This design comes from an exercise in tuning for small area and a short achievable clock period on the open sky130 flow, not from production work. Where RTL was checked, it was by simulation tests only, not by an equivalence proof against the original. Not every run is shown, and edits may drop behaviour that the tests do not exercise. For runs 5, 6 and 8, only the layout was checked, not whether the RTL still works.

===== run.sh =====
#!/bin/bash
# synth_recipe.tcl (not shown) runs the flow's synth.tcl, then flattens the netlist and writes it again
# the make line also repeats each setting of config.mk as NAME=value (left out here)
make -C /OpenROAD-flow-scripts/flow DESIGN_CONFIG=/design/flow/config.mk WORK_HOME=/design/flow/orfs CLKGATE_MAP_FILE= SYNTH_SCRIPT=/design/flow/synth_recipe.tcl finish

===== config.mk =====
export PLATFORM = sky130hd
export DESIGN_NAME = cpu_z80
export DESIGN_NICKNAME = cpu_z80
export VERILOG_FILES = /design/flow/design.v
export SDC_FILE = /design/flow/constraint.sdc
export NUM_CORES = 4
export LEC_CHECK = 0
export CAP_MARGIN = 30
export CORE_MARGIN = 2
export CORE_UTILIZATION = 40
export SLEW_MARGIN = 30

===== constraint.sdc =====
create_clock -name core_clock -period 11.0 [get_ports {CLK}]
set_input_delay 2.2000 -clock core_clock [delete_from_list [all_inputs] [get_ports {CLK}]]
set_output_delay 2.2000 -clock core_clock [all_outputs]
set_load 0.01 [all_outputs]

===== design.v =====
module tv80_reg ( 
  DOBH, DOAL, DOCL, DOBL, DOCH, DOAH, 
  AddrC, AddrA, AddrB, DIH, DIL, clk, CEN, WEH, WEL
  );
    input  [2:0] AddrC;
    output [7:0] DOBH;
    input  [2:0] AddrA;
    input  [2:0] AddrB;
    input  [7:0] DIH;
    output [7:0] DOAL;
    output [7:0] DOCL;
    input  [7:0] DIL;
    output [7:0] DOBL;
    output [7:0] DOCH;
    output [7:0] DOAH;
    input  clk, CEN, WEH, WEL;
  reg [7:0] RegsH [0:7];
  reg [7:0] RegsL [0:7];
  always @(posedge clk)
    begin
      if (CEN)
        begin
          if (WEH) RegsH[AddrA] <= DIH;
          if (WEL) RegsL[AddrA] <= DIL;
        end
    end
  assign DOAH = RegsH[AddrA];
  assign DOAL = RegsL[AddrA];
  assign DOBH = RegsH[AddrB];
  assign DOBL = RegsL[AddrB];
  assign DOCH = RegsH[AddrC];
  assign DOCL = RegsL[AddrC];
  wire [7:0] B = RegsH[0];
  wire [7:0] C = RegsL[0];
  wire [7:0] D = RegsH[1];
  wire [7:0] E = RegsL[1];
  wire [7:0] H = RegsH[2];
  wire [7:0] L = RegsL[2];
  wire [15:0] IX = { RegsH[3], RegsL[3] };
  wire [15:0] IY = { RegsH[7], RegsL[7] };
endmodule
module tv80_alu ( 
  Q, F_Out, 
  Arith16, Z16, ALU_Op, IR, ISet, BusA, BusB, F_In
  );
  parameter		Mode   = 0;
  parameter		Flag_C = 0;
  parameter		Flag_N = 1;
  parameter		Flag_P = 2;
  parameter		Flag_X = 3;
  parameter		Flag_H = 4;
  parameter		Flag_Y = 5;
  parameter		Flag_Z = 6;
  parameter		Flag_S = 7;
  input 		Arith16;
  input 		Z16;
  input [3:0]           ALU_Op ;
  input [5:0]           IR;
  input [1:0]           ISet;
  input [7:0]           BusA;
  input [7:0]           BusB;
  input [7:0]           F_In;
  output [7:0]          Q;
  output [7:0]          F_Out;
  reg [7:0]             Q;
  reg [7:0]             F_Out;
  function [4:0] AddSub4;
    input [3:0] A;
    input [3:0] B;
    input Sub;
    input Carry_In;
    begin
      AddSub4 = { 1'b0, A } + { 1'b0, (Sub)?~B:B } + {4'h0,Carry_In};
    end
  endfunction  
  function [3:0] AddSub3;
    input [2:0] A;
    input [2:0] B;
    input Sub;
    input Carry_In;
    begin
      AddSub3 = { 1'b0, A } + { 1'b0, (Sub)?~B:B } + {3'h0,Carry_In};
    end
  endfunction  
  function [1:0] AddSub1;
    input A;
    input B;
    input Sub;
    input Carry_In;
    begin
      AddSub1 = { 1'b0, A } + { 1'b0, (Sub)?~B:B } + {1'h0,Carry_In};
    end
  endfunction  
  reg UseCarry;
  reg Carry7_v;
  reg OverFlow_v;
  reg HalfCarry_v;
  reg Carry_v;
  reg [7:0] Q_v;
  reg [7:0] BitMask;
  always @( ALU_Op or BusA or BusB or F_In or IR)
    begin
      case (IR[5:3])
        3'b000 : BitMask = 8'b00000001;
        3'b001 : BitMask = 8'b00000010;
        3'b010 : BitMask = 8'b00000100; 
        3'b011 : BitMask = 8'b00001000; 
        3'b100 : BitMask = 8'b00010000; 
        3'b101 : BitMask = 8'b00100000; 
        3'b110 : BitMask = 8'b01000000; 
        default: BitMask = 8'b10000000; 
      endcase  
      UseCarry = ~ ALU_Op[2] && ALU_Op[0];
      { HalfCarry_v, Q_v[3:0] } = AddSub4(BusA[3:0], BusB[3:0], ALU_Op[1], ALU_Op[1] ^ (UseCarry && F_In[Flag_C]) );
      { Carry7_v, Q_v[6:4]  } = AddSub3(BusA[6:4], BusB[6:4], ALU_Op[1], HalfCarry_v);
      { Carry_v, Q_v[7] } = AddSub1(BusA[7], BusB[7], ALU_Op[1], Carry7_v);
      OverFlow_v = Carry_v ^ Carry7_v;
    end  
  reg [7:0] Q_t;
  reg [8:0] DAA_Q;
  always @ ( ALU_Op or Arith16 or BitMask or BusA or BusB
	    or Carry_v or F_In or HalfCarry_v or IR or ISet
	    or OverFlow_v or Q_v or Z16)
    begin
      Q_t = 8'hxx;
      DAA_Q = {9{1'bx}};
      F_Out = F_In;
      case (ALU_Op)
	4'b0000, 4'b0001,  4'b0010, 4'b0011, 4'b0100, 4'b0101, 4'b0110, 4'b0111 :
          begin
	    F_Out[Flag_N] = 1'b0;
	    F_Out[Flag_C] = 1'b0;
	    case (ALU_Op[2:0])
	      3'b000, 3'b001 :  
                begin
		  Q_t = Q_v;
		  F_Out[Flag_C] = Carry_v;
		  F_Out[Flag_H] = HalfCarry_v;
		  F_Out[Flag_P] = OverFlow_v;
                end
	      3'b010, 3'b011, 3'b111 :  
                begin
		  Q_t = Q_v;
		  F_Out[Flag_N] = 1'b1;
		  F_Out[Flag_C] = ~ Carry_v;
		  F_Out[Flag_H] = ~ HalfCarry_v;
		  F_Out[Flag_P] = OverFlow_v;
                end
	      3'b100 :  
                begin
		  Q_t[7:0] = BusA & BusB;
		  F_Out[Flag_H] = 1'b1;
                end
	      3'b101 :  
                begin
		  Q_t[7:0] = BusA ^ BusB;
		  F_Out[Flag_H] = 1'b0;
                end
	      default :  
                begin
		  Q_t[7:0] = BusA | BusB;
		  F_Out[Flag_H] = 1'b0;
                end
	    endcase  
	    if (ALU_Op[2:0] == 3'b111 ) 
              begin  
		F_Out[Flag_X] = BusB[3];
		F_Out[Flag_Y] = BusB[5];
	      end 
            else 
              begin
		F_Out[Flag_X] = Q_t[3];
		F_Out[Flag_Y] = Q_t[5];
	      end
	    if (Q_t[7:0] == 8'b00000000 ) 
              begin
		F_Out[Flag_Z] = 1'b1;
		if (Z16 == 1'b1 ) 
                  begin
		    F_Out[Flag_Z] = F_In[Flag_Z];	 
		  end
	      end 
            else 
              begin
		F_Out[Flag_Z] = 1'b0;
	      end  
	    F_Out[Flag_S] = Q_t[7];
	    case (ALU_Op[2:0])
	      3'b000, 3'b001, 3'b010, 3'b011, 3'b111 :  
                ;
	      default :
	        F_Out[Flag_P] = ~(^Q_t);                    
	    endcase  
	    if (Arith16 == 1'b1 ) 
              begin
		F_Out[Flag_S] = F_In[Flag_S];
		F_Out[Flag_Z] = F_In[Flag_Z];
		F_Out[Flag_P] = F_In[Flag_P];
	      end
          end  
	4'b1100 :
          begin
	    F_Out[Flag_H] = F_In[Flag_H];
	    F_Out[Flag_C] = F_In[Flag_C];
	    DAA_Q[7:0] = BusA;
	    DAA_Q[8] = 1'b0;
	    if (F_In[Flag_N] == 1'b0 ) 
              begin
		if (DAA_Q[3:0] > 9 || F_In[Flag_H] == 1'b1 ) 
                  begin
		    if ((DAA_Q[3:0] > 9) ) 
                      begin
			F_Out[Flag_H] = 1'b1;
		      end 
                    else 
                      begin
			F_Out[Flag_H] = 1'b0;
		      end
		    DAA_Q = DAA_Q + 6;
		  end  
		if (DAA_Q[8:4] > 9 || F_In[Flag_C] == 1'b1 ) 
                  begin
		    DAA_Q = DAA_Q + 96;  
		  end
	      end 
            else 
              begin
		if (DAA_Q[3:0] > 9 || F_In[Flag_H] == 1'b1 ) 
                  begin
		    if (DAA_Q[3:0] > 5 ) 
                      begin
			F_Out[Flag_H] = 1'b0;
		      end
		    DAA_Q[7:0] = DAA_Q[7:0] - 6;
		  end
		if (BusA > 153 || F_In[Flag_C] == 1'b1 ) 
                  begin
		    DAA_Q = DAA_Q - 352;  
		  end
	      end  
	    F_Out[Flag_X] = DAA_Q[3];
	    F_Out[Flag_Y] = DAA_Q[5];
	    F_Out[Flag_C] = F_In[Flag_C] || DAA_Q[8];
	    Q_t = DAA_Q[7:0];
	    if (DAA_Q[7:0] == 8'b00000000 ) 
              begin
		F_Out[Flag_Z] = 1'b1;
	      end 
            else 
              begin
		F_Out[Flag_Z] = 1'b0;
	      end
	    F_Out[Flag_S] = DAA_Q[7];
	    F_Out[Flag_P] = ~ (^DAA_Q);
          end  
	4'b1101, 4'b1110 :
          begin
	    Q_t[7:4] = BusA[7:4];
	    if (ALU_Op[0] == 1'b1 ) 
              begin
		Q_t[3:0] = BusB[7:4];
	      end 
            else 
              begin
		Q_t[3:0] = BusB[3:0];
	      end
	    F_Out[Flag_H] = 1'b0;
	    F_Out[Flag_N] = 1'b0;
	    F_Out[Flag_X] = Q_t[3];
	    F_Out[Flag_Y] = Q_t[5];
	    if (Q_t[7:0] == 8'b00000000 ) 
              begin
		F_Out[Flag_Z] = 1'b1;
	      end 
            else 
              begin
		F_Out[Flag_Z] = 1'b0;
	      end
	    F_Out[Flag_S] = Q_t[7];
            F_Out[Flag_P] = ~(^Q_t);
          end  
	4'b1001 :
          begin
	    Q_t[7:0] = BusB & BitMask;
	    F_Out[Flag_S] = Q_t[7];
	    if (Q_t[7:0] == 8'b00000000 ) 
              begin
		F_Out[Flag_Z] = 1'b1;
		F_Out[Flag_P] = 1'b1;
	      end 
            else 
              begin
		F_Out[Flag_Z] = 1'b0;
		F_Out[Flag_P] = 1'b0;
	      end
	    F_Out[Flag_H] = 1'b1;
	    F_Out[Flag_N] = 1'b0;
	    F_Out[Flag_X] = 1'b0;
	    F_Out[Flag_Y] = 1'b0;
	    if (IR[2:0] != 3'b110 ) 
              begin
		F_Out[Flag_X] = BusB[3];
		F_Out[Flag_Y] = BusB[5];
	      end
          end  
	4'b1010 :
	  Q_t[7:0] = BusB | BitMask;
	4'b1011 :
	  Q_t[7:0] = BusB & ~ BitMask;
	4'b1000 :
          begin
	    case (IR[5:3])
	      3'b000 :  
                begin
		  Q_t[7:1] = BusA[6:0];
		  Q_t[0] = BusA[7];
		  F_Out[Flag_C] = BusA[7];
                end
	      3'b010 :  
                begin
		  Q_t[7:1] = BusA[6:0];
		  Q_t[0] = F_In[Flag_C];
		  F_Out[Flag_C] = BusA[7];
                end
	      3'b001 :  
                begin
		  Q_t[6:0] = BusA[7:1];
		  Q_t[7] = BusA[0];
		  F_Out[Flag_C] = BusA[0];
                end
	      3'b011 :  
                begin                        
		  Q_t[6:0] = BusA[7:1];
		  Q_t[7] = F_In[Flag_C];
		  F_Out[Flag_C] = BusA[0];
                end
	      3'b100 :  
                begin
		  Q_t[7:1] = BusA[6:0];
		  Q_t[0] = 1'b0;
		  F_Out[Flag_C] = BusA[7];
                end
	      3'b110 :  
                begin
		  if (Mode == 3 ) 
                    begin
		      Q_t[7:4] = BusA[3:0];
		      Q_t[3:0] = BusA[7:4];
		      F_Out[Flag_C] = 1'b0;                            
		    end 
                  else 
                    begin
		      Q_t[7:1] = BusA[6:0];
		      Q_t[0] = 1'b1;
		      F_Out[Flag_C] = BusA[7];
		    end  
                end  
	      3'b101 :  
                begin
		  Q_t[6:0] = BusA[7:1];
		  Q_t[7] = BusA[7];
		  F_Out[Flag_C] = BusA[0];
                end
	      default :  
                begin
		  Q_t[6:0] = BusA[7:1];
		  Q_t[7] = 1'b0;
		  F_Out[Flag_C] = BusA[0];
                end
	    endcase  
	    F_Out[Flag_H] = 1'b0;
	    F_Out[Flag_N] = 1'b0;
	    F_Out[Flag_X] = Q_t[3];
	    F_Out[Flag_Y] = Q_t[5];
	    F_Out[Flag_S] = Q_t[7];
	    if (Q_t[7:0] == 8'b00000000 ) 
              begin
		F_Out[Flag_Z] = 1'b1;
	      end 
            else 
              begin
		F_Out[Flag_Z] = 1'b0;
	      end
            F_Out[Flag_P] = ~(^Q_t);
	    if (ISet == 2'b00 ) 
              begin
		F_Out[Flag_P] = F_In[Flag_P];
		F_Out[Flag_S] = F_In[Flag_S];
		F_Out[Flag_Z] = F_In[Flag_Z];
	      end
          end  
	default :
	  ;
      endcase  
      Q = Q_t;
    end  
endmodule  
module tv80_mcode 
  ( 
  MCycles, TStates, Prefix, Inc_PC, Inc_WZ, IncDec_16, Read_To_Reg, 
  Read_To_Acc, Set_BusA_To, Set_BusB_To, ALU_Op, Save_ALU, PreserveC, 
  Arith16, Set_Addr_To, IORQ, Jump, JumpE, JumpXY, Call, RstP, LDZ, 
  LDW, LDSPHL, Special_LD, ExchangeDH, ExchangeRp, ExchangeAF, 
  ExchangeRS, I_DJNZ, I_CPL, I_CCF, I_SCF, I_RETN, I_BT, I_BC, I_BTR, 
  I_RLD, I_RRD, I_INRC, SetDI, SetEI, IMode, Halt, NoRead, Write, 
  IR, ISet, MCycle, F, NMICycle, IntCycle
  );
  parameter             Mode   = 0;
  parameter             Flag_C = 0;
  parameter             Flag_N = 1;
  parameter             Flag_P = 2;
  parameter             Flag_X = 3;
  parameter             Flag_H = 4;
  parameter             Flag_Y = 5;
  parameter             Flag_Z = 6;
  parameter             Flag_S = 7;
  input [7:0]           IR;
  input [1:0]           ISet                    ;
  input [6:0]           MCycle                  ;
  input [7:0]           F                       ;
  input                 NMICycle                ;
  input                 IntCycle                ;
  output [2:0]          MCycles                 ;
  output [2:0]          TStates                 ;
  output [1:0]          Prefix                  ;  
  output                Inc_PC                  ;
  output                Inc_WZ                  ;
  output [3:0]          IncDec_16               ;  
  output                Read_To_Reg             ;
  output                Read_To_Acc             ;
  output [3:0]          Set_BusA_To     ;  
  output [3:0]          Set_BusB_To     ;  
  output [3:0]          ALU_Op                  ;
  output                Save_ALU                ;
  output                PreserveC               ;
  output                Arith16                 ;
  output [2:0]          Set_Addr_To             ;  
  output                IORQ                    ;
  output                Jump                    ;
  output                JumpE                   ;
  output                JumpXY                  ;
  output                Call                    ;
  output                RstP                    ;
  output                LDZ                     ;
  output                LDW                     ;
  output                LDSPHL                  ;
  output [2:0]          Special_LD              ;  
  output                ExchangeDH              ;
  output                ExchangeRp              ;
  output                ExchangeAF              ;
  output                ExchangeRS              ;
  output                I_DJNZ                  ;
  output                I_CPL                   ;
  output                I_CCF                   ;
  output                I_SCF                   ;
  output                I_RETN                  ;
  output                I_BT                    ;
  output                I_BC                    ;
  output                I_BTR                   ;
  output                I_RLD                   ;
  output                I_RRD                   ;
  output                I_INRC                  ;
  output                SetDI                   ;
  output                SetEI                   ;
  output [1:0]          IMode                   ;
  output                Halt                    ;
  output                NoRead                  ;
  output                Write   ;                
  reg [2:0]             MCycles                 ;
  reg [2:0]             TStates                 ;
  reg [1:0]             Prefix                  ;  
  reg                   Inc_PC                  ;
  reg                   Inc_WZ                  ;
  reg [3:0]             IncDec_16               ;  
  reg                   Read_To_Reg             ;
  reg                   Read_To_Acc             ;
  reg [3:0]             Set_BusA_To     ;  
  reg [3:0]             Set_BusB_To     ;  
  reg [3:0]             ALU_Op                  ;
  reg                   Save_ALU                ;
  reg                   PreserveC               ;
  reg                   Arith16                 ;
  reg [2:0]             Set_Addr_To             ;  
  reg                   IORQ                    ;
  reg                   Jump                    ;
  reg                   JumpE                   ;
  reg                   JumpXY                  ;
  reg                   Call                    ;
  reg                   RstP                    ;
  reg                   LDZ                     ;
  reg                   LDW                     ;
  reg                   LDSPHL                  ;
  reg [2:0]             Special_LD              ;  
  reg                   ExchangeDH              ;
  reg                   ExchangeRp              ;
  reg                   ExchangeAF              ;
  reg                   ExchangeRS              ;
  reg                   I_DJNZ                  ;
  reg                   I_CPL                   ;
  reg                   I_CCF                   ;
  reg                   I_SCF                   ;
  reg                   I_RETN                  ;
  reg                   I_BT                    ;
  reg                   I_BC                    ;
  reg                   I_BTR                   ;
  reg                   I_RLD                   ;
  reg                   I_RRD                   ;
  reg                   I_INRC                  ;
  reg                   SetDI                   ;
  reg                   SetEI                   ;
  reg [1:0]             IMode                   ;
  reg                   Halt                    ;
  reg                   NoRead                  ;
  reg                   Write   ;                
  parameter             aNone   = 3'b111;
  parameter             aBC     = 3'b000;
  parameter             aDE     = 3'b001;
  parameter             aXY     = 3'b010;
  parameter             aIOA    = 3'b100;
  parameter             aSP     = 3'b101;
  parameter             aZI     = 3'b110;
  function is_cc_true;
    input [7:0] FF;
    input [2:0] cc;
    begin
      if (Mode == 3 ) 
        begin
          case (cc)
            3'b000  : is_cc_true = FF[7] == 1'b0;  
            3'b001  : is_cc_true = FF[7] == 1'b1;  
            3'b010  : is_cc_true = FF[4] == 1'b0;  
            3'b011  : is_cc_true = FF[4] == 1'b1;  
            3'b100  : is_cc_true = 0;
            3'b101  : is_cc_true = 0;
            3'b110  : is_cc_true = 0;
            3'b111  : is_cc_true = 0;
          endcase
        end 
      else 
        begin
          case (cc)
            3'b000  : is_cc_true = FF[6] == 1'b0;  
            3'b001  : is_cc_true = FF[6] == 1'b1;  
            3'b010  : is_cc_true = FF[0] == 1'b0;  
            3'b011  : is_cc_true = FF[0] == 1'b1;  
            3'b100  : is_cc_true = FF[2] == 1'b0;  
            3'b101  : is_cc_true = FF[2] == 1'b1;  
            3'b110  : is_cc_true = FF[7] == 1'b0;  
            3'b111  : is_cc_true = FF[7] == 1'b1;  
          endcase
        end
    end
  endfunction  
  reg [2:0] DDD;
  reg [2:0] SSS;
  reg [1:0] DPAIR;
  always @ ( F or IR or ISet or IntCycle or MCycle
            or NMICycle)
    begin
      DDD = IR[5:3];
      SSS = IR[2:0];
      DPAIR = IR[5:4];
      MCycles = 3'b001;
      if (MCycle[0] ) 
        begin
          TStates = 3'b100;
        end 
      else 
        begin
          TStates = 3'b011;
        end
      Prefix = 2'b00;
      Inc_PC = 1'b0;
      Inc_WZ = 1'b0;
      IncDec_16 = 4'b0000;
      Read_To_Acc = 1'b0;
      Read_To_Reg = 1'b0;
      Set_BusB_To = 4'b0000;
      Set_BusA_To = 4'b0000;
      ALU_Op = { 1'b0, IR[5:3] };
      Save_ALU = 1'b0;
      PreserveC = 1'b0;
      Arith16 = 1'b0;
      IORQ = 1'b0;
      Set_Addr_To = aNone;
      Jump = 1'b0;
      JumpE = 1'b0;
      JumpXY = 1'b0;
      Call = 1'b0;
      RstP = 1'b0;
      LDZ = 1'b0;
      LDW = 1'b0;
      LDSPHL = 1'b0;
      Special_LD = 3'b000;
      ExchangeDH = 1'b0;
      ExchangeRp = 1'b0;
      ExchangeAF = 1'b0;
      ExchangeRS = 1'b0;
      I_DJNZ = 1'b0;
      I_CPL = 1'b0;
      I_CCF = 1'b0;
      I_SCF = 1'b0;
      I_RETN = 1'b0;
      I_BT = 1'b0;
      I_BC = 1'b0;
      I_BTR = 1'b0;
      I_RLD = 1'b0;
      I_RRD = 1'b0;
      I_INRC = 1'b0;
      SetDI = 1'b0;
      SetEI = 1'b0;
      IMode = 2'b11;
      Halt = 1'b0;
      NoRead = 1'b0;
      Write = 1'b0;
      case (ISet)
        2'b00  :
          begin
            casez (IR)
              8'b01zzzzzz :
                begin
                  if (IR[5:0] == 6'b110110)
                    Halt = 1'b1;
                  else if (IR[2:0] == 3'b110)
                    begin
                      MCycles = 3'b010;
                      if (MCycle[0])
                        Set_Addr_To = aXY;
                      if (MCycle[1])
                        begin
                          Set_BusA_To[2:0] = DDD;
                          Read_To_Reg = 1'b1;
                        end
                    end  
                  else if (IR[5:3] == 3'b110)
                    begin
                      MCycles = 3'b010;
                      if (MCycle[0])
                        begin
                          Set_Addr_To = aXY;
                          Set_BusB_To[2:0] = SSS;
                          Set_BusB_To[3] = 1'b0;
                        end
                      if (MCycle[1])
                        Write = 1'b1;
                    end  
                  else
                    begin
                      Set_BusB_To[2:0] = SSS;
                      ExchangeRp = 1'b1;
                      Set_BusA_To[2:0] = DDD;
                      Read_To_Reg = 1'b1;
                    end  
                end  
              8'b00zzz110 :
                begin
                  if (IR[5:3] == 3'b110)
                    begin
                      MCycles = 3'b011;
                      if (MCycle[1])
                        begin
                          Inc_PC = 1'b1;
                          Set_Addr_To = aXY;
                          Set_BusB_To[2:0] = SSS;
                          Set_BusB_To[3] = 1'b0;
                        end
                      if (MCycle[2])
                        Write = 1'b1;
                    end  
                  else
                    begin
                      MCycles = 3'b010;
                      if (MCycle[1])
                        begin
                          Inc_PC = 1'b1;
                          Set_BusA_To[2:0] = DDD;
                          Read_To_Reg = 1'b1;
                        end
                    end
                end
              8'b00001010  :
                begin
                  MCycles = 3'b010;
                  if (MCycle[0])
                    Set_Addr_To = aBC;
                  if (MCycle[1])
                    Read_To_Acc = 1'b1;
                end  
              8'b00011010  :
                begin
                  MCycles = 3'b010;
                  if (MCycle[0])
                    Set_Addr_To = aDE;
                  if (MCycle[1])
                    Read_To_Acc = 1'b1;
                end  
              8'b00111010  :
                begin
                  if (Mode == 3 ) 
                    begin
                      MCycles = 3'b010;
                      if (MCycle[0])
                        Set_Addr_To = aXY;
                      if (MCycle[1])
                        begin
                          Read_To_Acc = 1'b1;
                          IncDec_16 = 4'b1110;
                        end
                    end 
                  else 
                    begin
                      MCycles = 3'b100;
                      if (MCycle[1])
                        begin
                          Inc_PC = 1'b1;
                          LDZ = 1'b1;
                        end
                      if (MCycle[2])
                        begin
                          Set_Addr_To = aZI;
                          Inc_PC = 1'b1;
                        end
                      if (MCycle[3])
                        begin
                          Read_To_Acc = 1'b1;
                        end
                    end  
                end  
              8'b00000010  :
                begin
                  MCycles = 3'b010;
                  if (MCycle[0])
                    begin
                      Set_Addr_To = aBC;
                      Set_BusB_To = 4'b0111;
                    end
                  if (MCycle[1])
                    begin
                      Write = 1'b1;
                    end
                end  
              8'b00010010  :
                begin
                  MCycles = 3'b010;
                  case (1'b1)  
                    MCycle[0] :
                      begin
                        Set_Addr_To = aDE;
                        Set_BusB_To = 4'b0111;
                      end
                    MCycle[1] :
                      Write = 1'b1;
                    default :;
                  endcase  
                end  
              8'b00110010  :
                begin
                  if (Mode == 3 ) 
                    begin
                      MCycles = 3'b010;
                      case (1'b1)  
                        MCycle[0] :
                          begin
                            Set_Addr_To = aXY;
                            Set_BusB_To = 4'b0111;
                          end
                        MCycle[1] :
                          begin
                            Write = 1'b1;
                            IncDec_16 = 4'b1110;
                          end
                        default :;
                      endcase  
                    end 
                  else 
                    begin
                      MCycles = 3'b100;
                      case (1'b1)  
                        MCycle[1] :
                          begin
                            Inc_PC = 1'b1;
                            LDZ = 1'b1;
                          end
                        MCycle[2] :
                          begin
                            Set_Addr_To = aZI;
                            Inc_PC = 1'b1;
                            Set_BusB_To = 4'b0111;
                          end
                        MCycle[3] :
                          begin
                            Write = 1'b1;
                          end
                        default :;
                      endcase
                    end  
                end  
              8'b00000001,8'b00010001,8'b00100001,8'b00110001  :
                begin
                  MCycles = 3'b011;
                  case (1'b1)  
                    MCycle[1] :
                      begin
                        Inc_PC = 1'b1;
                        Read_To_Reg = 1'b1;
                        if (DPAIR == 2'b11 ) 
                          begin
                            Set_BusA_To[3:0] = 4'b1000;
                          end 
                        else 
                          begin
                            Set_BusA_To[2:1] = DPAIR;
                            Set_BusA_To[0] = 1'b1;
                          end
                      end  
                    MCycle[2] :
                      begin
                        Inc_PC = 1'b1;
                        Read_To_Reg = 1'b1;
                        if (DPAIR == 2'b11 ) 
                          begin
                            Set_BusA_To[3:0] = 4'b1001;
                          end 
                        else 
                          begin
                            Set_BusA_To[2:1] = DPAIR;
                            Set_BusA_To[0] = 1'b0;
                          end
                      end  
                    default :;
                  endcase  
                end  
              8'b00101010  :
                begin
                  if (Mode == 3 ) 
                    begin
                      MCycles = 3'b010;
                      case (1'b1)  
                        MCycle[0] :
                          Set_Addr_To = aXY;
                        MCycle[1] :
                          begin
                            Read_To_Acc = 1'b1;
                            IncDec_16 = 4'b0110;
                          end
                        default :;
                      endcase
                    end 
                  else 
                    begin
                      MCycles = 3'b101;
                      case (1'b1)  
                        MCycle[1] :
                          begin
                            Inc_PC = 1'b1;
                            LDZ = 1'b1;
                          end
                        MCycle[2] :
                          begin
                            Set_Addr_To = aZI;
                            Inc_PC = 1'b1;
                            LDW = 1'b1;
                          end
                        MCycle[3] :
                          begin
                            Set_BusA_To[2:0] = 3'b101;  
                            Read_To_Reg = 1'b1;
                            Inc_WZ = 1'b1;
                            Set_Addr_To = aZI;
                          end
                        MCycle[4] :
                          begin
                            Set_BusA_To[2:0] = 3'b100;  
                            Read_To_Reg = 1'b1;
                          end
                        default :;
                      endcase
                    end  
                end  
              8'b00100010  :
                begin
                  if (Mode == 3 ) 
                    begin
                      MCycles = 3'b010;
                      case (1'b1)  
                        MCycle[0] :
                          begin
                            Set_Addr_To = aXY;
                            Set_BusB_To = 4'b0111;
                          end
                        MCycle[1] :
                          begin
                            Write = 1'b1;
                            IncDec_16 = 4'b0110;
                          end
                        default :;
                      endcase
                    end 
                  else 
                    begin
                      MCycles = 3'b101;
                      case (1'b1)  
                        MCycle[1] :
                          begin
                            Inc_PC = 1'b1;
                            LDZ = 1'b1;
                          end
                        MCycle[2] :
                          begin
                            Set_Addr_To = aZI;
                            Inc_PC = 1'b1;
                            LDW = 1'b1;
                            Set_BusB_To = 4'b0101;  
                          end
                        MCycle[3] :
                          begin
                            Inc_WZ = 1'b1;
                            Set_Addr_To = aZI;
                            Write = 1'b1;
                            Set_BusB_To = 4'b0100;  
                          end
                        MCycle[4] :                          
                          Write = 1'b1;
                        default :;
                      endcase
                    end  
                end  
              8'b11111001  :
                begin
                  TStates = 3'b110;
                  LDSPHL = 1'b1;
                end
              8'b11zz0101 :
                begin
                  MCycles = 3'b011;
                  case (1'b1)  
                    MCycle[0] :
                      begin
                        TStates = 3'b101;
                        IncDec_16 = 4'b1111;
                        Set_Addr_To = aSP;
                        if (DPAIR == 2'b11 ) 
                          begin
                            Set_BusB_To = 4'b0111;
                          end 
                        else
                          begin
                            Set_BusB_To[2:1] = DPAIR;
                            Set_BusB_To[0] = 1'b0;
                            Set_BusB_To[3] = 1'b0;
                          end
                      end  
                    MCycle[1] :
                      begin
                        IncDec_16 = 4'b1111;
                        Set_Addr_To = aSP;
                        if (DPAIR == 2'b11 ) 
                          begin
                            Set_BusB_To = 4'b1011;
                          end 
                        else 
                          begin
                            Set_BusB_To[2:1] = DPAIR;
                            Set_BusB_To[0] = 1'b1;
                            Set_BusB_To[3] = 1'b0;
                          end
                        Write = 1'b1;
                      end  
                    MCycle[2] :
                      Write = 1'b1;
                    default :;
                  endcase  
                end  
              8'b11zz0001 :
                begin
                  MCycles = 3'b011;
                  case (1'b1)  
                    MCycle[0] :
                      Set_Addr_To = aSP;
                    MCycle[1] :
                      begin
                        IncDec_16 = 4'b0111;
                        Set_Addr_To = aSP;
                        Read_To_Reg = 1'b1;
                        if (DPAIR == 2'b11 ) 
                          begin
                            Set_BusA_To[3:0] = 4'b1011;
                          end 
                        else 
                          begin
                            Set_BusA_To[2:1] = DPAIR;
                            Set_BusA_To[0] = 1'b1;
                          end
                      end  
                    MCycle[2] :
                      begin
                        IncDec_16 = 4'b0111;
                        Read_To_Reg = 1'b1;
                        if (DPAIR == 2'b11 ) 
                          begin
                            Set_BusA_To[3:0] = 4'b0111;
                          end 
                        else 
                          begin
                            Set_BusA_To[2:1] = DPAIR;
                            Set_BusA_To[0] = 1'b0;
                          end
                      end  
                    default :;
                  endcase  
                end  
              8'b11101011  :
                begin
                  if (Mode != 3 ) 
                    begin
                      ExchangeDH = 1'b1;
                    end
                end
              8'b00001000  :
                begin
                  if (Mode == 3 ) 
                    begin
                      MCycles = 3'b101;
                      case (1'b1)  
                        MCycle[1] :
                          begin
                            Inc_PC = 1'b1;
                            LDZ = 1'b1;
                          end
                        MCycle[2] :
                          begin
                            Set_Addr_To = aZI;
                            Inc_PC = 1'b1;
                            LDW = 1'b1;
                            Set_BusB_To = 4'b1000;
                          end
                        MCycle[3] :
                          begin
                            Inc_WZ = 1'b1;
                            Set_Addr_To = aZI;
                            Write = 1'b1;
                            Set_BusB_To = 4'b1001;
                          end
                        MCycle[4] :
                          Write = 1'b1;
                        default :;
                      endcase
                    end 
                  else if (Mode < 2 ) 
                    begin
                      ExchangeAF = 1'b1;
                    end
                end  
              8'b11011001  :
                begin
                  if (Mode == 3 ) 
                    begin
                      MCycles = 3'b011;
                      case (1'b1)  
                        MCycle[0] :
                          Set_Addr_To = aSP;
                        MCycle[1] :
                          begin
                            IncDec_16 = 4'b0111;
                            Set_Addr_To = aSP;
                            LDZ = 1'b1;
                          end
                        MCycle[2] :
                          begin
                            Jump = 1'b1;
                            IncDec_16 = 4'b0111;
                            I_RETN = 1'b1;
                            SetEI = 1'b1;
                          end
                        default :;
                      endcase
                    end 
                  else if (Mode < 2 ) 
                    begin
                      ExchangeRS = 1'b1;
                    end
                end  
              8'b11100011  :
                begin
                  if (Mode != 3 ) 
                    begin
                      MCycles = 3'b101;
                      case (1'b1)  
                        MCycle[0] :
                          Set_Addr_To = aSP;
                        MCycle[1] :
                          begin
                            Read_To_Reg = 1'b1;
                            Set_BusA_To = 4'b0101;
                            Set_BusB_To = 4'b0101;
                            Set_Addr_To = aSP;
                          end
                        MCycle[2] :
                          begin
                            IncDec_16 = 4'b0111;
                            Set_Addr_To = aSP;
                            TStates = 3'b100;
                            Write = 1'b1;
                          end
                        MCycle[3] :
                          begin
                            Read_To_Reg = 1'b1;
                            Set_BusA_To = 4'b0100;
                            Set_BusB_To = 4'b0100;
                            Set_Addr_To = aSP;
                          end
                        MCycle[4] :
                          begin
                            IncDec_16 = 4'b1111;
                            TStates = 3'b101;
                            Write = 1'b1;
                          end
                        default :;
                      endcase
                    end  
                end  
              8'b10zzzzzz :
                begin
                  if (IR[2:0] == 3'b110)
                    begin
                      MCycles = 3'b010;
                      case (1'b1)  
                        MCycle[0] :
                          Set_Addr_To = aXY;
                        MCycle[1] :
                          begin
                            Read_To_Reg = 1'b1;
                            Save_ALU = 1'b1;
                            Set_BusB_To[2:0] = SSS;
                            Set_BusA_To[2:0] = 3'b111;
                          end
                        default :;
                      endcase  
                    end  
                  else
                    begin
                      Set_BusB_To[2:0] = SSS;
                      Set_BusA_To[2:0] = 3'b111;
                      Read_To_Reg = 1'b1;
                      Save_ALU = 1'b1;
                    end  
                end  
              8'b11zzz110 :
                begin
                  MCycles = 3'b010;
                  if (MCycle[1] ) 
                    begin
                      Inc_PC = 1'b1;
                      Read_To_Reg = 1'b1;
                      Save_ALU = 1'b1;
                      Set_BusB_To[2:0] = SSS;
                      Set_BusA_To[2:0] = 3'b111;
                    end
                end
              8'b00zzz100 :
                begin
                  if (IR[5:3] == 3'b110)
                    begin
                      MCycles = 3'b011;
                      case (1'b1)  
                        MCycle[0] :
                          Set_Addr_To = aXY;
                        MCycle[1] :
                          begin
                            TStates = 3'b100;
                            Set_Addr_To = aXY;
                            Read_To_Reg = 1'b1;
                            Save_ALU = 1'b1;
                            PreserveC = 1'b1;
                            ALU_Op = 4'b0000;
                            Set_BusB_To = 4'b1010;
                            Set_BusA_To[2:0] = DDD;
                          end  
                        MCycle[2] :
                          Write = 1'b1;
                        default :;
                      endcase  
                    end  
                  else
                    begin
                      Set_BusB_To = 4'b1010;
                      Set_BusA_To[2:0] = DDD;
                      Read_To_Reg = 1'b1;
                      Save_ALU = 1'b1;
                      PreserveC = 1'b1;
                      ALU_Op = 4'b0000;
                    end
                end
              8'b00zzz101 :
                begin               
                  if (IR[5:3] == 3'b110)
                    begin
                      MCycles = 3'b011;
                      case (1'b1)  
                        MCycle[0] :
                          Set_Addr_To = aXY;
                        MCycle[1] :
                          begin
                            TStates = 3'b100;
                            Set_Addr_To = aXY;
                            ALU_Op = 4'b0010;
                            Read_To_Reg = 1'b1;
                            Save_ALU = 1'b1;
                            PreserveC = 1'b1;
                            Set_BusB_To = 4'b1010;
                            Set_BusA_To[2:0] = DDD;
                          end  
                        MCycle[2] :
                          Write = 1'b1;
                        default :;
                      endcase  
                    end
                  else
                    begin
                      Set_BusB_To = 4'b1010;
                      Set_BusA_To[2:0] = DDD;
                      Read_To_Reg = 1'b1;
                      Save_ALU = 1'b1;
                      PreserveC = 1'b1;
                      ALU_Op = 4'b0010;
                    end
                end
              8'b00100111  :
                begin
                  Set_BusA_To[2:0] = 3'b111;
                  Read_To_Reg = 1'b1;
                  ALU_Op = 4'b1100;
                  Save_ALU = 1'b1;
                end
              8'b00101111  :
                I_CPL = 1'b1;
              8'b00111111  :
                I_CCF = 1'b1;
              8'b00110111  :
                I_SCF = 1'b1;
              8'b00000000  :
                begin
                  if (NMICycle == 1'b1 ) 
                    begin
                      MCycles = 3'b011;
                      case (1'b1)  
                        MCycle[0] :
                          begin
                            TStates = 3'b101;
                            IncDec_16 = 4'b1111;
                            Set_Addr_To = aSP;
                            Set_BusB_To = 4'b1101;
                          end
                        MCycle[1] :
                          begin
                            TStates = 3'b100;
                            Write = 1'b1;
                            IncDec_16 = 4'b1111;
                            Set_Addr_To = aSP;
                            Set_BusB_To = 4'b1100;
                          end
                        MCycle[2] :
                          begin
                            TStates = 3'b100;
                            Write = 1'b1;
                          end
                        default :;
                      endcase  
                    end 
                  else if (IntCycle == 1'b1 ) 
                    begin
                      MCycles = 3'b101;
                      case (1'b1)  
                        MCycle[0] :
                          begin
                            LDZ = 1'b1;
                            TStates = 3'b101;
                            IncDec_16 = 4'b1111;
                            Set_Addr_To = aSP;
                            Set_BusB_To = 4'b1101;
                          end
                        MCycle[1] :
                          begin
                            TStates = 3'b100;
                            Write = 1'b1;
                            IncDec_16 = 4'b1111;
                            Set_Addr_To = aSP;
                            Set_BusB_To = 4'b1100;
                          end
                        MCycle[2] :
                          begin
                            TStates = 3'b100;
                            Write = 1'b1;
                          end
                        MCycle[3] :
                          begin
                            Inc_PC = 1'b1;
                            LDZ = 1'b1;
                          end
                        MCycle[4] :
                          Jump = 1'b1;
                        default :;
                      endcase
                    end
                end  
              8'b11110011  :
                SetDI = 1'b1;
              8'b11111011  :
                SetEI = 1'b1;
              8'b00zz1001  :
                begin
                  MCycles = 3'b011;
                  case (1'b1)  
                    MCycle[1] :
                      begin
                        NoRead = 1'b1;
                        ALU_Op = 4'b0000;
                        Read_To_Reg = 1'b1;
                        Save_ALU = 1'b1;
                        Set_BusA_To[2:0] = 3'b101;
                        case (IR[5:4])
                          0,1,2  :
                            begin
                              Set_BusB_To[2:1] = IR[5:4];
                              Set_BusB_To[0] = 1'b1;
                            end
                          default :
                            Set_BusB_To = 4'b1000;
                        endcase  
                        TStates = 3'b100;
                        Arith16 = 1'b1;
                      end  
                    MCycle[2] :
                      begin
                        NoRead = 1'b1;
                        Read_To_Reg = 1'b1;
                        Save_ALU = 1'b1;
                        ALU_Op = 4'b0001;
                        Set_BusA_To[2:0] = 3'b100;
                        case (IR[5:4])
                          0,1,2  :
                            Set_BusB_To[2:1] = IR[5:4];
                          default :
                            Set_BusB_To = 4'b1001;
                        endcase
                        Arith16 = 1'b1;
                      end  
                    default :;
                  endcase  
                end  
              8'b00zz0011 :
                begin
                  TStates = 3'b110;
                  IncDec_16[3:2] = 2'b01;
                  IncDec_16[1:0] = DPAIR;
                end
              8'b00zz1011 :
                begin
                  TStates = 3'b110;
                  IncDec_16[3:2] = 2'b11;
                  IncDec_16[1:0] = DPAIR;
                end
              8'b00000111,
                  8'b00010111,
                  8'b00001111,
                  8'b00011111 :
                    begin
                      Set_BusA_To[2:0] = 3'b111;
                      ALU_Op = 4'b1000;
                      Read_To_Reg = 1'b1;
                      Save_ALU = 1'b1;
                    end  
              8'b11000011  :
                begin
                  MCycles = 3'b011;
                  if (MCycle[1])
                    begin
                      Inc_PC = 1'b1;
                      LDZ = 1'b1;
                    end
                  if (MCycle[2])
                    begin
                      Inc_PC = 1'b1;
                      Jump = 1'b1;
                    end
                end  
              8'b11zzz010  :
                begin
                  if (IR[5] == 1'b1 && Mode == 3 ) 
                    begin
                      case (IR[4:3])
                        2'b00  :
                          begin
                            MCycles = 3'b010;
                            case (1'b1)  
                              MCycle[0] :
                                begin
                                  Set_Addr_To = aBC;
                                  Set_BusB_To   = 4'b0111;
                                end
                              MCycle[1] :
                                begin
                                  Write = 1'b1;
                                  IORQ = 1'b1;
                                end
                              default :;
                            endcase  
                          end  
                        2'b01  :
                          begin
                            MCycles = 3'b100;
                            case (1'b1)  
                              MCycle[1] :
                                begin
                                  Inc_PC = 1'b1;
                                  LDZ = 1'b1;
                                end
                              MCycle[2] :
                                begin
                                  Set_Addr_To = aZI;
                                  Inc_PC = 1'b1;
                                  Set_BusB_To = 4'b0111;
                                end
                              MCycle[3] :
                                Write = 1'b1;
                              default :;
                            endcase  
                          end  
                        2'b10  :
                          begin
                            MCycles = 3'b010;
                            case (1'b1)  
                              MCycle[0] :
                                Set_Addr_To = aBC;
                              MCycle[1] :
                                begin
                                  Read_To_Acc = 1'b1;
                                  IORQ = 1'b1;
                                end
                              default :;
                            endcase  
                          end  
                        2'b11  :
                          begin
                            MCycles = 3'b100;
                            case (1'b1)  
                              MCycle[1] :
                                begin
                                  Inc_PC = 1'b1;
                                  LDZ = 1'b1;
                                end
                              MCycle[2] :
                                begin
                                  Set_Addr_To = aZI;
                                  Inc_PC = 1'b1;
                                end
                              MCycle[3] :
                                Read_To_Acc = 1'b1;
                              default :;
                            endcase  
                          end
                      endcase
                    end 
                  else 
                    begin
                      MCycles = 3'b011;
                      case (1'b1)  
                        MCycle[1] :
                          begin
                            Inc_PC = 1'b1;
                            LDZ = 1'b1;
                          end
                        MCycle[2] :
                          begin
                            Inc_PC = 1'b1;
                            if (is_cc_true(F, IR[5:3]) ) 
                              begin
                                Jump = 1'b1;
                              end
                          end
                        default :;
                      endcase
                    end  
                end  
              8'b00011000  :
                begin
                  if (Mode != 2 ) 
                    begin
                      MCycles = 3'b011;
                      case (1'b1)  
                        MCycle[1] :
                          Inc_PC = 1'b1;
                        MCycle[2] :
                          begin
                            NoRead = 1'b1;
                            JumpE = 1'b1;
                            TStates = 3'b101;
                          end
                        default :;
                      endcase
                    end  
                end  
              8'b001zz000  :
                begin
                  if (Mode != 2 ) 
                    begin
                      MCycles = 3'd3;
                      case (1'b1)  
                        MCycle[1] :
                          begin
                            Inc_PC = 1'b1;
                            case (IR[4:3])
                              0 : MCycles = (F[Flag_Z]) ? 3'd2 : 3'd3;
                              1 : MCycles = (!F[Flag_Z]) ? 3'd2 : 3'd3;
                              2 : MCycles = (F[Flag_C]) ? 3'd2 : 3'd3;
                              3 : MCycles = (!F[Flag_C]) ? 3'd2 : 3'd3;
                            endcase
                          end
                        MCycle[2] :
                          begin
                            NoRead = 1'b1;
                            JumpE = 1'b1;
                            TStates = 3'd5;
                          end
                        default :;
                      endcase
                    end  
                end  
              8'b11101001  :
                JumpXY = 1'b1;
              8'b00010000  :
                begin
                  if (Mode == 3 ) 
                    begin
                      I_DJNZ = 1'b1;
                    end 
                  else if (Mode < 2 ) 
                    begin
                      MCycles = 3'b011;
                      case (1'b1)  
                        MCycle[0] :
                          begin
                            TStates = 3'b101;
                            I_DJNZ = 1'b1;
                            Set_BusB_To = 4'b1010;
                            Set_BusA_To[2:0] = 3'b000;
                            Read_To_Reg = 1'b1;
                            Save_ALU = 1'b1;
                            ALU_Op = 4'b0010;
                          end
                        MCycle[1] :
                          begin
                            I_DJNZ = 1'b1;
                            Inc_PC = 1'b1;
                          end
                        MCycle[2] :
                          begin
                            NoRead = 1'b1;
                            JumpE = 1'b1;
                            TStates = 3'b101;
                          end
                        default :;
                      endcase
                    end  
                end  
              8'b11001101  :
                begin
                  MCycles = 3'b101;
                  case (1'b1)  
                    MCycle[1] :
                      begin
                        Inc_PC = 1'b1;
                        LDZ = 1'b1;
                      end
                    MCycle[2] :
                      begin
                        IncDec_16 = 4'b1111;
                        Inc_PC = 1'b1;
                        TStates = 3'b100;
                        Set_Addr_To = aSP;
                        LDW = 1'b1;
                        Set_BusB_To = 4'b1101;
                      end
                    MCycle[3] :
                      begin
                        Write = 1'b1;
                        IncDec_16 = 4'b1111;
                        Set_Addr_To = aSP;
                        Set_BusB_To = 4'b1100;
                      end
                    MCycle[4] :
                      begin
                        Write = 1'b1;
                        Call = 1'b1;
                      end
                    default :;
                  endcase  
                end  
              8'b11zzz100  :
                begin
                  if (IR[5] == 1'b0 || Mode != 3 ) 
                    begin
                      MCycles = 3'b101;
                      case (1'b1)  
                        MCycle[1] :
                          begin
                            Inc_PC = 1'b1;
                            LDZ = 1'b1;
                          end
                        MCycle[2] :
                          begin
                            Inc_PC = 1'b1;
                            LDW = 1'b1;
                            if (is_cc_true(F, IR[5:3]) ) 
                              begin
                                IncDec_16 = 4'b1111;
                                Set_Addr_To = aSP;
                                TStates = 3'b100;
                                Set_BusB_To = 4'b1101;
                              end 
                            else 
                              begin
                                MCycles = 3'b011;
                              end  
                          end  
                        MCycle[3] :
                          begin
                            Write = 1'b1;
                            IncDec_16 = 4'b1111;
                            Set_Addr_To = aSP;
                            Set_BusB_To = 4'b1100;
                          end
                        MCycle[4] :
                          begin
                            Write = 1'b1;
                            Call = 1'b1;
                          end
                        default :;
                      endcase
                    end  
                end  
              8'b11001001  :
                begin
                  MCycles = 3'b011;
                  case (1'b1)  
                    MCycle[0] :
                      begin
                        TStates = 3'b101;
                        Set_Addr_To = aSP;
                      end
                    MCycle[1] :
                      begin
                        IncDec_16 = 4'b0111;
                        Set_Addr_To = aSP;
                        LDZ = 1'b1;
                      end
                    MCycle[2] :
                      begin
                        Jump = 1'b1;
                        IncDec_16 = 4'b0111;
                      end
                    default :;
                  endcase  
                end  
              8'b11000000,8'b11001000,8'b11010000,8'b11011000,8'b11100000,8'b11101000,8'b11110000,8'b11111000  :
                begin                  
                  if (IR[5] == 1'b1 && Mode == 3 ) 
                    begin
                      case (IR[4:3])
                        2'b00  :
                          begin
                            MCycles = 3'b011;
                            case (1'b1)  
                              MCycle[1] :
                                begin
                                  Inc_PC = 1'b1;
                                  Set_Addr_To = aIOA;
                                  Set_BusB_To   = 4'b0111;
                                end
                              MCycle[2] :
                                Write = 1'b1;
                              default :;
                            endcase  
                          end  
                        2'b01  :
                          begin
                            MCycles = 3'b011;
                            case (1'b1)  
                              MCycle[1] :
                                begin
                                  ALU_Op = 4'b0000;
                                  Inc_PC = 1'b1;
                                  Read_To_Reg = 1'b1;
                                  Save_ALU = 1'b1;
                                  Set_BusA_To = 4'b1000;
                                  Set_BusB_To = 4'b0110;
                                end
                              MCycle[2] :
                                begin
                                  NoRead = 1'b1;
                                  Read_To_Reg = 1'b1;
                                  Save_ALU = 1'b1;
                                  ALU_Op = 4'b0001;
                                  Set_BusA_To = 4'b1001;
                                  Set_BusB_To = 4'b1110;         
                                end
                              default :;
                            endcase  
                          end  
                        2'b10  :
                          begin
                            MCycles = 3'b011;
                            case (1'b1)  
                              MCycle[1] :
                                begin
                                  Inc_PC = 1'b1;
                                  Set_Addr_To = aIOA;
                                end
                              MCycle[2] :
                                Read_To_Acc = 1'b1;
                              default :;
                            endcase  
                          end  
                        2'b11  :
                          begin
                            MCycles = 3'b101;
                            case (1'b1)  
                              MCycle[1] :
                                begin
                                  Inc_PC = 1'b1;
                                  LDZ = 1'b1;
                                end
                              MCycle[2] :
                                begin
                                  Set_Addr_To = aZI;
                                  Inc_PC = 1'b1;
                                  LDW = 1'b1;
                                end
                              MCycle[3] :
                                begin
                                  Set_BusA_To[2:0] = 3'b101;  
                                  Read_To_Reg = 1'b1;
                                  Inc_WZ = 1'b1;
                                  Set_Addr_To = aZI;
                                end
                              MCycle[4] :
                                begin
                                  Set_BusA_To[2:0] = 3'b100;  
                                  Read_To_Reg = 1'b1;
                                end
                              default :;
                            endcase  
                          end  
                      endcase  
                    end 
                  else 
                    begin
                      MCycles = 3'b011;
                      case (1'b1)  
                        MCycle[0] :
                          begin
                            if (is_cc_true(F, IR[5:3]) )                              
                              begin
                                Set_Addr_To = aSP;
                              end 
                            else 
                              begin
                                MCycles = 3'b001;
                              end
                            TStates = 3'b101;
                          end  
                        MCycle[1] :
                          begin
                            IncDec_16 = 4'b0111;
                            Set_Addr_To = aSP;
                            LDZ = 1'b1;
                          end
                        MCycle[2] :
                          begin
                            Jump = 1'b1;
                            IncDec_16 = 4'b0111;
                          end
                        default :;
                      endcase
                    end  
                end  
              8'b11000111,8'b11001111,8'b11010111,8'b11011111,8'b11100111,8'b11101111,8'b11110111,8'b11111111  :
                begin
                  MCycles = 3'b011;
                  case (1'b1)  
                    MCycle[0] :
                      begin
                        TStates = 3'b101;
                        IncDec_16 = 4'b1111;
                        Set_Addr_To = aSP;
                        Set_BusB_To = 4'b1101;
                      end
                    MCycle[1] :
                      begin
                        Write = 1'b1;
                        IncDec_16 = 4'b1111;
                        Set_Addr_To = aSP;
                        Set_BusB_To = 4'b1100;
                      end
                    MCycle[2] :
                      begin
                        Write = 1'b1;
                        RstP = 1'b1;
                      end
                    default :;
                  endcase  
                end  
              8'b11011011  :
                begin
                  if (Mode != 3 ) 
                    begin
                      MCycles = 3'b011;
                      case (1'b1)  
                        MCycle[1] :
                          begin
                            Inc_PC = 1'b1;
                            Set_Addr_To = aIOA;
                          end
                        MCycle[2] :
                          begin
                            Read_To_Acc = 1'b1;
                            IORQ = 1'b1;
                          end
                        default :;
                      endcase
                    end  
                end  
              8'b11010011  :
                begin
                  if (Mode != 3 ) 
                    begin
                      MCycles = 3'b011;
                      case (1'b1)  
                        MCycle[1] :
                          begin
                            Inc_PC = 1'b1;
                            Set_Addr_To = aIOA;
                            Set_BusB_To = 4'b0111;
                          end
                        MCycle[2] :
                          begin
                            Write = 1'b1;
                            IORQ = 1'b1;
                          end
                        default :;
                      endcase
                    end  
                end  
              8'b11001011  :
                begin
                  if (Mode != 2 ) 
                    begin
                      Prefix = 2'b01;
                    end
                end              
              8'b11101101  :
                begin
                  if (Mode < 2 ) 
                    begin
                      Prefix = 2'b10;
                    end
                end
              8'b11011101,8'b11111101  :
                begin
                  if (Mode < 2 ) 
                    begin
                      Prefix = 2'b11;
                    end
                end
            endcase  
          end  
        2'b01  :
          begin
            Set_BusA_To[2:0] = IR[2:0];
            Set_BusB_To[2:0] = IR[2:0];
            casez (IR)
              8'b00000000,8'b00000001,8'b00000010,8'b00000011,8'b00000100,8'b00000101,8'b00000111,
              8'b00010000,8'b00010001,8'b00010010,8'b00010011,8'b00010100,8'b00010101,8'b00010111,
              8'b00001000,8'b00001001,8'b00001010,8'b00001011,8'b00001100,8'b00001101,8'b00001111,
              8'b00011000,8'b00011001,8'b00011010,8'b00011011,8'b00011100,8'b00011101,8'b00011111,
              8'b00100000,8'b00100001,8'b00100010,8'b00100011,8'b00100100,8'b00100101,8'b00100111,
              8'b00101000,8'b00101001,8'b00101010,8'b00101011,8'b00101100,8'b00101101,8'b00101111,
              8'b00110000,8'b00110001,8'b00110010,8'b00110011,8'b00110100,8'b00110101,8'b00110111,
              8'b00111000,8'b00111001,8'b00111010,8'b00111011,8'b00111100,8'b00111101,8'b00111111 :
                begin
                  if (MCycle[0] ) begin
                    ALU_Op = 4'b1000;
                    Read_To_Reg = 1'b1;
                    Save_ALU = 1'b1;
                  end
                end  
              8'b00zzz110  :
                begin
                  MCycles = 3'b011;
                  case (1'b1)  
                    MCycle[0], MCycle[6] :
                      Set_Addr_To = aXY;
                    MCycle[1] :
                      begin
                        ALU_Op = 4'b1000;
                        Read_To_Reg = 1'b1;
                        Save_ALU = 1'b1;
                        Set_Addr_To = aXY;
                        TStates = 3'b100;
                      end
                    MCycle[2] :
                      Write = 1'b1;
                    default :;
                  endcase  
                end  
              8'b01000000,8'b01000001,8'b01000010,8'b01000011,8'b01000100,8'b01000101,8'b01000111,
                  8'b01001000,8'b01001001,8'b01001010,8'b01001011,8'b01001100,8'b01001101,8'b01001111,
                  8'b01010000,8'b01010001,8'b01010010,8'b01010011,8'b01010100,8'b01010101,8'b01010111,
                  8'b01011000,8'b01011001,8'b01011010,8'b01011011,8'b01011100,8'b01011101,8'b01011111,
                  8'b01100000,8'b01100001,8'b01100010,8'b01100011,8'b01100100,8'b01100101,8'b01100111,
                  8'b01101000,8'b01101001,8'b01101010,8'b01101011,8'b01101100,8'b01101101,8'b01101111,
                  8'b01110000,8'b01110001,8'b01110010,8'b01110011,8'b01110100,8'b01110101,8'b01110111,
                  8'b01111000,8'b01111001,8'b01111010,8'b01111011,8'b01111100,8'b01111101,8'b01111111 :
                    begin
                      if (MCycle[0] )
                        begin
                          Set_BusB_To[2:0] = IR[2:0];
                          ALU_Op = 4'b1001;
                        end
                    end  
              8'b01000110,8'b01001110,8'b01010110,8'b01011110,8'b01100110,8'b01101110,8'b01110110,8'b01111110  :
                begin
                  MCycles = 3'b010;
                  case (1'b1)  
                    MCycle[0], MCycle[6] :
                      Set_Addr_To = aXY;
                    MCycle[1] :
                      begin
                        ALU_Op = 4'b1001;
                        TStates = 3'b100;
                      end
                    default :;
                  endcase  
                end  
              8'b11000000,8'b11000001,8'b11000010,8'b11000011,8'b11000100,8'b11000101,8'b11000111,
                  8'b11001000,8'b11001001,8'b11001010,8'b11001011,8'b11001100,8'b11001101,8'b11001111,
                  8'b11010000,8'b11010001,8'b11010010,8'b11010011,8'b11010100,8'b11010101,8'b11010111,
                  8'b11011000,8'b11011001,8'b11011010,8'b11011011,8'b11011100,8'b11011101,8'b11011111,
                  8'b11100000,8'b11100001,8'b11100010,8'b11100011,8'b11100100,8'b11100101,8'b11100111,
                  8'b11101000,8'b11101001,8'b11101010,8'b11101011,8'b11101100,8'b11101101,8'b11101111,
                  8'b11110000,8'b11110001,8'b11110010,8'b11110011,8'b11110100,8'b11110101,8'b11110111,
                  8'b11111000,8'b11111001,8'b11111010,8'b11111011,8'b11111100,8'b11111101,8'b11111111 :
                    begin
                      if (MCycle[0] ) 
                        begin
                          ALU_Op = 4'b1010;
                          Read_To_Reg = 1'b1;
                          Save_ALU = 1'b1;
                        end
                    end  
              8'b11000110,8'b11001110,8'b11010110,8'b11011110,8'b11100110,8'b11101110,8'b11110110,8'b11111110  :
                begin
                  MCycles = 3'b011;
                  case (1'b1)  
                    MCycle[0], MCycle[6] :
                      Set_Addr_To = aXY;
                    MCycle[1] :
                      begin
                        ALU_Op = 4'b1010;
                        Read_To_Reg = 1'b1;
                        Save_ALU = 1'b1;
                        Set_Addr_To = aXY;
                        TStates = 3'b100;
                      end
                    MCycle[2] :
                      Write = 1'b1;
                    default :;
                  endcase  
                end  
              8'b10000000,8'b10000001,8'b10000010,8'b10000011,8'b10000100,8'b10000101,8'b10000111,
                  8'b10001000,8'b10001001,8'b10001010,8'b10001011,8'b10001100,8'b10001101,8'b10001111,
                  8'b10010000,8'b10010001,8'b10010010,8'b10010011,8'b10010100,8'b10010101,8'b10010111,
                  8'b10011000,8'b10011001,8'b10011010,8'b10011011,8'b10011100,8'b10011101,8'b10011111,
                  8'b10100000,8'b10100001,8'b10100010,8'b10100011,8'b10100100,8'b10100101,8'b10100111,
                  8'b10101000,8'b10101001,8'b10101010,8'b10101011,8'b10101100,8'b10101101,8'b10101111,
                  8'b10110000,8'b10110001,8'b10110010,8'b10110011,8'b10110100,8'b10110101,8'b10110111,
                  8'b10111000,8'b10111001,8'b10111010,8'b10111011,8'b10111100,8'b10111101,8'b10111111 :
                    begin
                      if (MCycle[0] ) 
                        begin
                          ALU_Op = 4'b1011;
                          Read_To_Reg = 1'b1;
                          Save_ALU = 1'b1;
                        end
                    end  
              8'b10000110,8'b10001110,8'b10010110,8'b10011110,8'b10100110,8'b10101110,8'b10110110,8'b10111110  :
                begin
                  MCycles = 3'b011;
                  case (1'b1)  
                    MCycle[0], MCycle[6] :
                      Set_Addr_To = aXY;
                    MCycle[1] :
                      begin
                        ALU_Op = 4'b1011;
                        Read_To_Reg = 1'b1;
                        Save_ALU = 1'b1;
                        Set_Addr_To = aXY;
                        TStates = 3'b100;
                      end
                    MCycle[2] :
                      Write = 1'b1;
                    default :;
                  endcase  
                end  
            endcase  
          end  
        default :
          begin : default_ed_block
            casez (IR)
              8'b01010111  :
                begin
                  Special_LD = 3'b100;
                  TStates = 3'b101;
                end
              8'b01011111  :
                begin
                  Special_LD = 3'b101;
                  TStates = 3'b101;
                end
              8'b01000111  :
                begin
                  Special_LD = 3'b110;
                  TStates = 3'b101;
                end
              8'b01001111  :
                begin
                  Special_LD = 3'b111;
                  TStates = 3'b101;
                end
              8'b01001011,8'b01011011,8'b01101011,8'b01111011  :
                begin
                  MCycles = 3'b101;
                  case (1'b1)  
                    MCycle[1] :
                      begin
                        Inc_PC = 1'b1;
                        LDZ = 1'b1;
                      end
                    MCycle[2] :
                      begin
                        Set_Addr_To = aZI;
                        Inc_PC = 1'b1;
                        LDW = 1'b1;
                      end
                    MCycle[3] :
                      begin
                        Read_To_Reg = 1'b1;
                        if (IR[5:4] == 2'b11 ) 
                          begin
                            Set_BusA_To = 4'b1000;
                          end 
                        else 
                          begin
                            Set_BusA_To[2:1] = IR[5:4];
                            Set_BusA_To[0] = 1'b1;
                          end
                        Inc_WZ = 1'b1;
                        Set_Addr_To = aZI;
                      end  
                    MCycle[4] :
                      begin
                        Read_To_Reg = 1'b1;
                        if (IR[5:4] == 2'b11 ) 
                          begin
                            Set_BusA_To = 4'b1001;
                          end 
                        else 
                          begin
                            Set_BusA_To[2:1] = IR[5:4];
                            Set_BusA_To[0] = 1'b0;
                          end
                      end  
                    default :;
                  endcase  
                end  
              8'b01000011,8'b01010011,8'b01100011,8'b01110011  :
                begin
                  MCycles = 3'b101;
                  case (1'b1)  
                    MCycle[1] :
                      begin
                        Inc_PC = 1'b1;
                        LDZ = 1'b1;
                      end
                    MCycle[2] :
                      begin
                        Set_Addr_To = aZI;
                        Inc_PC = 1'b1;
                        LDW = 1'b1;
                        if (IR[5:4] == 2'b11 ) 
                          begin
                            Set_BusB_To = 4'b1000;
                          end 
                        else 
                          begin
                            Set_BusB_To[2:1] = IR[5:4];
                            Set_BusB_To[0] = 1'b1;
                            Set_BusB_To[3] = 1'b0;
                          end
                      end  
                    MCycle[3] :
                      begin
                        Inc_WZ = 1'b1;
                        Set_Addr_To = aZI;
                        Write = 1'b1;
                        if (IR[5:4] == 2'b11 ) 
                          begin
                            Set_BusB_To = 4'b1001;
                          end 
                        else 
                          begin
                            Set_BusB_To[2:1] = IR[5:4];
                            Set_BusB_To[0] = 1'b0;
                            Set_BusB_To[3] = 1'b0;
                          end
                      end  
                    MCycle[4] :
                      begin
                        Write = 1'b1;
                      end
                    default :;
                  endcase  
                end  
              8'b10100000 , 8'b10101000 , 8'b10110000 , 8'b10111000  :
                begin
                  MCycles = 3'b100;
                  case (1'b1)  
                    MCycle[0] :
                      begin
                        Set_Addr_To = aXY;
                        IncDec_16 = 4'b1100;  
                      end
                    MCycle[1] :
                      begin
                        Set_BusB_To = 4'b0110;
                        Set_BusA_To[2:0] = 3'b111;
                        ALU_Op = 4'b0000;
                        Set_Addr_To = aDE;
                        if (IR[3] == 1'b0 ) 
                          begin
                            IncDec_16 = 4'b0110;  
                          end 
                        else 
                          begin
                            IncDec_16 = 4'b1110;
                          end
                      end  
                    MCycle[2] :
                      begin
                        I_BT = 1'b1;
                        TStates = 3'b101;
                        Write = 1'b1;
                        if (IR[3] == 1'b0 ) 
                          begin
                            IncDec_16 = 4'b0101;  
                          end 
                        else 
                          begin
                            IncDec_16 = 4'b1101;
                          end
                      end  
                    MCycle[3] :
                      begin
                        NoRead = 1'b1;
                        TStates = 3'b101;
                      end
                    default :;
                  endcase  
                end  
              8'b10100001 , 8'b10101001 , 8'b10110001 , 8'b10111001  :
                begin
                  MCycles = 3'b100;
                  case (1'b1)  
                    MCycle[0] :
                      begin
                        Set_Addr_To = aXY;
                        IncDec_16 = 4'b1100;  
                      end
                    MCycle[1] :
                      begin
                        Set_BusB_To = 4'b0110;
                        Set_BusA_To[2:0] = 3'b111;
                        ALU_Op = 4'b0111;
                        Save_ALU = 1'b1;
                        PreserveC = 1'b1;
                        if (IR[3] == 1'b0 ) 
                          begin
                            IncDec_16 = 4'b0110;
                          end 
                        else 
                          begin
                            IncDec_16 = 4'b1110;
                          end
                      end  
                    MCycle[2] :
                      begin
                        NoRead = 1'b1;
                        I_BC = 1'b1;
                        TStates = 3'b101;
                      end
                    MCycle[3] :
                      begin
                        NoRead = 1'b1;
                        TStates = 3'b101;
                      end
                    default :;
                  endcase  
                end  
              8'b01000100,8'b01001100,8'b01010100,8'b01011100,8'b01100100,8'b01101100,8'b01110100,8'b01111100  :
                begin
                  ALU_Op = 4'b0010;
                  Set_BusB_To = 4'b0111;
                  Set_BusA_To = 4'b1010;
                  Read_To_Acc = 1'b1;
                  Save_ALU = 1'b1;
                end
              8'b01000110,8'b01001110,8'b01100110,8'b01101110  :
                begin
                  IMode = 2'b00;
                end
              8'b01010110,8'b01110110  :
                IMode = 2'b01;
              8'b01011110,8'b01110111  :
                IMode = 2'b10;
              8'b01001010,8'b01011010,8'b01101010,8'b01111010  :
                begin
                  MCycles = 3'b011;
                  case (1'b1)  
                    MCycle[1] :
                      begin
                        NoRead = 1'b1;
                        ALU_Op = 4'b0001;
                        Read_To_Reg = 1'b1;
                        Save_ALU = 1'b1;
                        Set_BusA_To[2:0] = 3'b101;
                        case (IR[5:4])
                          0,1,2  :
                            begin
                              Set_BusB_To[2:1] = IR[5:4];
                              Set_BusB_To[0] = 1'b1;
                            end
                          default :
                            Set_BusB_To = 4'b1000;
                        endcase
                        TStates = 3'b100;
                      end  
                    MCycle[2] :
                      begin
                        NoRead = 1'b1;
                        Read_To_Reg = 1'b1;
                        Save_ALU = 1'b1;
                        ALU_Op = 4'b0001;
                        Set_BusA_To[2:0] = 3'b100;
                        case (IR[5:4])
                          0,1,2  :
                            begin
                              Set_BusB_To[2:1] = IR[5:4];
                              Set_BusB_To[0] = 1'b0;
                            end
                          default :
                            Set_BusB_To = 4'b1001;
                        endcase  
                      end  
                    default :;
                  endcase  
                end  
              8'b01000010,8'b01010010,8'b01100010,8'b01110010  :
                begin
                  MCycles = 3'b011;
                  case (1'b1)  
                    MCycle[1] :
                      begin
                        NoRead = 1'b1;
                        ALU_Op = 4'b0011;
                        Read_To_Reg = 1'b1;
                        Save_ALU = 1'b1;
                        Set_BusA_To[2:0] = 3'b101;
                        case (IR[5:4])
                          0,1,2  :
                            begin
                              Set_BusB_To[2:1] = IR[5:4];
                              Set_BusB_To[0] = 1'b1;
                            end
                          default :
                            Set_BusB_To = 4'b1000;
                        endcase
                        TStates = 3'b100;
                      end  
                    MCycle[2] :
                      begin
                        NoRead = 1'b1;
                        ALU_Op = 4'b0011;
                        Read_To_Reg = 1'b1;
                        Save_ALU = 1'b1;
                        Set_BusA_To[2:0] = 3'b100;
                        case (IR[5:4])
                          0,1,2  :
                            Set_BusB_To[2:1] = IR[5:4];
                          default :
                            Set_BusB_To = 4'b1001;
                        endcase
                      end  
                    default :;
                  endcase  
                end  
              8'b01101111  :
                begin
                  MCycles = 3'b100;
                  case (1'b1)  
                    MCycle[1] :
                      begin
                        NoRead = 1'b1;
                        Set_Addr_To = aXY;
                      end
                    MCycle[2] :
                      begin
                        Read_To_Reg = 1'b1;
                        Set_BusB_To[2:0] = 3'b110;
                        Set_BusA_To[2:0] = 3'b111;
                        ALU_Op = 4'b1101;
                        TStates = 3'b100;
                        Set_Addr_To = aXY;
                        Save_ALU = 1'b1;
                      end
                    MCycle[3] :
                      begin
                        I_RLD = 1'b1;
                        Write = 1'b1;
                      end
                    default :;
                  endcase  
                end  
              8'b01100111  :
                begin
                  MCycles = 3'b100;
                  case (1'b1)  
                    MCycle[1] :
                      Set_Addr_To = aXY;
                    MCycle[2] :
                      begin
                        Read_To_Reg = 1'b1;
                        Set_BusB_To[2:0] = 3'b110;
                        Set_BusA_To[2:0] = 3'b111;
                        ALU_Op = 4'b1110;
                        TStates = 3'b100;
                        Set_Addr_To = aXY;
                        Save_ALU = 1'b1;
                      end
                    MCycle[3] :
                      begin
                        I_RRD = 1'b1;
                        Write = 1'b1;
                      end
                    default :;
                  endcase  
                end  
              8'b01000101,8'b01001101,8'b01010101,8'b01011101,8'b01100101,8'b01101101,8'b01110101,8'b01111101  :
                begin
                  MCycles = 3'b011;
                  case (1'b1)  
                    MCycle[0] :
                      Set_Addr_To = aSP;
                    MCycle[1] :
                      begin
                        IncDec_16 = 4'b0111;
                        Set_Addr_To = aSP;
                        LDZ = 1'b1;
                      end
                    MCycle[2] :
                      begin
                        Jump = 1'b1;
                        IncDec_16 = 4'b0111;
                        I_RETN = 1'b1;
                      end
                    default :;
                  endcase  
                end  
              8'b01000000,8'b01001000,8'b01010000,8'b01011000,8'b01100000,8'b01101000,8'b01110000,8'b01111000  :
                begin
                  MCycles = 3'b010;
                  case (1'b1)  
                    MCycle[0] :
                      Set_Addr_To = aBC;
                    MCycle[1] :
                      begin
                        IORQ = 1'b1;
                        if (IR[5:3] != 3'b110 ) 
                          begin
                            Read_To_Reg = 1'b1;
                            Set_BusA_To[2:0] = IR[5:3];
                          end
                        I_INRC = 1'b1;
                      end
                    default :;
                  endcase  
                end  
              8'b01000001,8'b01001001,8'b01010001,8'b01011001,8'b01100001,8'b01101001,8'b01110001,8'b01111001  :
                begin
                  MCycles = 3'b010;
                  case (1'b1)  
                    MCycle[0] :
                      begin
                        Set_Addr_To = aBC;
                        Set_BusB_To[2:0]        = IR[5:3];
                        if (IR[5:3] == 3'b110 ) 
                          begin
                            Set_BusB_To[3] = 1'b1;
                          end
                      end
                    MCycle[1] :
                      begin
                        Write = 1'b1;
                        IORQ = 1'b1;
                      end
                    default :;
                  endcase  
                end  
              8'b10100010 , 8'b10101010 , 8'b10110010 , 8'b10111010  :
                begin
                  MCycles = 3'b100;
                  case (1'b1)  
                    MCycle[0] :
                      begin
                        Set_Addr_To = aBC;
                        Set_BusB_To = 4'b1010;
                        Set_BusA_To = 4'b0000;
                        Read_To_Reg = 1'b1;
                        Save_ALU = 1'b1;
                        ALU_Op = 4'b0010;
                      end
                    MCycle[1] :
                      begin
                        IORQ = 1'b1;
                        Set_BusB_To = 4'b0110;
                        Set_Addr_To = aXY;
                      end
                    MCycle[2] :
                      begin
                        if (IR[3] == 1'b0 ) 
                          begin
			    IncDec_16 = 4'b0110;
                          end 
                        else 
                          begin
			    IncDec_16 = 4'b1110;
                          end
                        TStates = 3'b100;
                        Write = 1'b1;
                        I_BTR = 1'b1;
                      end  
                    MCycle[3] :
                      begin
                        NoRead = 1'b1;
                        TStates = 3'b101;
                      end
                    default :;
                  endcase  
                end  
              8'b10100011 , 8'b10101011 , 8'b10110011 , 8'b10111011  :
                begin
                  MCycles = 3'b100;
                  case (1'b1)  
                    MCycle[0] :
                      begin
                        TStates = 3'b101;
                        Set_Addr_To = aXY;
                        Set_BusB_To = 4'b1010;
                        Set_BusA_To = 4'b0000;
                        Read_To_Reg = 1'b1;
                        Save_ALU = 1'b1;
                        ALU_Op = 4'b0010;
                      end
                    MCycle[1] :
                      begin
                        Set_BusB_To = 4'b0110;
                        Set_Addr_To = aBC;
                        if (IR[3] == 1'b0 ) 
                          begin
                            IncDec_16 = 4'b0110;
                          end 
                        else 
                          begin
                            IncDec_16 = 4'b1110;
                          end
                      end
                    MCycle[2] :
                      begin
                        if (IR[3] == 1'b0 ) 
                          begin
                            IncDec_16 = 4'b0010;
                          end 
                        else 
                          begin
                            IncDec_16 = 4'b1010;
                          end
                        IORQ = 1'b1;
                        Write = 1'b1;
                        I_BTR = 1'b1;
                      end  
                    MCycle[3] :
                      begin
                        NoRead = 1'b1;
                        TStates = 3'b101;
                      end
                    default :;
                  endcase  
                end  
              default : ;
            endcase  
          end  
      endcase  
      if (Mode == 1 ) 
        begin
          if (MCycle[0] ) 
            begin
            end 
          else 
            begin
              TStates = 3'b011;
            end
        end
      if (Mode == 3 ) 
        begin
          if (MCycle[0] ) 
            begin
            end 
          else 
            begin
              TStates = 3'b100;
            end
        end
      if (Mode < 2 ) 
        begin
          if (MCycle[5] ) 
            begin
              Inc_PC = 1'b1;
              if (Mode == 1 ) 
                begin
                  Set_Addr_To = aXY;
                  TStates = 3'b100;
                  Set_BusB_To[2:0] = SSS;
                  Set_BusB_To[3] = 1'b0;
                end
              if (IR == 8'b00110110 || IR == 8'b11001011 ) 
                begin
                  Set_Addr_To = aNone;
                end
            end
          if (MCycle[6] ) 
            begin
              if (Mode == 0 ) 
                begin
                  TStates = 3'b101;
                end
              if (ISet != 2'b01 ) 
                begin
                  Set_Addr_To = aXY;
                end
              Set_BusB_To[2:0] = SSS;
              Set_BusB_To[3] = 1'b0;
              if (IR == 8'b00110110 || ISet == 2'b01 ) 
                begin
                  Inc_PC = 1'b1;
                end 
              else 
                begin
                  NoRead = 1'b1;
                end
            end
        end  
    end  
endmodule  
module tv80_core ( 
  m1_n, iorq, no_read, write, rfsh_n, halt_n, busak_n, A, dout, mc,
  ts, intcycle_n, IntE, stop,
  reset_n, clk, cen, wait_n, int_n, nmi_n, busrq_n, dinst, di
  );
  parameter Mode = 0;    
  parameter IOWait = 1;  
  parameter Flag_C = 0;
  parameter Flag_N = 1;
  parameter Flag_P = 2;
  parameter Flag_X = 3;
  parameter Flag_H = 4;
  parameter Flag_Y = 5;
  parameter Flag_Z = 6;
  parameter Flag_S = 7;
  input     reset_n;            
  input     clk;                
  input     cen;                
  input     wait_n;             
  input     int_n;              
  input     nmi_n;              
  input     busrq_n;            
  output    m1_n;               
  output    iorq;               
  output    no_read;            
  output    write;
  output    rfsh_n;
  output    halt_n;
  output    busak_n;
  output [15:0] A;
  input [7:0]   dinst;
  input [7:0]   di;
  output [7:0]  dout;
  output [6:0]  mc;
  output [6:0]  ts;
  output        intcycle_n;     
  output        IntE;           
  output        stop;           
  reg    m1_n;          
  reg    iorq; 
  reg    halt_n;                
  reg    busak_n;               
  reg [15:0] A; 
  reg [7:0]  dout;        
  reg [6:0]  mc;        
  reg [6:0]  ts;        
  reg   intcycle_n;     
  reg   IntE;           
  reg   stop;           
  parameter     aNone    = 3'b111;
  parameter     aBC      = 3'b000;
  parameter     aDE      = 3'b001;
  parameter     aXY      = 3'b010;
  parameter     aIOA     = 3'b100;
  parameter     aSP      = 3'b101;
  parameter     aZI      = 3'b110;
  reg [7:0]     ACC, F;
  reg [7:0]     Ap, Fp;
  reg [7:0]     I;
  reg [15:0]    SP, PC;
  reg [7:0]     RegDIH;
  reg [7:0]     RegDIL;
  wire [15:0]   RegBusA;
  wire [15:0]   RegBusB;
  wire [15:0]   RegBusC;
  reg [2:0]     RegAddrA_r;
  reg [2:0]     RegAddrA;
  reg [2:0]     RegAddrB_r;
  reg [2:0]     RegAddrB;
  reg [2:0]     RegAddrC;
  reg           RegWEH;
  reg           RegWEL;
  reg           Alternate;
  reg [15:0]    TmpAddr;         
  reg [7:0]     IR;              
  reg [1:0]     ISet;            
  reg [15:0]    RegBusA_r;
  reg [15:0]    ID16;
  reg [7:0]     Save_Mux;
  reg [6:0]     tstate;
  reg [6:0]     mcycle;
  reg           last_mcycle, last_tstate;
  reg           IntE_FF1;
  reg           IntE_FF2;
  reg           Halt_FF;
  reg           BusReq_s;
  reg           BusAck;
  reg           ClkEn;
  reg           NMI_s;
  reg           INT_s;
  reg [1:0]     IStatus;
  reg [7:0]     DI_Reg;
  reg           T_Res;
  reg [1:0]     XY_State;
  reg [2:0]     Pre_XY_F_M;
  reg           NextIs_XY_Fetch;
  reg           XY_Ind;
  reg           No_BTR;
  reg           BTR_r;
  reg           Auto_Wait;
  reg           Auto_Wait_t1;
  reg           Auto_Wait_t2;
  reg           IncDecZ;
  reg [7:0]     BusB;
  reg [7:0]     BusA;
  wire [7:0]    ALU_Q;
  wire [7:0]    F_Out;
  reg [4:0]     Read_To_Reg_r;
  reg           Arith16_r;
  reg           Z16_r;
  reg [3:0]     ALU_Op_r;
  reg           Save_ALU_r;
  reg           PreserveC_r;
  reg [2:0]     mcycles;
  wire [2:0]    mcycles_d;
  wire [2:0]    tstates;
  reg           IntCycle;
  reg           NMICycle;
  wire          Inc_PC;
  wire          Inc_WZ;
  wire [3:0]    IncDec_16;
  wire [1:0]    Prefix;
  wire          Read_To_Acc;
  wire          Read_To_Reg;
  wire [3:0]     Set_BusB_To;
  wire [3:0]     Set_BusA_To;
  wire [3:0]     ALU_Op;
  wire           Save_ALU;
  wire           PreserveC;
  wire           Arith16;
  wire [2:0]     Set_Addr_To;
  wire           Jump;
  wire           JumpE;
  wire           JumpXY;
  wire           Call;
  wire           RstP;
  wire           LDZ;
  wire           LDW;
  wire           LDSPHL;
  wire           iorq_i;
  wire [2:0]     Special_LD;
  wire           ExchangeDH;
  wire           ExchangeRp;
  wire           ExchangeAF;
  wire           ExchangeRS;
  wire           I_DJNZ;
  wire           I_CPL;
  wire           I_CCF;
  wire           I_SCF;
  wire           I_RETN;
  wire           I_BT;
  wire           I_BC;
  wire           I_BTR;
  wire           I_RLD;
  wire           I_RRD;
  wire           I_INRC;
  wire           SetDI;
  wire           SetEI;
  wire [1:0]     IMode;
  wire           Halt;
  reg [15:0]     PC16;
  reg [15:0]     PC16_B;
  reg [15:0]     SP16, SP16_A, SP16_B;
  reg [15:0]     ID16_B;
  reg            Oldnmi_n;
  tv80_mcode #(Mode, Flag_C, Flag_N, Flag_P, Flag_X, Flag_H, Flag_Y, Flag_Z, Flag_S) i_mcode
    (
     .IR                   (IR),
     .ISet                 (ISet),
     .MCycle               (mcycle),
     .F                    (F),
     .NMICycle             (NMICycle),
     .IntCycle             (IntCycle),
     .MCycles              (mcycles_d),
     .TStates              (tstates),
     .Prefix               (Prefix),
     .Inc_PC               (Inc_PC),
     .Inc_WZ               (Inc_WZ),
     .IncDec_16            (IncDec_16),
     .Read_To_Acc          (Read_To_Acc),
     .Read_To_Reg          (Read_To_Reg),
     .Set_BusB_To          (Set_BusB_To),
     .Set_BusA_To          (Set_BusA_To),
     .ALU_Op               (ALU_Op),
     .Save_ALU             (Save_ALU),
     .PreserveC            (PreserveC),
     .Arith16              (Arith16),
     .Set_Addr_To          (Set_Addr_To),
     .IORQ                 (iorq_i),
     .Jump                 (Jump),
     .JumpE                (JumpE),
     .JumpXY               (JumpXY),
     .Call                 (Call),
     .RstP                 (RstP),
     .LDZ                  (LDZ),
     .LDW                  (LDW),
     .LDSPHL               (LDSPHL),
     .Special_LD           (Special_LD),
     .ExchangeDH           (ExchangeDH),
     .ExchangeRp           (ExchangeRp),
     .ExchangeAF           (ExchangeAF),
     .ExchangeRS           (ExchangeRS),
     .I_DJNZ               (I_DJNZ),
     .I_CPL                (I_CPL),
     .I_CCF                (I_CCF),
     .I_SCF                (I_SCF),
     .I_RETN               (I_RETN),
     .I_BT                 (I_BT),
     .I_BC                 (I_BC),
     .I_BTR                (I_BTR),
     .I_RLD                (I_RLD),
     .I_RRD                (I_RRD),
     .I_INRC               (I_INRC),
     .SetDI                (SetDI),
     .SetEI                (SetEI),
     .IMode                (IMode),
     .Halt                 (Halt),
     .NoRead               (no_read),
     .Write                (write)
     );
  tv80_alu #(Mode, Flag_C, Flag_N, Flag_P, Flag_X, Flag_H, Flag_Y, Flag_Z, Flag_S) i_alu
    (
     .Arith16              (Arith16_r),
     .Z16                  (Z16_r),
     .ALU_Op               (ALU_Op_r),
     .IR                   (IR[5:0]),
     .ISet                 (ISet),
     .BusA                 (BusA),
     .BusB                 (BusB),
     .F_In                 (F),
     .Q                    (ALU_Q),
     .F_Out                (F_Out)
     );
  function [6:0] number_to_bitvec;
    input [2:0] num;
    begin
      case (num)
        1 : number_to_bitvec = 7'b0000001;
        2 : number_to_bitvec = 7'b0000010;
        3 : number_to_bitvec = 7'b0000100;
        4 : number_to_bitvec = 7'b0001000;
        5 : number_to_bitvec = 7'b0010000;
        6 : number_to_bitvec = 7'b0100000;
        7 : number_to_bitvec = 7'b1000000;
        default : number_to_bitvec = 7'bx;
      endcase  
    end
  endfunction  
  function [2:0] mcyc_to_number;
    input [6:0] mcyc;
    begin
      casez (mcyc)
        7'b1zzzzzz : mcyc_to_number = 3'h7;
        7'b01zzzzz : mcyc_to_number = 3'h6;
        7'b001zzzz : mcyc_to_number = 3'h5;
        7'b0001zzz : mcyc_to_number = 3'h4;
        7'b00001zz : mcyc_to_number = 3'h3;
        7'b000001z : mcyc_to_number = 3'h2;
        7'b0000001 : mcyc_to_number = 3'h1;
        default : mcyc_to_number = 3'h1;
      endcase
    end
  endfunction
  always @( mcycle or mcycles or tstate or tstates)
    begin
      case (mcycles)
        1 : last_mcycle = mcycle[0];
        2 : last_mcycle = mcycle[1];
        3 : last_mcycle = mcycle[2];
        4 : last_mcycle = mcycle[3];
        5 : last_mcycle = mcycle[4];
        6 : last_mcycle = mcycle[5];
        7 : last_mcycle = mcycle[6];
        default : last_mcycle = 1'bx;
      endcase  
      case (tstates)
        0 : last_tstate = tstate[0];
        1 : last_tstate = tstate[1];
        2 : last_tstate = tstate[2];
        3 : last_tstate = tstate[3];
        4 : last_tstate = tstate[4];
        5 : last_tstate = tstate[5];
        6 : last_tstate = tstate[6];
        default : last_tstate = 1'bx;
      endcase
    end  
  always @( ALU_Q or BusAck or BusB or DI_Reg
	   or ExchangeRp or IR or Save_ALU_r or Set_Addr_To or XY_Ind
	   or XY_State or cen or last_tstate or mcycle)
    begin
      ClkEn = cen && ~ BusAck;
      if (last_tstate)
        T_Res = 1'b1;
      else T_Res = 1'b0;
      if (XY_State != 2'b00 && XY_Ind == 1'b0 &&
          ((Set_Addr_To == aXY) ||
           (mcycle[0] && IR == 8'b11001011) ||
           (mcycle[0] && IR == 8'b00110110)))
        NextIs_XY_Fetch = 1'b1;
      else 
        NextIs_XY_Fetch = 1'b0;
      if (ExchangeRp)
        Save_Mux = BusB;
      else if (!Save_ALU_r)
        Save_Mux = DI_Reg;
      else
        Save_Mux = ALU_Q;
    end  
  always @ (posedge clk or negedge reset_n)
    begin
      if (reset_n == 1'b0 ) 
        begin
          PC <= 0;   
          A <= 0;
          TmpAddr <= 0;
          IR <= 8'b00000000;
          ISet <= 2'b00;
          XY_State <= 2'b00;
          IStatus <= 2'b00;
          mcycles <= 3'b000;
          dout <= 8'b00000000;
          ACC <= 8'hFF;
          F <= 8'hFF;
          Ap <= 8'hFF;
          Fp <= 8'hFF;
          I <= 0;
          SP <= 16'hFFFF;
          Alternate <= 1'b0;
          Read_To_Reg_r <= 5'b00000;
          Arith16_r <= 1'b0;
          BTR_r <= 1'b0;
          Z16_r <= 1'b0;
          ALU_Op_r <= 4'b0000;
          Save_ALU_r <= 1'b0;
          PreserveC_r <= 1'b0;
          XY_Ind <= 1'b0;
        end 
      else 
        begin
          if (ClkEn == 1'b1 ) 
            begin
              ALU_Op_r <= 4'b0000;
              Save_ALU_r <= 1'b0;
              Read_To_Reg_r <= 5'b00000;
              mcycles <= mcycles_d;
              if (IMode != 2'b11 ) 
                begin
                  IStatus <= IMode;
                end
              Arith16_r <= Arith16;
              PreserveC_r <= PreserveC;
              if (ISet == 2'b10 && ALU_Op[2] == 1'b0 && ALU_Op[0] == 1'b1 && mcycle[2] ) 
                begin
                  Z16_r <= 1'b1;
                end 
              else 
                begin
                  Z16_r <= 1'b0;
                end
              if (mcycle[0] && (tstate[1] | tstate[2] | tstate[3] )) 
                begin
                  if (tstate[2] && wait_n == 1'b1 ) 
                    begin
                      if (Jump == 1'b0 && Call == 1'b0 && NMICycle == 1'b0 && IntCycle == 1'b0 && ~ (Halt_FF == 1'b1 || Halt == 1'b1) ) 
                        begin
                          PC <= PC16;
                        end
                      if (IntCycle == 1'b1 && IStatus == 2'b01 ) 
                        begin
                          IR <= 8'b11111111;
                        end 
                      else if (Halt_FF == 1'b1 || (IntCycle == 1'b1 && IStatus == 2'b10) || NMICycle == 1'b1 ) 
                        begin
                          IR <= 8'b00000000;
			  TmpAddr[7:0] <= dinst;  
                        end 
                      else 
                        begin
                          IR <= dinst;
                        end
                      ISet <= 2'b00;
                      if (Prefix != 2'b00 ) 
                        begin
                          if (Prefix == 2'b11 ) 
                            begin
                              if (IR[5] == 1'b1 ) 
                                begin
                                  XY_State <= 2'b10;
                                end 
                              else 
                                begin
                                  XY_State <= 2'b01;
                                end
                            end 
                          else 
                            begin
                              if (Prefix == 2'b10 ) 
                                begin
                                  XY_State <= 2'b00;
                                  XY_Ind <= 1'b0;
                                end
                              ISet <= Prefix;
                            end
                        end 
                      else 
                        begin
                          XY_State <= 2'b00;
                          XY_Ind <= 1'b0;
                        end
                    end  
                end 
              else 
                begin
                  if (mcycle[5] ) 
                    begin
                      XY_Ind <= 1'b1;
                      if (Prefix == 2'b01 ) 
                        begin
                          ISet <= 2'b01;
                        end
                    end
                  if (T_Res == 1'b1 ) 
                    begin
                      BTR_r <= (I_BT || I_BC || I_BTR) && ~ No_BTR;
                      if (Jump == 1'b1 ) 
                        begin
                          A[15:8] <= DI_Reg;
                          A[7:0] <= TmpAddr[7:0];
                          PC[15:8] <= DI_Reg;
                          PC[7:0] <= TmpAddr[7:0];
                        end 
                      else if (JumpXY == 1'b1 ) 
                        begin
                          A <= RegBusC;
                          PC <= RegBusC;
                        end else if (Call == 1'b1 || RstP == 1'b1 ) 
                          begin
                            A <= TmpAddr;
                            PC <= TmpAddr;
                          end 
                        else if (last_mcycle && NMICycle == 1'b1 ) 
                          begin
                            A <= 16'b0000000001100110;
                            PC <= 16'b0000000001100110;
                          end 
                        else if (mcycle[2] && IntCycle == 1'b1 && IStatus == 2'b10 ) 
                          begin
                            A[15:8] <= I;
                            A[7:0] <= TmpAddr[7:0];
                            PC[15:8] <= I;
                            PC[7:0] <= TmpAddr[7:0];
                          end 
                        else 
                          begin
                            case (Set_Addr_To)
                              aXY :
                                begin
                                  if (XY_State == 2'b00 ) 
                                    begin
                                      A <= RegBusC;
                                    end 
                                  else 
                                    begin
                                      if (NextIs_XY_Fetch == 1'b1 )
                                        begin
                                          A <= PC;
                                        end 
                                      else 
                                        begin
                                          A <= TmpAddr;
                                        end
                                    end  
                                end  
                              aIOA :
                                begin
                                  if (Mode == 3 ) 
                                    begin
                                      A[15:8] <= 8'hFF;
                                    end 
                                  else if (Mode == 2 ) 
                                    begin
                                      A[15:8] <= DI_Reg;
                                    end 
                                  else 
                                    begin
                                      A[15:8] <= ACC;
                                    end
                                  A[7:0] <= DI_Reg;
                                end  
                              aSP :
                                begin
                                  A <= SP;
                                end
                              aBC :
                                begin
                                  if (Mode == 3 && iorq_i == 1'b1 ) 
                                    begin
                                      A[15:8] <= 8'hFF;
                                      A[7:0] <= RegBusC[7:0];
                                    end 
                                  else 
                                    begin
                                      A <= RegBusC;
                                    end
                                end  
                              aDE :
                                begin
                                  A <= RegBusC;
                                end
                              aZI :
                                begin                                  
                                  if (Inc_WZ == 1'b1 ) 
                                    begin
                                      A <= TmpAddr + 1;
                                    end 
                                  else 
                                    begin
                                      A[15:8] <= DI_Reg;
                                      A[7:0] <= TmpAddr[7:0];
                                    end
                                end  
                              default   :
                                begin                                    
                                  A <= PC;
                                end
                            endcase  
                          end  
                      Save_ALU_r <= Save_ALU;
                      ALU_Op_r <= ALU_Op;
                      if (I_CPL == 1'b1 ) 
                        begin
                          ACC <= ~ ACC;
                          F[Flag_Y] <= ~ ACC[5];
                          F[Flag_H] <= 1'b1;
                          F[Flag_X] <= ~ ACC[3];
                          F[Flag_N] <= 1'b1;
                        end
                      if (I_CCF == 1'b1 ) 
                        begin
                          F[Flag_C] <= ~ F[Flag_C];
                          F[Flag_Y] <= ACC[5];
                          F[Flag_H] <= F[Flag_C];
                          F[Flag_X] <= ACC[3];
                          F[Flag_N] <= 1'b0;
                        end
                      if (I_SCF == 1'b1 ) 
                        begin
                          F[Flag_C] <= 1'b1;
                          F[Flag_Y] <= ACC[5];
                          F[Flag_H] <= 1'b0;
                          F[Flag_X] <= ACC[3];
                          F[Flag_N] <= 1'b0;
                        end
                    end  
                  if (tstate[2] && wait_n == 1'b1 ) 
                    begin
                      if (ISet == 2'b01 && mcycle[6] ) 
                        begin
                          IR <= dinst;
                        end
                      if (JumpE == 1'b1 ) 
                        begin
                          PC <= PC16;
                        end 
                      else if (Inc_PC == 1'b1 ) 
                        begin
                          PC <= PC16;
                        end
                      if (BTR_r == 1'b1 ) 
                        begin
                          PC <= PC16;
                        end
                      if (RstP == 1'b1 ) 
                        begin
                          TmpAddr <= { 10'h0, IR[5:3], 3'h0 };
                        end
                    end
                  if (tstate[3] && mcycle[5] ) 
                    begin
                      TmpAddr <= SP16;
                    end
                  if ((tstate[2] && wait_n == 1'b1) || (tstate[4] && mcycle[0]) ) 
                    begin
                      if (IncDec_16[2:0] == 3'b111 ) 
                        begin
                          SP <= SP16;
                        end
                    end
                  if (LDSPHL == 1'b1 ) 
                    begin
                      SP <= RegBusC;
                    end
                  if (ExchangeAF == 1'b1 ) 
                    begin
                      Ap <= ACC;
                      ACC <= Ap;
                      Fp <= F;
                      F <= Fp;
                    end
                  if (ExchangeRS == 1'b1 ) 
                    begin
                      Alternate <= ~ Alternate;
                    end
                end  
              if (tstate[3] ) 
                begin
                  if (LDZ == 1'b1 ) 
                    begin
                      TmpAddr[7:0] <= DI_Reg;
                    end
                  if (LDW == 1'b1 ) 
                    begin
                      TmpAddr[15:8] <= DI_Reg;
                    end
                  if (Special_LD[2] == 1'b1 ) 
                    begin
                      case (Special_LD[1:0])
                        2'b00 :
                          begin
                            ACC <= I;
                            F[Flag_P] <= IntE_FF2;
			    F[Flag_Z] <= (I == 0);
			    F[Flag_S] <= I[7];
			    F[Flag_H] <= 0;
			    F[Flag_N] <= 0; 
                          end
                        2'b01 :
                          begin
                            ACC <= 0;
                            F[Flag_P] <= IntE_FF2;
			    F[Flag_Z] <= (I == 0);
			    F[Flag_S] <= I[7];
			    F[Flag_H] <= 0;
			    F[Flag_N] <= 0; 
                          end
                        2'b10 :
                          I <= ACC;
                        default : ;
                      endcase
                    end
                end  
              if ((I_DJNZ == 1'b0 && Save_ALU_r == 1'b1) || ALU_Op_r == 4'b1001 ) 
                begin
                  if (Mode == 3 ) 
                    begin
                      F[6] <= F_Out[6];
                      F[5] <= F_Out[5];
                      F[7] <= F_Out[7];
                      if (PreserveC_r == 1'b0 ) 
                        begin
                          F[4] <= F_Out[4];
                        end
                    end 
                  else 
                    begin
                      F[7:1] <= F_Out[7:1];
                      if (PreserveC_r == 1'b0 ) 
                        begin
                          F[Flag_C] <= F_Out[0];
                        end
                    end
                end  
              if (T_Res == 1'b1 && I_INRC == 1'b1 ) 
                begin
                  F[Flag_H] <= 1'b0;
                  F[Flag_N] <= 1'b0;
                  if (DI_Reg[7:0] == 8'b00000000 ) 
                    begin
                      F[Flag_Z] <= 1'b1;
                    end 
                  else 
                    begin
                      F[Flag_Z] <= 1'b0;
                    end
                  F[Flag_S] <= DI_Reg[7];
                  F[Flag_P] <= ~ (^DI_Reg[7:0]);
                end  
              if (tstate[1] && Auto_Wait_t1 == 1'b0 ) 
                begin
                  dout <= BusB;
                  if (I_RLD == 1'b1 ) 
                    begin
                      dout[3:0] <= BusA[3:0];
                      dout[7:4] <= BusB[3:0];
                    end
                  if (I_RRD == 1'b1 ) 
                    begin
                      dout[3:0] <= BusB[7:4];
                      dout[7:4] <= BusA[3:0];
                    end
                end
              if (T_Res == 1'b1 ) 
                begin
                  Read_To_Reg_r[3:0] <= Set_BusA_To;
                  Read_To_Reg_r[4] <= Read_To_Reg;
                  if (Read_To_Acc == 1'b1 ) 
                    begin
                      Read_To_Reg_r[3:0] <= 4'b0111;
                      Read_To_Reg_r[4] <= 1'b1;
                    end
                end
              if (tstate[1] && I_BT == 1'b1 ) 
                begin
                  F[Flag_X] <= ALU_Q[3];
                  F[Flag_Y] <= ALU_Q[1];
                  F[Flag_H] <= 1'b0;
                  F[Flag_N] <= 1'b0;
                end
              if (I_BC == 1'b1 || I_BT == 1'b1 ) 
                begin
                  F[Flag_P] <= IncDecZ;
                end
              if ((tstate[1] && Save_ALU_r == 1'b0 && Auto_Wait_t1 == 1'b0) ||
                  (Save_ALU_r == 1'b1 && ALU_Op_r != 4'b0111) ) 
                begin
                  case (Read_To_Reg_r)
                    5'b10111 :
                      ACC <= Save_Mux;
                    5'b10110 :
                      dout <= Save_Mux;
                    5'b11000 :
                      SP[7:0] <= Save_Mux;
                    5'b11001 :
                      SP[15:8] <= Save_Mux;
                    5'b11011 :
                      F <= Save_Mux;
                    default : ;
                  endcase
                end  
            end  
        end  
    end
  always @ (posedge clk)
    begin
      if (ClkEn == 1'b1 ) 
        begin
          RegAddrA_r <=  { Alternate, Set_BusA_To[2:1] };
          if (XY_Ind == 1'b0 && XY_State != 2'b00 && Set_BusA_To[2:1] == 2'b10 ) 
            begin
              RegAddrA_r <= { XY_State[1],  2'b11 };
            end
          RegAddrB_r <= { Alternate, Set_BusB_To[2:1] };
          if (XY_Ind == 1'b0 && XY_State != 2'b00 && Set_BusB_To[2:1] == 2'b10 ) 
            begin
              RegAddrB_r <= { XY_State[1],  2'b11 };
            end
          RegAddrC <= { Alternate,  Set_Addr_To[1:0] };
          if ((JumpXY == 1'b1 || LDSPHL == 1'b1) ) 
            begin
              RegAddrC <= { Alternate, 2'b10 };
            end
          if (((JumpXY == 1'b1 || LDSPHL == 1'b1) && XY_State != 2'b00) || (mcycle[5]) ) 
            begin
              RegAddrC <= { XY_State[1],  2'b11 };
            end
          if (I_DJNZ == 1'b1 && Save_ALU_r == 1'b1 && Mode < 2 ) 
            begin
              IncDecZ <= F_Out[Flag_Z];
            end
          if ((tstate[2] || (tstate[3] && mcycle[0])) && IncDec_16[2:0] == 3'b100 ) 
            begin
              if (ID16 == 0 ) 
                begin
                  IncDecZ <= 1'b0;
                end 
              else 
                begin
                  IncDecZ <= 1'b1;
                end
            end
          RegBusA_r <= RegBusA;
        end
    end  
  always @( Alternate or ExchangeDH or IncDec_16
	   or RegAddrA_r or RegAddrB_r or XY_State or mcycle or tstate)
    begin
      if ((tstate[2] || (tstate[3] && mcycle[0] && IncDec_16[2] == 1'b1)) && XY_State == 2'b00)
        RegAddrA = { Alternate, IncDec_16[1:0] };
      else if ((tstate[2] || (tstate[3] && mcycle[0] && IncDec_16[2] == 1'b1)) && IncDec_16[1:0] == 2'b10)
        RegAddrA = { XY_State[1], 2'b11 };
      else if (ExchangeDH == 1'b1 && tstate[3])
        RegAddrA = { Alternate, 2'b10 };
      else if (ExchangeDH == 1'b1 && tstate[4])
        RegAddrA = { Alternate, 2'b01 };
      else
        RegAddrA = RegAddrA_r;
      if (ExchangeDH == 1'b1 && tstate[3])
        RegAddrB = { Alternate, 2'b01 };
      else
        RegAddrB = RegAddrB_r;
    end  
  always @( ALU_Op_r or Auto_Wait_t1 or ExchangeDH
	   or IncDec_16 or Read_To_Reg_r or Save_ALU_r or mcycle
	   or tstate or wait_n)
    begin
      RegWEH = 1'b0;
      RegWEL = 1'b0;
      if ((tstate[1] && ~Save_ALU_r && ~Auto_Wait_t1) ||
          (Save_ALU_r && (ALU_Op_r != 4'b0111)) ) 
        begin
          case (Read_To_Reg_r)
            5'b10000 , 5'b10001 , 5'b10010 , 5'b10011 , 5'b10100 , 5'b10101 :
              begin
                RegWEH = ~ Read_To_Reg_r[0];
                RegWEL = Read_To_Reg_r[0];
              end  
            default : ;
          endcase  
        end  
      if (ExchangeDH && (tstate[3] || tstate[4]) ) 
        begin
          RegWEH = 1'b1;
          RegWEL = 1'b1;
        end
      if (IncDec_16[2] && ((tstate[2] && wait_n && ~mcycle[0]) || (tstate[3] && mcycle[0])) ) 
        begin
          case (IncDec_16[1:0])
            2'b00 , 2'b01 , 2'b10 :
              begin
                RegWEH = 1'b1;
                RegWEL = 1'b1;
              end  
            default : ;
          endcase
        end
    end  
  always @( ExchangeDH or ID16 or IncDec_16 or RegBusA_r
	   or RegBusB or Save_Mux or mcycle or tstate)
    begin
      RegDIH = Save_Mux;
      RegDIL = Save_Mux;
      if (ExchangeDH == 1'b1 && tstate[3] ) 
        begin
          RegDIH = RegBusB[15:8];
          RegDIL = RegBusB[7:0];
        end
      else if (ExchangeDH == 1'b1 && tstate[4] ) 
        begin
          RegDIH = RegBusA_r[15:8];
          RegDIL = RegBusA_r[7:0];
        end
      else if (IncDec_16[2] == 1'b1 && ((tstate[2] && ~mcycle[0]) || (tstate[3] && mcycle[0])) ) 
        begin
          RegDIH = ID16[15:8];
          RegDIL = ID16[7:0];
        end
    end
  tv80_reg i_reg
    (
     .clk                  (clk),
     .CEN                  (ClkEn),
     .WEH                  (RegWEH),
     .WEL                  (RegWEL),
     .AddrA                (RegAddrA),
     .AddrB                (RegAddrB),
     .AddrC                (RegAddrC),
     .DIH                  (RegDIH),
     .DIL                  (RegDIL),
     .DOAH                 (RegBusA[15:8]),
     .DOAL                 (RegBusA[7:0]),
     .DOBH                 (RegBusB[15:8]),
     .DOBL                 (RegBusB[7:0]),
     .DOCH                 (RegBusC[15:8]),
     .DOCL                 (RegBusC[7:0])
     );
  always @ (posedge clk)
    begin
      if (ClkEn == 1'b1 ) 
        begin
          case (Set_BusB_To)
            4'b0111 :
              BusB <= ACC;
            4'b0000 , 4'b0001 , 4'b0010 , 4'b0011 , 4'b0100 , 4'b0101 :
              begin
                if (Set_BusB_To[0] == 1'b1 ) 
                  begin
                    BusB <= RegBusB[7:0];
                  end 
                else 
                  begin
                    BusB <= RegBusB[15:8];
                  end
              end
            4'b0110 :
              BusB <= DI_Reg;
            4'b1000 :
              BusB <= SP[7:0];
            4'b1001 :
              BusB <= SP[15:8];
            4'b1010 :
              BusB <= 8'b00000001;
            4'b1011 :
              BusB <= F;
            4'b1100 :
              BusB <= PC[7:0];
            4'b1101 :
              BusB <= PC[15:8];
            4'b1110 :
              BusB <= 8'b00000000;
            default :
              BusB <= 8'h0;
          endcase
          case (Set_BusA_To)
            4'b0111 :
              BusA <= ACC;
            4'b0000 , 4'b0001 , 4'b0010 , 4'b0011 , 4'b0100 , 4'b0101 :
              begin
                if (Set_BusA_To[0] == 1'b1 )
                  begin
                    BusA <= RegBusA[7:0];
                  end 
                else 
                  begin
                    BusA <= RegBusA[15:8];
                  end
              end
            4'b0110 :
              BusA <= DI_Reg;
            4'b1000 :
              BusA <= SP[7:0];
            4'b1001 :
              BusA <= SP[15:8];
            4'b1010 :
              BusA <= 8'b00000000;
            default :
              BusA <=  8'h0;
          endcase
        end
    end
  assign rfsh_n = 1'b1;
  always @( BusAck or Halt_FF or I_DJNZ or IntCycle
	   or IntE_FF1 or di or iorq_i or mcycle or tstate)
    begin
      mc = mcycle;
      ts = tstate;
      DI_Reg = di;
      halt_n = ~ Halt_FF;
      busak_n = ~ BusAck;
      intcycle_n = ~ IntCycle;
      IntE = IntE_FF1;
      iorq = iorq_i;
      stop = I_DJNZ;
    end
  always @ (posedge clk or negedge reset_n)
    begin : sync_inputs
      if (~reset_n) 
        begin
          BusReq_s <= 1'b0;
          INT_s <= 1'b0;
          NMI_s <= 1'b0;
          Oldnmi_n <= 1'b0;
        end 
      else
        begin
          if (cen == 1'b1 ) 
            begin
              BusReq_s <= ~ busrq_n;
              INT_s <= ~ int_n;
              if (NMICycle == 1'b1 ) 
                begin
                  NMI_s <= 1'b0;
                end 
              else if (nmi_n == 1'b0 && Oldnmi_n == 1'b1 ) 
                begin
                  NMI_s <= 1'b1;
                end
              Oldnmi_n <= nmi_n;
            end
        end
    end
  always @ (posedge clk or negedge reset_n)
    begin
      if (reset_n == 1'b0 ) 
        begin
          mcycle <= 7'b0000001;
          tstate <= 7'b0000001;
          Pre_XY_F_M <= 3'b000;
          Halt_FF <= 1'b0;
          BusAck <= 1'b0;
          NMICycle <= 1'b0;
          IntCycle <= 1'b0;
          IntE_FF1 <= 1'b0;
          IntE_FF2 <= 1'b0;
          No_BTR <= 1'b0;
          Auto_Wait_t1 <= 1'b0;
          Auto_Wait_t2 <= 1'b0;
          m1_n <= 1'b1;
        end 
      else
        begin
          if (cen == 1'b1 ) 
            begin
              if (T_Res == 1'b1 ) 
                begin
                  Auto_Wait_t1 <= 1'b0;
                end 
              else 
                begin
		  Auto_Wait_t1 <= Auto_Wait || (iorq_i & ~Auto_Wait_t2);
                end
              Auto_Wait_t2 <= Auto_Wait_t1 & !T_Res;
              No_BTR <= (I_BT && (~ IR[4] || ~ F[Flag_P])) ||
                        (I_BC && (~ IR[4] || F[Flag_Z] || ~ F[Flag_P])) ||
                        (I_BTR && (~ IR[4] || F[Flag_Z]));
              if (tstate[2] ) 
                begin
                  if (SetEI == 1'b1 ) 
                    begin
                      if (!NMICycle)
                        IntE_FF1 <= 1'b1;
                      IntE_FF2 <= 1'b1;
                    end
                  if (I_RETN == 1'b1 ) 
                    begin
                      IntE_FF1 <= IntE_FF2;
                    end
                end
              if (tstate[3] ) 
                begin
                  if (SetDI == 1'b1 ) 
                    begin
                      IntE_FF1 <= 1'b0;
                      IntE_FF2 <= 1'b0;
                    end
                end
              if (IntCycle == 1'b1 || NMICycle == 1'b1 ) 
                begin
                  Halt_FF <= 1'b0;
                end
              if (mcycle[0] && tstate[2] && wait_n == 1'b1 ) 
                begin
                  m1_n <= 1'b1;
                end
              if (BusReq_s == 1'b1 && BusAck == 1'b1 ) 
                begin
                end 
              else 
                begin
                  BusAck <= 1'b0;
                  if (tstate[2] && wait_n == 1'b0 ) 
                    begin
                    end 
                  else if (T_Res == 1'b1 ) 
                    begin
                      if (Halt == 1'b1 ) 
                        begin
                          Halt_FF <= 1'b1;
                        end
                      if (BusReq_s == 1'b1 ) 
                        begin
                          BusAck <= 1'b1;
                        end 
                      else 
                        begin
                          tstate <= 7'b0000010;
                          if (NextIs_XY_Fetch == 1'b1 ) 
                            begin
                              mcycle <= 7'b0100000;
                              Pre_XY_F_M <= mcyc_to_number(mcycle);
                              if (IR == 8'b00110110 && Mode == 0 ) 
                                begin
                                  Pre_XY_F_M <= 3'b010;
                                end
                            end 
                          else if ((mcycle[6]) || (mcycle[5] && Mode == 1 && ISet != 2'b01) ) 
                            begin
                              mcycle <= number_to_bitvec(Pre_XY_F_M + 1);
                            end 
                          else if ((last_mcycle) ||
                                   No_BTR == 1'b1 ||
                                   (mcycle[1] && I_DJNZ == 1'b1 && IncDecZ == 1'b1) ) 
                            begin
                              m1_n <= 1'b0;
                              mcycle <= 7'b0000001;
                              IntCycle <= 1'b0;
                              NMICycle <= 1'b0;
                              if (NMI_s == 1'b1 && Prefix == 2'b00 ) 
                                begin
                                  NMICycle <= 1'b1;
                                  IntE_FF1 <= 1'b0;
                                end 
                              else if ((IntE_FF1 == 1'b1 && INT_s == 1'b1) && Prefix == 2'b00 && SetEI == 1'b0 ) 
                                begin
                                  IntCycle <= 1'b1;
                                  IntE_FF1 <= 1'b0;
                                  IntE_FF2 <= 1'b0;
                                end
                            end 
                          else 
                            begin
                              mcycle <= { mcycle[5:0], mcycle[6] };
                            end
                        end
                    end 
                  else 
                    begin    
                      if ( ~(Auto_Wait == 1'b1 && Auto_Wait_t2 == 1'b0) &&
                           ~(IOWait == 1 && iorq_i == 1'b1 && Auto_Wait_t1 == 1'b0) ) 
                        begin
                          tstate <= { tstate[5:0], tstate[6] };
                        end
                    end
                end
              if (tstate[0]) 
                begin
                  m1_n <= 1'b0;
                end
            end
        end
    end
  always @( BTR_r or DI_Reg or IncDec_16 or JumpE or PC
	   or RegBusA or RegBusC or SP or tstate)
    begin
      if (JumpE == 1'b1 ) 
        begin
          PC16_B = { {8{DI_Reg[7]}}, DI_Reg };
        end 
      else if (BTR_r == 1'b1 ) 
        begin
          PC16_B = -2;
        end
      else
        begin
          PC16_B = 1;
        end
      if (tstate[3])
        begin
          SP16_A = RegBusC;
          SP16_B = { {8{DI_Reg[7]}}, DI_Reg };
        end
      else
        begin
          SP16_A = SP;
          if (IncDec_16[3] == 1'b1)
            SP16_B = -1;
          else
            SP16_B = 1;
        end
      if (IncDec_16[3])  
        ID16_B = -1;
      else
        ID16_B = 1;
      ID16 = RegBusA + ID16_B;
      PC16 = PC + PC16_B;
      SP16 = SP16_A + SP16_B;
    end  
  always @( IntCycle or NMICycle or mcycle)
    begin
      Auto_Wait = 1'b0;
      if (IntCycle == 1'b1 || NMICycle == 1'b1 ) 
        begin
          if (mcycle[0] ) 
            begin
              Auto_Wait = 1'b1;
            end
        end
    end  
endmodule  
module cpu_z80(
	input CLK,
	input nRESET,
	input wire [7:0] DATA_IN,
	output wire [7:0] DATA_OUT,
	output [15:0] ADDRESS,
	output reg nIORQ, nMREQ,
	output reg nRD, nWR,
	input nINT, nNMI
);
	reg [7:0] DATA_IN_REG;
	wire [6:0] T_STATE;
	wire [6:0] M_CYCLE;
	wire nINTCYCLE;
	wire NO_READ;
	wire WRITE;
	wire IORQ;
	tv80_core TV80( , IORQ, NO_READ, WRITE, , , , ADDRESS, DATA_OUT, M_CYCLE,
							T_STATE, nINTCYCLE, , , nRESET, CLK, 1'b1, 1'b1,
							nINT, nNMI, 1'b1, DATA_IN, DATA_IN_REG);
	always @(posedge CLK)
	begin
		if (!nRESET)
		begin
			nRD <= 1'b1;
			nWR <= 1'b1;
			nIORQ <= 1'b1;
			nMREQ <= 1'b1;
			DATA_IN_REG <= 8'b00000000;
		end
		else
		begin
			nRD <= 1'b1;
			nWR <= 1'b1;
			nIORQ <= 1'b1;
			nMREQ <= 1'b1;
			if (M_CYCLE[0])
			begin
				if (T_STATE[1])
				begin
					nRD <= ~nINTCYCLE;
					nMREQ <= ~nINTCYCLE;
					nIORQ <= nINTCYCLE;
				end
			end
			else
			begin
				if ((T_STATE[1]) && NO_READ == 1'b0 && WRITE == 1'b0)
				begin
					nRD <= 1'b0;
					nIORQ <= ~IORQ;
					nMREQ <= IORQ;
				end
				if ((T_STATE[1]) && WRITE == 1'b1)
				begin
					nWR <= 1'b0;
					nIORQ <= ~IORQ;
					nMREQ <= IORQ;
				end
			end
			if (T_STATE[2]) DATA_IN_REG <= DATA_IN;
		end
	end
endmodule

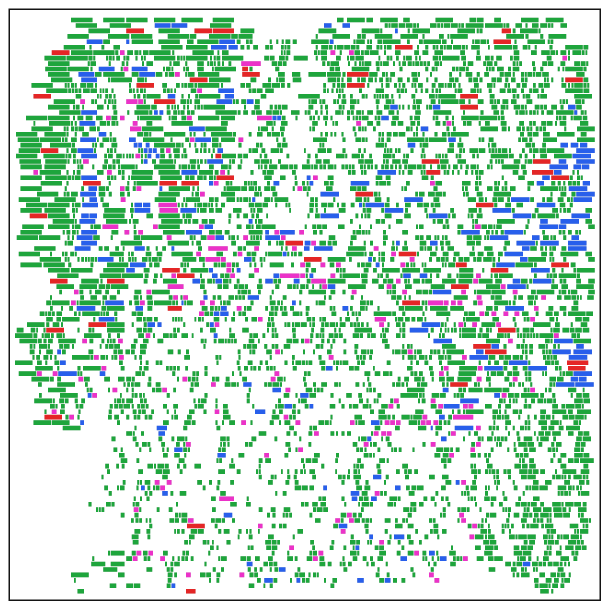
*Sizing map, run 1*
(2 px per um)
colour	size	cells	most used
blue	_2 cells	250	dfstp_2
green	_0 and _1 cells	3,784	nand2_1
red	_6 and larger	56	clkbuf_16
magenta	_3 and _4 cells	211	buf_4
P&R area growth vs syn: 10.4%
final cell area excluding filler cells: 37,300 um^2
non-clock buffer total of the final layout: 226
final setup margin: 1.99 ns

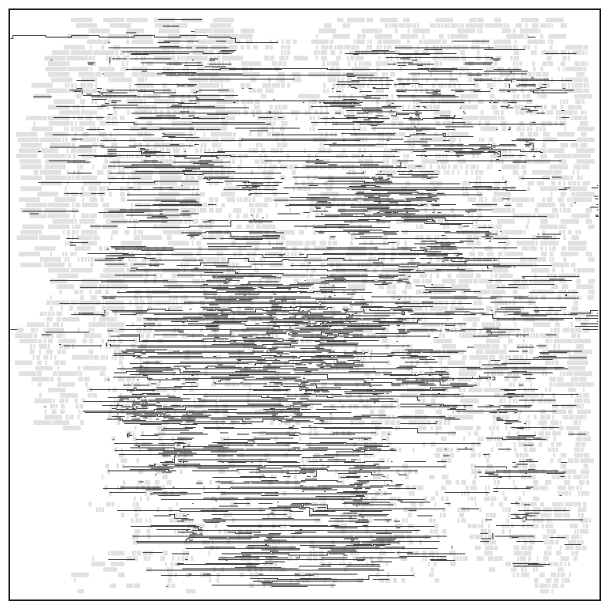
*M3 wires, run 1*
(2 px per um)
nets with wire on the layer	838
main direction	horizontal
longest straight run	171 um
drt total wl: 189,000 um
met3 Resource Use GR: 16.8%
via count: 38,700

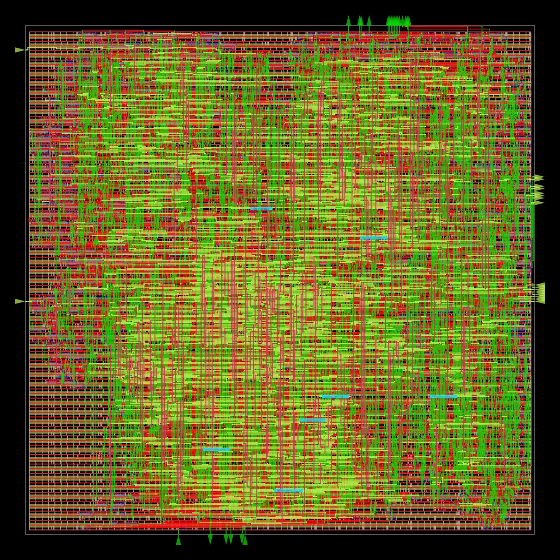
*Routing view, run 1*
routed length per instance: 34.8 um
met2 layer wire length in the routed design: 75,900 um
met1 wire length: 74,800 um

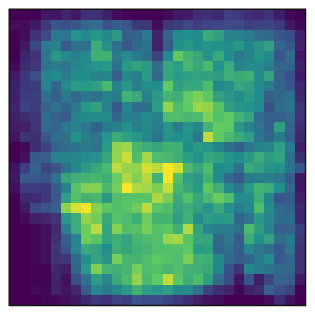
*Signal metal coverage by tile, run 1*
(1 px per um) The die is cut into 29 by 29 equal tiles; dark purple is low, yellow is high, scaled to the fullest tile. Values are wire area over tile area, all layers added.
nearly empty tiles	5.4%
tiles over half the peak	39%
fullest tile	0.94
emptiest ninth of the die	lower left

==> notes.md, run 1 <==
- Of the synthesized area, sequential elements account for 27.6%.
- The port buffer count is 39.
- The die covers 86,800 um^2.
- The synthesized design contains 129 enable-type register cells.
- The final critical path takes up 81.9% of the cycle.
- From left edge to right edge, the die measures 295 um.
- TritonCTS built the clock tree.
- By area, the class that comes first in the final layout consists of multi-input gates.
- The worst setup timing slack at the placement stage is 2.26 ns.
- Summing all placed instances gives a cell area of 35,800 um^2.
- The area of the multi-input gates is 22,800 um^2.
- The maximum fanout encountered on the critical timing path is 44.
- Excluding fillers, the count of instances in the completed layout stands at 5,442.
- The number of buffers inserted by post-CTS setup repair is 0.
- The number of cells in the design after placement is 5,357.
- The final net count is 4,390.
- After global routing the overflow that remains totals 0.
- Summing the areas of all and, or, nand and nor instances in the mapped netlist gives 23.1% of the synthesized area.
- Summed over all failing endpoints, the final setup total negative slack is 0 ns.
- The number of maximum-capacitance violations is 0.
- The compound-gate portion of the synthesized area is 28.4%.
- The post-synthesis share of cell area spent on full adders, half adders and majority gates is 4.25%.
- The register bit count reported by yosys is 355.
- The flow ran to the end and the layout has no timing, DRC or antenna violations.
- The most used flip-flop cell after synthesis is sky130_fd_sc_hd__edfxtp_1.
- The row count is 106.
- Based on the critical path, the design can be clocked at up to 0.111 GHz.
- The layer flagged by global routing as most heavily used is met2.
- The total of endpoints with negative setup slack in the final report is 0.
- On the worst path, the slowest cell contributes a delay of 0.79 ns.
- The largest family of logic cells by synthesized area is compound AO/OA/AOI/OAI gates.
- The async set-or-reset flop fraction in the synthesized netlist is 48.7%.
- The worst slew margin relative to its limit is 21.1%.
- Setup repair after global routing left no endpoint under its margin.
- Data arrives at the worst endpoint at 9.29 ns.
- The sum of met3 wire segment lengths after detailed routing is 28,000 um.
- In the final layout, flip-flops and latches take up 25.0% of the cell area.
- The Yosys step of the flow raised 5 warnings.
- The cell count after synthesis came out at 4,349.
- The multi-input combinational cell count is 3,506.
- The core area is 83,700 um^2.
- The final-report hold violation count is 0.
- Grouping stages by cell kind, the critical path spends the most delay in compound AO/OA/AOI/OAI gates.
- At the pin with the least slew margin, the transition time is 1.17 ns.
- The antenna cell count is 7.
- Yosys attributes the largest share of cell area to sky130_fd_sc_hd__edfxtp_1 (11%), sky130_fd_sc_hd__dfrtp_1 (9.1%), sky130_fd_sc_hd__a21oi_1 (5.8%).
- The share of cells above drive strength 1 is 12.0%.
- At the later pin of the worst-skew pair, clock insertion delay measures 0.63 ns.
- The tightest hold path in the finished design has a slack of 0.482 ns.
[run 1: path summary, 6_finish.rpt]
kind | startpoint | endpoint | slack, ns | cells past startpoint
worst min register to register | TV80.Ap[5]$_DFFE_PN1P_ | TV80.Ap[5]$_DFFE_PN1P_ | 0.48 | 2
max in group asynchronous | nRESET | TV80.PC[10]$_DFFE_PN0P_ | 7.95 | 2
worst min-delay path | TV80.Ap[5]$_DFFE_PN1P_ | TV80.Ap[5]$_DFFE_PN1P_ | 0.48 | 2
min in group asynchronous | nRESET | TV80.INT_s$_DFF_PN0_ | 1.60 | 1
worst max-delay path | TV80.IR[0]$_DFFE_PN0P_ | TV80.i_reg.RegsH[5][5]$_DFFE_PP_ | 1.99 | 23
worst max register to register | TV80.IR[0]$_DFFE_PN0P_ | TV80.i_reg.RegsH[5][5]$_DFFE_PP_ | 1.99 | 23
## Run 2: what changed since run 1
--- a/config.mk
+++ b/config.mk
@@ -7,2 +7,3 @@
 export LEC_CHECK = 0
+export ABC_AREA = 1
 export CAP_MARGIN = 30
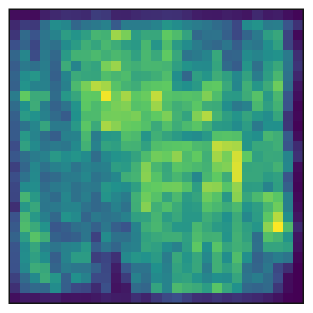
*Signal metal coverage by tile, run 2*
(1 px per um) The die is cut into 29 by 29 equal tiles; dark purple is low, yellow is high, scaled to the fullest tile. Values are wire area over tile area, all layers added.
densest ninth of the die	centre
nearly empty tiles	1.2%
tiles over half the peak	49%
fullest tile	0.88
mean over tiles	0.42
drt total wl: 201,000 um
total global routing track utilization: 45.7%

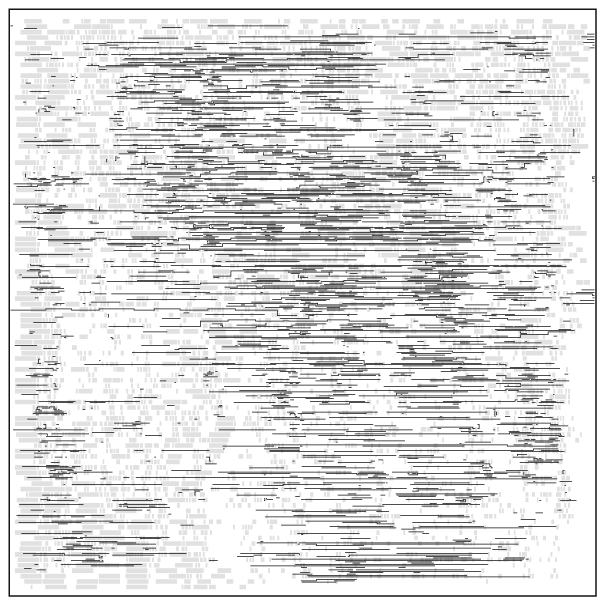
*M3 wires, run 2*
(2 px per um)
share of all routed wire	13%
wire length on this layer	26.2 mm
longest straight run	156 um

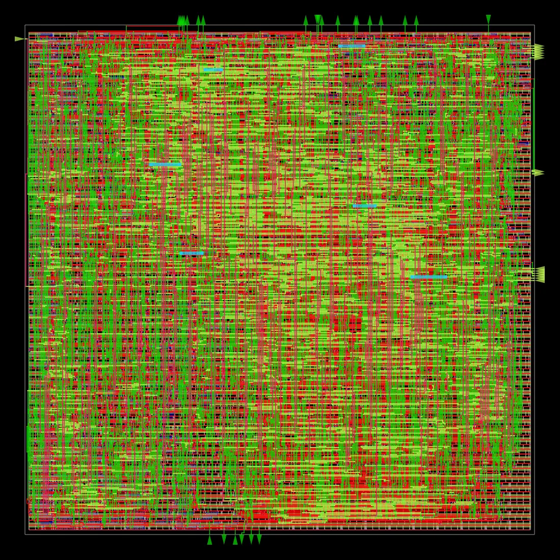
*Routing view, run 2*
sum of met3 wire segment lengths after detailed routing: 26,200 um
met1 wire length: 77,200 um
Top Layer Used: met5

==> notes.md, run 2 <==
- The flow ran to the end and the layout has no timing, DRC or antenna violations.
- The cell depth of the worst flop-to-flop path is 30.
- The achievable clock frequency is 0.111 GHz.
- The most used flip-flop cell after synthesis is sky130_fd_sc_hd__edfxtp_1.
- The global routing stage identified its most utilized layer as met2.
- The register fraction of the total cell area is 25.6%.
- The most area-hungry cell class in the final design is multi-input gates.
- The final net count is 5,232.
- The post-route worst hold slack is 0.488 ns.
- The worst path uses 81.7% of the clock period.
- The reg-to-reg setup timing slack is 2.01 ns.
- Once placement finished, the instance area stood at 35,000 um^2.
- The final-report hold violation count is 0.
- The non-clock buffer instance count of the final layout is 134.
- For this run, combinational gates with multiple inputs come to 3,924.
- The antenna cell count is 4.
- For met3 alone, demand over resource in global routing was 13.4%.
- In the post-synthesis netlist, the biggest area contributors are sky130_fd_sc_hd__nand2_1 (12%), sky130_fd_sc_hd__edfxtp_1 (12%), sky130_fd_sc_hd__dfrtp_1 (9.2%).
- The wire length per cell is 32.3 um.
- The critical path crosses 30 cells after its start point.
- The area growth from synthesis to layout is 9.59%.
- Of the synthesized area, sequential elements account for 28.0%.
- In this run the critical register-to-register path is launched from TV80.IR[4]$_DFFE_PN0P_.
- The port buffer count is 39.
- Counting instances, the worst hold path has a depth of 2.
- Summing over every cut layer, the via total after detailed routing is 41,200.
- The post-layout worst setup margin is 2.01 ns.
- At the later pin of the worst-skew pair, clock insertion delay measures 0.64 ns.
- The worst pin sits at a relative slew slack of 25.1%.
- Of the cells placed in the final design, the portion with a size suffix greater than 1 is 7.40%.
- The finished cells cover 36,500 um^2.
- The number of non-filler instances in the completed layout is 6,221.
- Setup repair after global routing left no endpoint under its margin.
- Yosys printed 5 warnings.
- The row count is 105.
- Synthesis produced 5,150 cells.
- Summed over all nets, wire length on met2 after detailed routing comes to 83,400 um.
- In this run, synthesis inferred 129 flip-flops with an integrated enable.
- The horizontal die dimension is 293 um.
- The worst reg2reg path endpoint is TV80.i_reg.RegsH[5][5]$_DFFE_PP_.
- The area of the multi-input gates is 20,800 um^2.
- The floorplan step defined a core boundary enclosing 82,200 um^2.
- The async set-or-reset flop fraction in the synthesized netlist is 48.7%.
- The source of the worst hold timing path is TV80.A[3]$_DFFE_PN0P_.
- The largest single stage delay on the critical path is 0.64 ns.
- The data arrival time at the worst-slack endpoint is 9.29 ns.
-- run 2: cell types whose count changed in the layout (fill, tap and decap cells not counted), sizes merged, moves of 45 or more --
cell	before	now
nor2	458	608
nand2	471	1104
o211ai	46	119
nor2b	57	0
and3	49	2
a211oi	92	23
inv	138	639
xnor2	79	21
nand3	141	315
o21ai	321	541
mux2i	140	3
mux2	46	1
a21oi	395	350
buf	187	94
-- run 2: worst min-delay path: stages, from the launching register on --
cell	delay [ns]
sky130_fd_sc_hd__dfrtp_1	0.34
sky130_fd_sc_hd__nand2_1	0.05
sky130_fd_sc_hd__o21ai_1	0.06
-- run 2: kinds of logic (layout without fill, tap and decap cells) --
group	after synthesis	in the layout	synth area share, %
AND/OR/NAND/NOR	2293	2293	29.5
AO/OA/AOI/OAI	1439	1439	26.1
buffers and inverters	871	868	9.99
flip-flops	355	355	28.0
adder cells (fa/ha/maj)	110	110	4.31
XOR/XNOR	78	78	2.05
multiplexers	4	4	0.124
other	0	4	0
## Run 3: what changed since run 2
--- a/config.mk
+++ b/config.mk
@@ -7,3 +7,2 @@
 export LEC_CHECK = 0
-export ABC_AREA = 1
 export CAP_MARGIN = 30
@@ -11,2 +10,3 @@
 export CORE_UTILIZATION = 40
+export SETUP_SLACK_MARGIN = 3
 export SLEW_MARGIN = 30
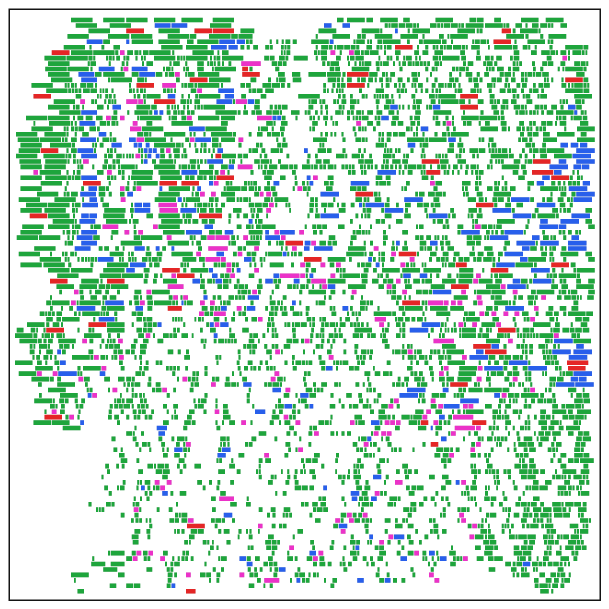
*Sizing map, run 3*
(2 px per um)
colour	size	cells	most used
blue	_2 cells	259	dfstp_2
magenta	_3 and _4 cells	226	buf_4
green	_0 and _1 cells	3,763	nand2_1
red	_6 and larger	60	clkbuf_16

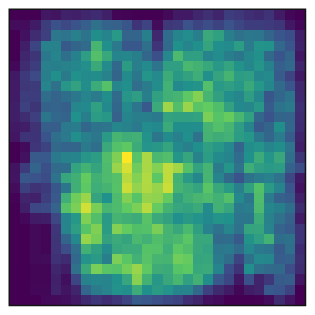
*Signal metal coverage by tile, run 3*
(1 px per um) The die is cut into 29 by 29 equal tiles; dark purple is low, yellow is high, scaled to the fullest tile. Values are wire area over tile area, all layers added.
nearly empty tiles	6.2%
emptiest ninth of the die	lower left
tiles over half the peak	36%
mean over tiles	0.39
fullest tile	0.97
densest ninth of the die	centre
drt total wl: 190,000 um
total global routing track utilization: 42.4%
routed length per instance: 34.9 um
via count: 38,900

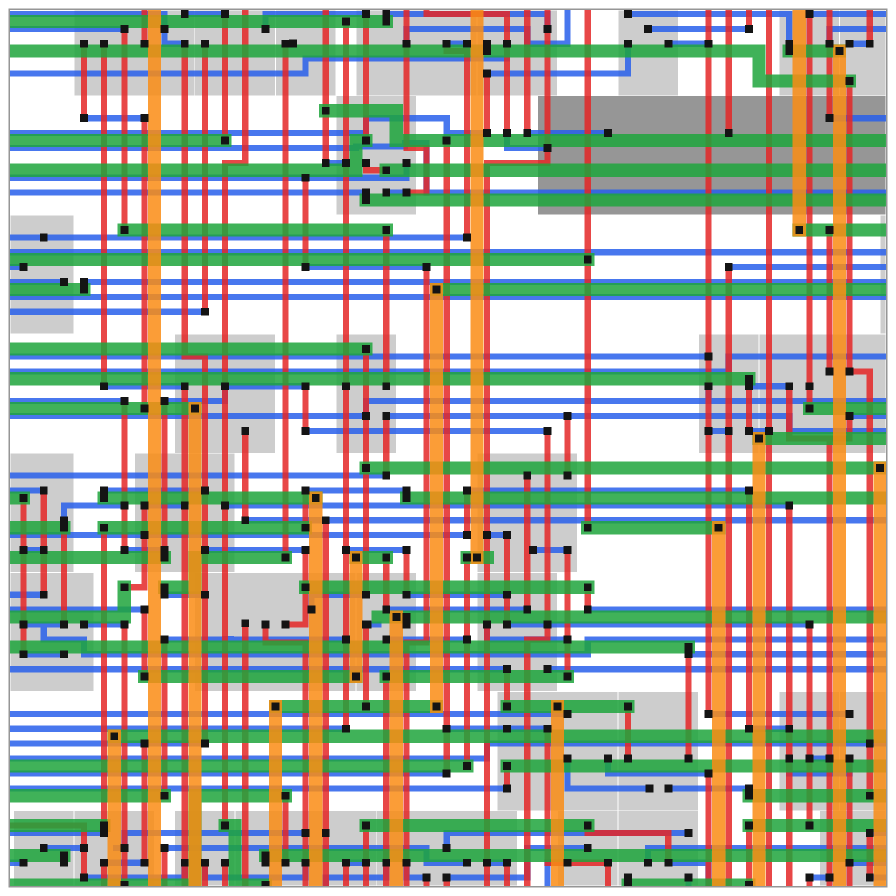
*Zoomed window, run 3*
Region (137, 137) to (157, 157) um. Cells in grey, sequential cells in the stronger grey; small squares are vias.
colour	layer
green	metal 3
blue	metal 1
orange	metal 4
red	metal 2
sequential cells in the window	1
cells with their middle in the window	32
most frequent	nand2_1 (5), nor2_1 (4), o21ai_0 (4)
netlist names of flops here include	TV80.Halt_FF (1)

==> notes.md, run 3 <==
- The data arrival time at the worst-slack endpoint is 8.51 ns.
- The run finished with no timing, DRC or antenna violations.
- For hold timing, the worst endpoint is TV80.Ap[5]$_DFFE_PN1P_.
- For the final routed database, the setup TNS stands at 0 ns.
- Wire segments on met2 add up to 76,400 um in the final route.
- In this run, synthesis produced a sequential element count of 355.
- After detailed routing, the wire length on met1 is 74,700 um.
- The largest family of logic cells by synthesized area is compound AO/OA/AOI/OAI gates.
- Buffers placed on the I/O ports in this run total 39.
- The portion of synthesized area spent on multiplexers is 8.11%.
- The source of the worst hold timing path is TV80.Ap[5]$_DFFE_PN1P_.
- The ratio of final minimum period to clock period is 72.7%.
- Summed over all layers, the global routing overflow is 0.
- The CTS tree is yes.
- The post-route netlist has 12.7% of its cells at a drive strength greater than 1.
- Detailed routing placed a total of 28,100 um of wire on met3.
- The most critical setup path has its startpoint at TV80.IR[2]$_DFFE_PN0P_.
- Counting buffers and inverters, the worst setup path is 19 cells deep.
- For the worst flop-to-flop path, the logic depth is 19.
- The number of flops mapped to enable cells by yosys is 129.
- The number of maximum-capacitance violations is 0.
- After Yosys synthesis, XOR and XNOR cells account for 2.69% of the synthesized area.
- The core area is 83,700 um^2.
- Along the worst hold path, the cell count comes to 2.
- The compound-gate portion of the synthesized area is 28.4%.
## run 3: cell count changes in the layout (fill, tap and decap cells not counted), sizes merged, moves of 58 or more
| cell | delta |
|---|---|
| buf | +98 |
| o211ai | -73 |
| inv | -501 |
| nand2 | -633 |
| xnor2 | +58 |
| nor2 | -150 |
| a211oi | +69 |
| mux2i | +137 |
| nand3 | -174 |
| o21ai | -220 |
## run 3: layer usage
layer,global-route usage [%],vias up
li1,-,16200
met1,56.9,18800
met2,59.9,3173
met3,15.9,687
met4,19.0,10
met5,0,-
## run 3: cell type report
type | count | area [um^2]
Fill cell | 8358 | 46100
Multi-Input combinational cell | 3507 | 22900
Sequential cell | 355 | 9350
Timing Repair Buffer | 232 | 1890
Tap cell | 1134 | 1420
Clock buffer | 50 | 1110
Inverter | 137 | 520
Clock inverter | 27 | 355
Antenna cell | 6 | 15.0
## run 3: logic make-up (layout without fill, tap and decap cells)
group,count (synthesis),in the layout
buffers and inverters,488,446
AND/OR/NAND/NOR,1610,1611
other,0,6
AO/OA/AOI/OAI,1460,1460
flip-flops,355,355
multiplexers,222,222
XOR/XNOR,104,104
adder cells (fa/ha/maj),110,110
## Run 4: what changed since run 3
--- a/config.mk
+++ b/config.mk
@@ -10,3 +10,3 @@
 export CORE_UTILIZATION = 40
-export SETUP_SLACK_MARGIN = 3
+export SETUP_SLACK_MARGIN = 5
 export SLEW_MARGIN = 30
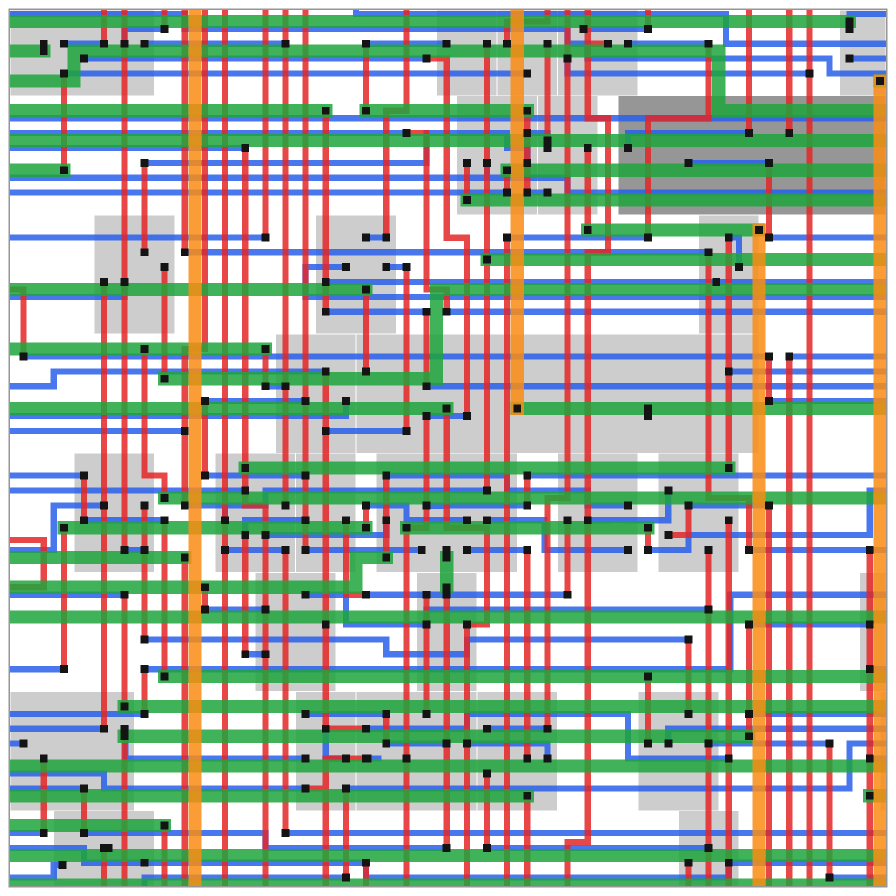
*Zoomed window, run 4*
Region (137, 137) to (157, 157) um. Cells in grey, sequential cells in the stronger grey; small squares are vias.

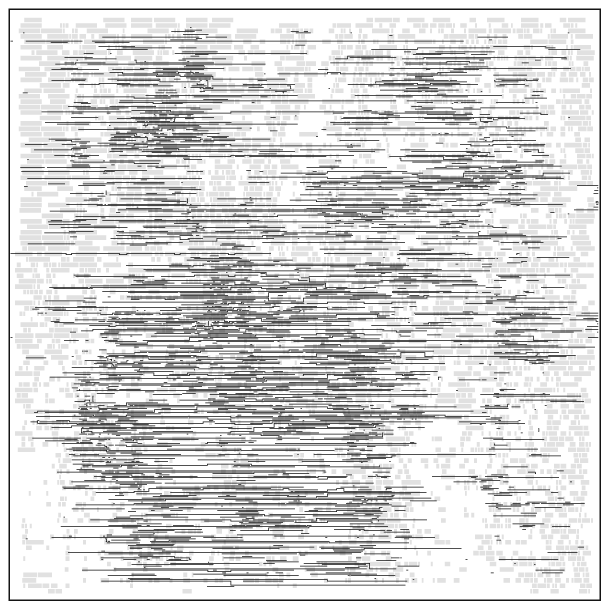
*M3 wires, run 4*
(2 px per um)
longest straight run	214 um
wire length on this layer	33.0 mm

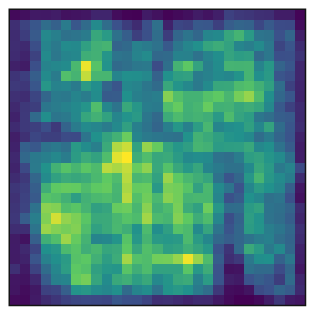
*Signal metal coverage by tile, run 4*
(1 px per um) The die is cut into 29 by 29 equal tiles; dark purple is low, yellow is high, scaled to the fullest tile. Values are wire area over tile area, all layers added.
via count: 40,700
routed length per instance: 37.3 um
drt total wl: 211,000 um

==> notes.md, run 4 <==
- The multi-input gate share of the layout cell area is 59.5%.
- The highest metal layer with signal wires is met5.
- The worst hold path was traced through 2 stages.
- The cell depth of the worst flop-to-flop path is 27.
- The number of cells in the design after placement is 5,349.
- The worst reg2reg path endpoint is TV80.i_reg.RegsH[0][6]$_DFFE_PP_.
- The horizontal die dimension is 295 um.
- The flip-flop and latch count is 355.
- The layout has 431 buffers outside the clock class.
- The fill cell total of the finished layout is 8,119.
- The most used flip-flop cell after synthesis is sky130_fd_sc_hd__edfxtp_1.
- Excluding fillers, the count of instances in the completed layout stands at 5,658.
- The share of cells above drive strength 1 is 22.8%.
- The async set-or-reset flop fraction in the synthesized netlist is 48.7%.
- After global routing the overflow that remains totals 0.
- The flow ran to the end and the layout has no timing, DRC or antenna violations.
- The number of flops mapped to enable cells by yosys is 129.
- The synthesized netlist devotes 28.4% of its cell area to compound gates.
- For the final routed database, the setup TNS stands at 0 ns.
- Grouping stages by cell kind, the critical path spends the most delay in compound AO/OA/AOI/OAI gates.
- The parity-gate share of the synthesized area counting xor and xnor cells is 2.69%.
- At the worst endpoint, the arrival time is 6.75 ns.
- For this floorplan the total number of well-tap instances is 1,134.
==> run 4: cell counts after synthesis <==
No cell type changed its count.
==> run 4: metal layers <==
metal,vias to the layer above,GRT usage [%]
li1,16600,-
met2,3448,63.7
met4,16,22.2
met5,-,0
met1,19700,63.1
met3,806,20.3
==> run 4: worst max path at each step <==
stage	startpoint	end	cells after the start
2_1_floorplan	TV80.IR[6]$_DFFE_PN0P_	TV80.TmpAddr[15]$_DFF_PN0_	32
3_3_place_gp	TV80.IR[1]$_DFFE_PN0P_	TV80.i_reg.RegsH[1][3]$_DFFE_PP_	23
3_5_place_dp	TV80.IR[1]$_DFFE_PN0P_	TV80.i_reg.RegsH[5][3]$_DFFE_PP_	23
4_1_cts	TV80.IR[1]$_DFFE_PN0P_	TV80.i_reg.RegsH[0][6]$_DFFE_PP_	27
5_1_grt	TV80.IR[7]$_DFFE_PN0P_	TV80.i_reg.RegsH[2][4]$_DFFE_PP_	24
6_report	TV80.IR[1]$_DFFE_PN0P_	TV80.i_reg.RegsH[0][6]$_DFFE_PP_	27
==> run 4: repair_timing <==
item                                    in CTS  in global routing
setup buffers                              155                 48
cloned                                       7                  4
resized for setup                          304                181
endpoints found under the setup margin     343                194
pin swaps                                   77                 70
## Run 5: what changed since run 4
--- a/design.v
+++ b/design.v
@@ -405,3 +405,3 @@
   I_RLD, I_RRD, I_INRC, SetDI, SetEI, IMode, Halt, NoRead, Write, 
-  IR, ISet, MCycle, F, NMICycle, IntCycle
+  IR, ISet, MCycle, cc, NMICycle, IntCycle
   );
@@ -419,3 +419,3 @@
   input [6:0]           MCycle                  ;
-  input [7:0]           F                       ;
+  input                 cc                      ;
   input                 NMICycle                ;
@@ -521,34 +521,2 @@
   parameter             aZI     = 3'b110;
-  function is_cc_true;
-    input [7:0] FF;
-    input [2:0] cc;
-    begin
-      if (Mode == 3 ) 
-        begin
-          case (cc)
-            3'b000  : is_cc_true = FF[7] == 1'b0;  
-            3'b001  : is_cc_true = FF[7] == 1'b1;  
-            3'b010  : is_cc_true = FF[4] == 1'b0;  
-            3'b011  : is_cc_true = FF[4] == 1'b1;  
-            3'b100  : is_cc_true = 0;
-            3'b101  : is_cc_true = 0;
-            3'b110  : is_cc_true = 0;
-            3'b111  : is_cc_true = 0;
-          endcase
-        end 
-      else 
-        begin
-          case (cc)
-            3'b000  : is_cc_true = FF[6] == 1'b0;  
-            3'b001  : is_cc_true = FF[6] == 1'b1;  
-            3'b010  : is_cc_true = FF[0] == 1'b0;  
-            3'b011  : is_cc_true = FF[0] == 1'b1;  
-            3'b100  : is_cc_true = FF[2] == 1'b0;  
-            3'b101  : is_cc_true = FF[2] == 1'b1;  
-            3'b110  : is_cc_true = FF[7] == 1'b0;  
-            3'b111  : is_cc_true = FF[7] == 1'b1;  
-          endcase
-        end
-    end
-  endfunction  
   reg [2:0] DDD;
@@ -556,3 +524,3 @@
   reg [1:0] DPAIR;
-  always @ ( F or IR or ISet or IntCycle or MCycle
+  always @ ( cc or IR or ISet or IntCycle or MCycle
             or NMICycle)
@@ -1475,3 +1443,3 @@
                             Inc_PC = 1'b1;
-                            if (is_cc_true(F, IR[5:3]) ) 
+                            if (cc ) 
                               begin
@@ -1511,8 +1479,3 @@
                             Inc_PC = 1'b1;
-                            case (IR[4:3])
-                              0 : MCycles = (F[Flag_Z]) ? 3'd2 : 3'd3;
-                              1 : MCycles = (!F[Flag_Z]) ? 3'd2 : 3'd3;
-                              2 : MCycles = (F[Flag_C]) ? 3'd2 : 3'd3;
-                              3 : MCycles = (!F[Flag_C]) ? 3'd2 : 3'd3;
-                            endcase
+                            MCycles = cc ? 3'd3 : 3'd2;
                           end
@@ -1613,3 +1576,3 @@
                             LDW = 1'b1;
-                            if (is_cc_true(F, IR[5:3]) ) 
+                            if (cc ) 
                               begin
@@ -1761,3 +1724,3 @@
                           begin
-                            if (is_cc_true(F, IR[5:3]) )                              
+                            if (cc )                              
                               begin
@@ -2747,57 +2710,2 @@
   reg            Oldnmi_n;
-  tv80_mcode #(Mode, Flag_C, Flag_N, Flag_P, Flag_X, Flag_H, Flag_Y, Flag_Z, Flag_S) i_mcode
-    (
-     .IR                   (IR),
-     .ISet                 (ISet),
-     .MCycle               (mcycle),
-     .F                    (F),
-     .NMICycle             (NMICycle),
-     .IntCycle             (IntCycle),
-     .MCycles              (mcycles_d),
-     .TStates              (tstates),
-     .Prefix               (Prefix),
-     .Inc_PC               (Inc_PC),
-     .Inc_WZ               (Inc_WZ),
-     .IncDec_16            (IncDec_16),
-     .Read_To_Acc          (Read_To_Acc),
-     .Read_To_Reg          (Read_To_Reg),
-     .Set_BusB_To          (Set_BusB_To),
-     .Set_BusA_To          (Set_BusA_To),
-     .ALU_Op               (ALU_Op),
-     .Save_ALU             (Save_ALU),
-     .PreserveC            (PreserveC),
-     .Arith16              (Arith16),
-     .Set_Addr_To          (Set_Addr_To),
-     .IORQ                 (iorq_i),
-     .Jump                 (Jump),
-     .JumpE                (JumpE),
-     .JumpXY               (JumpXY),
-     .Call                 (Call),
-     .RstP                 (RstP),
-     .LDZ                  (LDZ),
-     .LDW                  (LDW),
-     .LDSPHL               (LDSPHL),
-     .Special_LD           (Special_LD),
-     .ExchangeDH           (ExchangeDH),
-     .ExchangeRp           (ExchangeRp),
-     .ExchangeAF           (ExchangeAF),
-     .ExchangeRS           (ExchangeRS),
-     .I_DJNZ               (I_DJNZ),
-     .I_CPL                (I_CPL),
-     .I_CCF                (I_CCF),
-     .I_SCF                (I_SCF),
-     .I_RETN               (I_RETN),
-     .I_BT                 (I_BT),
-     .I_BC                 (I_BC),
-     .I_BTR                (I_BTR),
-     .I_RLD                (I_RLD),
-     .I_RRD                (I_RRD),
-     .I_INRC               (I_INRC),
-     .SetDI                (SetDI),
-     .SetEI                (SetEI),
-     .IMode                (IMode),
-     .Halt                 (Halt),
-     .NoRead               (no_read),
-     .Write                (write)
-     );
   tv80_alu #(Mode, Flag_C, Flag_N, Flag_P, Flag_X, Flag_H, Flag_Y, Flag_Z, Flag_S) i_alu
@@ -2845,2 +2753,215 @@
   endfunction
+  reg [7:0]     IR_n;
+  reg [1:0]     ISet_n;
+  reg [6:0]     mcycle_n;
+  reg           NMICycle_n, IntCycle_n;
+  always @*
+    begin
+      IR_n = IR;
+      ISet_n = ISet;
+      if (ClkEn)
+        begin
+          if (mcycle[0] && (tstate[1] | tstate[2] | tstate[3]))
+            begin
+              if (tstate[2] && wait_n)
+                begin
+                  if (IntCycle && IStatus == 2'b01)
+                    IR_n = 8'b11111111;
+                  else if (Halt_FF || (IntCycle && IStatus == 2'b10) || NMICycle)
+                    IR_n = 8'b00000000;
+                  else
+                    IR_n = dinst;
+                  ISet_n = 2'b00;
+                  if (Prefix != 2'b00 && Prefix != 2'b11)
+                    ISet_n = Prefix;
+                end
+            end
+          else
+            begin
+              if (mcycle[5] && Prefix == 2'b01)
+                ISet_n = 2'b01;
+              if (tstate[2] && wait_n && ISet == 2'b01 && mcycle[6])
+                IR_n = dinst;
+            end
+        end
+    end
+  always @*
+    begin
+      mcycle_n = mcycle;
+      NMICycle_n = NMICycle;
+      IntCycle_n = IntCycle;
+      if (cen && !(BusReq_s && BusAck) && !(tstate[2] && !wait_n) && T_Res && !BusReq_s)
+        begin
+          if (NextIs_XY_Fetch)
+            mcycle_n = 7'b0100000;
+          else if ((mcycle[6]) || (mcycle[5] && Mode == 1 && ISet != 2'b01))
+            mcycle_n = number_to_bitvec(Pre_XY_F_M + 1);
+          else if (last_mcycle || No_BTR || (mcycle[1] && I_DJNZ && IncDecZ))
+            begin
+              mcycle_n = 7'b0000001;
+              IntCycle_n = 1'b0;
+              NMICycle_n = 1'b0;
+              if (NMI_s && Prefix == 2'b00)
+                NMICycle_n = 1'b1;
+              else if (IntE_FF1 && INT_s && Prefix == 2'b00 && !SetEI)
+                IntCycle_n = 1'b1;
+            end
+          else
+            mcycle_n = { mcycle[5:0], mcycle[6] };
+        end
+    end
+  always @ (posedge clk or negedge reset_n)
+    begin
+      if (reset_n == 1'b0)
+        begin
+          IR <= 8'b00000000;
+          ISet <= 2'b00;
+          mcycle <= 7'b0000001;
+          NMICycle <= 1'b0;
+          IntCycle <= 1'b0;
+        end
+      else
+        begin
+          IR <= IR_n;
+          ISet <= ISet_n;
+          mcycle <= mcycle_n;
+          NMICycle <= NMICycle_n;
+          IntCycle <= IntCycle_n;
+        end
+    end
+  wire [67:0]  dec0, dec1;
+  reg  [67:0]  dec0_r, dec1_r;
+  localparam [67:0] DEC_RST = 68'h30000001c00000018;
+  always @ (posedge clk or negedge reset_n)
+    begin
+      if (reset_n == 1'b0)
+        begin
+          dec0_r <= DEC_RST;
+          dec1_r <= DEC_RST;
+        end
+      else
+        begin
+          dec0_r <= dec0;
+          dec1_r <= dec1;
+        end
+    end
+  function cc_true;
+    input [7:0] FF;
+    input [2:0] c;
+    begin
+      case (c)
+        3'b000  : cc_true = FF[6] == 1'b0;  
+        3'b001  : cc_true = FF[6] == 1'b1;  
+        3'b010  : cc_true = FF[0] == 1'b0;  
+        3'b011  : cc_true = FF[0] == 1'b1;  
+        3'b100  : cc_true = FF[2] == 1'b0;  
+        3'b101  : cc_true = FF[2] == 1'b1;  
+        3'b110  : cc_true = FF[7] == 1'b0;  
+        default : cc_true = FF[7] == 1'b1;  
+      endcase
+    end
+  endfunction
+  wire cc_now = cc_true(F, { IR[5] & ~(IR[7:5] == 3'b001), IR[4:3] });
+  wire [67:0]  dec = cc_now ? dec1_r : dec0_r;
+  tv80_mcode #(Mode, Flag_C, Flag_N, Flag_P, Flag_X, Flag_H, Flag_Y, Flag_Z, Flag_S) i_mcode0
+    (
+     .IR(IR_n), .ISet(ISet_n), .MCycle(mcycle_n), .cc(1'b0), .NMICycle(NMICycle_n), .IntCycle(IntCycle_n),
+     .MCycles(dec0[67:65]),
+     .TStates(dec0[64:62]),
+     .Prefix(dec0[61:60]),
+     .Inc_PC(dec0[59:59]),
+     .Inc_WZ(dec0[58:58]),
+     .IncDec_16(dec0[57:54]),
+     .Read_To_Acc(dec0[53:53]),
+     .Read_To_Reg(dec0[52:52]),
+     .Set_BusB_To(dec0[51:48]),
+     .Set_BusA_To(dec0[47:44]),
+     .ALU_Op(dec0[43:40]),
+     .Save_ALU(dec0[39:39]),
+     .PreserveC(dec0[38:38]),
+     .Arith16(dec0[37:37]),
+     .Set_Addr_To(dec0[36:34]),
+     .IORQ(dec0[33:33]),
+     .Jump(dec0[32:32]),
+     .JumpE(dec0[31:31]),
+     .JumpXY(dec0[30:30]),
+     .Call(dec0[29:29]),
+     .RstP(dec0[28:28]),
+     .LDZ(dec0[27:27]),
+     .LDW(dec0[26:26]),
+     .LDSPHL(dec0[25:25]),
+     .Special_LD(dec0[24:22]),
+     .ExchangeDH(dec0[21:21]),
+     .ExchangeRp(dec0[20:20]),
+     .ExchangeAF(dec0[19:19]),
+     .ExchangeRS(dec0[18:18]),
+     .I_DJNZ(dec0[17:17]),
+     .I_CPL(dec0[16:16]),
+     .I_CCF(dec0[15:15]),
+     .I_SCF(dec0[14:14]),
+     .I_RETN(dec0[13:13]),
+     .I_BT(dec0[12:12]),
+     .I_BC(dec0[11:11]),
+     .I_BTR(dec0[10:10]),
+     .I_RLD(dec0[9:9]),
+     .I_RRD(dec0[8:8]),
+     .I_INRC(dec0[7:7]),
+     .SetDI(dec0[6:6]),
+     .SetEI(dec0[5:5]),
+     .IMode(dec0[4:3]),
+     .Halt(dec0[2:2]),
+     .NoRead(dec0[1:1]),
+     .Write(dec0[0:0])
+    );
+  tv80_mcode #(Mode, Flag_C, Flag_N, Flag_P, Flag_X, Flag_H, Flag_Y, Flag_Z, Flag_S) i_mcode1
+    (
+     .IR(IR_n), .ISet(ISet_n), .MCycle(mcycle_n), .cc(1'b1), .NMICycle(NMICycle_n), .IntCycle(IntCycle_n),
+     .MCycles(dec1[67:65]),
+     .TStates(dec1[64:62]),
+     .Prefix(dec1[61:60]),
+     .Inc_PC(dec1[59:59]),
+     .Inc_WZ(dec1[58:58]),
+     .IncDec_16(dec1[57:54]),
+     .Read_To_Acc(dec1[53:53]),
+     .Read_To_Reg(dec1[52:52]),
+     .Set_BusB_To(dec1[51:48]),
+     .Set_BusA_To(dec1[47:44]),
+     .ALU_Op(dec1[43:40]),
+     .Save_ALU(dec1[39:39]),
+     .PreserveC(dec1[38:38]),
+     .Arith16(dec1[37:37]),
+     .Set_Addr_To(dec1[36:34]),
+     .IORQ(dec1[33:33]),
+     .Jump(dec1[32:32]),
+     .JumpE(dec1[31:31]),
+     .JumpXY(dec1[30:30]),
+     .Call(dec1[29:29]),
+     .RstP(dec1[28:28]),
+     .LDZ(dec1[27:27]),
+     .LDW(dec1[26:26]),
+     .LDSPHL(dec1[25:25]),
+     .Special_LD(dec1[24:22]),
+     .ExchangeDH(dec1[21:21]),
+     .ExchangeRp(dec1[20:20]),
+     .ExchangeAF(dec1[19:19]),
+     .ExchangeRS(dec1[18:18]),
+     .I_DJNZ(dec1[17:17]),
+     .I_CPL(dec1[16:16]),
+     .I_CCF(dec1[15:15]),
+     .I_SCF(dec1[14:14]),
+     .I_RETN(dec1[13:13]),
+     .I_BT(dec1[12:12]),
+     .I_BC(dec1[11:11]),
+     .I_BTR(dec1[10:10]),
+     .I_RLD(dec1[9:9]),
+     .I_RRD(dec1[8:8]),
+     .I_INRC(dec1[7:7]),
+     .SetDI(dec1[6:6]),
+     .SetEI(dec1[5:5]),
+     .IMode(dec1[4:3]),
+     .Halt(dec1[2:2]),
+     .NoRead(dec1[1:1]),
+     .Write(dec1[0:0])
+    );
+  assign {mcycles_d, tstates, Prefix, Inc_PC, Inc_WZ, IncDec_16, Read_To_Acc, Read_To_Reg, Set_BusB_To, Set_BusA_To, ALU_Op, Save_ALU, PreserveC, Arith16, Set_Addr_To, iorq_i, Jump, JumpE, JumpXY, Call, RstP, LDZ, LDW, LDSPHL, Special_LD, ExchangeDH, ExchangeRp, ExchangeAF, ExchangeRS, I_DJNZ, I_CPL, I_CCF, I_SCF, I_RETN, I_BT, I_BC, I_BTR, I_RLD, I_RRD, I_INRC, SetDI, SetEI, IMode, Halt, no_read, write} = dec;
   always @( mcycle or mcycles or tstate or tstates)
@@ -2897,4 +3018,2 @@
           TmpAddr <= 0;
-          IR <= 8'b00000000;
-          ISet <= 2'b00;
           XY_State <= 2'b00;
@@ -2951,3 +3070,2 @@
                         begin
-                          IR <= 8'b11111111;
                         end 
@@ -2955,10 +3073,4 @@
                         begin
-                          IR <= 8'b00000000;
 			  TmpAddr[7:0] <= dinst;  
                         end 
-                      else 
-                        begin
-                          IR <= dinst;
-                        end
-                      ISet <= 2'b00;
                       if (Prefix != 2'b00 ) 
@@ -2983,3 +3095,2 @@
                                 end
-                              ISet <= Prefix;
                             end
@@ -2998,6 +3109,2 @@
                       XY_Ind <= 1'b1;
-                      if (Prefix == 2'b01 ) 
-                        begin
-                          ISet <= 2'b01;
-                        end
                     end
@@ -3138,6 +3245,2 @@
                     begin
-                      if (ISet == 2'b01 && mcycle[6] ) 
-                        begin
-                          IR <= dinst;
-                        end
                       if (JumpE == 1'b1 ) 
@@ -3556,3 +3659,2 @@
         begin
-          mcycle <= 7'b0000001;
           tstate <= 7'b0000001;
@@ -3561,4 +3663,2 @@
           BusAck <= 1'b0;
-          NMICycle <= 1'b0;
-          IntCycle <= 1'b0;
           IntE_FF1 <= 1'b0;
@@ -3639,3 +3739,2 @@
                             begin
-                              mcycle <= 7'b0100000;
                               Pre_XY_F_M <= mcyc_to_number(mcycle);
@@ -3648,3 +3747,2 @@
                             begin
-                              mcycle <= number_to_bitvec(Pre_XY_F_M + 1);
                             end 
@@ -3655,8 +3753,4 @@
                               m1_n <= 1'b0;
-                              mcycle <= 7'b0000001;
-                              IntCycle <= 1'b0;
-                              NMICycle <= 1'b0;
                               if (NMI_s == 1'b1 && Prefix == 2'b00 ) 
                                 begin
-                                  NMICycle <= 1'b1;
                                   IntE_FF1 <= 1'b0;
@@ -3665,3 +3759,2 @@
                                 begin
-                                  IntCycle <= 1'b1;
                                   IntE_FF1 <= 1'b0;
@@ -3670,6 +3763,2 @@
                             end 
-                          else 
-                            begin
-                              mcycle <= { mcycle[5:0], mcycle[6] };
-                            end
                         end
--- a/config.mk
+++ b/config.mk
@@ -10,3 +10,2 @@
 export CORE_UTILIZATION = 40
-export SETUP_SLACK_MARGIN = 5
 export SLEW_MARGIN = 30
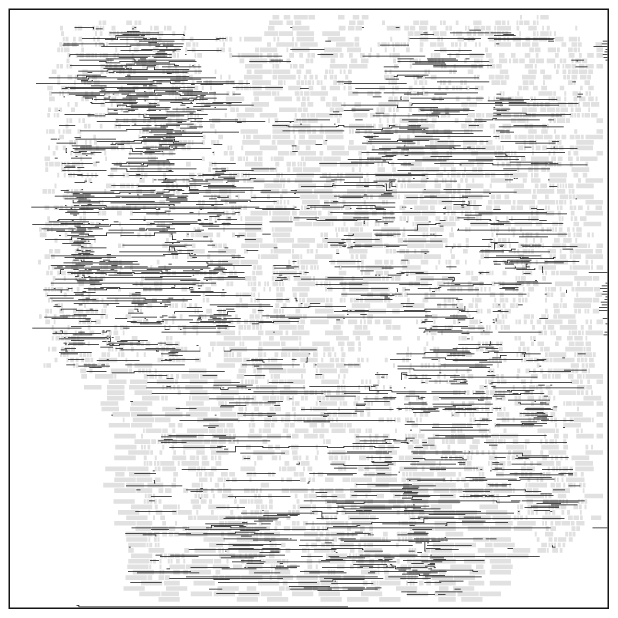
*M3 wires, run 5*
(2 px per um)
longest straight run	170 um
wire length on this layer	21.7 mm
main direction	horizontal
via count: 37,800
met3 Resource Use GR: 9.71%

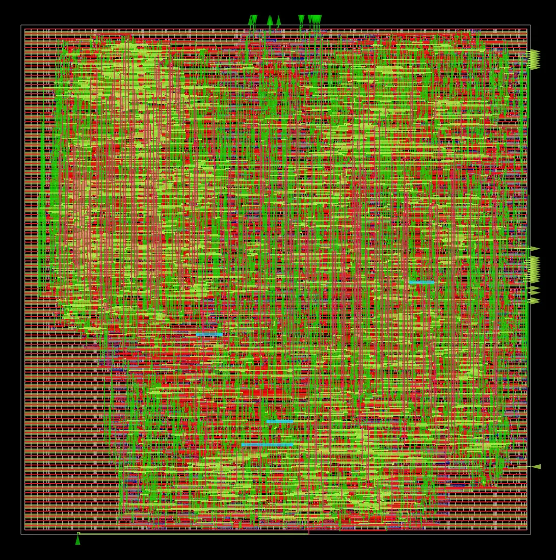
*Routing view, run 5*
routed length per instance: 33.1 um
met1 wire length: 69,600 um
sum of met3 wire segment lengths after detailed routing: 21,700 um
met2 layer wire length in the routed design: 75,200 um
total global routing track utilization: 39.0%

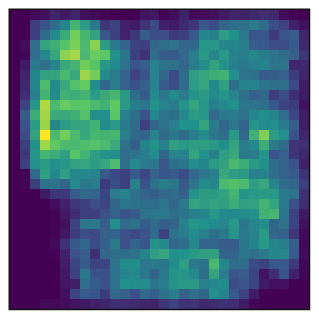
*Signal metal coverage by tile, run 5*
(1 px per um) The die is cut into 30 by 30 equal tiles; dark purple is low, yellow is high, scaled to the fullest tile. Values are wire area over tile area, all layers added.
drt total wl: 180,000 um

==> notes.md, run 5 <==
- The async set-or-reset flop fraction in the synthesized netlist is 58.7%.
- Measured against its own limit, the worst slew margin works out to 26.9%.
- The global route total overflow is 0.
- Summing all placed instances gives a cell area of 36,600 um^2.
- Setup violations remaining at the end of the flow were counted as 0.
- The synthesized netlist devotes 27.5% of its cell area to compound gates.
- In this run, post-CTS repair resized a total of 0 instances.
- The flow ran to the end and the layout has no timing, DRC or antenna violations.
- The critical path crosses 22 cells after its start point.
- The ratio of final minimum period to clock period is 77.4%.
- The clock insertion delay at the later pin of the skew report is 0.65 ns.
- Counting the fill cells in the layout gives 8,601.
- Data arrives at the worst endpoint at 8.85 ns.
- For this run, the post-layout net count is 4,364.
- Once placement completed, the tool counted placed cells totaling 5,349.
- The maximum fanout encountered on the critical timing path is 20.
- In the final timing run, aggregate negative setup slack is 0 ns.
- In this run the register-to-register setup slack is 2.48 ns.
- After Yosys synthesis, and, or, nand and nor cells account for 19.3% of the synthesized area.
- The mux contribution to synthesized area is 8.72%.
- The delay of the slowest cell on the worst path is 0.94 ns.
- Setup repair after global routing left no endpoint under its margin.
- Synthesis produced 4,338 cells.
- In this run, synthesis produced a sequential element count of 441.
- The critical path ends at TV80.i_reg.RegsH[5][6]$_DFFE_PP_.
- Leaving out filler cells and counting taps, the final layout contains 5,444.
- The number of flops mapped to enable cells by yosys is 129.
- The summed area of non-filler cells in the final layout is 38,300 um^2.
- The number of buffers inserted by post-CTS setup repair is 0.
- The post-layout worst setup margin is 2.48 ns.
- The cell depth of the worst flop-to-flop path is 22.
- TritonCTS built the clock tree.
- The die covers 89,300 um^2.
- The parity-gate share of the synthesized area counting xor and xnor cells is 2.55%.
- The largest family of logic cells by synthesized area is compound AO/OA/AOI/OAI gates.
- The sequential cell area is 11,500 um^2.
-- run 5: changes by cell type in the layout (fill, tap and decap cells not counted), moves of 23 or more --
cell                       before  now
sky130_fd_sc_hd__buf_4        318  138
sky130_fd_sc_hd__a21oi_1      356  404
sky130_fd_sc_hd__o21ai_0      276  362
sky130_fd_sc_hd__a221oi_1      31   55
sky130_fd_sc_hd__and3_1        44   21
sky130_fd_sc_hd__buf_6         35    2
sky130_fd_sc_hd__dfrtp_1      112  196
sky130_fd_sc_hd__nand2_1      449  580
sky130_fd_sc_hd__a22oi_1       55   87
sky130_fd_sc_hd__o22ai_1       57   88
sky130_fd_sc_hd__a21oi_2       34    1
sky130_fd_sc_hd__a211oi_1      76  101
-- run 5: layout make-up --
type | instances | area share, %
multi-input combinational | 3466 | 57.0
sequential | 441 | 30.0
timing repair buffer | 179 | 3.79
tap | 1155 | 3.77
clock buffer | 68 | 3.68
inverter | 108 | 1.06
clock inverter | 26 | 0.689
antenna | 1 | 0.00653
-- run 5: per-layer routing --
metal	track usage [%]	vias up	routed length, um
met5	0	-	69
met4	23.4	8	13500
met3	9.71	688	21700
met2	57.4	2853	75200
met1	51.7	18300	69600
li1	-	16000	-
## Run 6: what changed since run 5
--- a/design.v
+++ b/design.v
@@ -99,2 +99,4 @@
   reg [7:0] Q_v;
+  reg [7:0] BusB_x;
+  reg [8:0] Sum_v;
   reg [7:0] BitMask;
@@ -113,5 +115,8 @@
       UseCarry = ~ ALU_Op[2] && ALU_Op[0];
-      { HalfCarry_v, Q_v[3:0] } = AddSub4(BusA[3:0], BusB[3:0], ALU_Op[1], ALU_Op[1] ^ (UseCarry && F_In[Flag_C]) );
-      { Carry7_v, Q_v[6:4]  } = AddSub3(BusA[6:4], BusB[6:4], ALU_Op[1], HalfCarry_v);
-      { Carry_v, Q_v[7] } = AddSub1(BusA[7], BusB[7], ALU_Op[1], Carry7_v);
+      BusB_x = ALU_Op[1] ? ~BusB : BusB;
+      Sum_v = { 1'b0, BusA } + { 1'b0, BusB_x } + { 8'h00, ALU_Op[1] ^ (UseCarry && F_In[Flag_C]) };
+      Q_v = Sum_v[7:0];
+      Carry_v = Sum_v[8];
+      HalfCarry_v = Sum_v[4] ^ BusA[4] ^ BusB_x[4];
+      Carry7_v = Sum_v[7] ^ BusA[7] ^ BusB_x[7];
       OverFlow_v = Carry_v ^ Carry7_v;
@@ -2706,5 +2711,3 @@
   reg [15:0]     PC16;
-  reg [15:0]     PC16_B;
-  reg [15:0]     SP16, SP16_A, SP16_B;
-  reg [15:0]     ID16_B;
+  reg [15:0]     SP16, SP16_A;
   reg            Oldnmi_n;
@@ -3202,3 +3205,3 @@
                                     begin
-                                      A <= TmpAddr + 1;
+                                      A <= incdec16(TmpAddr, 1'b0);
                                     end 
@@ -3781,12 +3784,43 @@
     end
-  always @( BTR_r or DI_Reg or IncDec_16 or JumpE or PC
-	   or RegBusA or RegBusC or SP or tstate)
+  function [7:0] adj8;
+    input [7:0] x;
+    input       c;
+    input       s;
+    reg [7:0]   t, m;
+    integer     i;
+    begin
+      t = s ? ~x : x;
+      m[0] = 1'b1;
+      for (i = 1; i < 8; i = i + 1)
+        m[i] = m[i-1] & t[i-1];
+      adj8 = (c ^ s) ? (x ^ m) : x;
+    end
+  endfunction
+  function [15:0] incdec16;
+    input [15:0] x;
+    input        d;
+    reg [15:0]   t, m;
+    integer      i;
+    begin
+      t = d ? ~x : x;
+      m[0] = 1'b1;
+      for (i = 1; i < 16; i = i + 1)
+        m[i] = m[i-1] & t[i-1];
+      incdec16 = x ^ m;
+    end
+  endfunction
+  reg [7:0] PC16_BL, SP16_BL;
+  reg       PC16_S, SP16_S;
+  reg [8:0] PC16_L, SP16_L;
+  always @*
     begin
-      if (JumpE == 1'b1 ) 
+      if (JumpE == 1'b1 )
         begin
-          PC16_B = { {8{DI_Reg[7]}}, DI_Reg };
-        end 
-      else if (BTR_r == 1'b1 ) 
+          PC16_BL = DI_Reg;
+          PC16_S = DI_Reg[7];
+        end
+      else if (BTR_r == 1'b1 )
         begin
-          PC16_B = -2;
+          PC16_BL = 8'hFE;
+          PC16_S = 1'b1;
         end
@@ -3794,3 +3828,4 @@
         begin
-          PC16_B = 1;
+          PC16_BL = 8'h01;
+          PC16_S = 1'b0;
         end
@@ -3799,3 +3834,4 @@
           SP16_A = RegBusC;
-          SP16_B = { {8{DI_Reg[7]}}, DI_Reg };
+          SP16_BL = DI_Reg;
+          SP16_S = DI_Reg[7];
         end
@@ -3804,15 +3840,11 @@
           SP16_A = SP;
-          if (IncDec_16[3] == 1'b1)
-            SP16_B = -1;
-          else
-            SP16_B = 1;
+          SP16_BL = IncDec_16[3] ? 8'hFF : 8'h01;
+          SP16_S = IncDec_16[3];
         end
-      if (IncDec_16[3])  
-        ID16_B = -1;
-      else
-        ID16_B = 1;
-      ID16 = RegBusA + ID16_B;
-      PC16 = PC + PC16_B;
-      SP16 = SP16_A + SP16_B;
-    end  
+      ID16 = incdec16(RegBusA, IncDec_16[3]);
+      PC16_L = PC[7:0] + PC16_BL;
+      PC16 = { adj8(PC[15:8], PC16_L[8], PC16_S), PC16_L[7:0] };
+      SP16_L = SP16_A[7:0] + SP16_BL;
+      SP16 = { adj8(SP16_A[15:8], SP16_L[8], SP16_S), SP16_L[7:0] };
+    end
   always @( IntCycle or NMICycle or mcycle)
--- a/config.mk
+++ b/config.mk
@@ -10,2 +10,3 @@
 export CORE_UTILIZATION = 40
+export SETUP_SLACK_MARGIN = 5
 export SLEW_MARGIN = 30
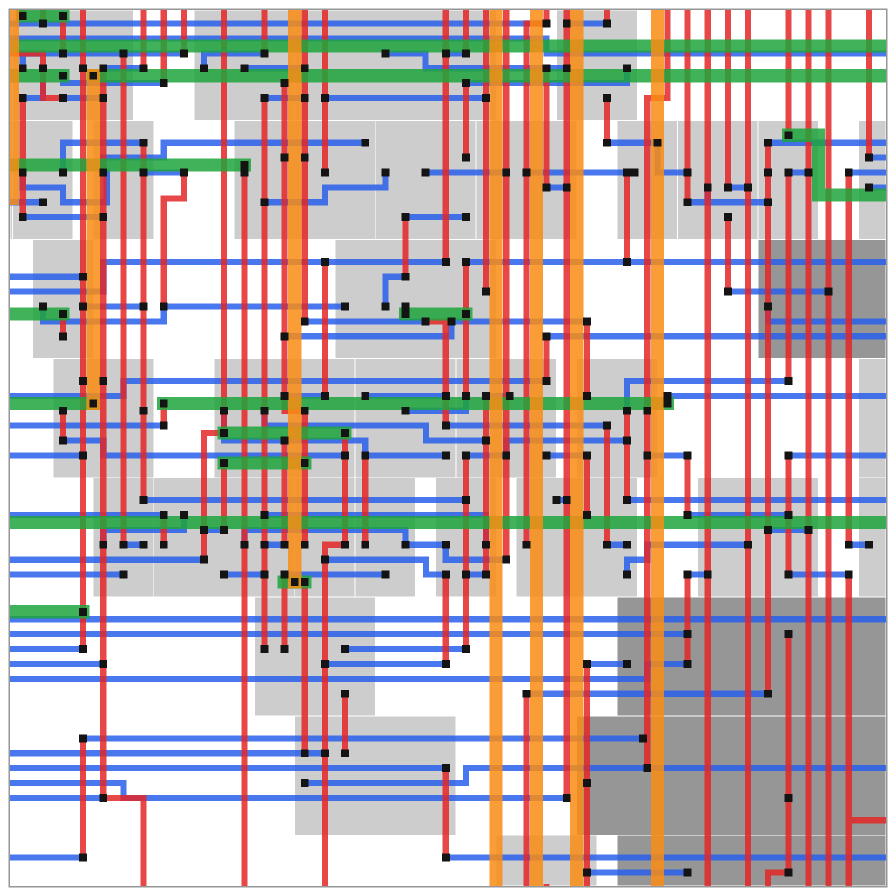
*Zoomed window, run 6*
Region (143, 143) to (163, 163) um. Cells in grey, sequential cells in the stronger grey; small squares are vias.
colour	layer
red	metal 2
blue	metal 1
green	metal 3
orange	metal 4
sequential cells in the window	2
most frequent	nor2_1 (4), nand2_1 (4), nor2b_1 (3)
cells with their middle in the window	30
netlist names of flops here include	TV80.dec0_r (1), TV80.dec1_r (1)

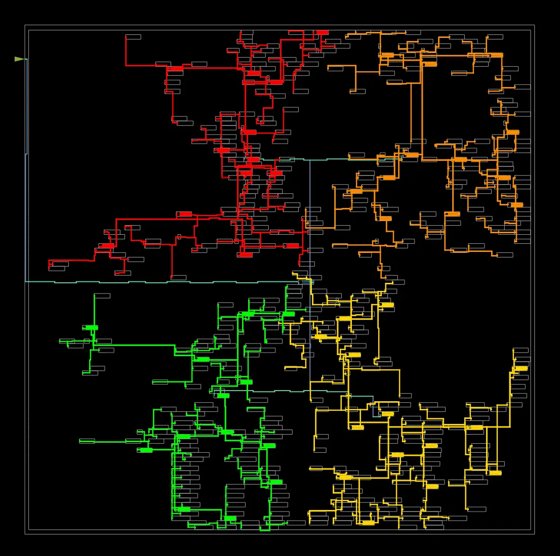
*Clock tree branches, run 6*
CTS root buffer: sky130_fd_sc_hd__clkbuf_16
Max H-tree Level: 2

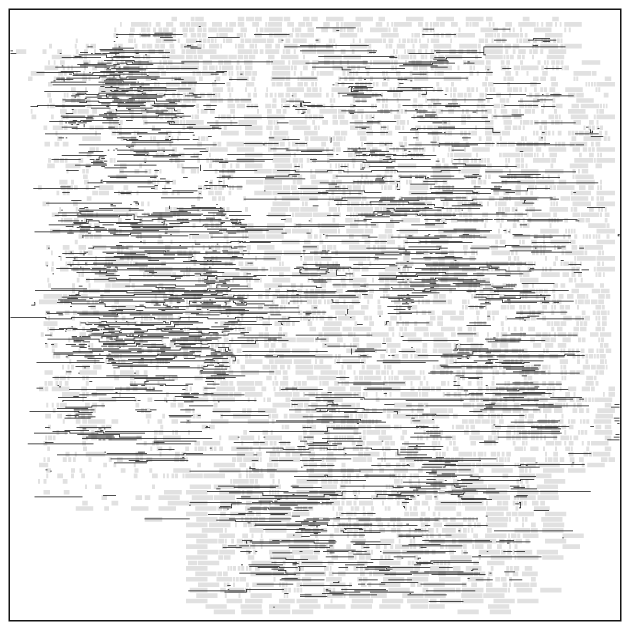
*M3 wires, run 6*
(2 px per um)
share of all routed wire	12%
main direction	horizontal
wire length on this layer	23.7 mm
longest straight run	122 um
met3 Resource Use GR: 10.4%
drt total wl: 196,000 um

==> notes.md, run 6 <==
- The run finished with no timing, DRC or antenna violations.
- For this run, the top clock speed supported by timing is 0.163 GHz.
- After detailed placement, the design holds a cell count of 5,511.
- The highest metal layer with signal wires is met5.
- In this run the worst setup path terminates at TV80.dec0_r[28]$_DFF_PN0_.
- After detailed routing, the met3 layer carries 23,700 um of wire.
- The met1 global-route usage is 52.3%.
- The mux contribution to synthesized area is 8.72%.
- The delay of the slowest cell on the worst path is 0.67 ns.
- By area the synthesized netlist is led by sky130_fd_sc_hd__dfrtp_1 (14%), sky130_fd_sc_hd__edfxtp_1 (11%), sky130_fd_sc_hd__nand2_1 (5.7%).
- The reg-to-reg setup timing slack is 5.02 ns.
- The worst setup timing slack at the placement stage is 3.03 ns.
- The total of endpoints with negative setup slack in the final report is 0.
- The wire length per cell is 34.6 um.
- After Yosys synthesis, XOR and XNOR cells account for 2.37% of the synthesized area.
- The share of cells above drive strength 1 is 15.0%.
- The critical path crosses 13 cells after its start point.
- The number of warnings reported in the yosys synthesis log is 5.
- The number of non-filler instances in the completed layout is 5,667.
- Of all nets on the critical path, the largest fanout is 7.
- Setup slack closes at 4.88 ns.
- The pin slew with the least headroom to its limit is 1.21 ns.
- Among all flip-flop cells after synthesis, the most frequent one is sky130_fd_sc_hd__dfrtp_1.
- The total negative slack is 0 ns.
- Summing the areas of all and, or, nand and nor instances in the mapped netlist gives 19.5% of the synthesized area.
- The global route total overflow is 0.
- The wire length on met1 is 74,100 um.
- The worst hold path passes through 2 cells.
- The sequential fraction of the synthesis area is 31.7%.
- TritonCTS built the clock tree.
- The capture endpoint of the worst hold path is TV80.Fp[7]$_DFFE_PN1P_.
- At the later pin of the worst-skew pair, clock insertion delay measures 0.64 ns.
- Port buffering added 39 buffers.
- The die is 305 um wide.
- The die area is 93,000 um^2.
- The met2 track demand over resource in global routing is 58.5%.
- The source of the worst hold timing path is TV80.Fp[7]$_DFFE_PN1P_.
- The core area is 89,900 um^2.
- Row generation in the floorplan step produced 110 rows.
- Across every metal layer, demand over resource in global routing totals 40.6%.
- Setup repair after global routing could not meet its margin everywhere.
[run 6: cell types whose count changed in the layout (fill, tap and decap cells not counted), sizes merged, moves of 15 or more]
cell / before / now
a21oi: 405 / 390
nand3: 131 / 112
mux2i: 125 / 140
o21ai: 372 / 343
nor3: 114 / 138
o22ai: 90 / 68
nand2: 581 / 554
a31oi: 53 / 73
and3: 21 / 44
nor2: 455 / 426
buf: 141 / 223
o211ai: 34 / 56
[run 6: timing repair]
item / CTS / global route
setup endpoints to repair: 179 / 155
setup buffers: 28 / 20
gates resized for setup: 69 / 90
pin swaps: 11 / 7
cloned: 0 / 2
[run 6: layout make-up]
| class | instances | area (um^2) |
|---|---|---|
| flip-flops and latches | 441 | 11500 |
| clock buffers | 73 | 1550 |
| inverters | 122 | 477 |
| multi-input cells | 3563 | 23700 |
| clock inverters | 27 | 293 |
| repair buffers | 263 | 2280 |
| fillers | 8883 | 48600 |
| diodes | 2 | 5.00 |
| well taps | 1176 | 1470 |
## Run 7: what changed since run 6
--- a/design.v
+++ b/design.v
@@ -2866,3 +2866,21 @@
   endfunction
-  wire cc_now = cc_true(F, { IR[5] & ~(IR[7:5] == 3'b001), IR[4:3] });
+  wire [2:0] csel_n = { IR_n[5] & ~(IR_n[7:5] == 3'b001), IR_n[4:3] };
+  reg  [3:0] cflag_r;
+  reg        cpol_r;
+  always @ (posedge clk or negedge reset_n)
+    begin
+      if (reset_n == 1'b0)
+        begin
+          cflag_r <= 4'b0001;
+          cpol_r <= 1'b0;
+        end
+      else
+        begin
+          cflag_r <= { csel_n[2:1] == 2'b11, csel_n[2:1] == 2'b10,
+                       csel_n[2:1] == 2'b01, csel_n[2:1] == 2'b00 };
+          cpol_r <= csel_n[0];
+        end
+    end
+  wire cc_now = ~(cpol_r ^ ((cflag_r[0] & F[Flag_Z]) | (cflag_r[1] & F[Flag_C]) |
+                            (cflag_r[2] & F[Flag_P]) | (cflag_r[3] & F[Flag_S])));
   wire [67:0]  dec = cc_now ? dec1_r : dec0_r;
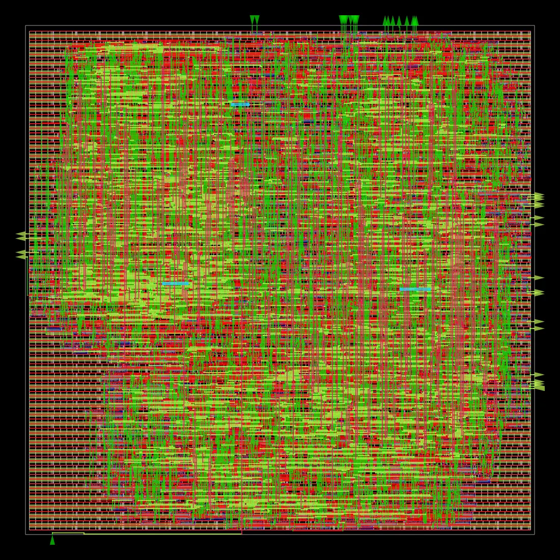
*Routing view, run 7*
total global routing track utilization: 39.1%
met2 layer wire length in the routed design: 74,200 um
sum of met3 wire segment lengths after detailed routing: 22,200 um
drt total wl: 181,000 um
via count: 37,600

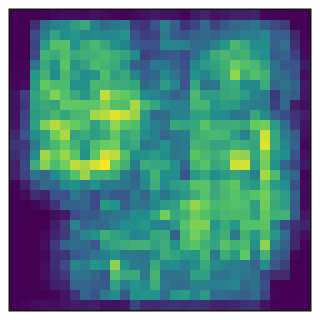
*Signal metal coverage by tile, run 7*
(1 px per um) The die is cut into 30 by 30 equal tiles; dark purple is low, yellow is high, scaled to the fullest tile. Values are wire area over tile area, all layers added.
routed length per instance: 33.7 um

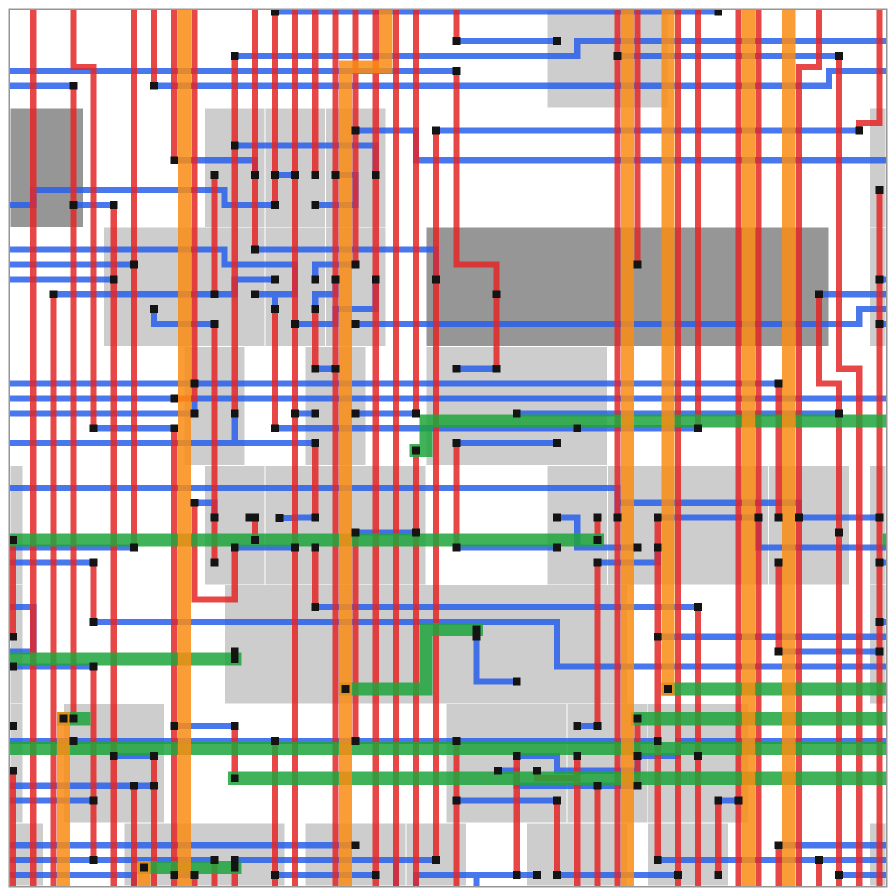
*Zoomed window, run 7*
Region (140, 140) to (160, 160) um. Cells in grey, sequential cells in the stronger grey; small squares are vias.
colour	layer
red	metal 2
orange	metal 4
green	metal 3
blue	metal 1
sequential cells in the window	1
most frequent	nand2_1 (7), mux2i_1 (4), nor2_1 (3)
netlist names of flops here include	TV80.mcycle (1)
cells with their middle in the window	26

==> notes.md, run 7 <==
- The run finished with no timing, DRC or antenna violations.
- Grouping stages by cell kind, the critical path spends the most delay in simple AND/OR/NAND/NOR gates.
- Static timing analysis puts the maximum clock frequency at 0.165 GHz.
- The antenna cell count is 0.
- The met2 track demand over resource in global routing is 56.1%.
- The highest metal layer with signal wires is met5.
- Buffers placed on the I/O ports in this run total 39.
- The deepest level of the CTS H-tree is 2.
- In this run the most critical hold path is launched from TV80.dec1_r[37]$_DFF_PN0_.
- Of all nets on the critical path, the largest fanout is 31.
- The clock insertion delay at the later pin of the skew report is 0.66 ns.
- The synthesized design contains 445 register bits.
- The final net count is 4,269.
- On the worst path, the slowest cell contributes a delay of 0.59 ns.
- The die covers 89,900 um^2.
- For the pin with the worst max-slew slack, the measured transition is 1.05 ns.
- The row count is 108.
- The met3 global-route usage is 9.12%.
- Of the cells placed in the final design, the portion with a size suffix greater than 1 is 13.3%.
- The ratio of final minimum period to clock period is 55.0%.
- The worst hold path cell count is 0.
- The root buffer cell chosen for the clock tree is sky130_fd_sc_hd__clkbuf_16.
- For the worst setup path, the data arrival time is 6.57 ns.
- The number of flops mapped to enable cells by yosys is 129.
- Setup repair after global routing could not meet its margin everywhere.
- The worst flop-to-flop path startpoint is TV80.F[0]$_DFF_PN1_.
- For this run, global-route usage on met1 was measured as 53.4%.
[run 7: cell count changes after synthesis, sizes merged, moves of 14 or more]
| cell | delta |
|---|---|
| a221oi | -20 |
| inv | -16 |
| a22oi | +31 |
| o22ai | +18 |
| mux2i | +15 |
| a21o | -14 |
| nand3 | -16 |
| nor3 | -18 |
| a31oi | -19 |
| nand2 | -79 |
| buf | -24 |
| a211oi | -23 |
[run 7: per-stage QoR]
stage	utilization, %	worst slack [ns]
floorplan	-	5.28
global placement	42.2	3.36
detailed placement	42.3	3.29
CTS	44.6	4.95
global route	44.9	4.95
finish	44.9	4.95
[run 7: final cells by class]
| cell class | count | area (um^2) |
|---|---|---|
| clock buffer | 73 | 1440 |
| clock inverter | 25 | 269 |
| fill | 8617 | 47800 |
| inverter | 108 | 424 |
| multi-input combinational | 3376 | 22200 |
| sequential | 445 | 11600 |
| tap | 1155 | 1450 |
| timing repair buffer | 186 | 1560 |
[run 7: cell families (layout without fill, tap and decap cells)]
logic type,count (synthesis),count (layout),share of synthesized area (%)
compound gates,1541,1541,28.9
xor+xnor,92,92,2.30
fa+ha+maj,88,88,3.23
buf+inv,442,392,4.98
flops,445,445,33.1
mux,241,241,8.97
simple gates,1413,1414,18.5
## Run 8: what changed since run 7
--- a/design.v
+++ b/design.v
@@ -125,2 +125,5 @@
   reg [8:0] DAA_Q;
+  reg [7:0] DAA_Q1;
+  reg [7:0] DAA_c;
+  reg       DAA_lo, DAA_hi;
   always @ ( ALU_Op or Arith16 or BitMask or BusA or BusB
@@ -131,2 +134,6 @@
       DAA_Q = {9{1'bx}};
+      DAA_lo = (BusA[3:0] > 9) || F_In[Flag_H];
+      DAA_hi = (BusA > 153) || F_In[Flag_C];
+      DAA_c = { 1'b0, DAA_hi, DAA_hi, 2'b00, DAA_lo, DAA_lo, 1'b0 };
+      DAA_Q1 = BusA - { 5'b00000, DAA_lo, DAA_lo, 1'b0 };
       F_Out = F_In;
@@ -209,38 +216,14 @@
 	    F_Out[Flag_C] = F_In[Flag_C];
-	    DAA_Q[7:0] = BusA;
-	    DAA_Q[8] = 1'b0;
-	    if (F_In[Flag_N] == 1'b0 ) 
+	    if (F_In[Flag_N] == 1'b0 )
               begin
-		if (DAA_Q[3:0] > 9 || F_In[Flag_H] == 1'b1 ) 
-                  begin
-		    if ((DAA_Q[3:0] > 9) ) 
-                      begin
-			F_Out[Flag_H] = 1'b1;
-		      end 
-                    else 
-                      begin
-			F_Out[Flag_H] = 1'b0;
-		      end
-		    DAA_Q = DAA_Q + 6;
-		  end  
-		if (DAA_Q[8:4] > 9 || F_In[Flag_C] == 1'b1 ) 
-                  begin
-		    DAA_Q = DAA_Q + 96;  
-		  end
-	      end 
-            else 
+		F_Out[Flag_H] = (BusA[3:0] > 9);
+		DAA_Q = { 1'b0, BusA } + { 1'b0, DAA_c };
+	      end
+            else
               begin
-		if (DAA_Q[3:0] > 9 || F_In[Flag_H] == 1'b1 ) 
-                  begin
-		    if (DAA_Q[3:0] > 5 ) 
-                      begin
-			F_Out[Flag_H] = 1'b0;
-		      end
-		    DAA_Q[7:0] = DAA_Q[7:0] - 6;
-		  end
-		if (BusA > 153 || F_In[Flag_C] == 1'b1 ) 
-                  begin
-		    DAA_Q = DAA_Q - 352;  
-		  end
-	      end  
+		if (BusA[3:0] > 5 )
+		  F_Out[Flag_H] = 1'b0;
+		DAA_Q[7:0] = BusA - DAA_c;
+		DAA_Q[8] = DAA_hi && (DAA_Q1 >= 8'h60);
+	      end
 	    F_Out[Flag_X] = DAA_Q[3];
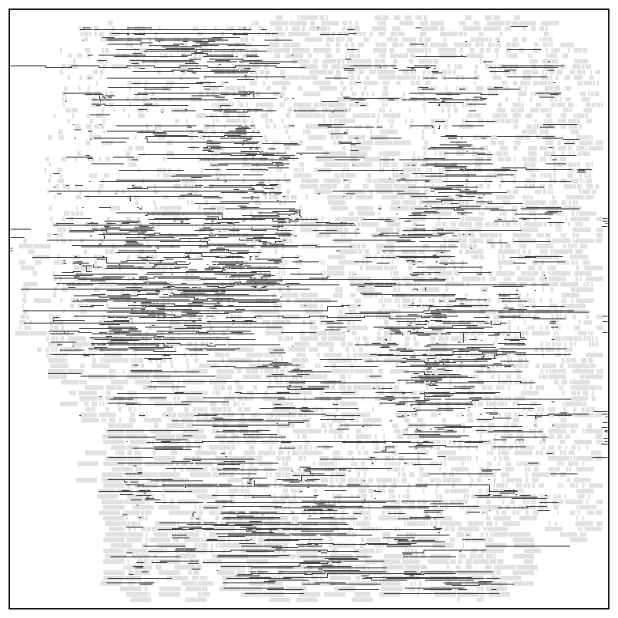
*M3 wires, run 8*
(2 px per um)
share of all routed wire	12%
longest straight run	152 um
main direction	horizontal
wire length on this layer	20.8 mm

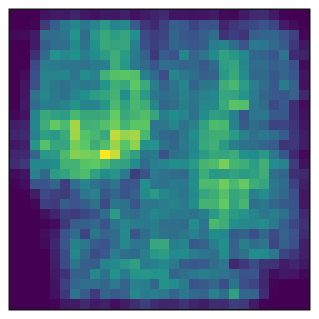
*Signal metal coverage by tile, run 8*
(1 px per um) The die is cut into 30 by 30 equal tiles; dark purple is low, yellow is high, scaled to the fullest tile. Values are wire area over tile area, all layers added.
drt total wl: 181,000 um
total global routing track utilization: 39.0%
routed length per instance: 33.7 um
via count: 37,400

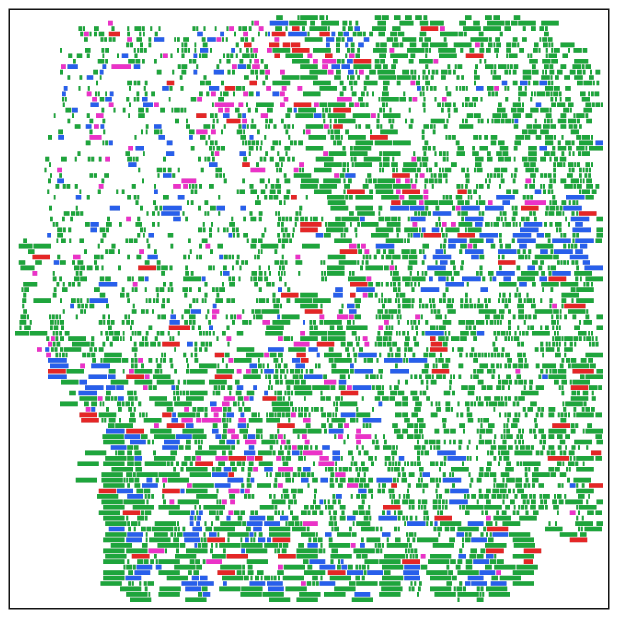
*Sizing map, run 8*
(2 px per um)
colour	size	cells	most used
blue	_2 cells	339	dfstp_2
red	_6 and larger	96	clkbuf_16
magenta	_3 and _4 cells	199	buf_4
green	_0 and _1 cells	3,573	nand2_1
final cell area excluding filler cells: 39,300 um^2
non-clock buffer total of the final layout: 199
final setup margin: 4.89 ns

==> notes.md, run 8 <==
- Measured on the final layout, buffering overhead outside the clock network stands at 4.38%.
- Of the synthesized area, sequential elements account for 33.3%.
- The number of antenna diodes in the final layout is 0.
- The worst flop-to-flop path startpoint is TV80.F[6]$_DFF_PN1_.
- The capture endpoint of the worst hold path is TV80.Arith16_r$_DFF_PN0_.
- The horizontal die dimension is 299 um.
- By area, multi-input gates come first.
- The achievable clock frequency is 0.164 GHz.
- The finished layout holds 5,362 standard cells, fillers aside.
- For this floorplan the total number of well-tap instances is 1,155.
- The final-report hold violation count is 0.
- The worst hold path cell count is 0.
- The data arrival time at the worst-slack endpoint is 6.64 ns.
- The fill cell total of the finished layout is 8,644.
- The capturing instance or port of the critical path is TV80.dec0_r[35]$_DFF_PN1_.
- In the final layout, clock buffers and inverters account for 4.77% of the cell area.
- The die area is 89,400 um^2.
- The CTS tree is yes.
- The reg-to-reg setup timing slack is 4.89 ns.
- In the post-synthesis netlist, the biggest area contributors are sky130_fd_sc_hd__dfrtp_1 (14%), sky130_fd_sc_hd__edfxtp_1 (11%), sky130_fd_sc_hd__a21oi_1 (5.9%).
- For this run, asynchronously set or reset flops after synthesis account for 59.1%.
- The post-route worst hold slack is 0.375 ns.
- The core area is 86,500 um^2.
- The number of cells on the worst reg-to-reg path is 18.
- The most critical setup path has its startpoint at TV80.F[6]$_DFF_PN1_.
- The area growth from synthesis to layout is 12.8%.
- On the worst path, the slowest cell contributes a delay of 0.75 ns.
- The run finished with no timing, DRC or antenna violations.
- Summed over all failing endpoints, the final setup total negative slack is 0 ns.
- The worst slew margin relative to its limit is 29.9%.
- The worst reg2reg path endpoint is TV80.dec0_r[35]$_DFF_PN1_.
- In this run the worst path has a maximum fanout of 45.
- At the later pin of the worst-skew pair, clock insertion delay measures 0.65 ns.
- The flip-flop and latch count is 445.
- The number of clock buffers in the layout is 70.
- At the pin with the least slew margin, the transition time is 1.05 ns.
- Summed over all layers, the global routing overflow is 0.
- Buffers placed on the I/O ports in this run total 39.
- In the final layout, the multi-input gates occupy 22,200 um^2.
- The deepest level of the CTS H-tree is 2.
- The sequential cell area is 11,600 um^2.
- The number of flops mapped to enable cells by yosys is 129.
- The number of cells in the design after placement is 5,241.
- Synthesis produced 4,239 cells.
## run 8: cell count changes after synthesis, sizes merged, moves of 16 or more
cell,delta
o211ai,-29
buf,+19
a22oi,-39
o22ai,-16
clkbuf,-18
a21oi,+36
mux2,+21
a211oi,+31
## run 8: cells by family (layout without fill, tap and decap cells)
logic type,after synthesis,count (layout),share of synthesized area (%)
mux,256,256,9.38
fa+ha+maj,93,93,3.47
xor+xnor,90,90,2.26
flops,445,445,33.3
buf+inv,437,403,5.06
simple gates,1413,1415,18.6
compound gates,1505,1505,27.9
## run 8: metal layers
layer  routed length (um)  GRT usage [%]
met5                   80              0
met4                13400           23.5
met3                20800           9.47
met2                75100           56.8
met1                71400           52.2
## run 8: critical path, delay by kind of cell, from the launching register on
| kind | cells | cell delay [ns] |
|---|---|---|
| and+or+nand+nor | 2 | 0.48 |
| buffers and inverters | 4 | 1.19 |
| muxes | 1 | 0.10 |
| DFF | 1 | 0.75 |
| AOI/OAI and AO/OA | 11 | 3.38 |
## run 8: what timing repair did
item,4_1_cts,5_1_grt
resized for setup,95,83
gates cloned,0,2
hold buffers,0,0
endpoints found under the setup margin,141,129
pin swaps,9,13
setup buffers,7,10
## Run 9: what changed since run 8
--- a/design.v
+++ b/design.v
@@ -2850,4 +2850,3 @@
   wire [2:0] csel_n = { IR_n[5] & ~(IR_n[7:5] == 3'b001), IR_n[4:3] };
-  reg  [3:0] cflag_r;
-  reg        cpol_r;
+  reg        cc_r;
   always @ (posedge clk or negedge reset_n)
@@ -2855,15 +2854,7 @@
       if (reset_n == 1'b0)
-        begin
-          cflag_r <= 4'b0001;
-          cpol_r <= 1'b0;
-        end
+        cc_r <= 1'b0;
       else
-        begin
-          cflag_r <= { csel_n[2:1] == 2'b11, csel_n[2:1] == 2'b10,
-                       csel_n[2:1] == 2'b01, csel_n[2:1] == 2'b00 };
-          cpol_r <= csel_n[0];
-        end
+        cc_r <= cc_true(F_n, csel_n);
     end
-  wire cc_now = ~(cpol_r ^ ((cflag_r[0] & F[Flag_Z]) | (cflag_r[1] & F[Flag_C]) |
-                            (cflag_r[2] & F[Flag_P]) | (cflag_r[3] & F[Flag_S])));
+  wire cc_now = cc_r;
   wire [67:0]  dec = cc_now ? dec1_r : dec0_r;
@@ -3015,2 +3006,75 @@
     end  
+  reg [7:0] F_n;
+  always @*
+    begin
+      F_n = F;
+      if (ClkEn == 1'b1 )
+        begin
+          if (!(mcycle[0] && (tstate[1] | tstate[2] | tstate[3] )))
+            begin
+              if (T_Res == 1'b1 )
+                begin
+                  if (I_CPL == 1'b1 )
+                    begin
+                      F_n[Flag_Y] = ~ ACC[5];
+                      F_n[Flag_H] = 1'b1;
+                      F_n[Flag_X] = ~ ACC[3];
+                      F_n[Flag_N] = 1'b1;
+                    end
+                  if (I_CCF == 1'b1 )
+                    begin
+                      F_n[Flag_C] = ~ F[Flag_C];
+                      F_n[Flag_Y] = ACC[5];
+                      F_n[Flag_H] = F[Flag_C];
+                      F_n[Flag_X] = ACC[3];
+                      F_n[Flag_N] = 1'b0;
+                    end
+                  if (I_SCF == 1'b1 )
+                    begin
+                      F_n[Flag_C] = 1'b1;
+                      F_n[Flag_Y] = ACC[5];
+                      F_n[Flag_H] = 1'b0;
+                      F_n[Flag_X] = ACC[3];
+                      F_n[Flag_N] = 1'b0;
+                    end
+                end
+              if (ExchangeAF == 1'b1 )
+                F_n = Fp;
+            end
+          if (tstate[3] && Special_LD[2] == 1'b1 && Special_LD[1] == 1'b0 )
+            begin
+              F_n[Flag_P] = IntE_FF2;
+              F_n[Flag_Z] = (I == 0);
+              F_n[Flag_S] = I[7];
+              F_n[Flag_H] = 1'b0;
+              F_n[Flag_N] = 1'b0;
+            end
+          if ((I_DJNZ == 1'b0 && Save_ALU_r == 1'b1) || ALU_Op_r == 4'b1001 )
+            begin
+              F_n[7:1] = F_Out[7:1];
+              if (PreserveC_r == 1'b0 )
+                F_n[Flag_C] = F_Out[0];
+            end
+          if (T_Res == 1'b1 && I_INRC == 1'b1 )
+            begin
+              F_n[Flag_H] = 1'b0;
+              F_n[Flag_N] = 1'b0;
+              F_n[Flag_Z] = (DI_Reg[7:0] == 8'b00000000);
+              F_n[Flag_S] = DI_Reg[7];
+              F_n[Flag_P] = ~ (^DI_Reg[7:0]);
+            end
+          if (tstate[1] && I_BT == 1'b1 )
+            begin
+              F_n[Flag_X] = ALU_Q[3];
+              F_n[Flag_Y] = ALU_Q[1];
+              F_n[Flag_H] = 1'b0;
+              F_n[Flag_N] = 1'b0;
+            end
+          if (I_BC == 1'b1 || I_BT == 1'b1 )
+            F_n[Flag_P] = IncDecZ;
+          if (((tstate[1] && Save_ALU_r == 1'b0 && Auto_Wait_t1 == 1'b0) ||
+               (Save_ALU_r == 1'b1 && ALU_Op_r != 4'b0111)) && Read_To_Reg_r == 5'b11011 )
+            F_n = Save_Mux;
+        end
+    end
   always @ (posedge clk or negedge reset_n)
@@ -3046,2 +3110,3 @@
             begin
+              F <= F_n;
               ALU_Op_r <= 4'b0000;
@@ -3225,6 +3290,6 @@
                           ACC <= ~ ACC;
-                          F[Flag_Y] <= ~ ACC[5];
-                          F[Flag_H] <= 1'b1;
-                          F[Flag_X] <= ~ ACC[3];
-                          F[Flag_N] <= 1'b1;
+                          ;
+                          ;
+                          ;
+                          ;
                         end
@@ -3232,7 +3297,7 @@
                         begin
-                          F[Flag_C] <= ~ F[Flag_C];
-                          F[Flag_Y] <= ACC[5];
-                          F[Flag_H] <= F[Flag_C];
-                          F[Flag_X] <= ACC[3];
-                          F[Flag_N] <= 1'b0;
+                          ;
+                          ;
+                          ;
+                          ;
+                          ;
                         end
@@ -3240,7 +3305,7 @@
                         begin
-                          F[Flag_C] <= 1'b1;
-                          F[Flag_Y] <= ACC[5];
-                          F[Flag_H] <= 1'b0;
-                          F[Flag_X] <= ACC[3];
-                          F[Flag_N] <= 1'b0;
+                          ;
+                          ;
+                          ;
+                          ;
+                          ;
                         end
@@ -3286,3 +3351,3 @@
                       Fp <= F;
-                      F <= Fp;
+                      ;
                     end
@@ -3309,7 +3374,7 @@
                             ACC <= I;
-                            F[Flag_P] <= IntE_FF2;
-			    F[Flag_Z] <= (I == 0);
-			    F[Flag_S] <= I[7];
-			    F[Flag_H] <= 0;
-			    F[Flag_N] <= 0; 
+                            ;
+			    ;
+			    ;
+			    ;
+			    ; 
                           end
@@ -3318,7 +3383,7 @@
                             ACC <= 0;
-                            F[Flag_P] <= IntE_FF2;
-			    F[Flag_Z] <= (I == 0);
-			    F[Flag_S] <= I[7];
-			    F[Flag_H] <= 0;
-			    F[Flag_N] <= 0; 
+                            ;
+			    ;
+			    ;
+			    ;
+			    ; 
                           end
@@ -3334,8 +3399,8 @@
                     begin
-                      F[6] <= F_Out[6];
-                      F[5] <= F_Out[5];
-                      F[7] <= F_Out[7];
+                      ;
+                      ;
+                      ;
                       if (PreserveC_r == 1'b0 ) 
                         begin
-                          F[4] <= F_Out[4];
+                          ;
                         end
@@ -3344,6 +3409,6 @@
                     begin
-                      F[7:1] <= F_Out[7:1];
+                      ;
                       if (PreserveC_r == 1'b0 ) 
                         begin
-                          F[Flag_C] <= F_Out[0];
+                          ;
                         end
@@ -3353,7 +3418,7 @@
                 begin
-                  F[Flag_H] <= 1'b0;
-                  F[Flag_N] <= 1'b0;
+                  ;
+                  ;
                   if (DI_Reg[7:0] == 8'b00000000 ) 
                     begin
-                      F[Flag_Z] <= 1'b1;
+                      ;
                     end 
@@ -3361,6 +3426,6 @@
                     begin
-                      F[Flag_Z] <= 1'b0;
+                      ;
                     end
-                  F[Flag_S] <= DI_Reg[7];
-                  F[Flag_P] <= ~ (^DI_Reg[7:0]);
+                  ;
+                  ;
                 end  
@@ -3392,6 +3457,6 @@
                 begin
-                  F[Flag_X] <= ALU_Q[3];
-                  F[Flag_Y] <= ALU_Q[1];
-                  F[Flag_H] <= 1'b0;
-                  F[Flag_N] <= 1'b0;
+                  ;
+                  ;
+                  ;
+                  ;
                 end
@@ -3399,3 +3464,3 @@
                 begin
-                  F[Flag_P] <= IncDecZ;
+                  ;
                 end
@@ -3414,3 +3479,3 @@
                     5'b11011 :
-                      F <= Save_Mux;
+                      ;
                     default : ;
==> flow/run.sh (new file) <==
#!/bin/bash
set -euo pipefail
bash standard.sh SETUP_SLACK_MARGIN=6 "BUFFER_PORTS_ARGS=-buffer_cell sky130_fd_sc_hd__buf_4" finish > make.log 2>&1
==> standard.sh (new file) <==
#!/bin/bash
# synth_recipe.tcl (not shown) runs the flow's synth.tcl, then flattens the netlist and writes it again
# the make line also repeats each setting of config.mk as NAME=value (left out here)
make -C /OpenROAD-flow-scripts/flow DESIGN_CONFIG=/design/flow/config.mk WORK_HOME=/design/flow/orfs CLKGATE_MAP_FILE= SYNTH_SCRIPT=/design/flow/synth_recipe.tcl "${@:-finish}"
--- a/config.mk
+++ b/config.mk
@@ -10,3 +10,3 @@
 export CORE_UTILIZATION = 40
-export SETUP_SLACK_MARGIN = 5
+export CTS_BUF_LIST = sky130_fd_sc_hd__clkbuf_4
 export SLEW_MARGIN = 30
removed: run.sh
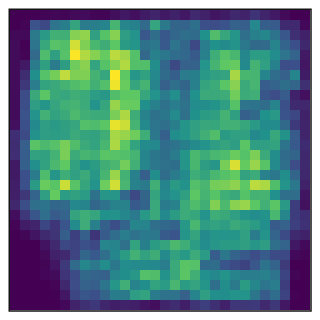
*Signal metal coverage by tile, run 9*
(1 px per um) The die is cut into 30 by 30 equal tiles; dark purple is low, yellow is high, scaled to the fullest tile. Values are wire area over tile area, all layers added.
emptiest ninth of the die	lower left
mean over tiles	0.38
nearly empty tiles	6.3%
fullest tile	0.90

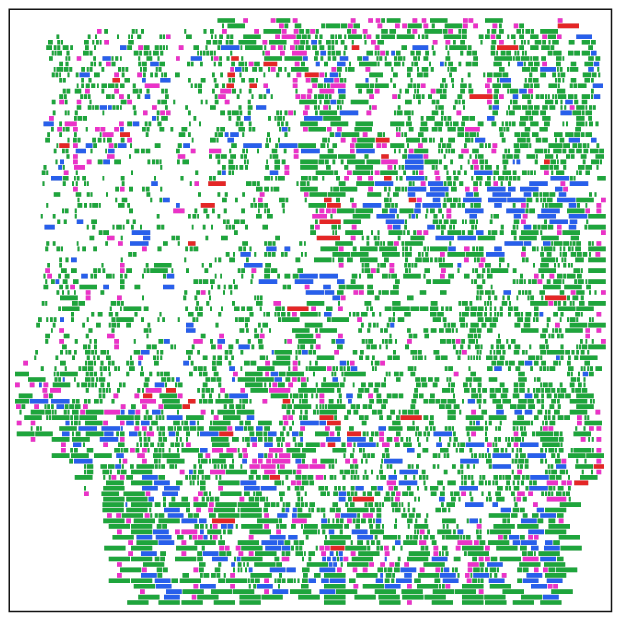
*Sizing map, run 9*
(2 px per um)
colour	size	cells	most used
green	_0 and _1 cells	3,457	nand2_1
magenta	_3 and _4 cells	509	buf_4
red	_6 and larger	44	buf_6
blue	_2 cells	372	dfstp_2

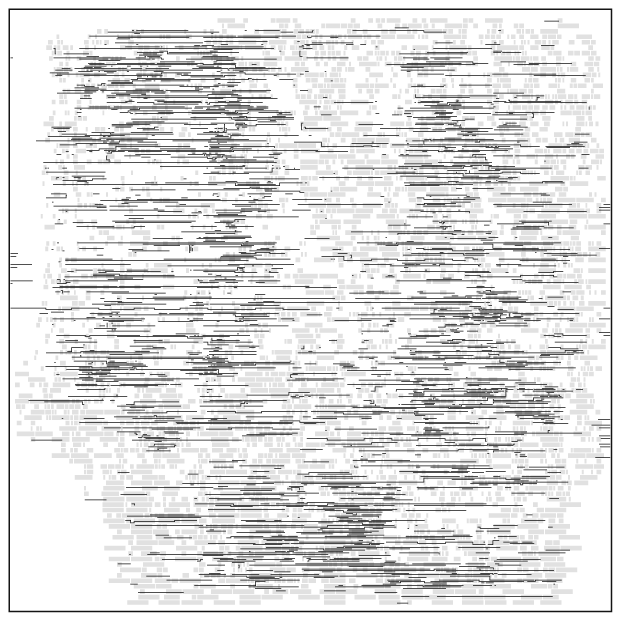
*M3 wires, run 9*
(2 px per um)
nets with wire on the layer	852
main direction	horizontal
via count: 39,400
drt total wl: 194,000 um
met3 Resource Use GR: 11.3%

==> notes.md, run 9 <==
- Of the total standard cell area in the layout, the sequential portion is 28.5%.
- At the pin with the least slew margin, the transition time is 1.05 ns.
- The tool flagged a number of max-cap violations equal to 0.
- The total of endpoints with negative setup slack in the final report is 0.
- Multi-input gates account for 56.3% of the area.
- The run finished with no timing, DRC or antenna violations.
- The area of the multi-input gates is 22,800 um^2.
- The final-report hold violation count is 0.
- Relative to the synthesized area, the layout overhead comes to 15.4%.
- The die area is 90,200 um^2.
- TritonCTS built the clock tree.
- Cells fill 46.7% of the core in the end.
- The number of cells in the design after placement is 5,220.
- Summing the areas of all compound-gate instances in the mapped netlist gives 29.8% of the synthesized area.
- The delay of the slowest cell on the worst path is 0.53 ns.
- The repair_antennas step left the layout with diodes totalling 7.
- The register bit count reported by yosys is 442.
- The cell count after synthesis is 4,199.
- The data arrival time at the worst-slack endpoint is 5.99 ns.
- The total global routing track utilization is 41.9%.
- After detailed placement, the total cell area comes to 37,000 um^2.
- The critical path contains buffers and inverters numbering 6 combined.
- The worst slew margin relative to its limit is 27.8%.
- The portion of the layout cell area used by clock cells is 4.54%.
- Summed over all layers, the global routing overflow is 0.
- Across all hold checks on the routed design, the worst slack comes to 0.333 ns.
- For this run, the top clock speed supported by timing is 0.198 GHz.
- The busiest layer in global routing is met2.
- The synthesized netlist devotes 3.48% of its cell area to adder and majority cells.
- The detailed router put a total of 75,000 um of wire on met1.
- The family with the most delay on the worst path is buffers and inverters.
- The number of non-filler instances in the completed layout is 5,544.
- The simple-gate area share of the yosys netlist is 17.2%.
- The number of flops mapped to enable cells by yosys is 129.
- After detailed routing, the met3 layer carries 24,300 um of wire.
- Dividing the detail-routed wire length by the instance count gives 35.0 um.
- The sequential fraction of the synthesis area is 32.8%.
- Setup repair after global routing could not meet its margin everywhere.
- The worst setup timing slack at the placement stage is 3.95 ns.
- The layout has 8,570 filler cells.
- The row count is 108.
- The deepest level of the CTS H-tree is 4.
- In this run the clock root is driven by a sky130_fd_sc_hd__clkbuf_4.
==> run 9: cell count changes after synthesis, sizes merged, moves of 20 or more <==
cell	delta
nor2	-90
a21oi	-64
nand2	-47
clkbuf	+24
a211oi	-22
o22ai	+21
nor3	+20
==> run 9: worst paths after layout <==
check                                      startpoint                        end  slack (ns)  depth (start not counted)
setup / recovery                           DATA_IN[3]  TV80.dec1_r[63]$_DFF_PN0_        5.94                         16
hold / removal              TV80.dec1_r[37]$_DFF_PN0_   TV80.Arith16_r$_DFF_PN0_        0.33                          0
setup reg to reg           TV80.tstate[1]$_DFFE_PN0P_  TV80.dec1_r[62]$_DFF_PN0_        5.97                         16
hold reg to reg             TV80.dec1_r[37]$_DFF_PN0_   TV80.Arith16_r$_DFF_PN0_        0.33                          0
max in group asynchronous                      nRESET       TV80.IR[5]$_DFF_PN0_        8.37                          2
min in group asynchronous                      nRESET     TV80.A[11]$_DFFE_PN0P_        1.10                          1
==> run 9: what timing repair did <==
item	in CTS	in global routing
gates resized for setup	145	93
pin swaps	8	16
gates cloned	6	1
setup buffers	22	44
endpoints found under the setup margin	200	180
## Run 10: what changed since run 9
--- a/config.mk
+++ b/config.mk
@@ -10,3 +10,2 @@
 export CORE_UTILIZATION = 40
-export CTS_BUF_LIST = sky130_fd_sc_hd__clkbuf_4
 export SLEW_MARGIN = 30
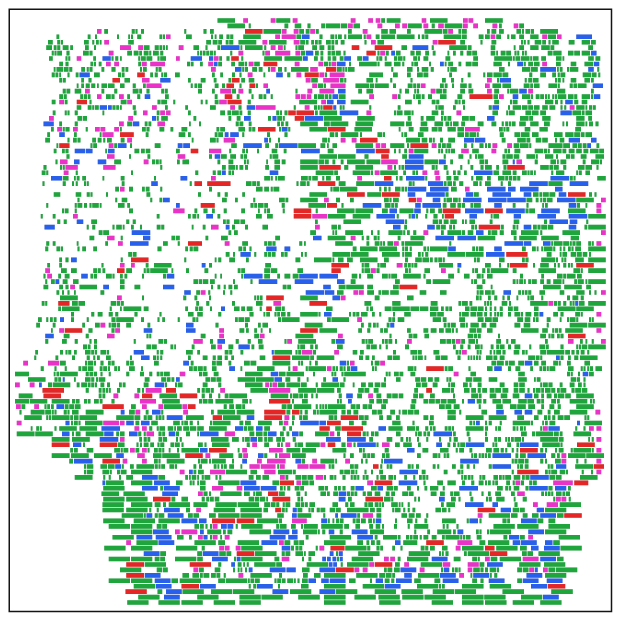
*Sizing map, run 10*
(2 px per um)
colour	size	cells	most used
magenta	_3 and _4 cells	331	buf_4
blue	_2 cells	371	dfstp_2
red	_6 and larger	121	clkbuf_16
green	_0 and _1 cells	3,421	nand2_1
P&R area growth vs syn: 16.4%
non-clock buffer total of the final layout: 289

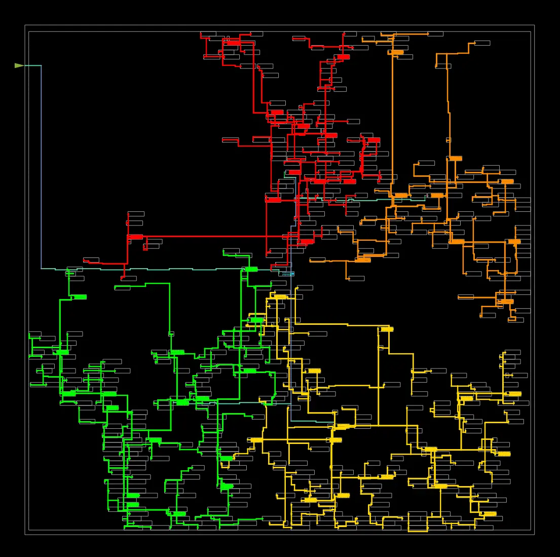
*Clock tree branches, run 10*
number of sinks driven by the clock tree: 442
CTS Buf Count: 54

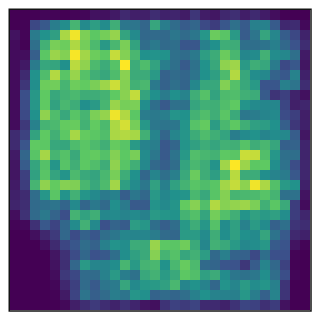
*Signal metal coverage by tile, run 10*
(1 px per um) The die is cut into 30 by 30 equal tiles; dark purple is low, yellow is high, scaled to the fullest tile. Values are wire area over tile area, all layers added.
fullest tile	0.85
emptiest ninth of the die	lower left
nearly empty tiles	6.8%
mean over tiles	0.38

==> notes.md, run 10 <==
- The flow ran to the end and the layout has no timing, DRC or antenna violations.
- The sum of met3 wire segment lengths after detailed routing is 23,100 um.
- The CTS tree is yes.
- The capture endpoint of the worst hold path is TV80.PreserveC_r$_DFF_PN0_.
- The H-tree was split into 2 levels.
- The global route total overflow is 0.
- The floorplan step set the die width to 300 um.
- The multi-input combinational cell count is 3,304.
- The critical path ends at TV80.dec1_r[62]$_DFF_PN0_.
- In this run the most critical hold path is launched from TV80.dec1_r[38]$_DFF_PN0_.
- In the global route stage, met3 resource usage came out at 10.3%.
- Static timing analysis puts the maximum clock frequency at 0.195 GHz.
- The final-report hold violation count is 0.
- The multi-input combinational cells in the finished layout cover a total of 23,000 um^2.
- The busiest layer in global routing is met2.
- Data arrives at the worst endpoint at 5.67 ns.
- The total of endpoints with negative setup slack in the final report is 0.
- The row count is 108.
- The async set-or-reset flop fraction in the synthesized netlist is 58.8%.
- The port buffer count is 39.
- The worst flop-to-flop path startpoint is TV80.tstate[2]$_DFFE_PN0P_.
- The worst register-to-register path ends at TV80.dec1_r[20]$_DFF_PN0_.
- The share of the Yosys chip area taken by registers is 32.8%.
- The number of maximum-capacitance violations is 0.
- In the final layout, flip-flops and latches occupy 11,500 um^2.
- The design received a total of 1,155 well taps at floorplan.
run 10: cell counts after synthesis:
No cell type changed its count.
run 10: metrics by stage:
step	setup WS [ns]	instance area (um^2)	instances	hold slack, ns
finish	5.86	40900	5403	0.351
global route	5.84	40900	5399	0.359
CTS	5.99	40000	5351	0.353
detailed placement	3.95	37000	5220	0.342
global placement	3.74	37000	5218	0.333
floorplan	6.02	35200	4199	0.405
run 10: cells by family after synthesis:
logic type      after synthesis  synth area share (%)
fa+ha+maj                    94                  3.48
compound gates             1567                  29.8
simple gates               1305                  17.2
mux                         243                  9.26
buf+inv                     456                  5.19
xor+xnor                     92                  2.29
flops                       442                  32.8
run 10: what timing repair did:
action / 4_1_cts / 5_1_grt
pin swaps: 10 / 20
gates resized for setup: 174 / 112
cloned: 5 / 2
setup endpoints to repair: 205 / 185
buffers inserted: 24 / 44
run 10: critical path, delay by kind of cell:
family	cells	cell delay [ns]
and+or+nand+nor	4	1.36
AOI/OAI and AO/OA	5	1.27
buffers and inverters	4	0.82
## Run 11: what changed since run 10
--- a/config.mk
+++ b/config.mk
@@ -7,5 +7,6 @@
 export LEC_CHECK = 0
-export CAP_MARGIN = 30
+export CAP_MARGIN = 10
 export CORE_MARGIN = 2
 export CORE_UTILIZATION = 40
-export SLEW_MARGIN = 30
+export CTS_BUF_LIST = sky130_fd_sc_hd__clkbuf_4
+export SLEW_MARGIN = 10
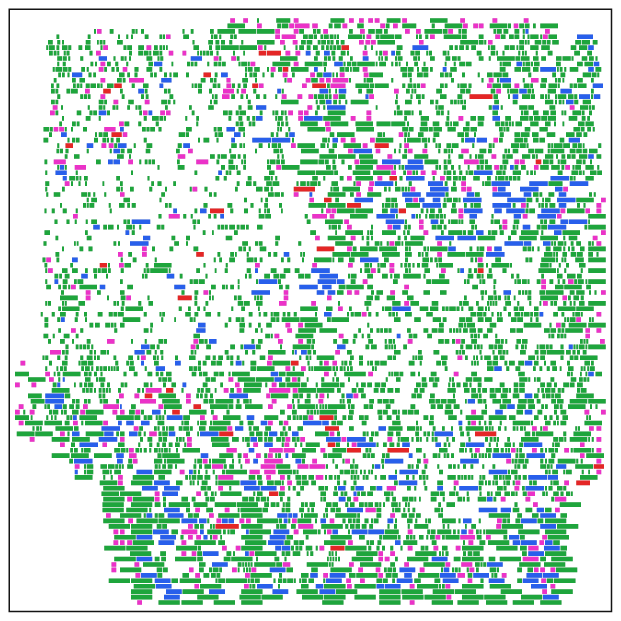
*Sizing map, run 11*
(2 px per um)
colour	size	cells	most used
magenta	_3 and _4 cells	502	buf_4
green	_0 and _1 cells	3,472	nand2_1
red	_6 and larger	42	buf_6
blue	_2 cells	348	dfstp_2

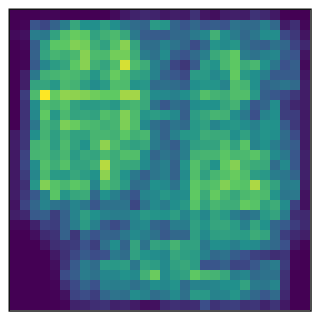
*Signal metal coverage by tile, run 11*
(1 px per um) The die is cut into 30 by 30 equal tiles; dark purple is low, yellow is high, scaled to the fullest tile. Values are wire area over tile area, all layers added.
total global routing track utilization: 41.4%
routed length per instance: 34.9 um

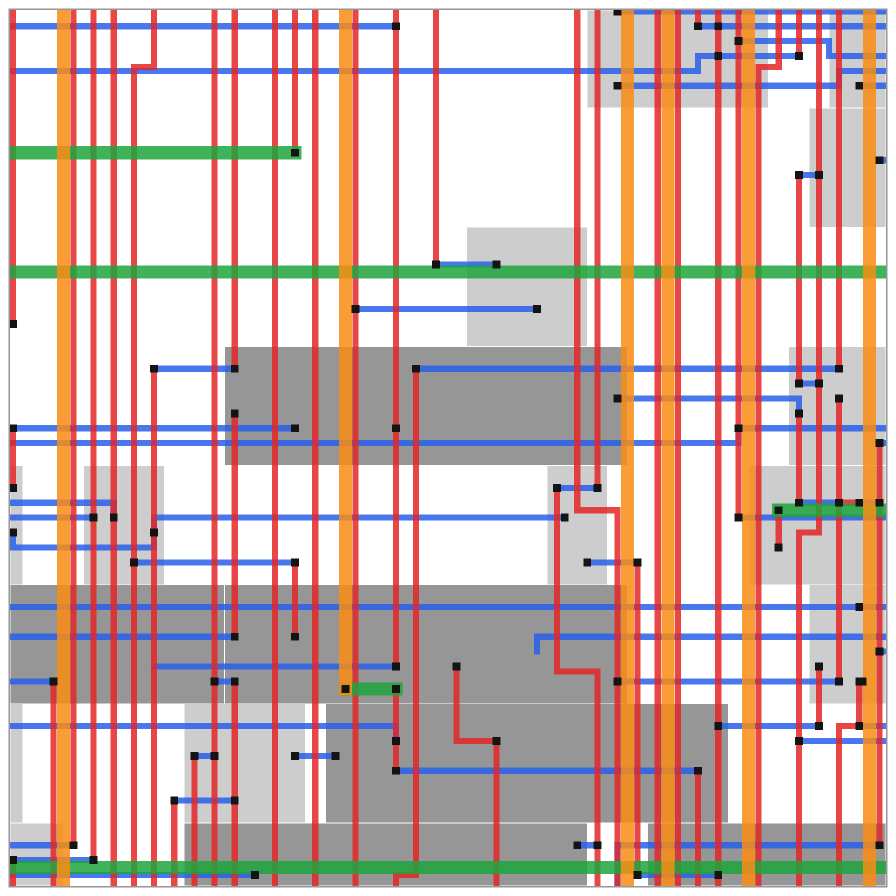
*Zoomed window, run 11*
Region (140, 140) to (160, 160) um. Cells in grey, sequential cells in the stronger grey; small squares are vias.
colour	layer
green	metal 3
blue	metal 1
red	metal 2
orange	metal 4
netlist names of flops here include	TV80.dec1_r (4)
cells with their middle in the window	15
most frequent	dfrtp_1 (6), mux2_2 (2), clkbuf_4 (2)
sequential cells in the window	6

==> notes.md, run 11 <==
- The synthesized netlist devotes 29.8% of its cell area to compound gates.
- The family with the most delay on the worst path is simple AND/OR/NAND/NOR gates.
- The final-report hold violation count came to 0.
- The tree is rooted in a sky130_fd_sc_hd__clkbuf_4.
- Cells fill 46.3% of the core in the end.
- Gates resized during post-CTS repair numbered 158.
- The flow ran to the end and the layout has no timing, DRC or antenna violations.
- The later pin in the worst-skew pair is clocked with a latency of 1.06 ns.
- The total number of cells along the worst setup path is 13.
- The post-synthesis share of cell area spent on full adders, half adders and majority gates is 3.48%.
- The floorplan step defined a core boundary enclosing 86,900 um^2.
- The achievable clock frequency is 0.193 GHz.
- Sequential elements use 32.8% of the synthesized area.
- Of the cells placed in the final design, the portion with a size suffix greater than 1 is 20.4%.
- The ratio of final minimum period to clock period is 47.0%.
- Setup slack closes at 5.83 ns.
- For hold timing, the worst endpoint is TV80.Arith16_r$_DFF_PN0_.
- The cell count after synthesis is 4,199.
- Of the post-synthesis cell area, the part taken by muxes is 9.26%.
- The pin slew with the least headroom to its limit is 1.28 ns.
- The critical path buffer and inverter count is 4.
- For this block, the via count after detailed routing is 39,200.
- The most used flip-flop cell after synthesis is sky130_fd_sc_hd__dfrtp_1.
- The worst reg2reg path endpoint is TV80.dec1_r[28]$_DFF_PN0_.
- The die covers 90,200 um^2.
- The reg-to-reg setup timing slack is 5.83 ns.
- For this block, the routed nets add up to 193,000 um of wire.
- The number of warnings reported in the yosys synthesis log is 5.
- The global route total overflow is 0.
- The instance area at placement is 37,000 um^2.
- In this run the core area contains 108 standard-cell rows.
- After synthesis, the cell types taking the most area are sky130_fd_sc_hd__dfrtp_1 (14%), sky130_fd_sc_hd__edfxtp_1 (11%), sky130_fd_sc_hd__a21oi_1 (5.0%).
- The worst setup timing slack at the placement stage is 3.76 ns.
- The maximum fanout encountered on the critical timing path is 60.
- Summed over all failing endpoints, the final setup total negative slack is 0 ns.
- Setup violations remaining at the end of the flow were counted as 0.
- The number of cells on the worst reg-to-reg path is 13.
- The synthesized design contains 442 register bits.
- The synthesized netlist devotes 2.29% of its cell area to XOR and XNOR gates.
- The number of maximum-capacitance violations is 0.
- The worst flop-to-flop path startpoint is TV80.tstate[3]$_DFFE_PN0P_.
- Counting instances, the worst hold path has a depth of 0.
- The deepest level of the CTS H-tree is 4.
- Port buffering added 39 buffers.
- The number of cells in the design after placement is 5,218.
- The capturing instance or port of the critical path is TV80.dec1_r[28]$_DFF_PN0_.
- The number of buffers inserted by post-CTS setup repair is 24.
- The critical path starts at TV80.tstate[3]$_DFFE_PN0P_.
-- run 11: cell types whose count changed in the layout (fill, tap and decap cells not counted), sizes merged --
cell      change
clkinvlp      -1
diode         +5
bufbuf        -1
bufinv        -6
clkbuf      +132
clkinv       +11
inv           -2
buf          -13
-- run 11: area by class of cell --
type | instances | area, um^2
diodes | 9 | 22.5
clock buffers | 199 | 1490
clock inverters | 39 | 264
fillers | 8654 | 46700
inverters | 107 | 434
multi-input cells | 3304 | 22700
flip-flops and latches | 442 | 11500
well taps | 1155 | 1450
repair buffers | 273 | 2330
-- run 11: per-layer routing --
layer  GRT usage [%]  wire [um]  vias up  share of wire (%)
met3            11.1      23900      744                 12
met4            27.4      15200        8                7.9
met1            55.0      74500    19000                 39
met5           0.741        153        -              0.079
li1                -          -    16300                  -
met2            58.8      78900     3160                 41
## Run 12: what changed since run 11
==> flow/run.sh (replaced) <==
#!/bin/bash
set -euo pipefail
bash standard.sh SETUP_SLACK_MARGIN=6.25 "BUFFER_PORTS_ARGS=-buffer_cell sky130_fd_sc_hd__buf_4" finish > make.log 2>&1
--- a/config.mk
+++ b/config.mk
@@ -7,3 +7,3 @@
 export LEC_CHECK = 0
-export CAP_MARGIN = 10
+export CAP_MARGIN = 30
 export CORE_MARGIN = 2
@@ -11,2 +11,2 @@
 export CTS_BUF_LIST = sky130_fd_sc_hd__clkbuf_4
-export SLEW_MARGIN = 10
+export SLEW_MARGIN = 30
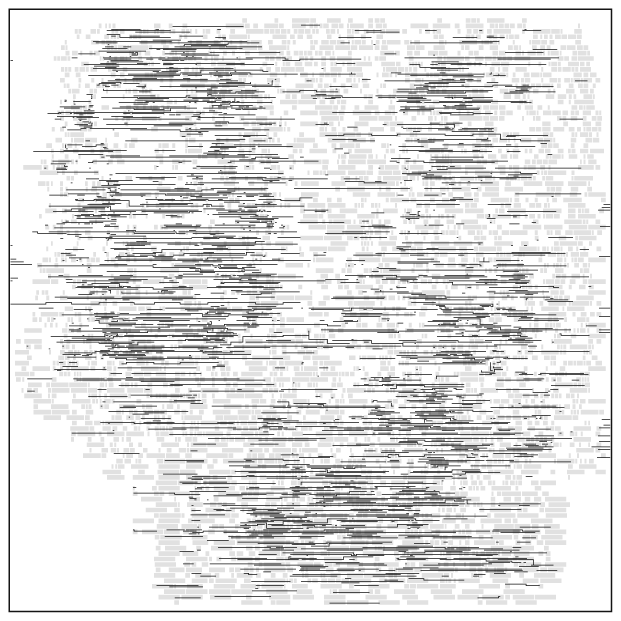
*M3 wires, run 12*
(2 px per um)
main direction	horizontal
share of all routed wire	13%
nets with wire on the layer	857
wire length on this layer	24.9 mm
longest straight run	116 um
via count: 39,500
met3 Resource Use GR: 11.6%
drt total wl: 192,000 um

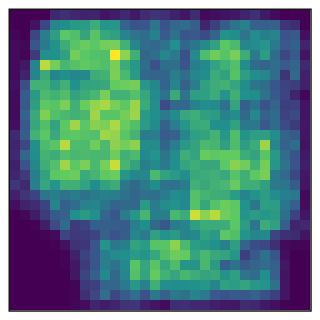
*Signal metal coverage by tile, run 12*
(1 px per um) The die is cut into 30 by 30 equal tiles; dark purple is low, yellow is high, scaled to the fullest tile. Values are wire area over tile area, all layers added.
tiles over half the peak	39%
emptiest ninth of the die	lower left
mean over tiles	0.39
nearly empty tiles	9.0%
fullest tile	0.94
total global routing track utilization: 41.2%
routed length per instance: 34.3 um

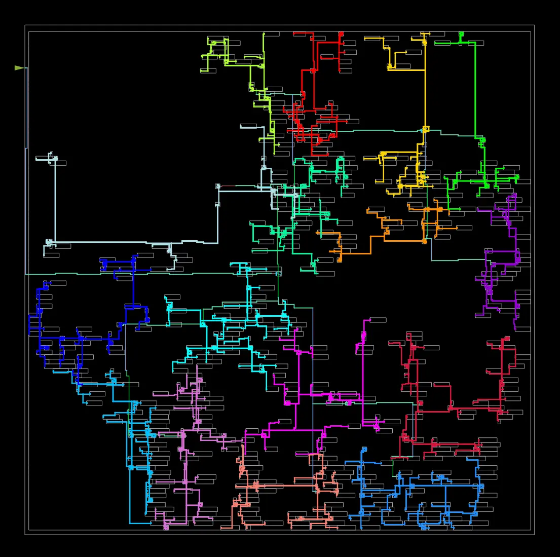
*Clock tree branches, run 12*
Max H-tree Level: 4
sequential cell count: 442

==> notes.md, run 12 <==
- The flow ran to the end and the layout has no timing, DRC or antenna violations.
- The number of buffers inserted for hold repair after clock tree synthesis is 0.
- The port buffer count is 39.
- The instance area at placement is 37,100 um^2.
- The total number of cells along the worst setup path is 21.
- Setup repair after global routing could not meet its margin everywhere.
- In the final layout, the multi-input gates occupy 23,200 um^2.
- In this run the critical register-to-register path is launched from TV80.F[0]$_DFF_PN1_.
- Counting both buffers and inverters, the worst setup path holds a total of 1.
- The worst reg2reg path endpoint is TV80.cc_r$_DFF_PN0_.
- The final-report hold violation count is 0.
- The capturing instance or port of the critical path is TV80.cc_r$_DFF_PN0_.
- The worst setup timing slack at the placement stage is 3.82 ns.
- The final net count is 4,432.
- The CTS tree is yes.
- The number of non-filler instances in the completed layout is 5,592.
- The worst register-to-register path has a setup slack of 6.16 ns.
- The pin slew with the least headroom to its limit is 1.12 ns.
- The total of endpoints with negative setup slack in the final report is 0.
- Headroom to the max-slew limit came out at 23.1%.
- The summed area of non-filler cells in the final layout is 41,600 um^2.
- Sorting the synthesized cells by area gives the leading types as sky130_fd_sc_hd__dfrtp_1 (14%), sky130_fd_sc_hd__edfxtp_1 (11%), sky130_fd_sc_hd__a21oi_1 (5.0%).
- The start point of the critical path is TV80.F[0]$_DFF_PN1_.
- The synthesized design contains 129 enable-type register cells.
- Counting tap cells, the placed design contains a total of 5,219 instances.
- For hold timing, the worst endpoint is TV80.PreserveC_r$_DFF_PN0_.
- The floorplan step defined a die boundary enclosing 90,200 um^2.
- The row count is 108.
- The cell depth of the worst flop-to-flop path is 21.
- In this run, synthesis produced a sequential element count of 442.
- The source of the worst hold timing path is TV80.dec1_r[38]$_DFF_PN0_.
==> run 12: cell counts after synthesis <==
No cell type changed its count.
==> run 12: logic make-up (layout without fill, tap and decap cells) <==
kind of cell,Yosys count,after routing,share of synthesized area [%]
AO/OA/AOI/OAI,1567,1568,29.8
XOR/XNOR,92,92,2.29
adder cells (fa/ha/maj),94,94,3.48
buffers and inverters,456,688,5.19
flip-flops,442,442,32.8
multiplexers,243,243,9.26
other,0,3,0
AND/OR/NAND/NOR,1305,1307,17.2
==> run 12: final cells by class <==
cell class | instances | area share, %
Multi-Input combinational cell | 3304 | 55.8
Sequential cell | 442 | 27.8
Timing Repair Buffer | 339 | 7.69
Tap cell | 1155 | 3.48
Clock buffer | 186 | 3.36
Inverter | 107 | 1.06
Clock inverter | 56 | 0.822
Antenna cell | 3 | 0.0181
==> run 12: layer usage <==
metal / global-route usage, % / share of wire [%]
met5: 0 / 0.030
met1: 54.2 / 38
met4: 27.7 / 8.6
met3: 11.6 / 13
met2: 58.6 / 41
==> run 12: timing repair <==
action,CTS,global route
cloned,9,8
buffers inserted,56,54
pin swaps,34,43
gates resized for setup,198,141
setup endpoints to repair,216,185
## Run 13: what changed since run 12
--- a/config.mk
+++ b/config.mk
@@ -7,6 +7,6 @@
 export LEC_CHECK = 0
-export CAP_MARGIN = 30
+export CAP_MARGIN = 10
 export CORE_MARGIN = 2
-export CORE_UTILIZATION = 40
+export CORE_UTILIZATION = 50
 export CTS_BUF_LIST = sky130_fd_sc_hd__clkbuf_4
-export SLEW_MARGIN = 30
+export SLEW_MARGIN = 10
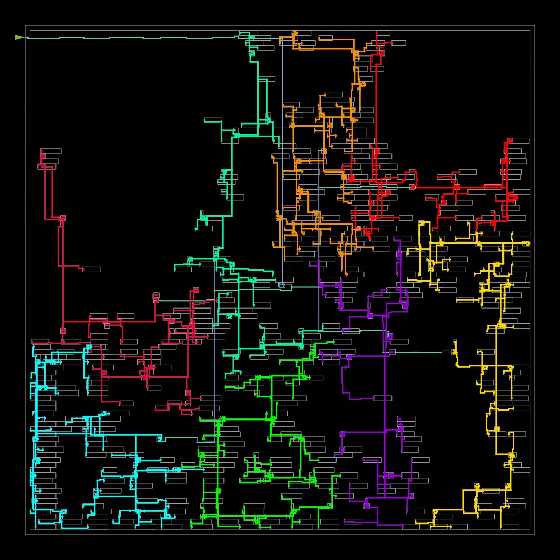
*Clock tree branches, run 13*
Max H-tree Level: 3
CTS root buffer: sky130_fd_sc_hd__clkbuf_4

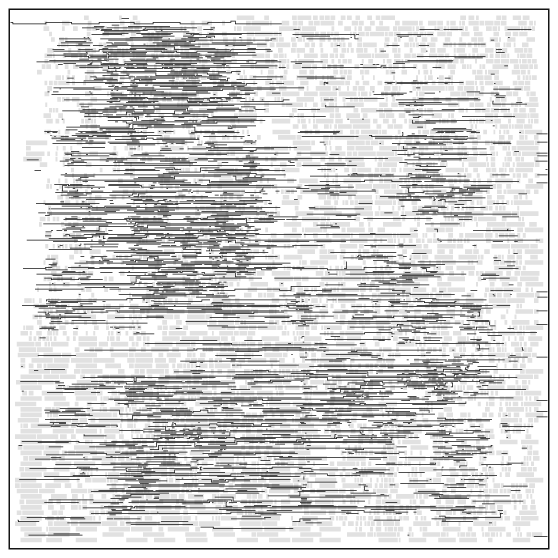
*M3 wires, run 13*
(2 px per um)
share of all routed wire	15%
longest straight run	175 um
nets with wire on the layer	905
wire length on this layer	28.1 mm

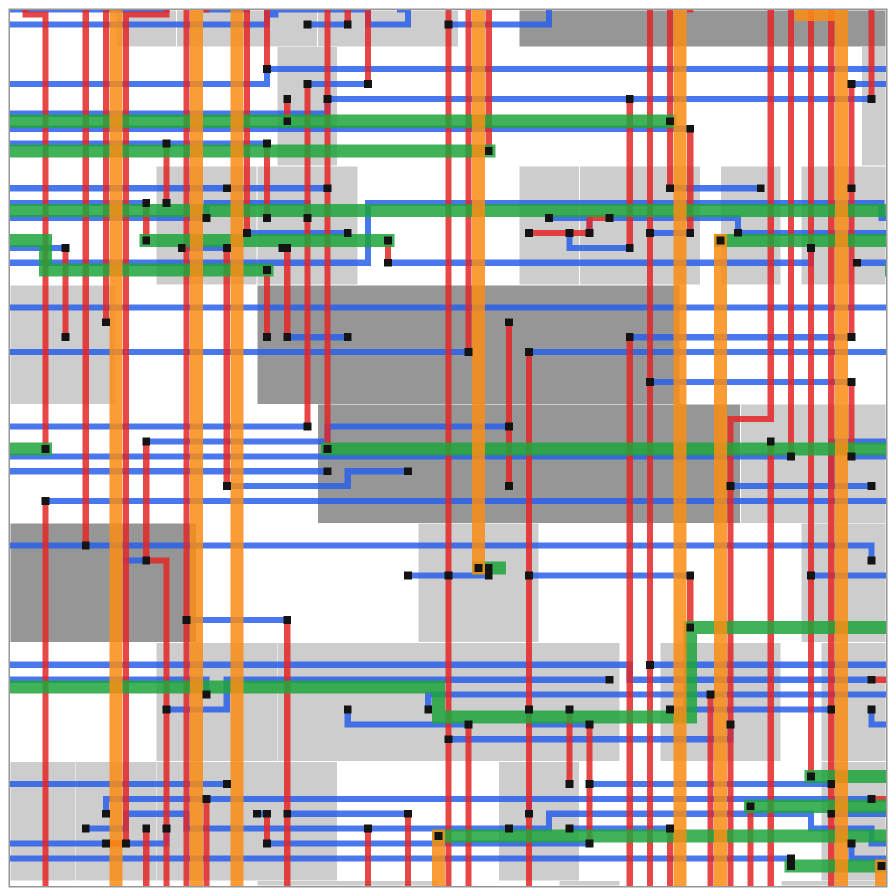
*Zoomed window, run 13*
Region (125, 125) to (145, 145) um. Cells in grey, sequential cells in the stronger grey; small squares are vias.

==> notes.md, run 13 <==
- OpenSTA, run right after detailed placement, puts the worst setup slack at 3.69 ns.
- Input and output buffers added on the ports amount to 39.
- In this run the horizontal extent of the chip is 269 um.
- The multi-input gate share of the layout cell area is 57.0%.
- The core area is 69,800 um^2.
- The run finished with no timing, DRC or antenna violations.
- The total number of cells along the worst setup path is 21.
- By area, the combinational part of the netlist is dominated by compound AO/OA/AOI/OAI gates.
- Dividing the final minimum period by the clock period gives 44.3%.
- In this run, placement finished with an instance count of 4,994.
- The share of final layout cell area taken by non-clock buffers is 6.46%.
- The biggest slice of the area belongs to multi-input gates.
- Along the worst path, the maximum fanout reaches 3.
- Buffers inserted to repair hold after CTS numbered 0.
- After synthesis, flip-flops and latches occupy 32.8% of the total area.
- The number of well taps is 940.
- The number of maximum-capacitance violations is 0.
- The final-report hold violation count is 0.
- The inverter count of the layout excluding clock inverters is 107.
- The number of antenna diodes in the final layout is 10.
- The parity-gate share of the synthesized area counting xor and xnor cells is 2.29%.
- The later pin in the worst-skew pair is clocked with a latency of 0.98 ns.
- The most used flip-flop cell after synthesis is sky130_fd_sc_hd__dfrtp_1.
- Setup repair after global routing could not meet its margin everywhere.
- Global routing finished with a remaining overflow of 0.
- The finished layout holds 5,329 standard cells, fillers aside.
- Of all the cell area in the finished design, the clock network holds 4.00%.
- The met3 global-route usage is 19.9%.
- The worst hold path cell count is 0.
- The clock buffers instantiated in the layout total 174.
- After Yosys synthesis, and, or, nand and nor cells account for 17.2% of the synthesized area.
- The number of flops mapped to enable cells by yosys is 129.
- The number of buffers inserted by post-CTS setup repair is 57.
- The cell depth of the worst flop-to-flop path is 21.
run 13: cell counts after synthesis:
No cell type changed its count.
run 13: worst paths after layout:
kind	from	end
setup / recovery	TV80.F[0]$_DFF_PN1_	TV80.cc_r$_DFF_PN0_
hold / removal	TV80.dec1_r[38]$_DFF_PN0_	TV80.PreserveC_r$_DFF_PN0_
setup reg to reg	TV80.F[0]$_DFF_PN1_	TV80.cc_r$_DFF_PN0_
hold reg to reg	TV80.dec1_r[38]$_DFF_PN0_	TV80.PreserveC_r$_DFF_PN0_
max in group asynchronous	nRESET	TV80.tstate[2]$_DFFE_PN0P_
min in group asynchronous	nRESET	TV80.A[10]$_DFFE_PN0P_
run 13: stage by stage:
stage / hold WS, ns / util [%] / area, um^2
6_report: 0.353 / 58.0 / 40500
3_5_place_dp: 0.343 / 52.6 / 36700
3_3_place_gp: 0.337 / 52.6 / 36700
4_1_cts: 0.346 / 56.9 / 39700
5_1_grt: 0.361 / 58.0 / 40500
2_1_floorplan: 0.405 / - / 35300
run 13: per-layer routing:
layer,vias up,share of wire (%)
li1,16300,-
met1,19000,36
met2,3572,40
met3,1108,15
met4,10,9.2
met5,-,0.041

==> screenshots <==
Zoomed window.
panel A
Region (137, 137) to (157, 157) um. Cells in grey, sequential cells in the stronger grey; small squares are vias.
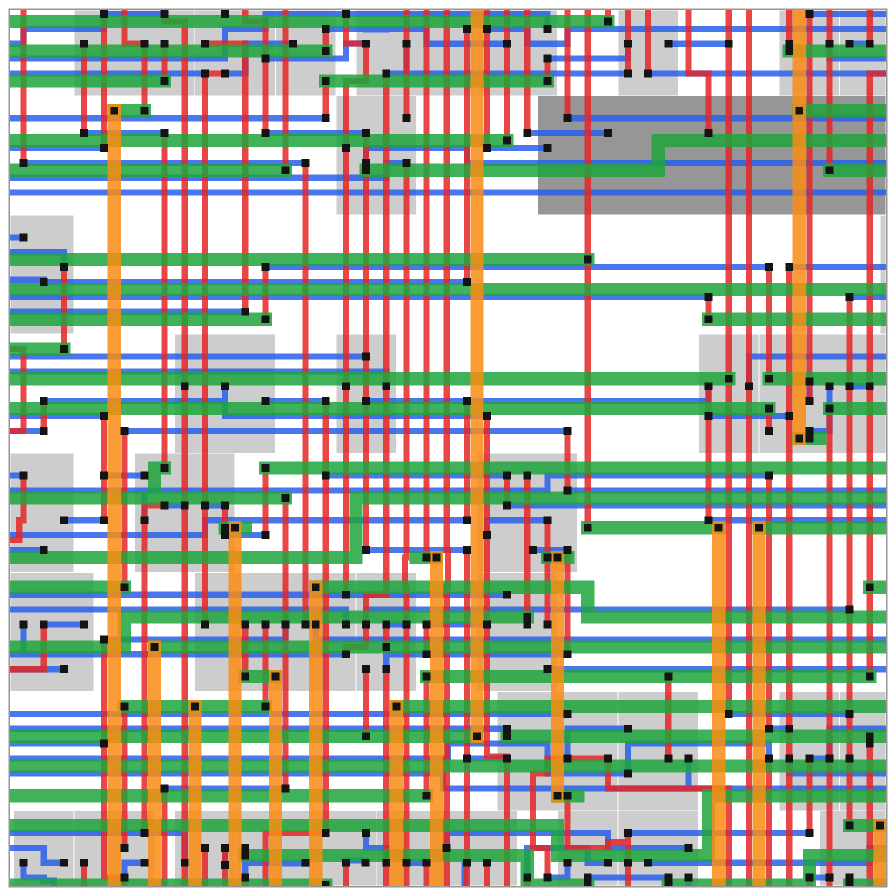
panel B
Region (136, 136) to (156, 156) um. Cells in grey, sequential cells in the stronger grey; small squares are vias.
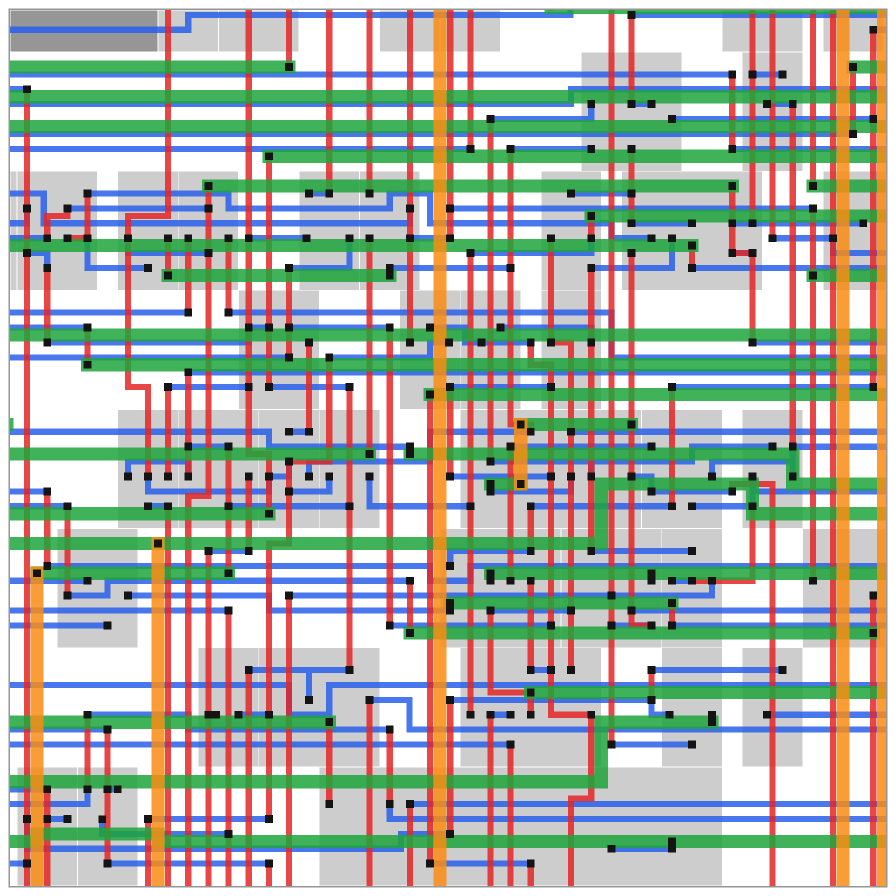
panel C
Region (140, 140) to (160, 160) um. Cells in grey, sequential cells in the stronger grey; small squares are vias.
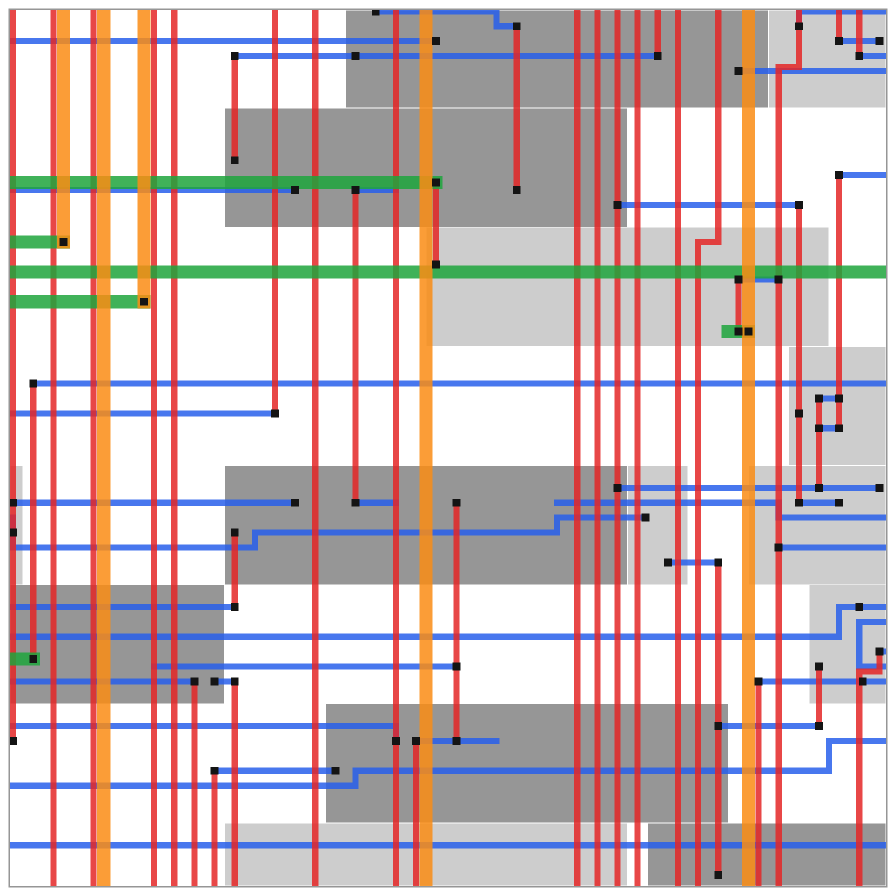
panel D
Region (139, 139) to (159, 159) um. Cells in grey, sequential cells in the stronger grey; small squares are vias.
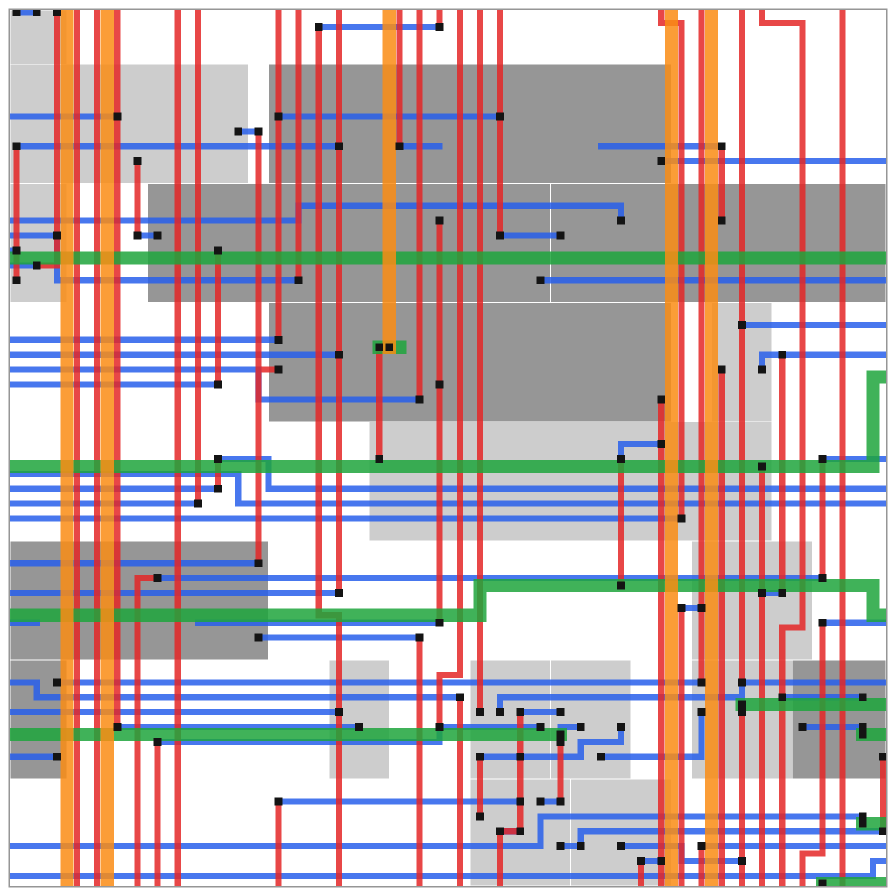
panel E
Region (140, 140) to (160, 160) um. Cells in grey, sequential cells in the stronger grey; small squares are vias.
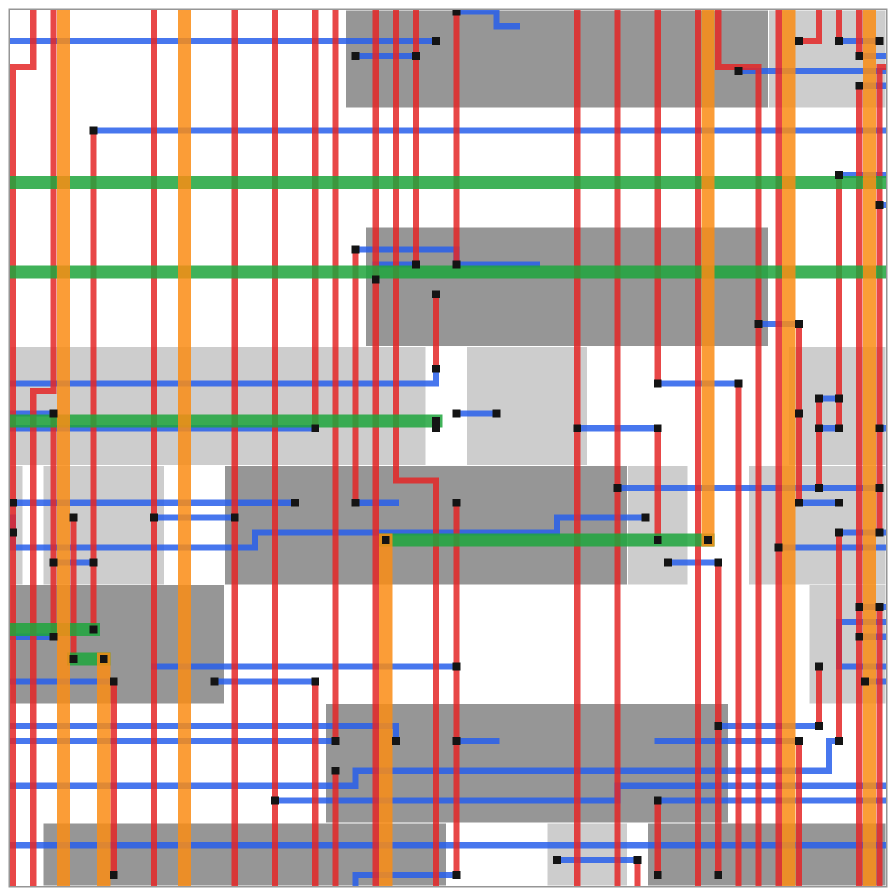
panel F
Region (139, 139) to (159, 159) um. Cells in grey, sequential cells in the stronger grey; small squares are vias.
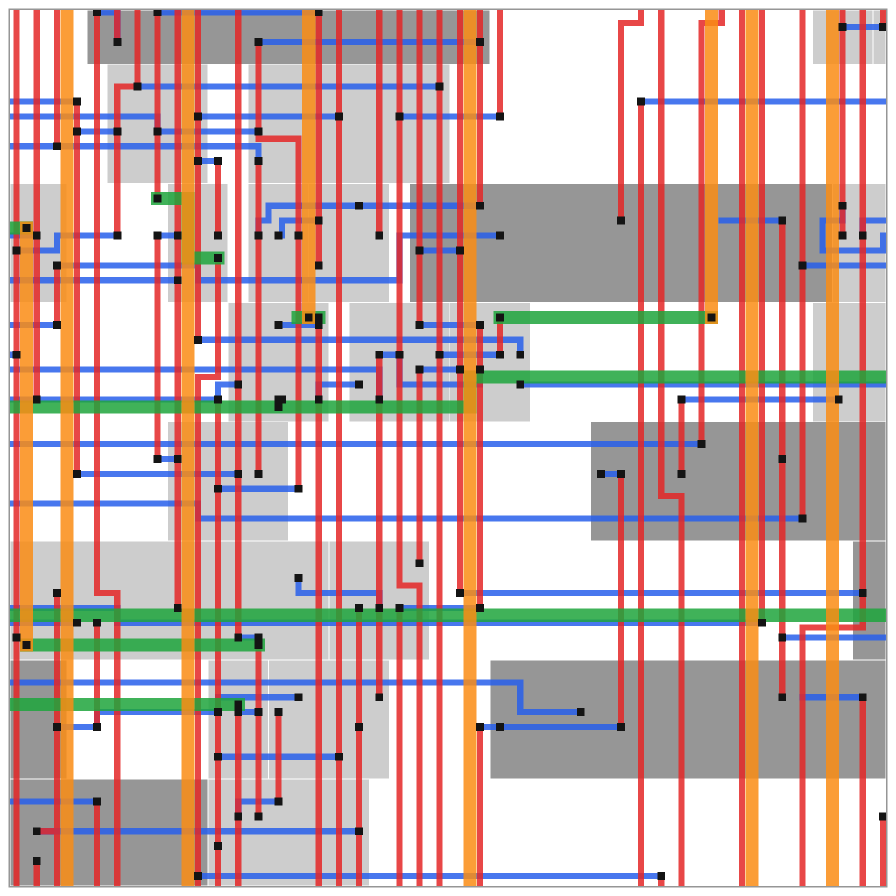
panel D -> run 8
panel C -> run 10
panel B -> run 2
panel F -> run 5
panel A -> run 1
panel E -> run 9

Key to panel B:
colour	layer
orange	metal 4
green	metal 3
blue	metal 1
red	metal 2
cells with their middle in the window	34
most frequent	nor2_1 (7), nand2_1 (7), inv_1 (5)
sequential cells in the window	0

static timing again, ports no longer ideal:
Ports are ideal in the flow. The routed layouts listed here were re-timed in OpenROAD. Step 1 assumes that a clkbuf_16 drives the clock port and a buf_2 every other input. Step 2 adds t to the input delays and takes it off the output delays; t is the mean of the earliest and latest rising clock arrival at the registers after step 1. Input paths then give back, and output paths get back, about the clock's delay inside the block. a / b / c = ideal / step 1 / step 2; a / b = the first two.
| run | shift t [ns] | setup WS [ns] | worst setup path after step 2 |
|---|---|---|---|
| run 1 | 0.672 | 1.991 / 1.991 / 1.991 | register to register |
| run 2 | 0.686 | 2.014 / 2.014 / 2.014 | register to register |
| run 3 | 0.670 | 3.001 / 3.001 / 3.001 | register to register |
| run 4 | 0.667 | 4.567 / 4.567 / 4.567 | register to register |
| run 5 | 0.697 | 2.483 / 2.483 / 2.483 | register to register |
| run 6 | 0.704 | 4.882 / 4.929 / 4.225 | input to register |
| run 7 | 0.694 | 4.946 / 4.984 / 4.291 | input to register |
| run 8 | 0.699 | 4.890 / 4.890 / 4.398 | input to register |
| run 9 | 1.127 | 5.942 / 5.966 / 4.844 | input to register |
| run 10 | 0.718 | 5.859 / 5.905 / 5.187 | input to register |
| run 11 | 1.091 | 5.828 / 5.828 / 4.856 | input to register |
| run 12 | 1.126 | 6.159 / 6.159 / 5.084 | input to register |
| run 13 | 1.026 | 6.124 / 6.124 / 5.127 | input to register |
After both steps setup and hold are still met in every run listed. For run 9, which loses most, drivers alone change the setup slack by +0.024 ns; drivers and shift together by -1.098 ns.
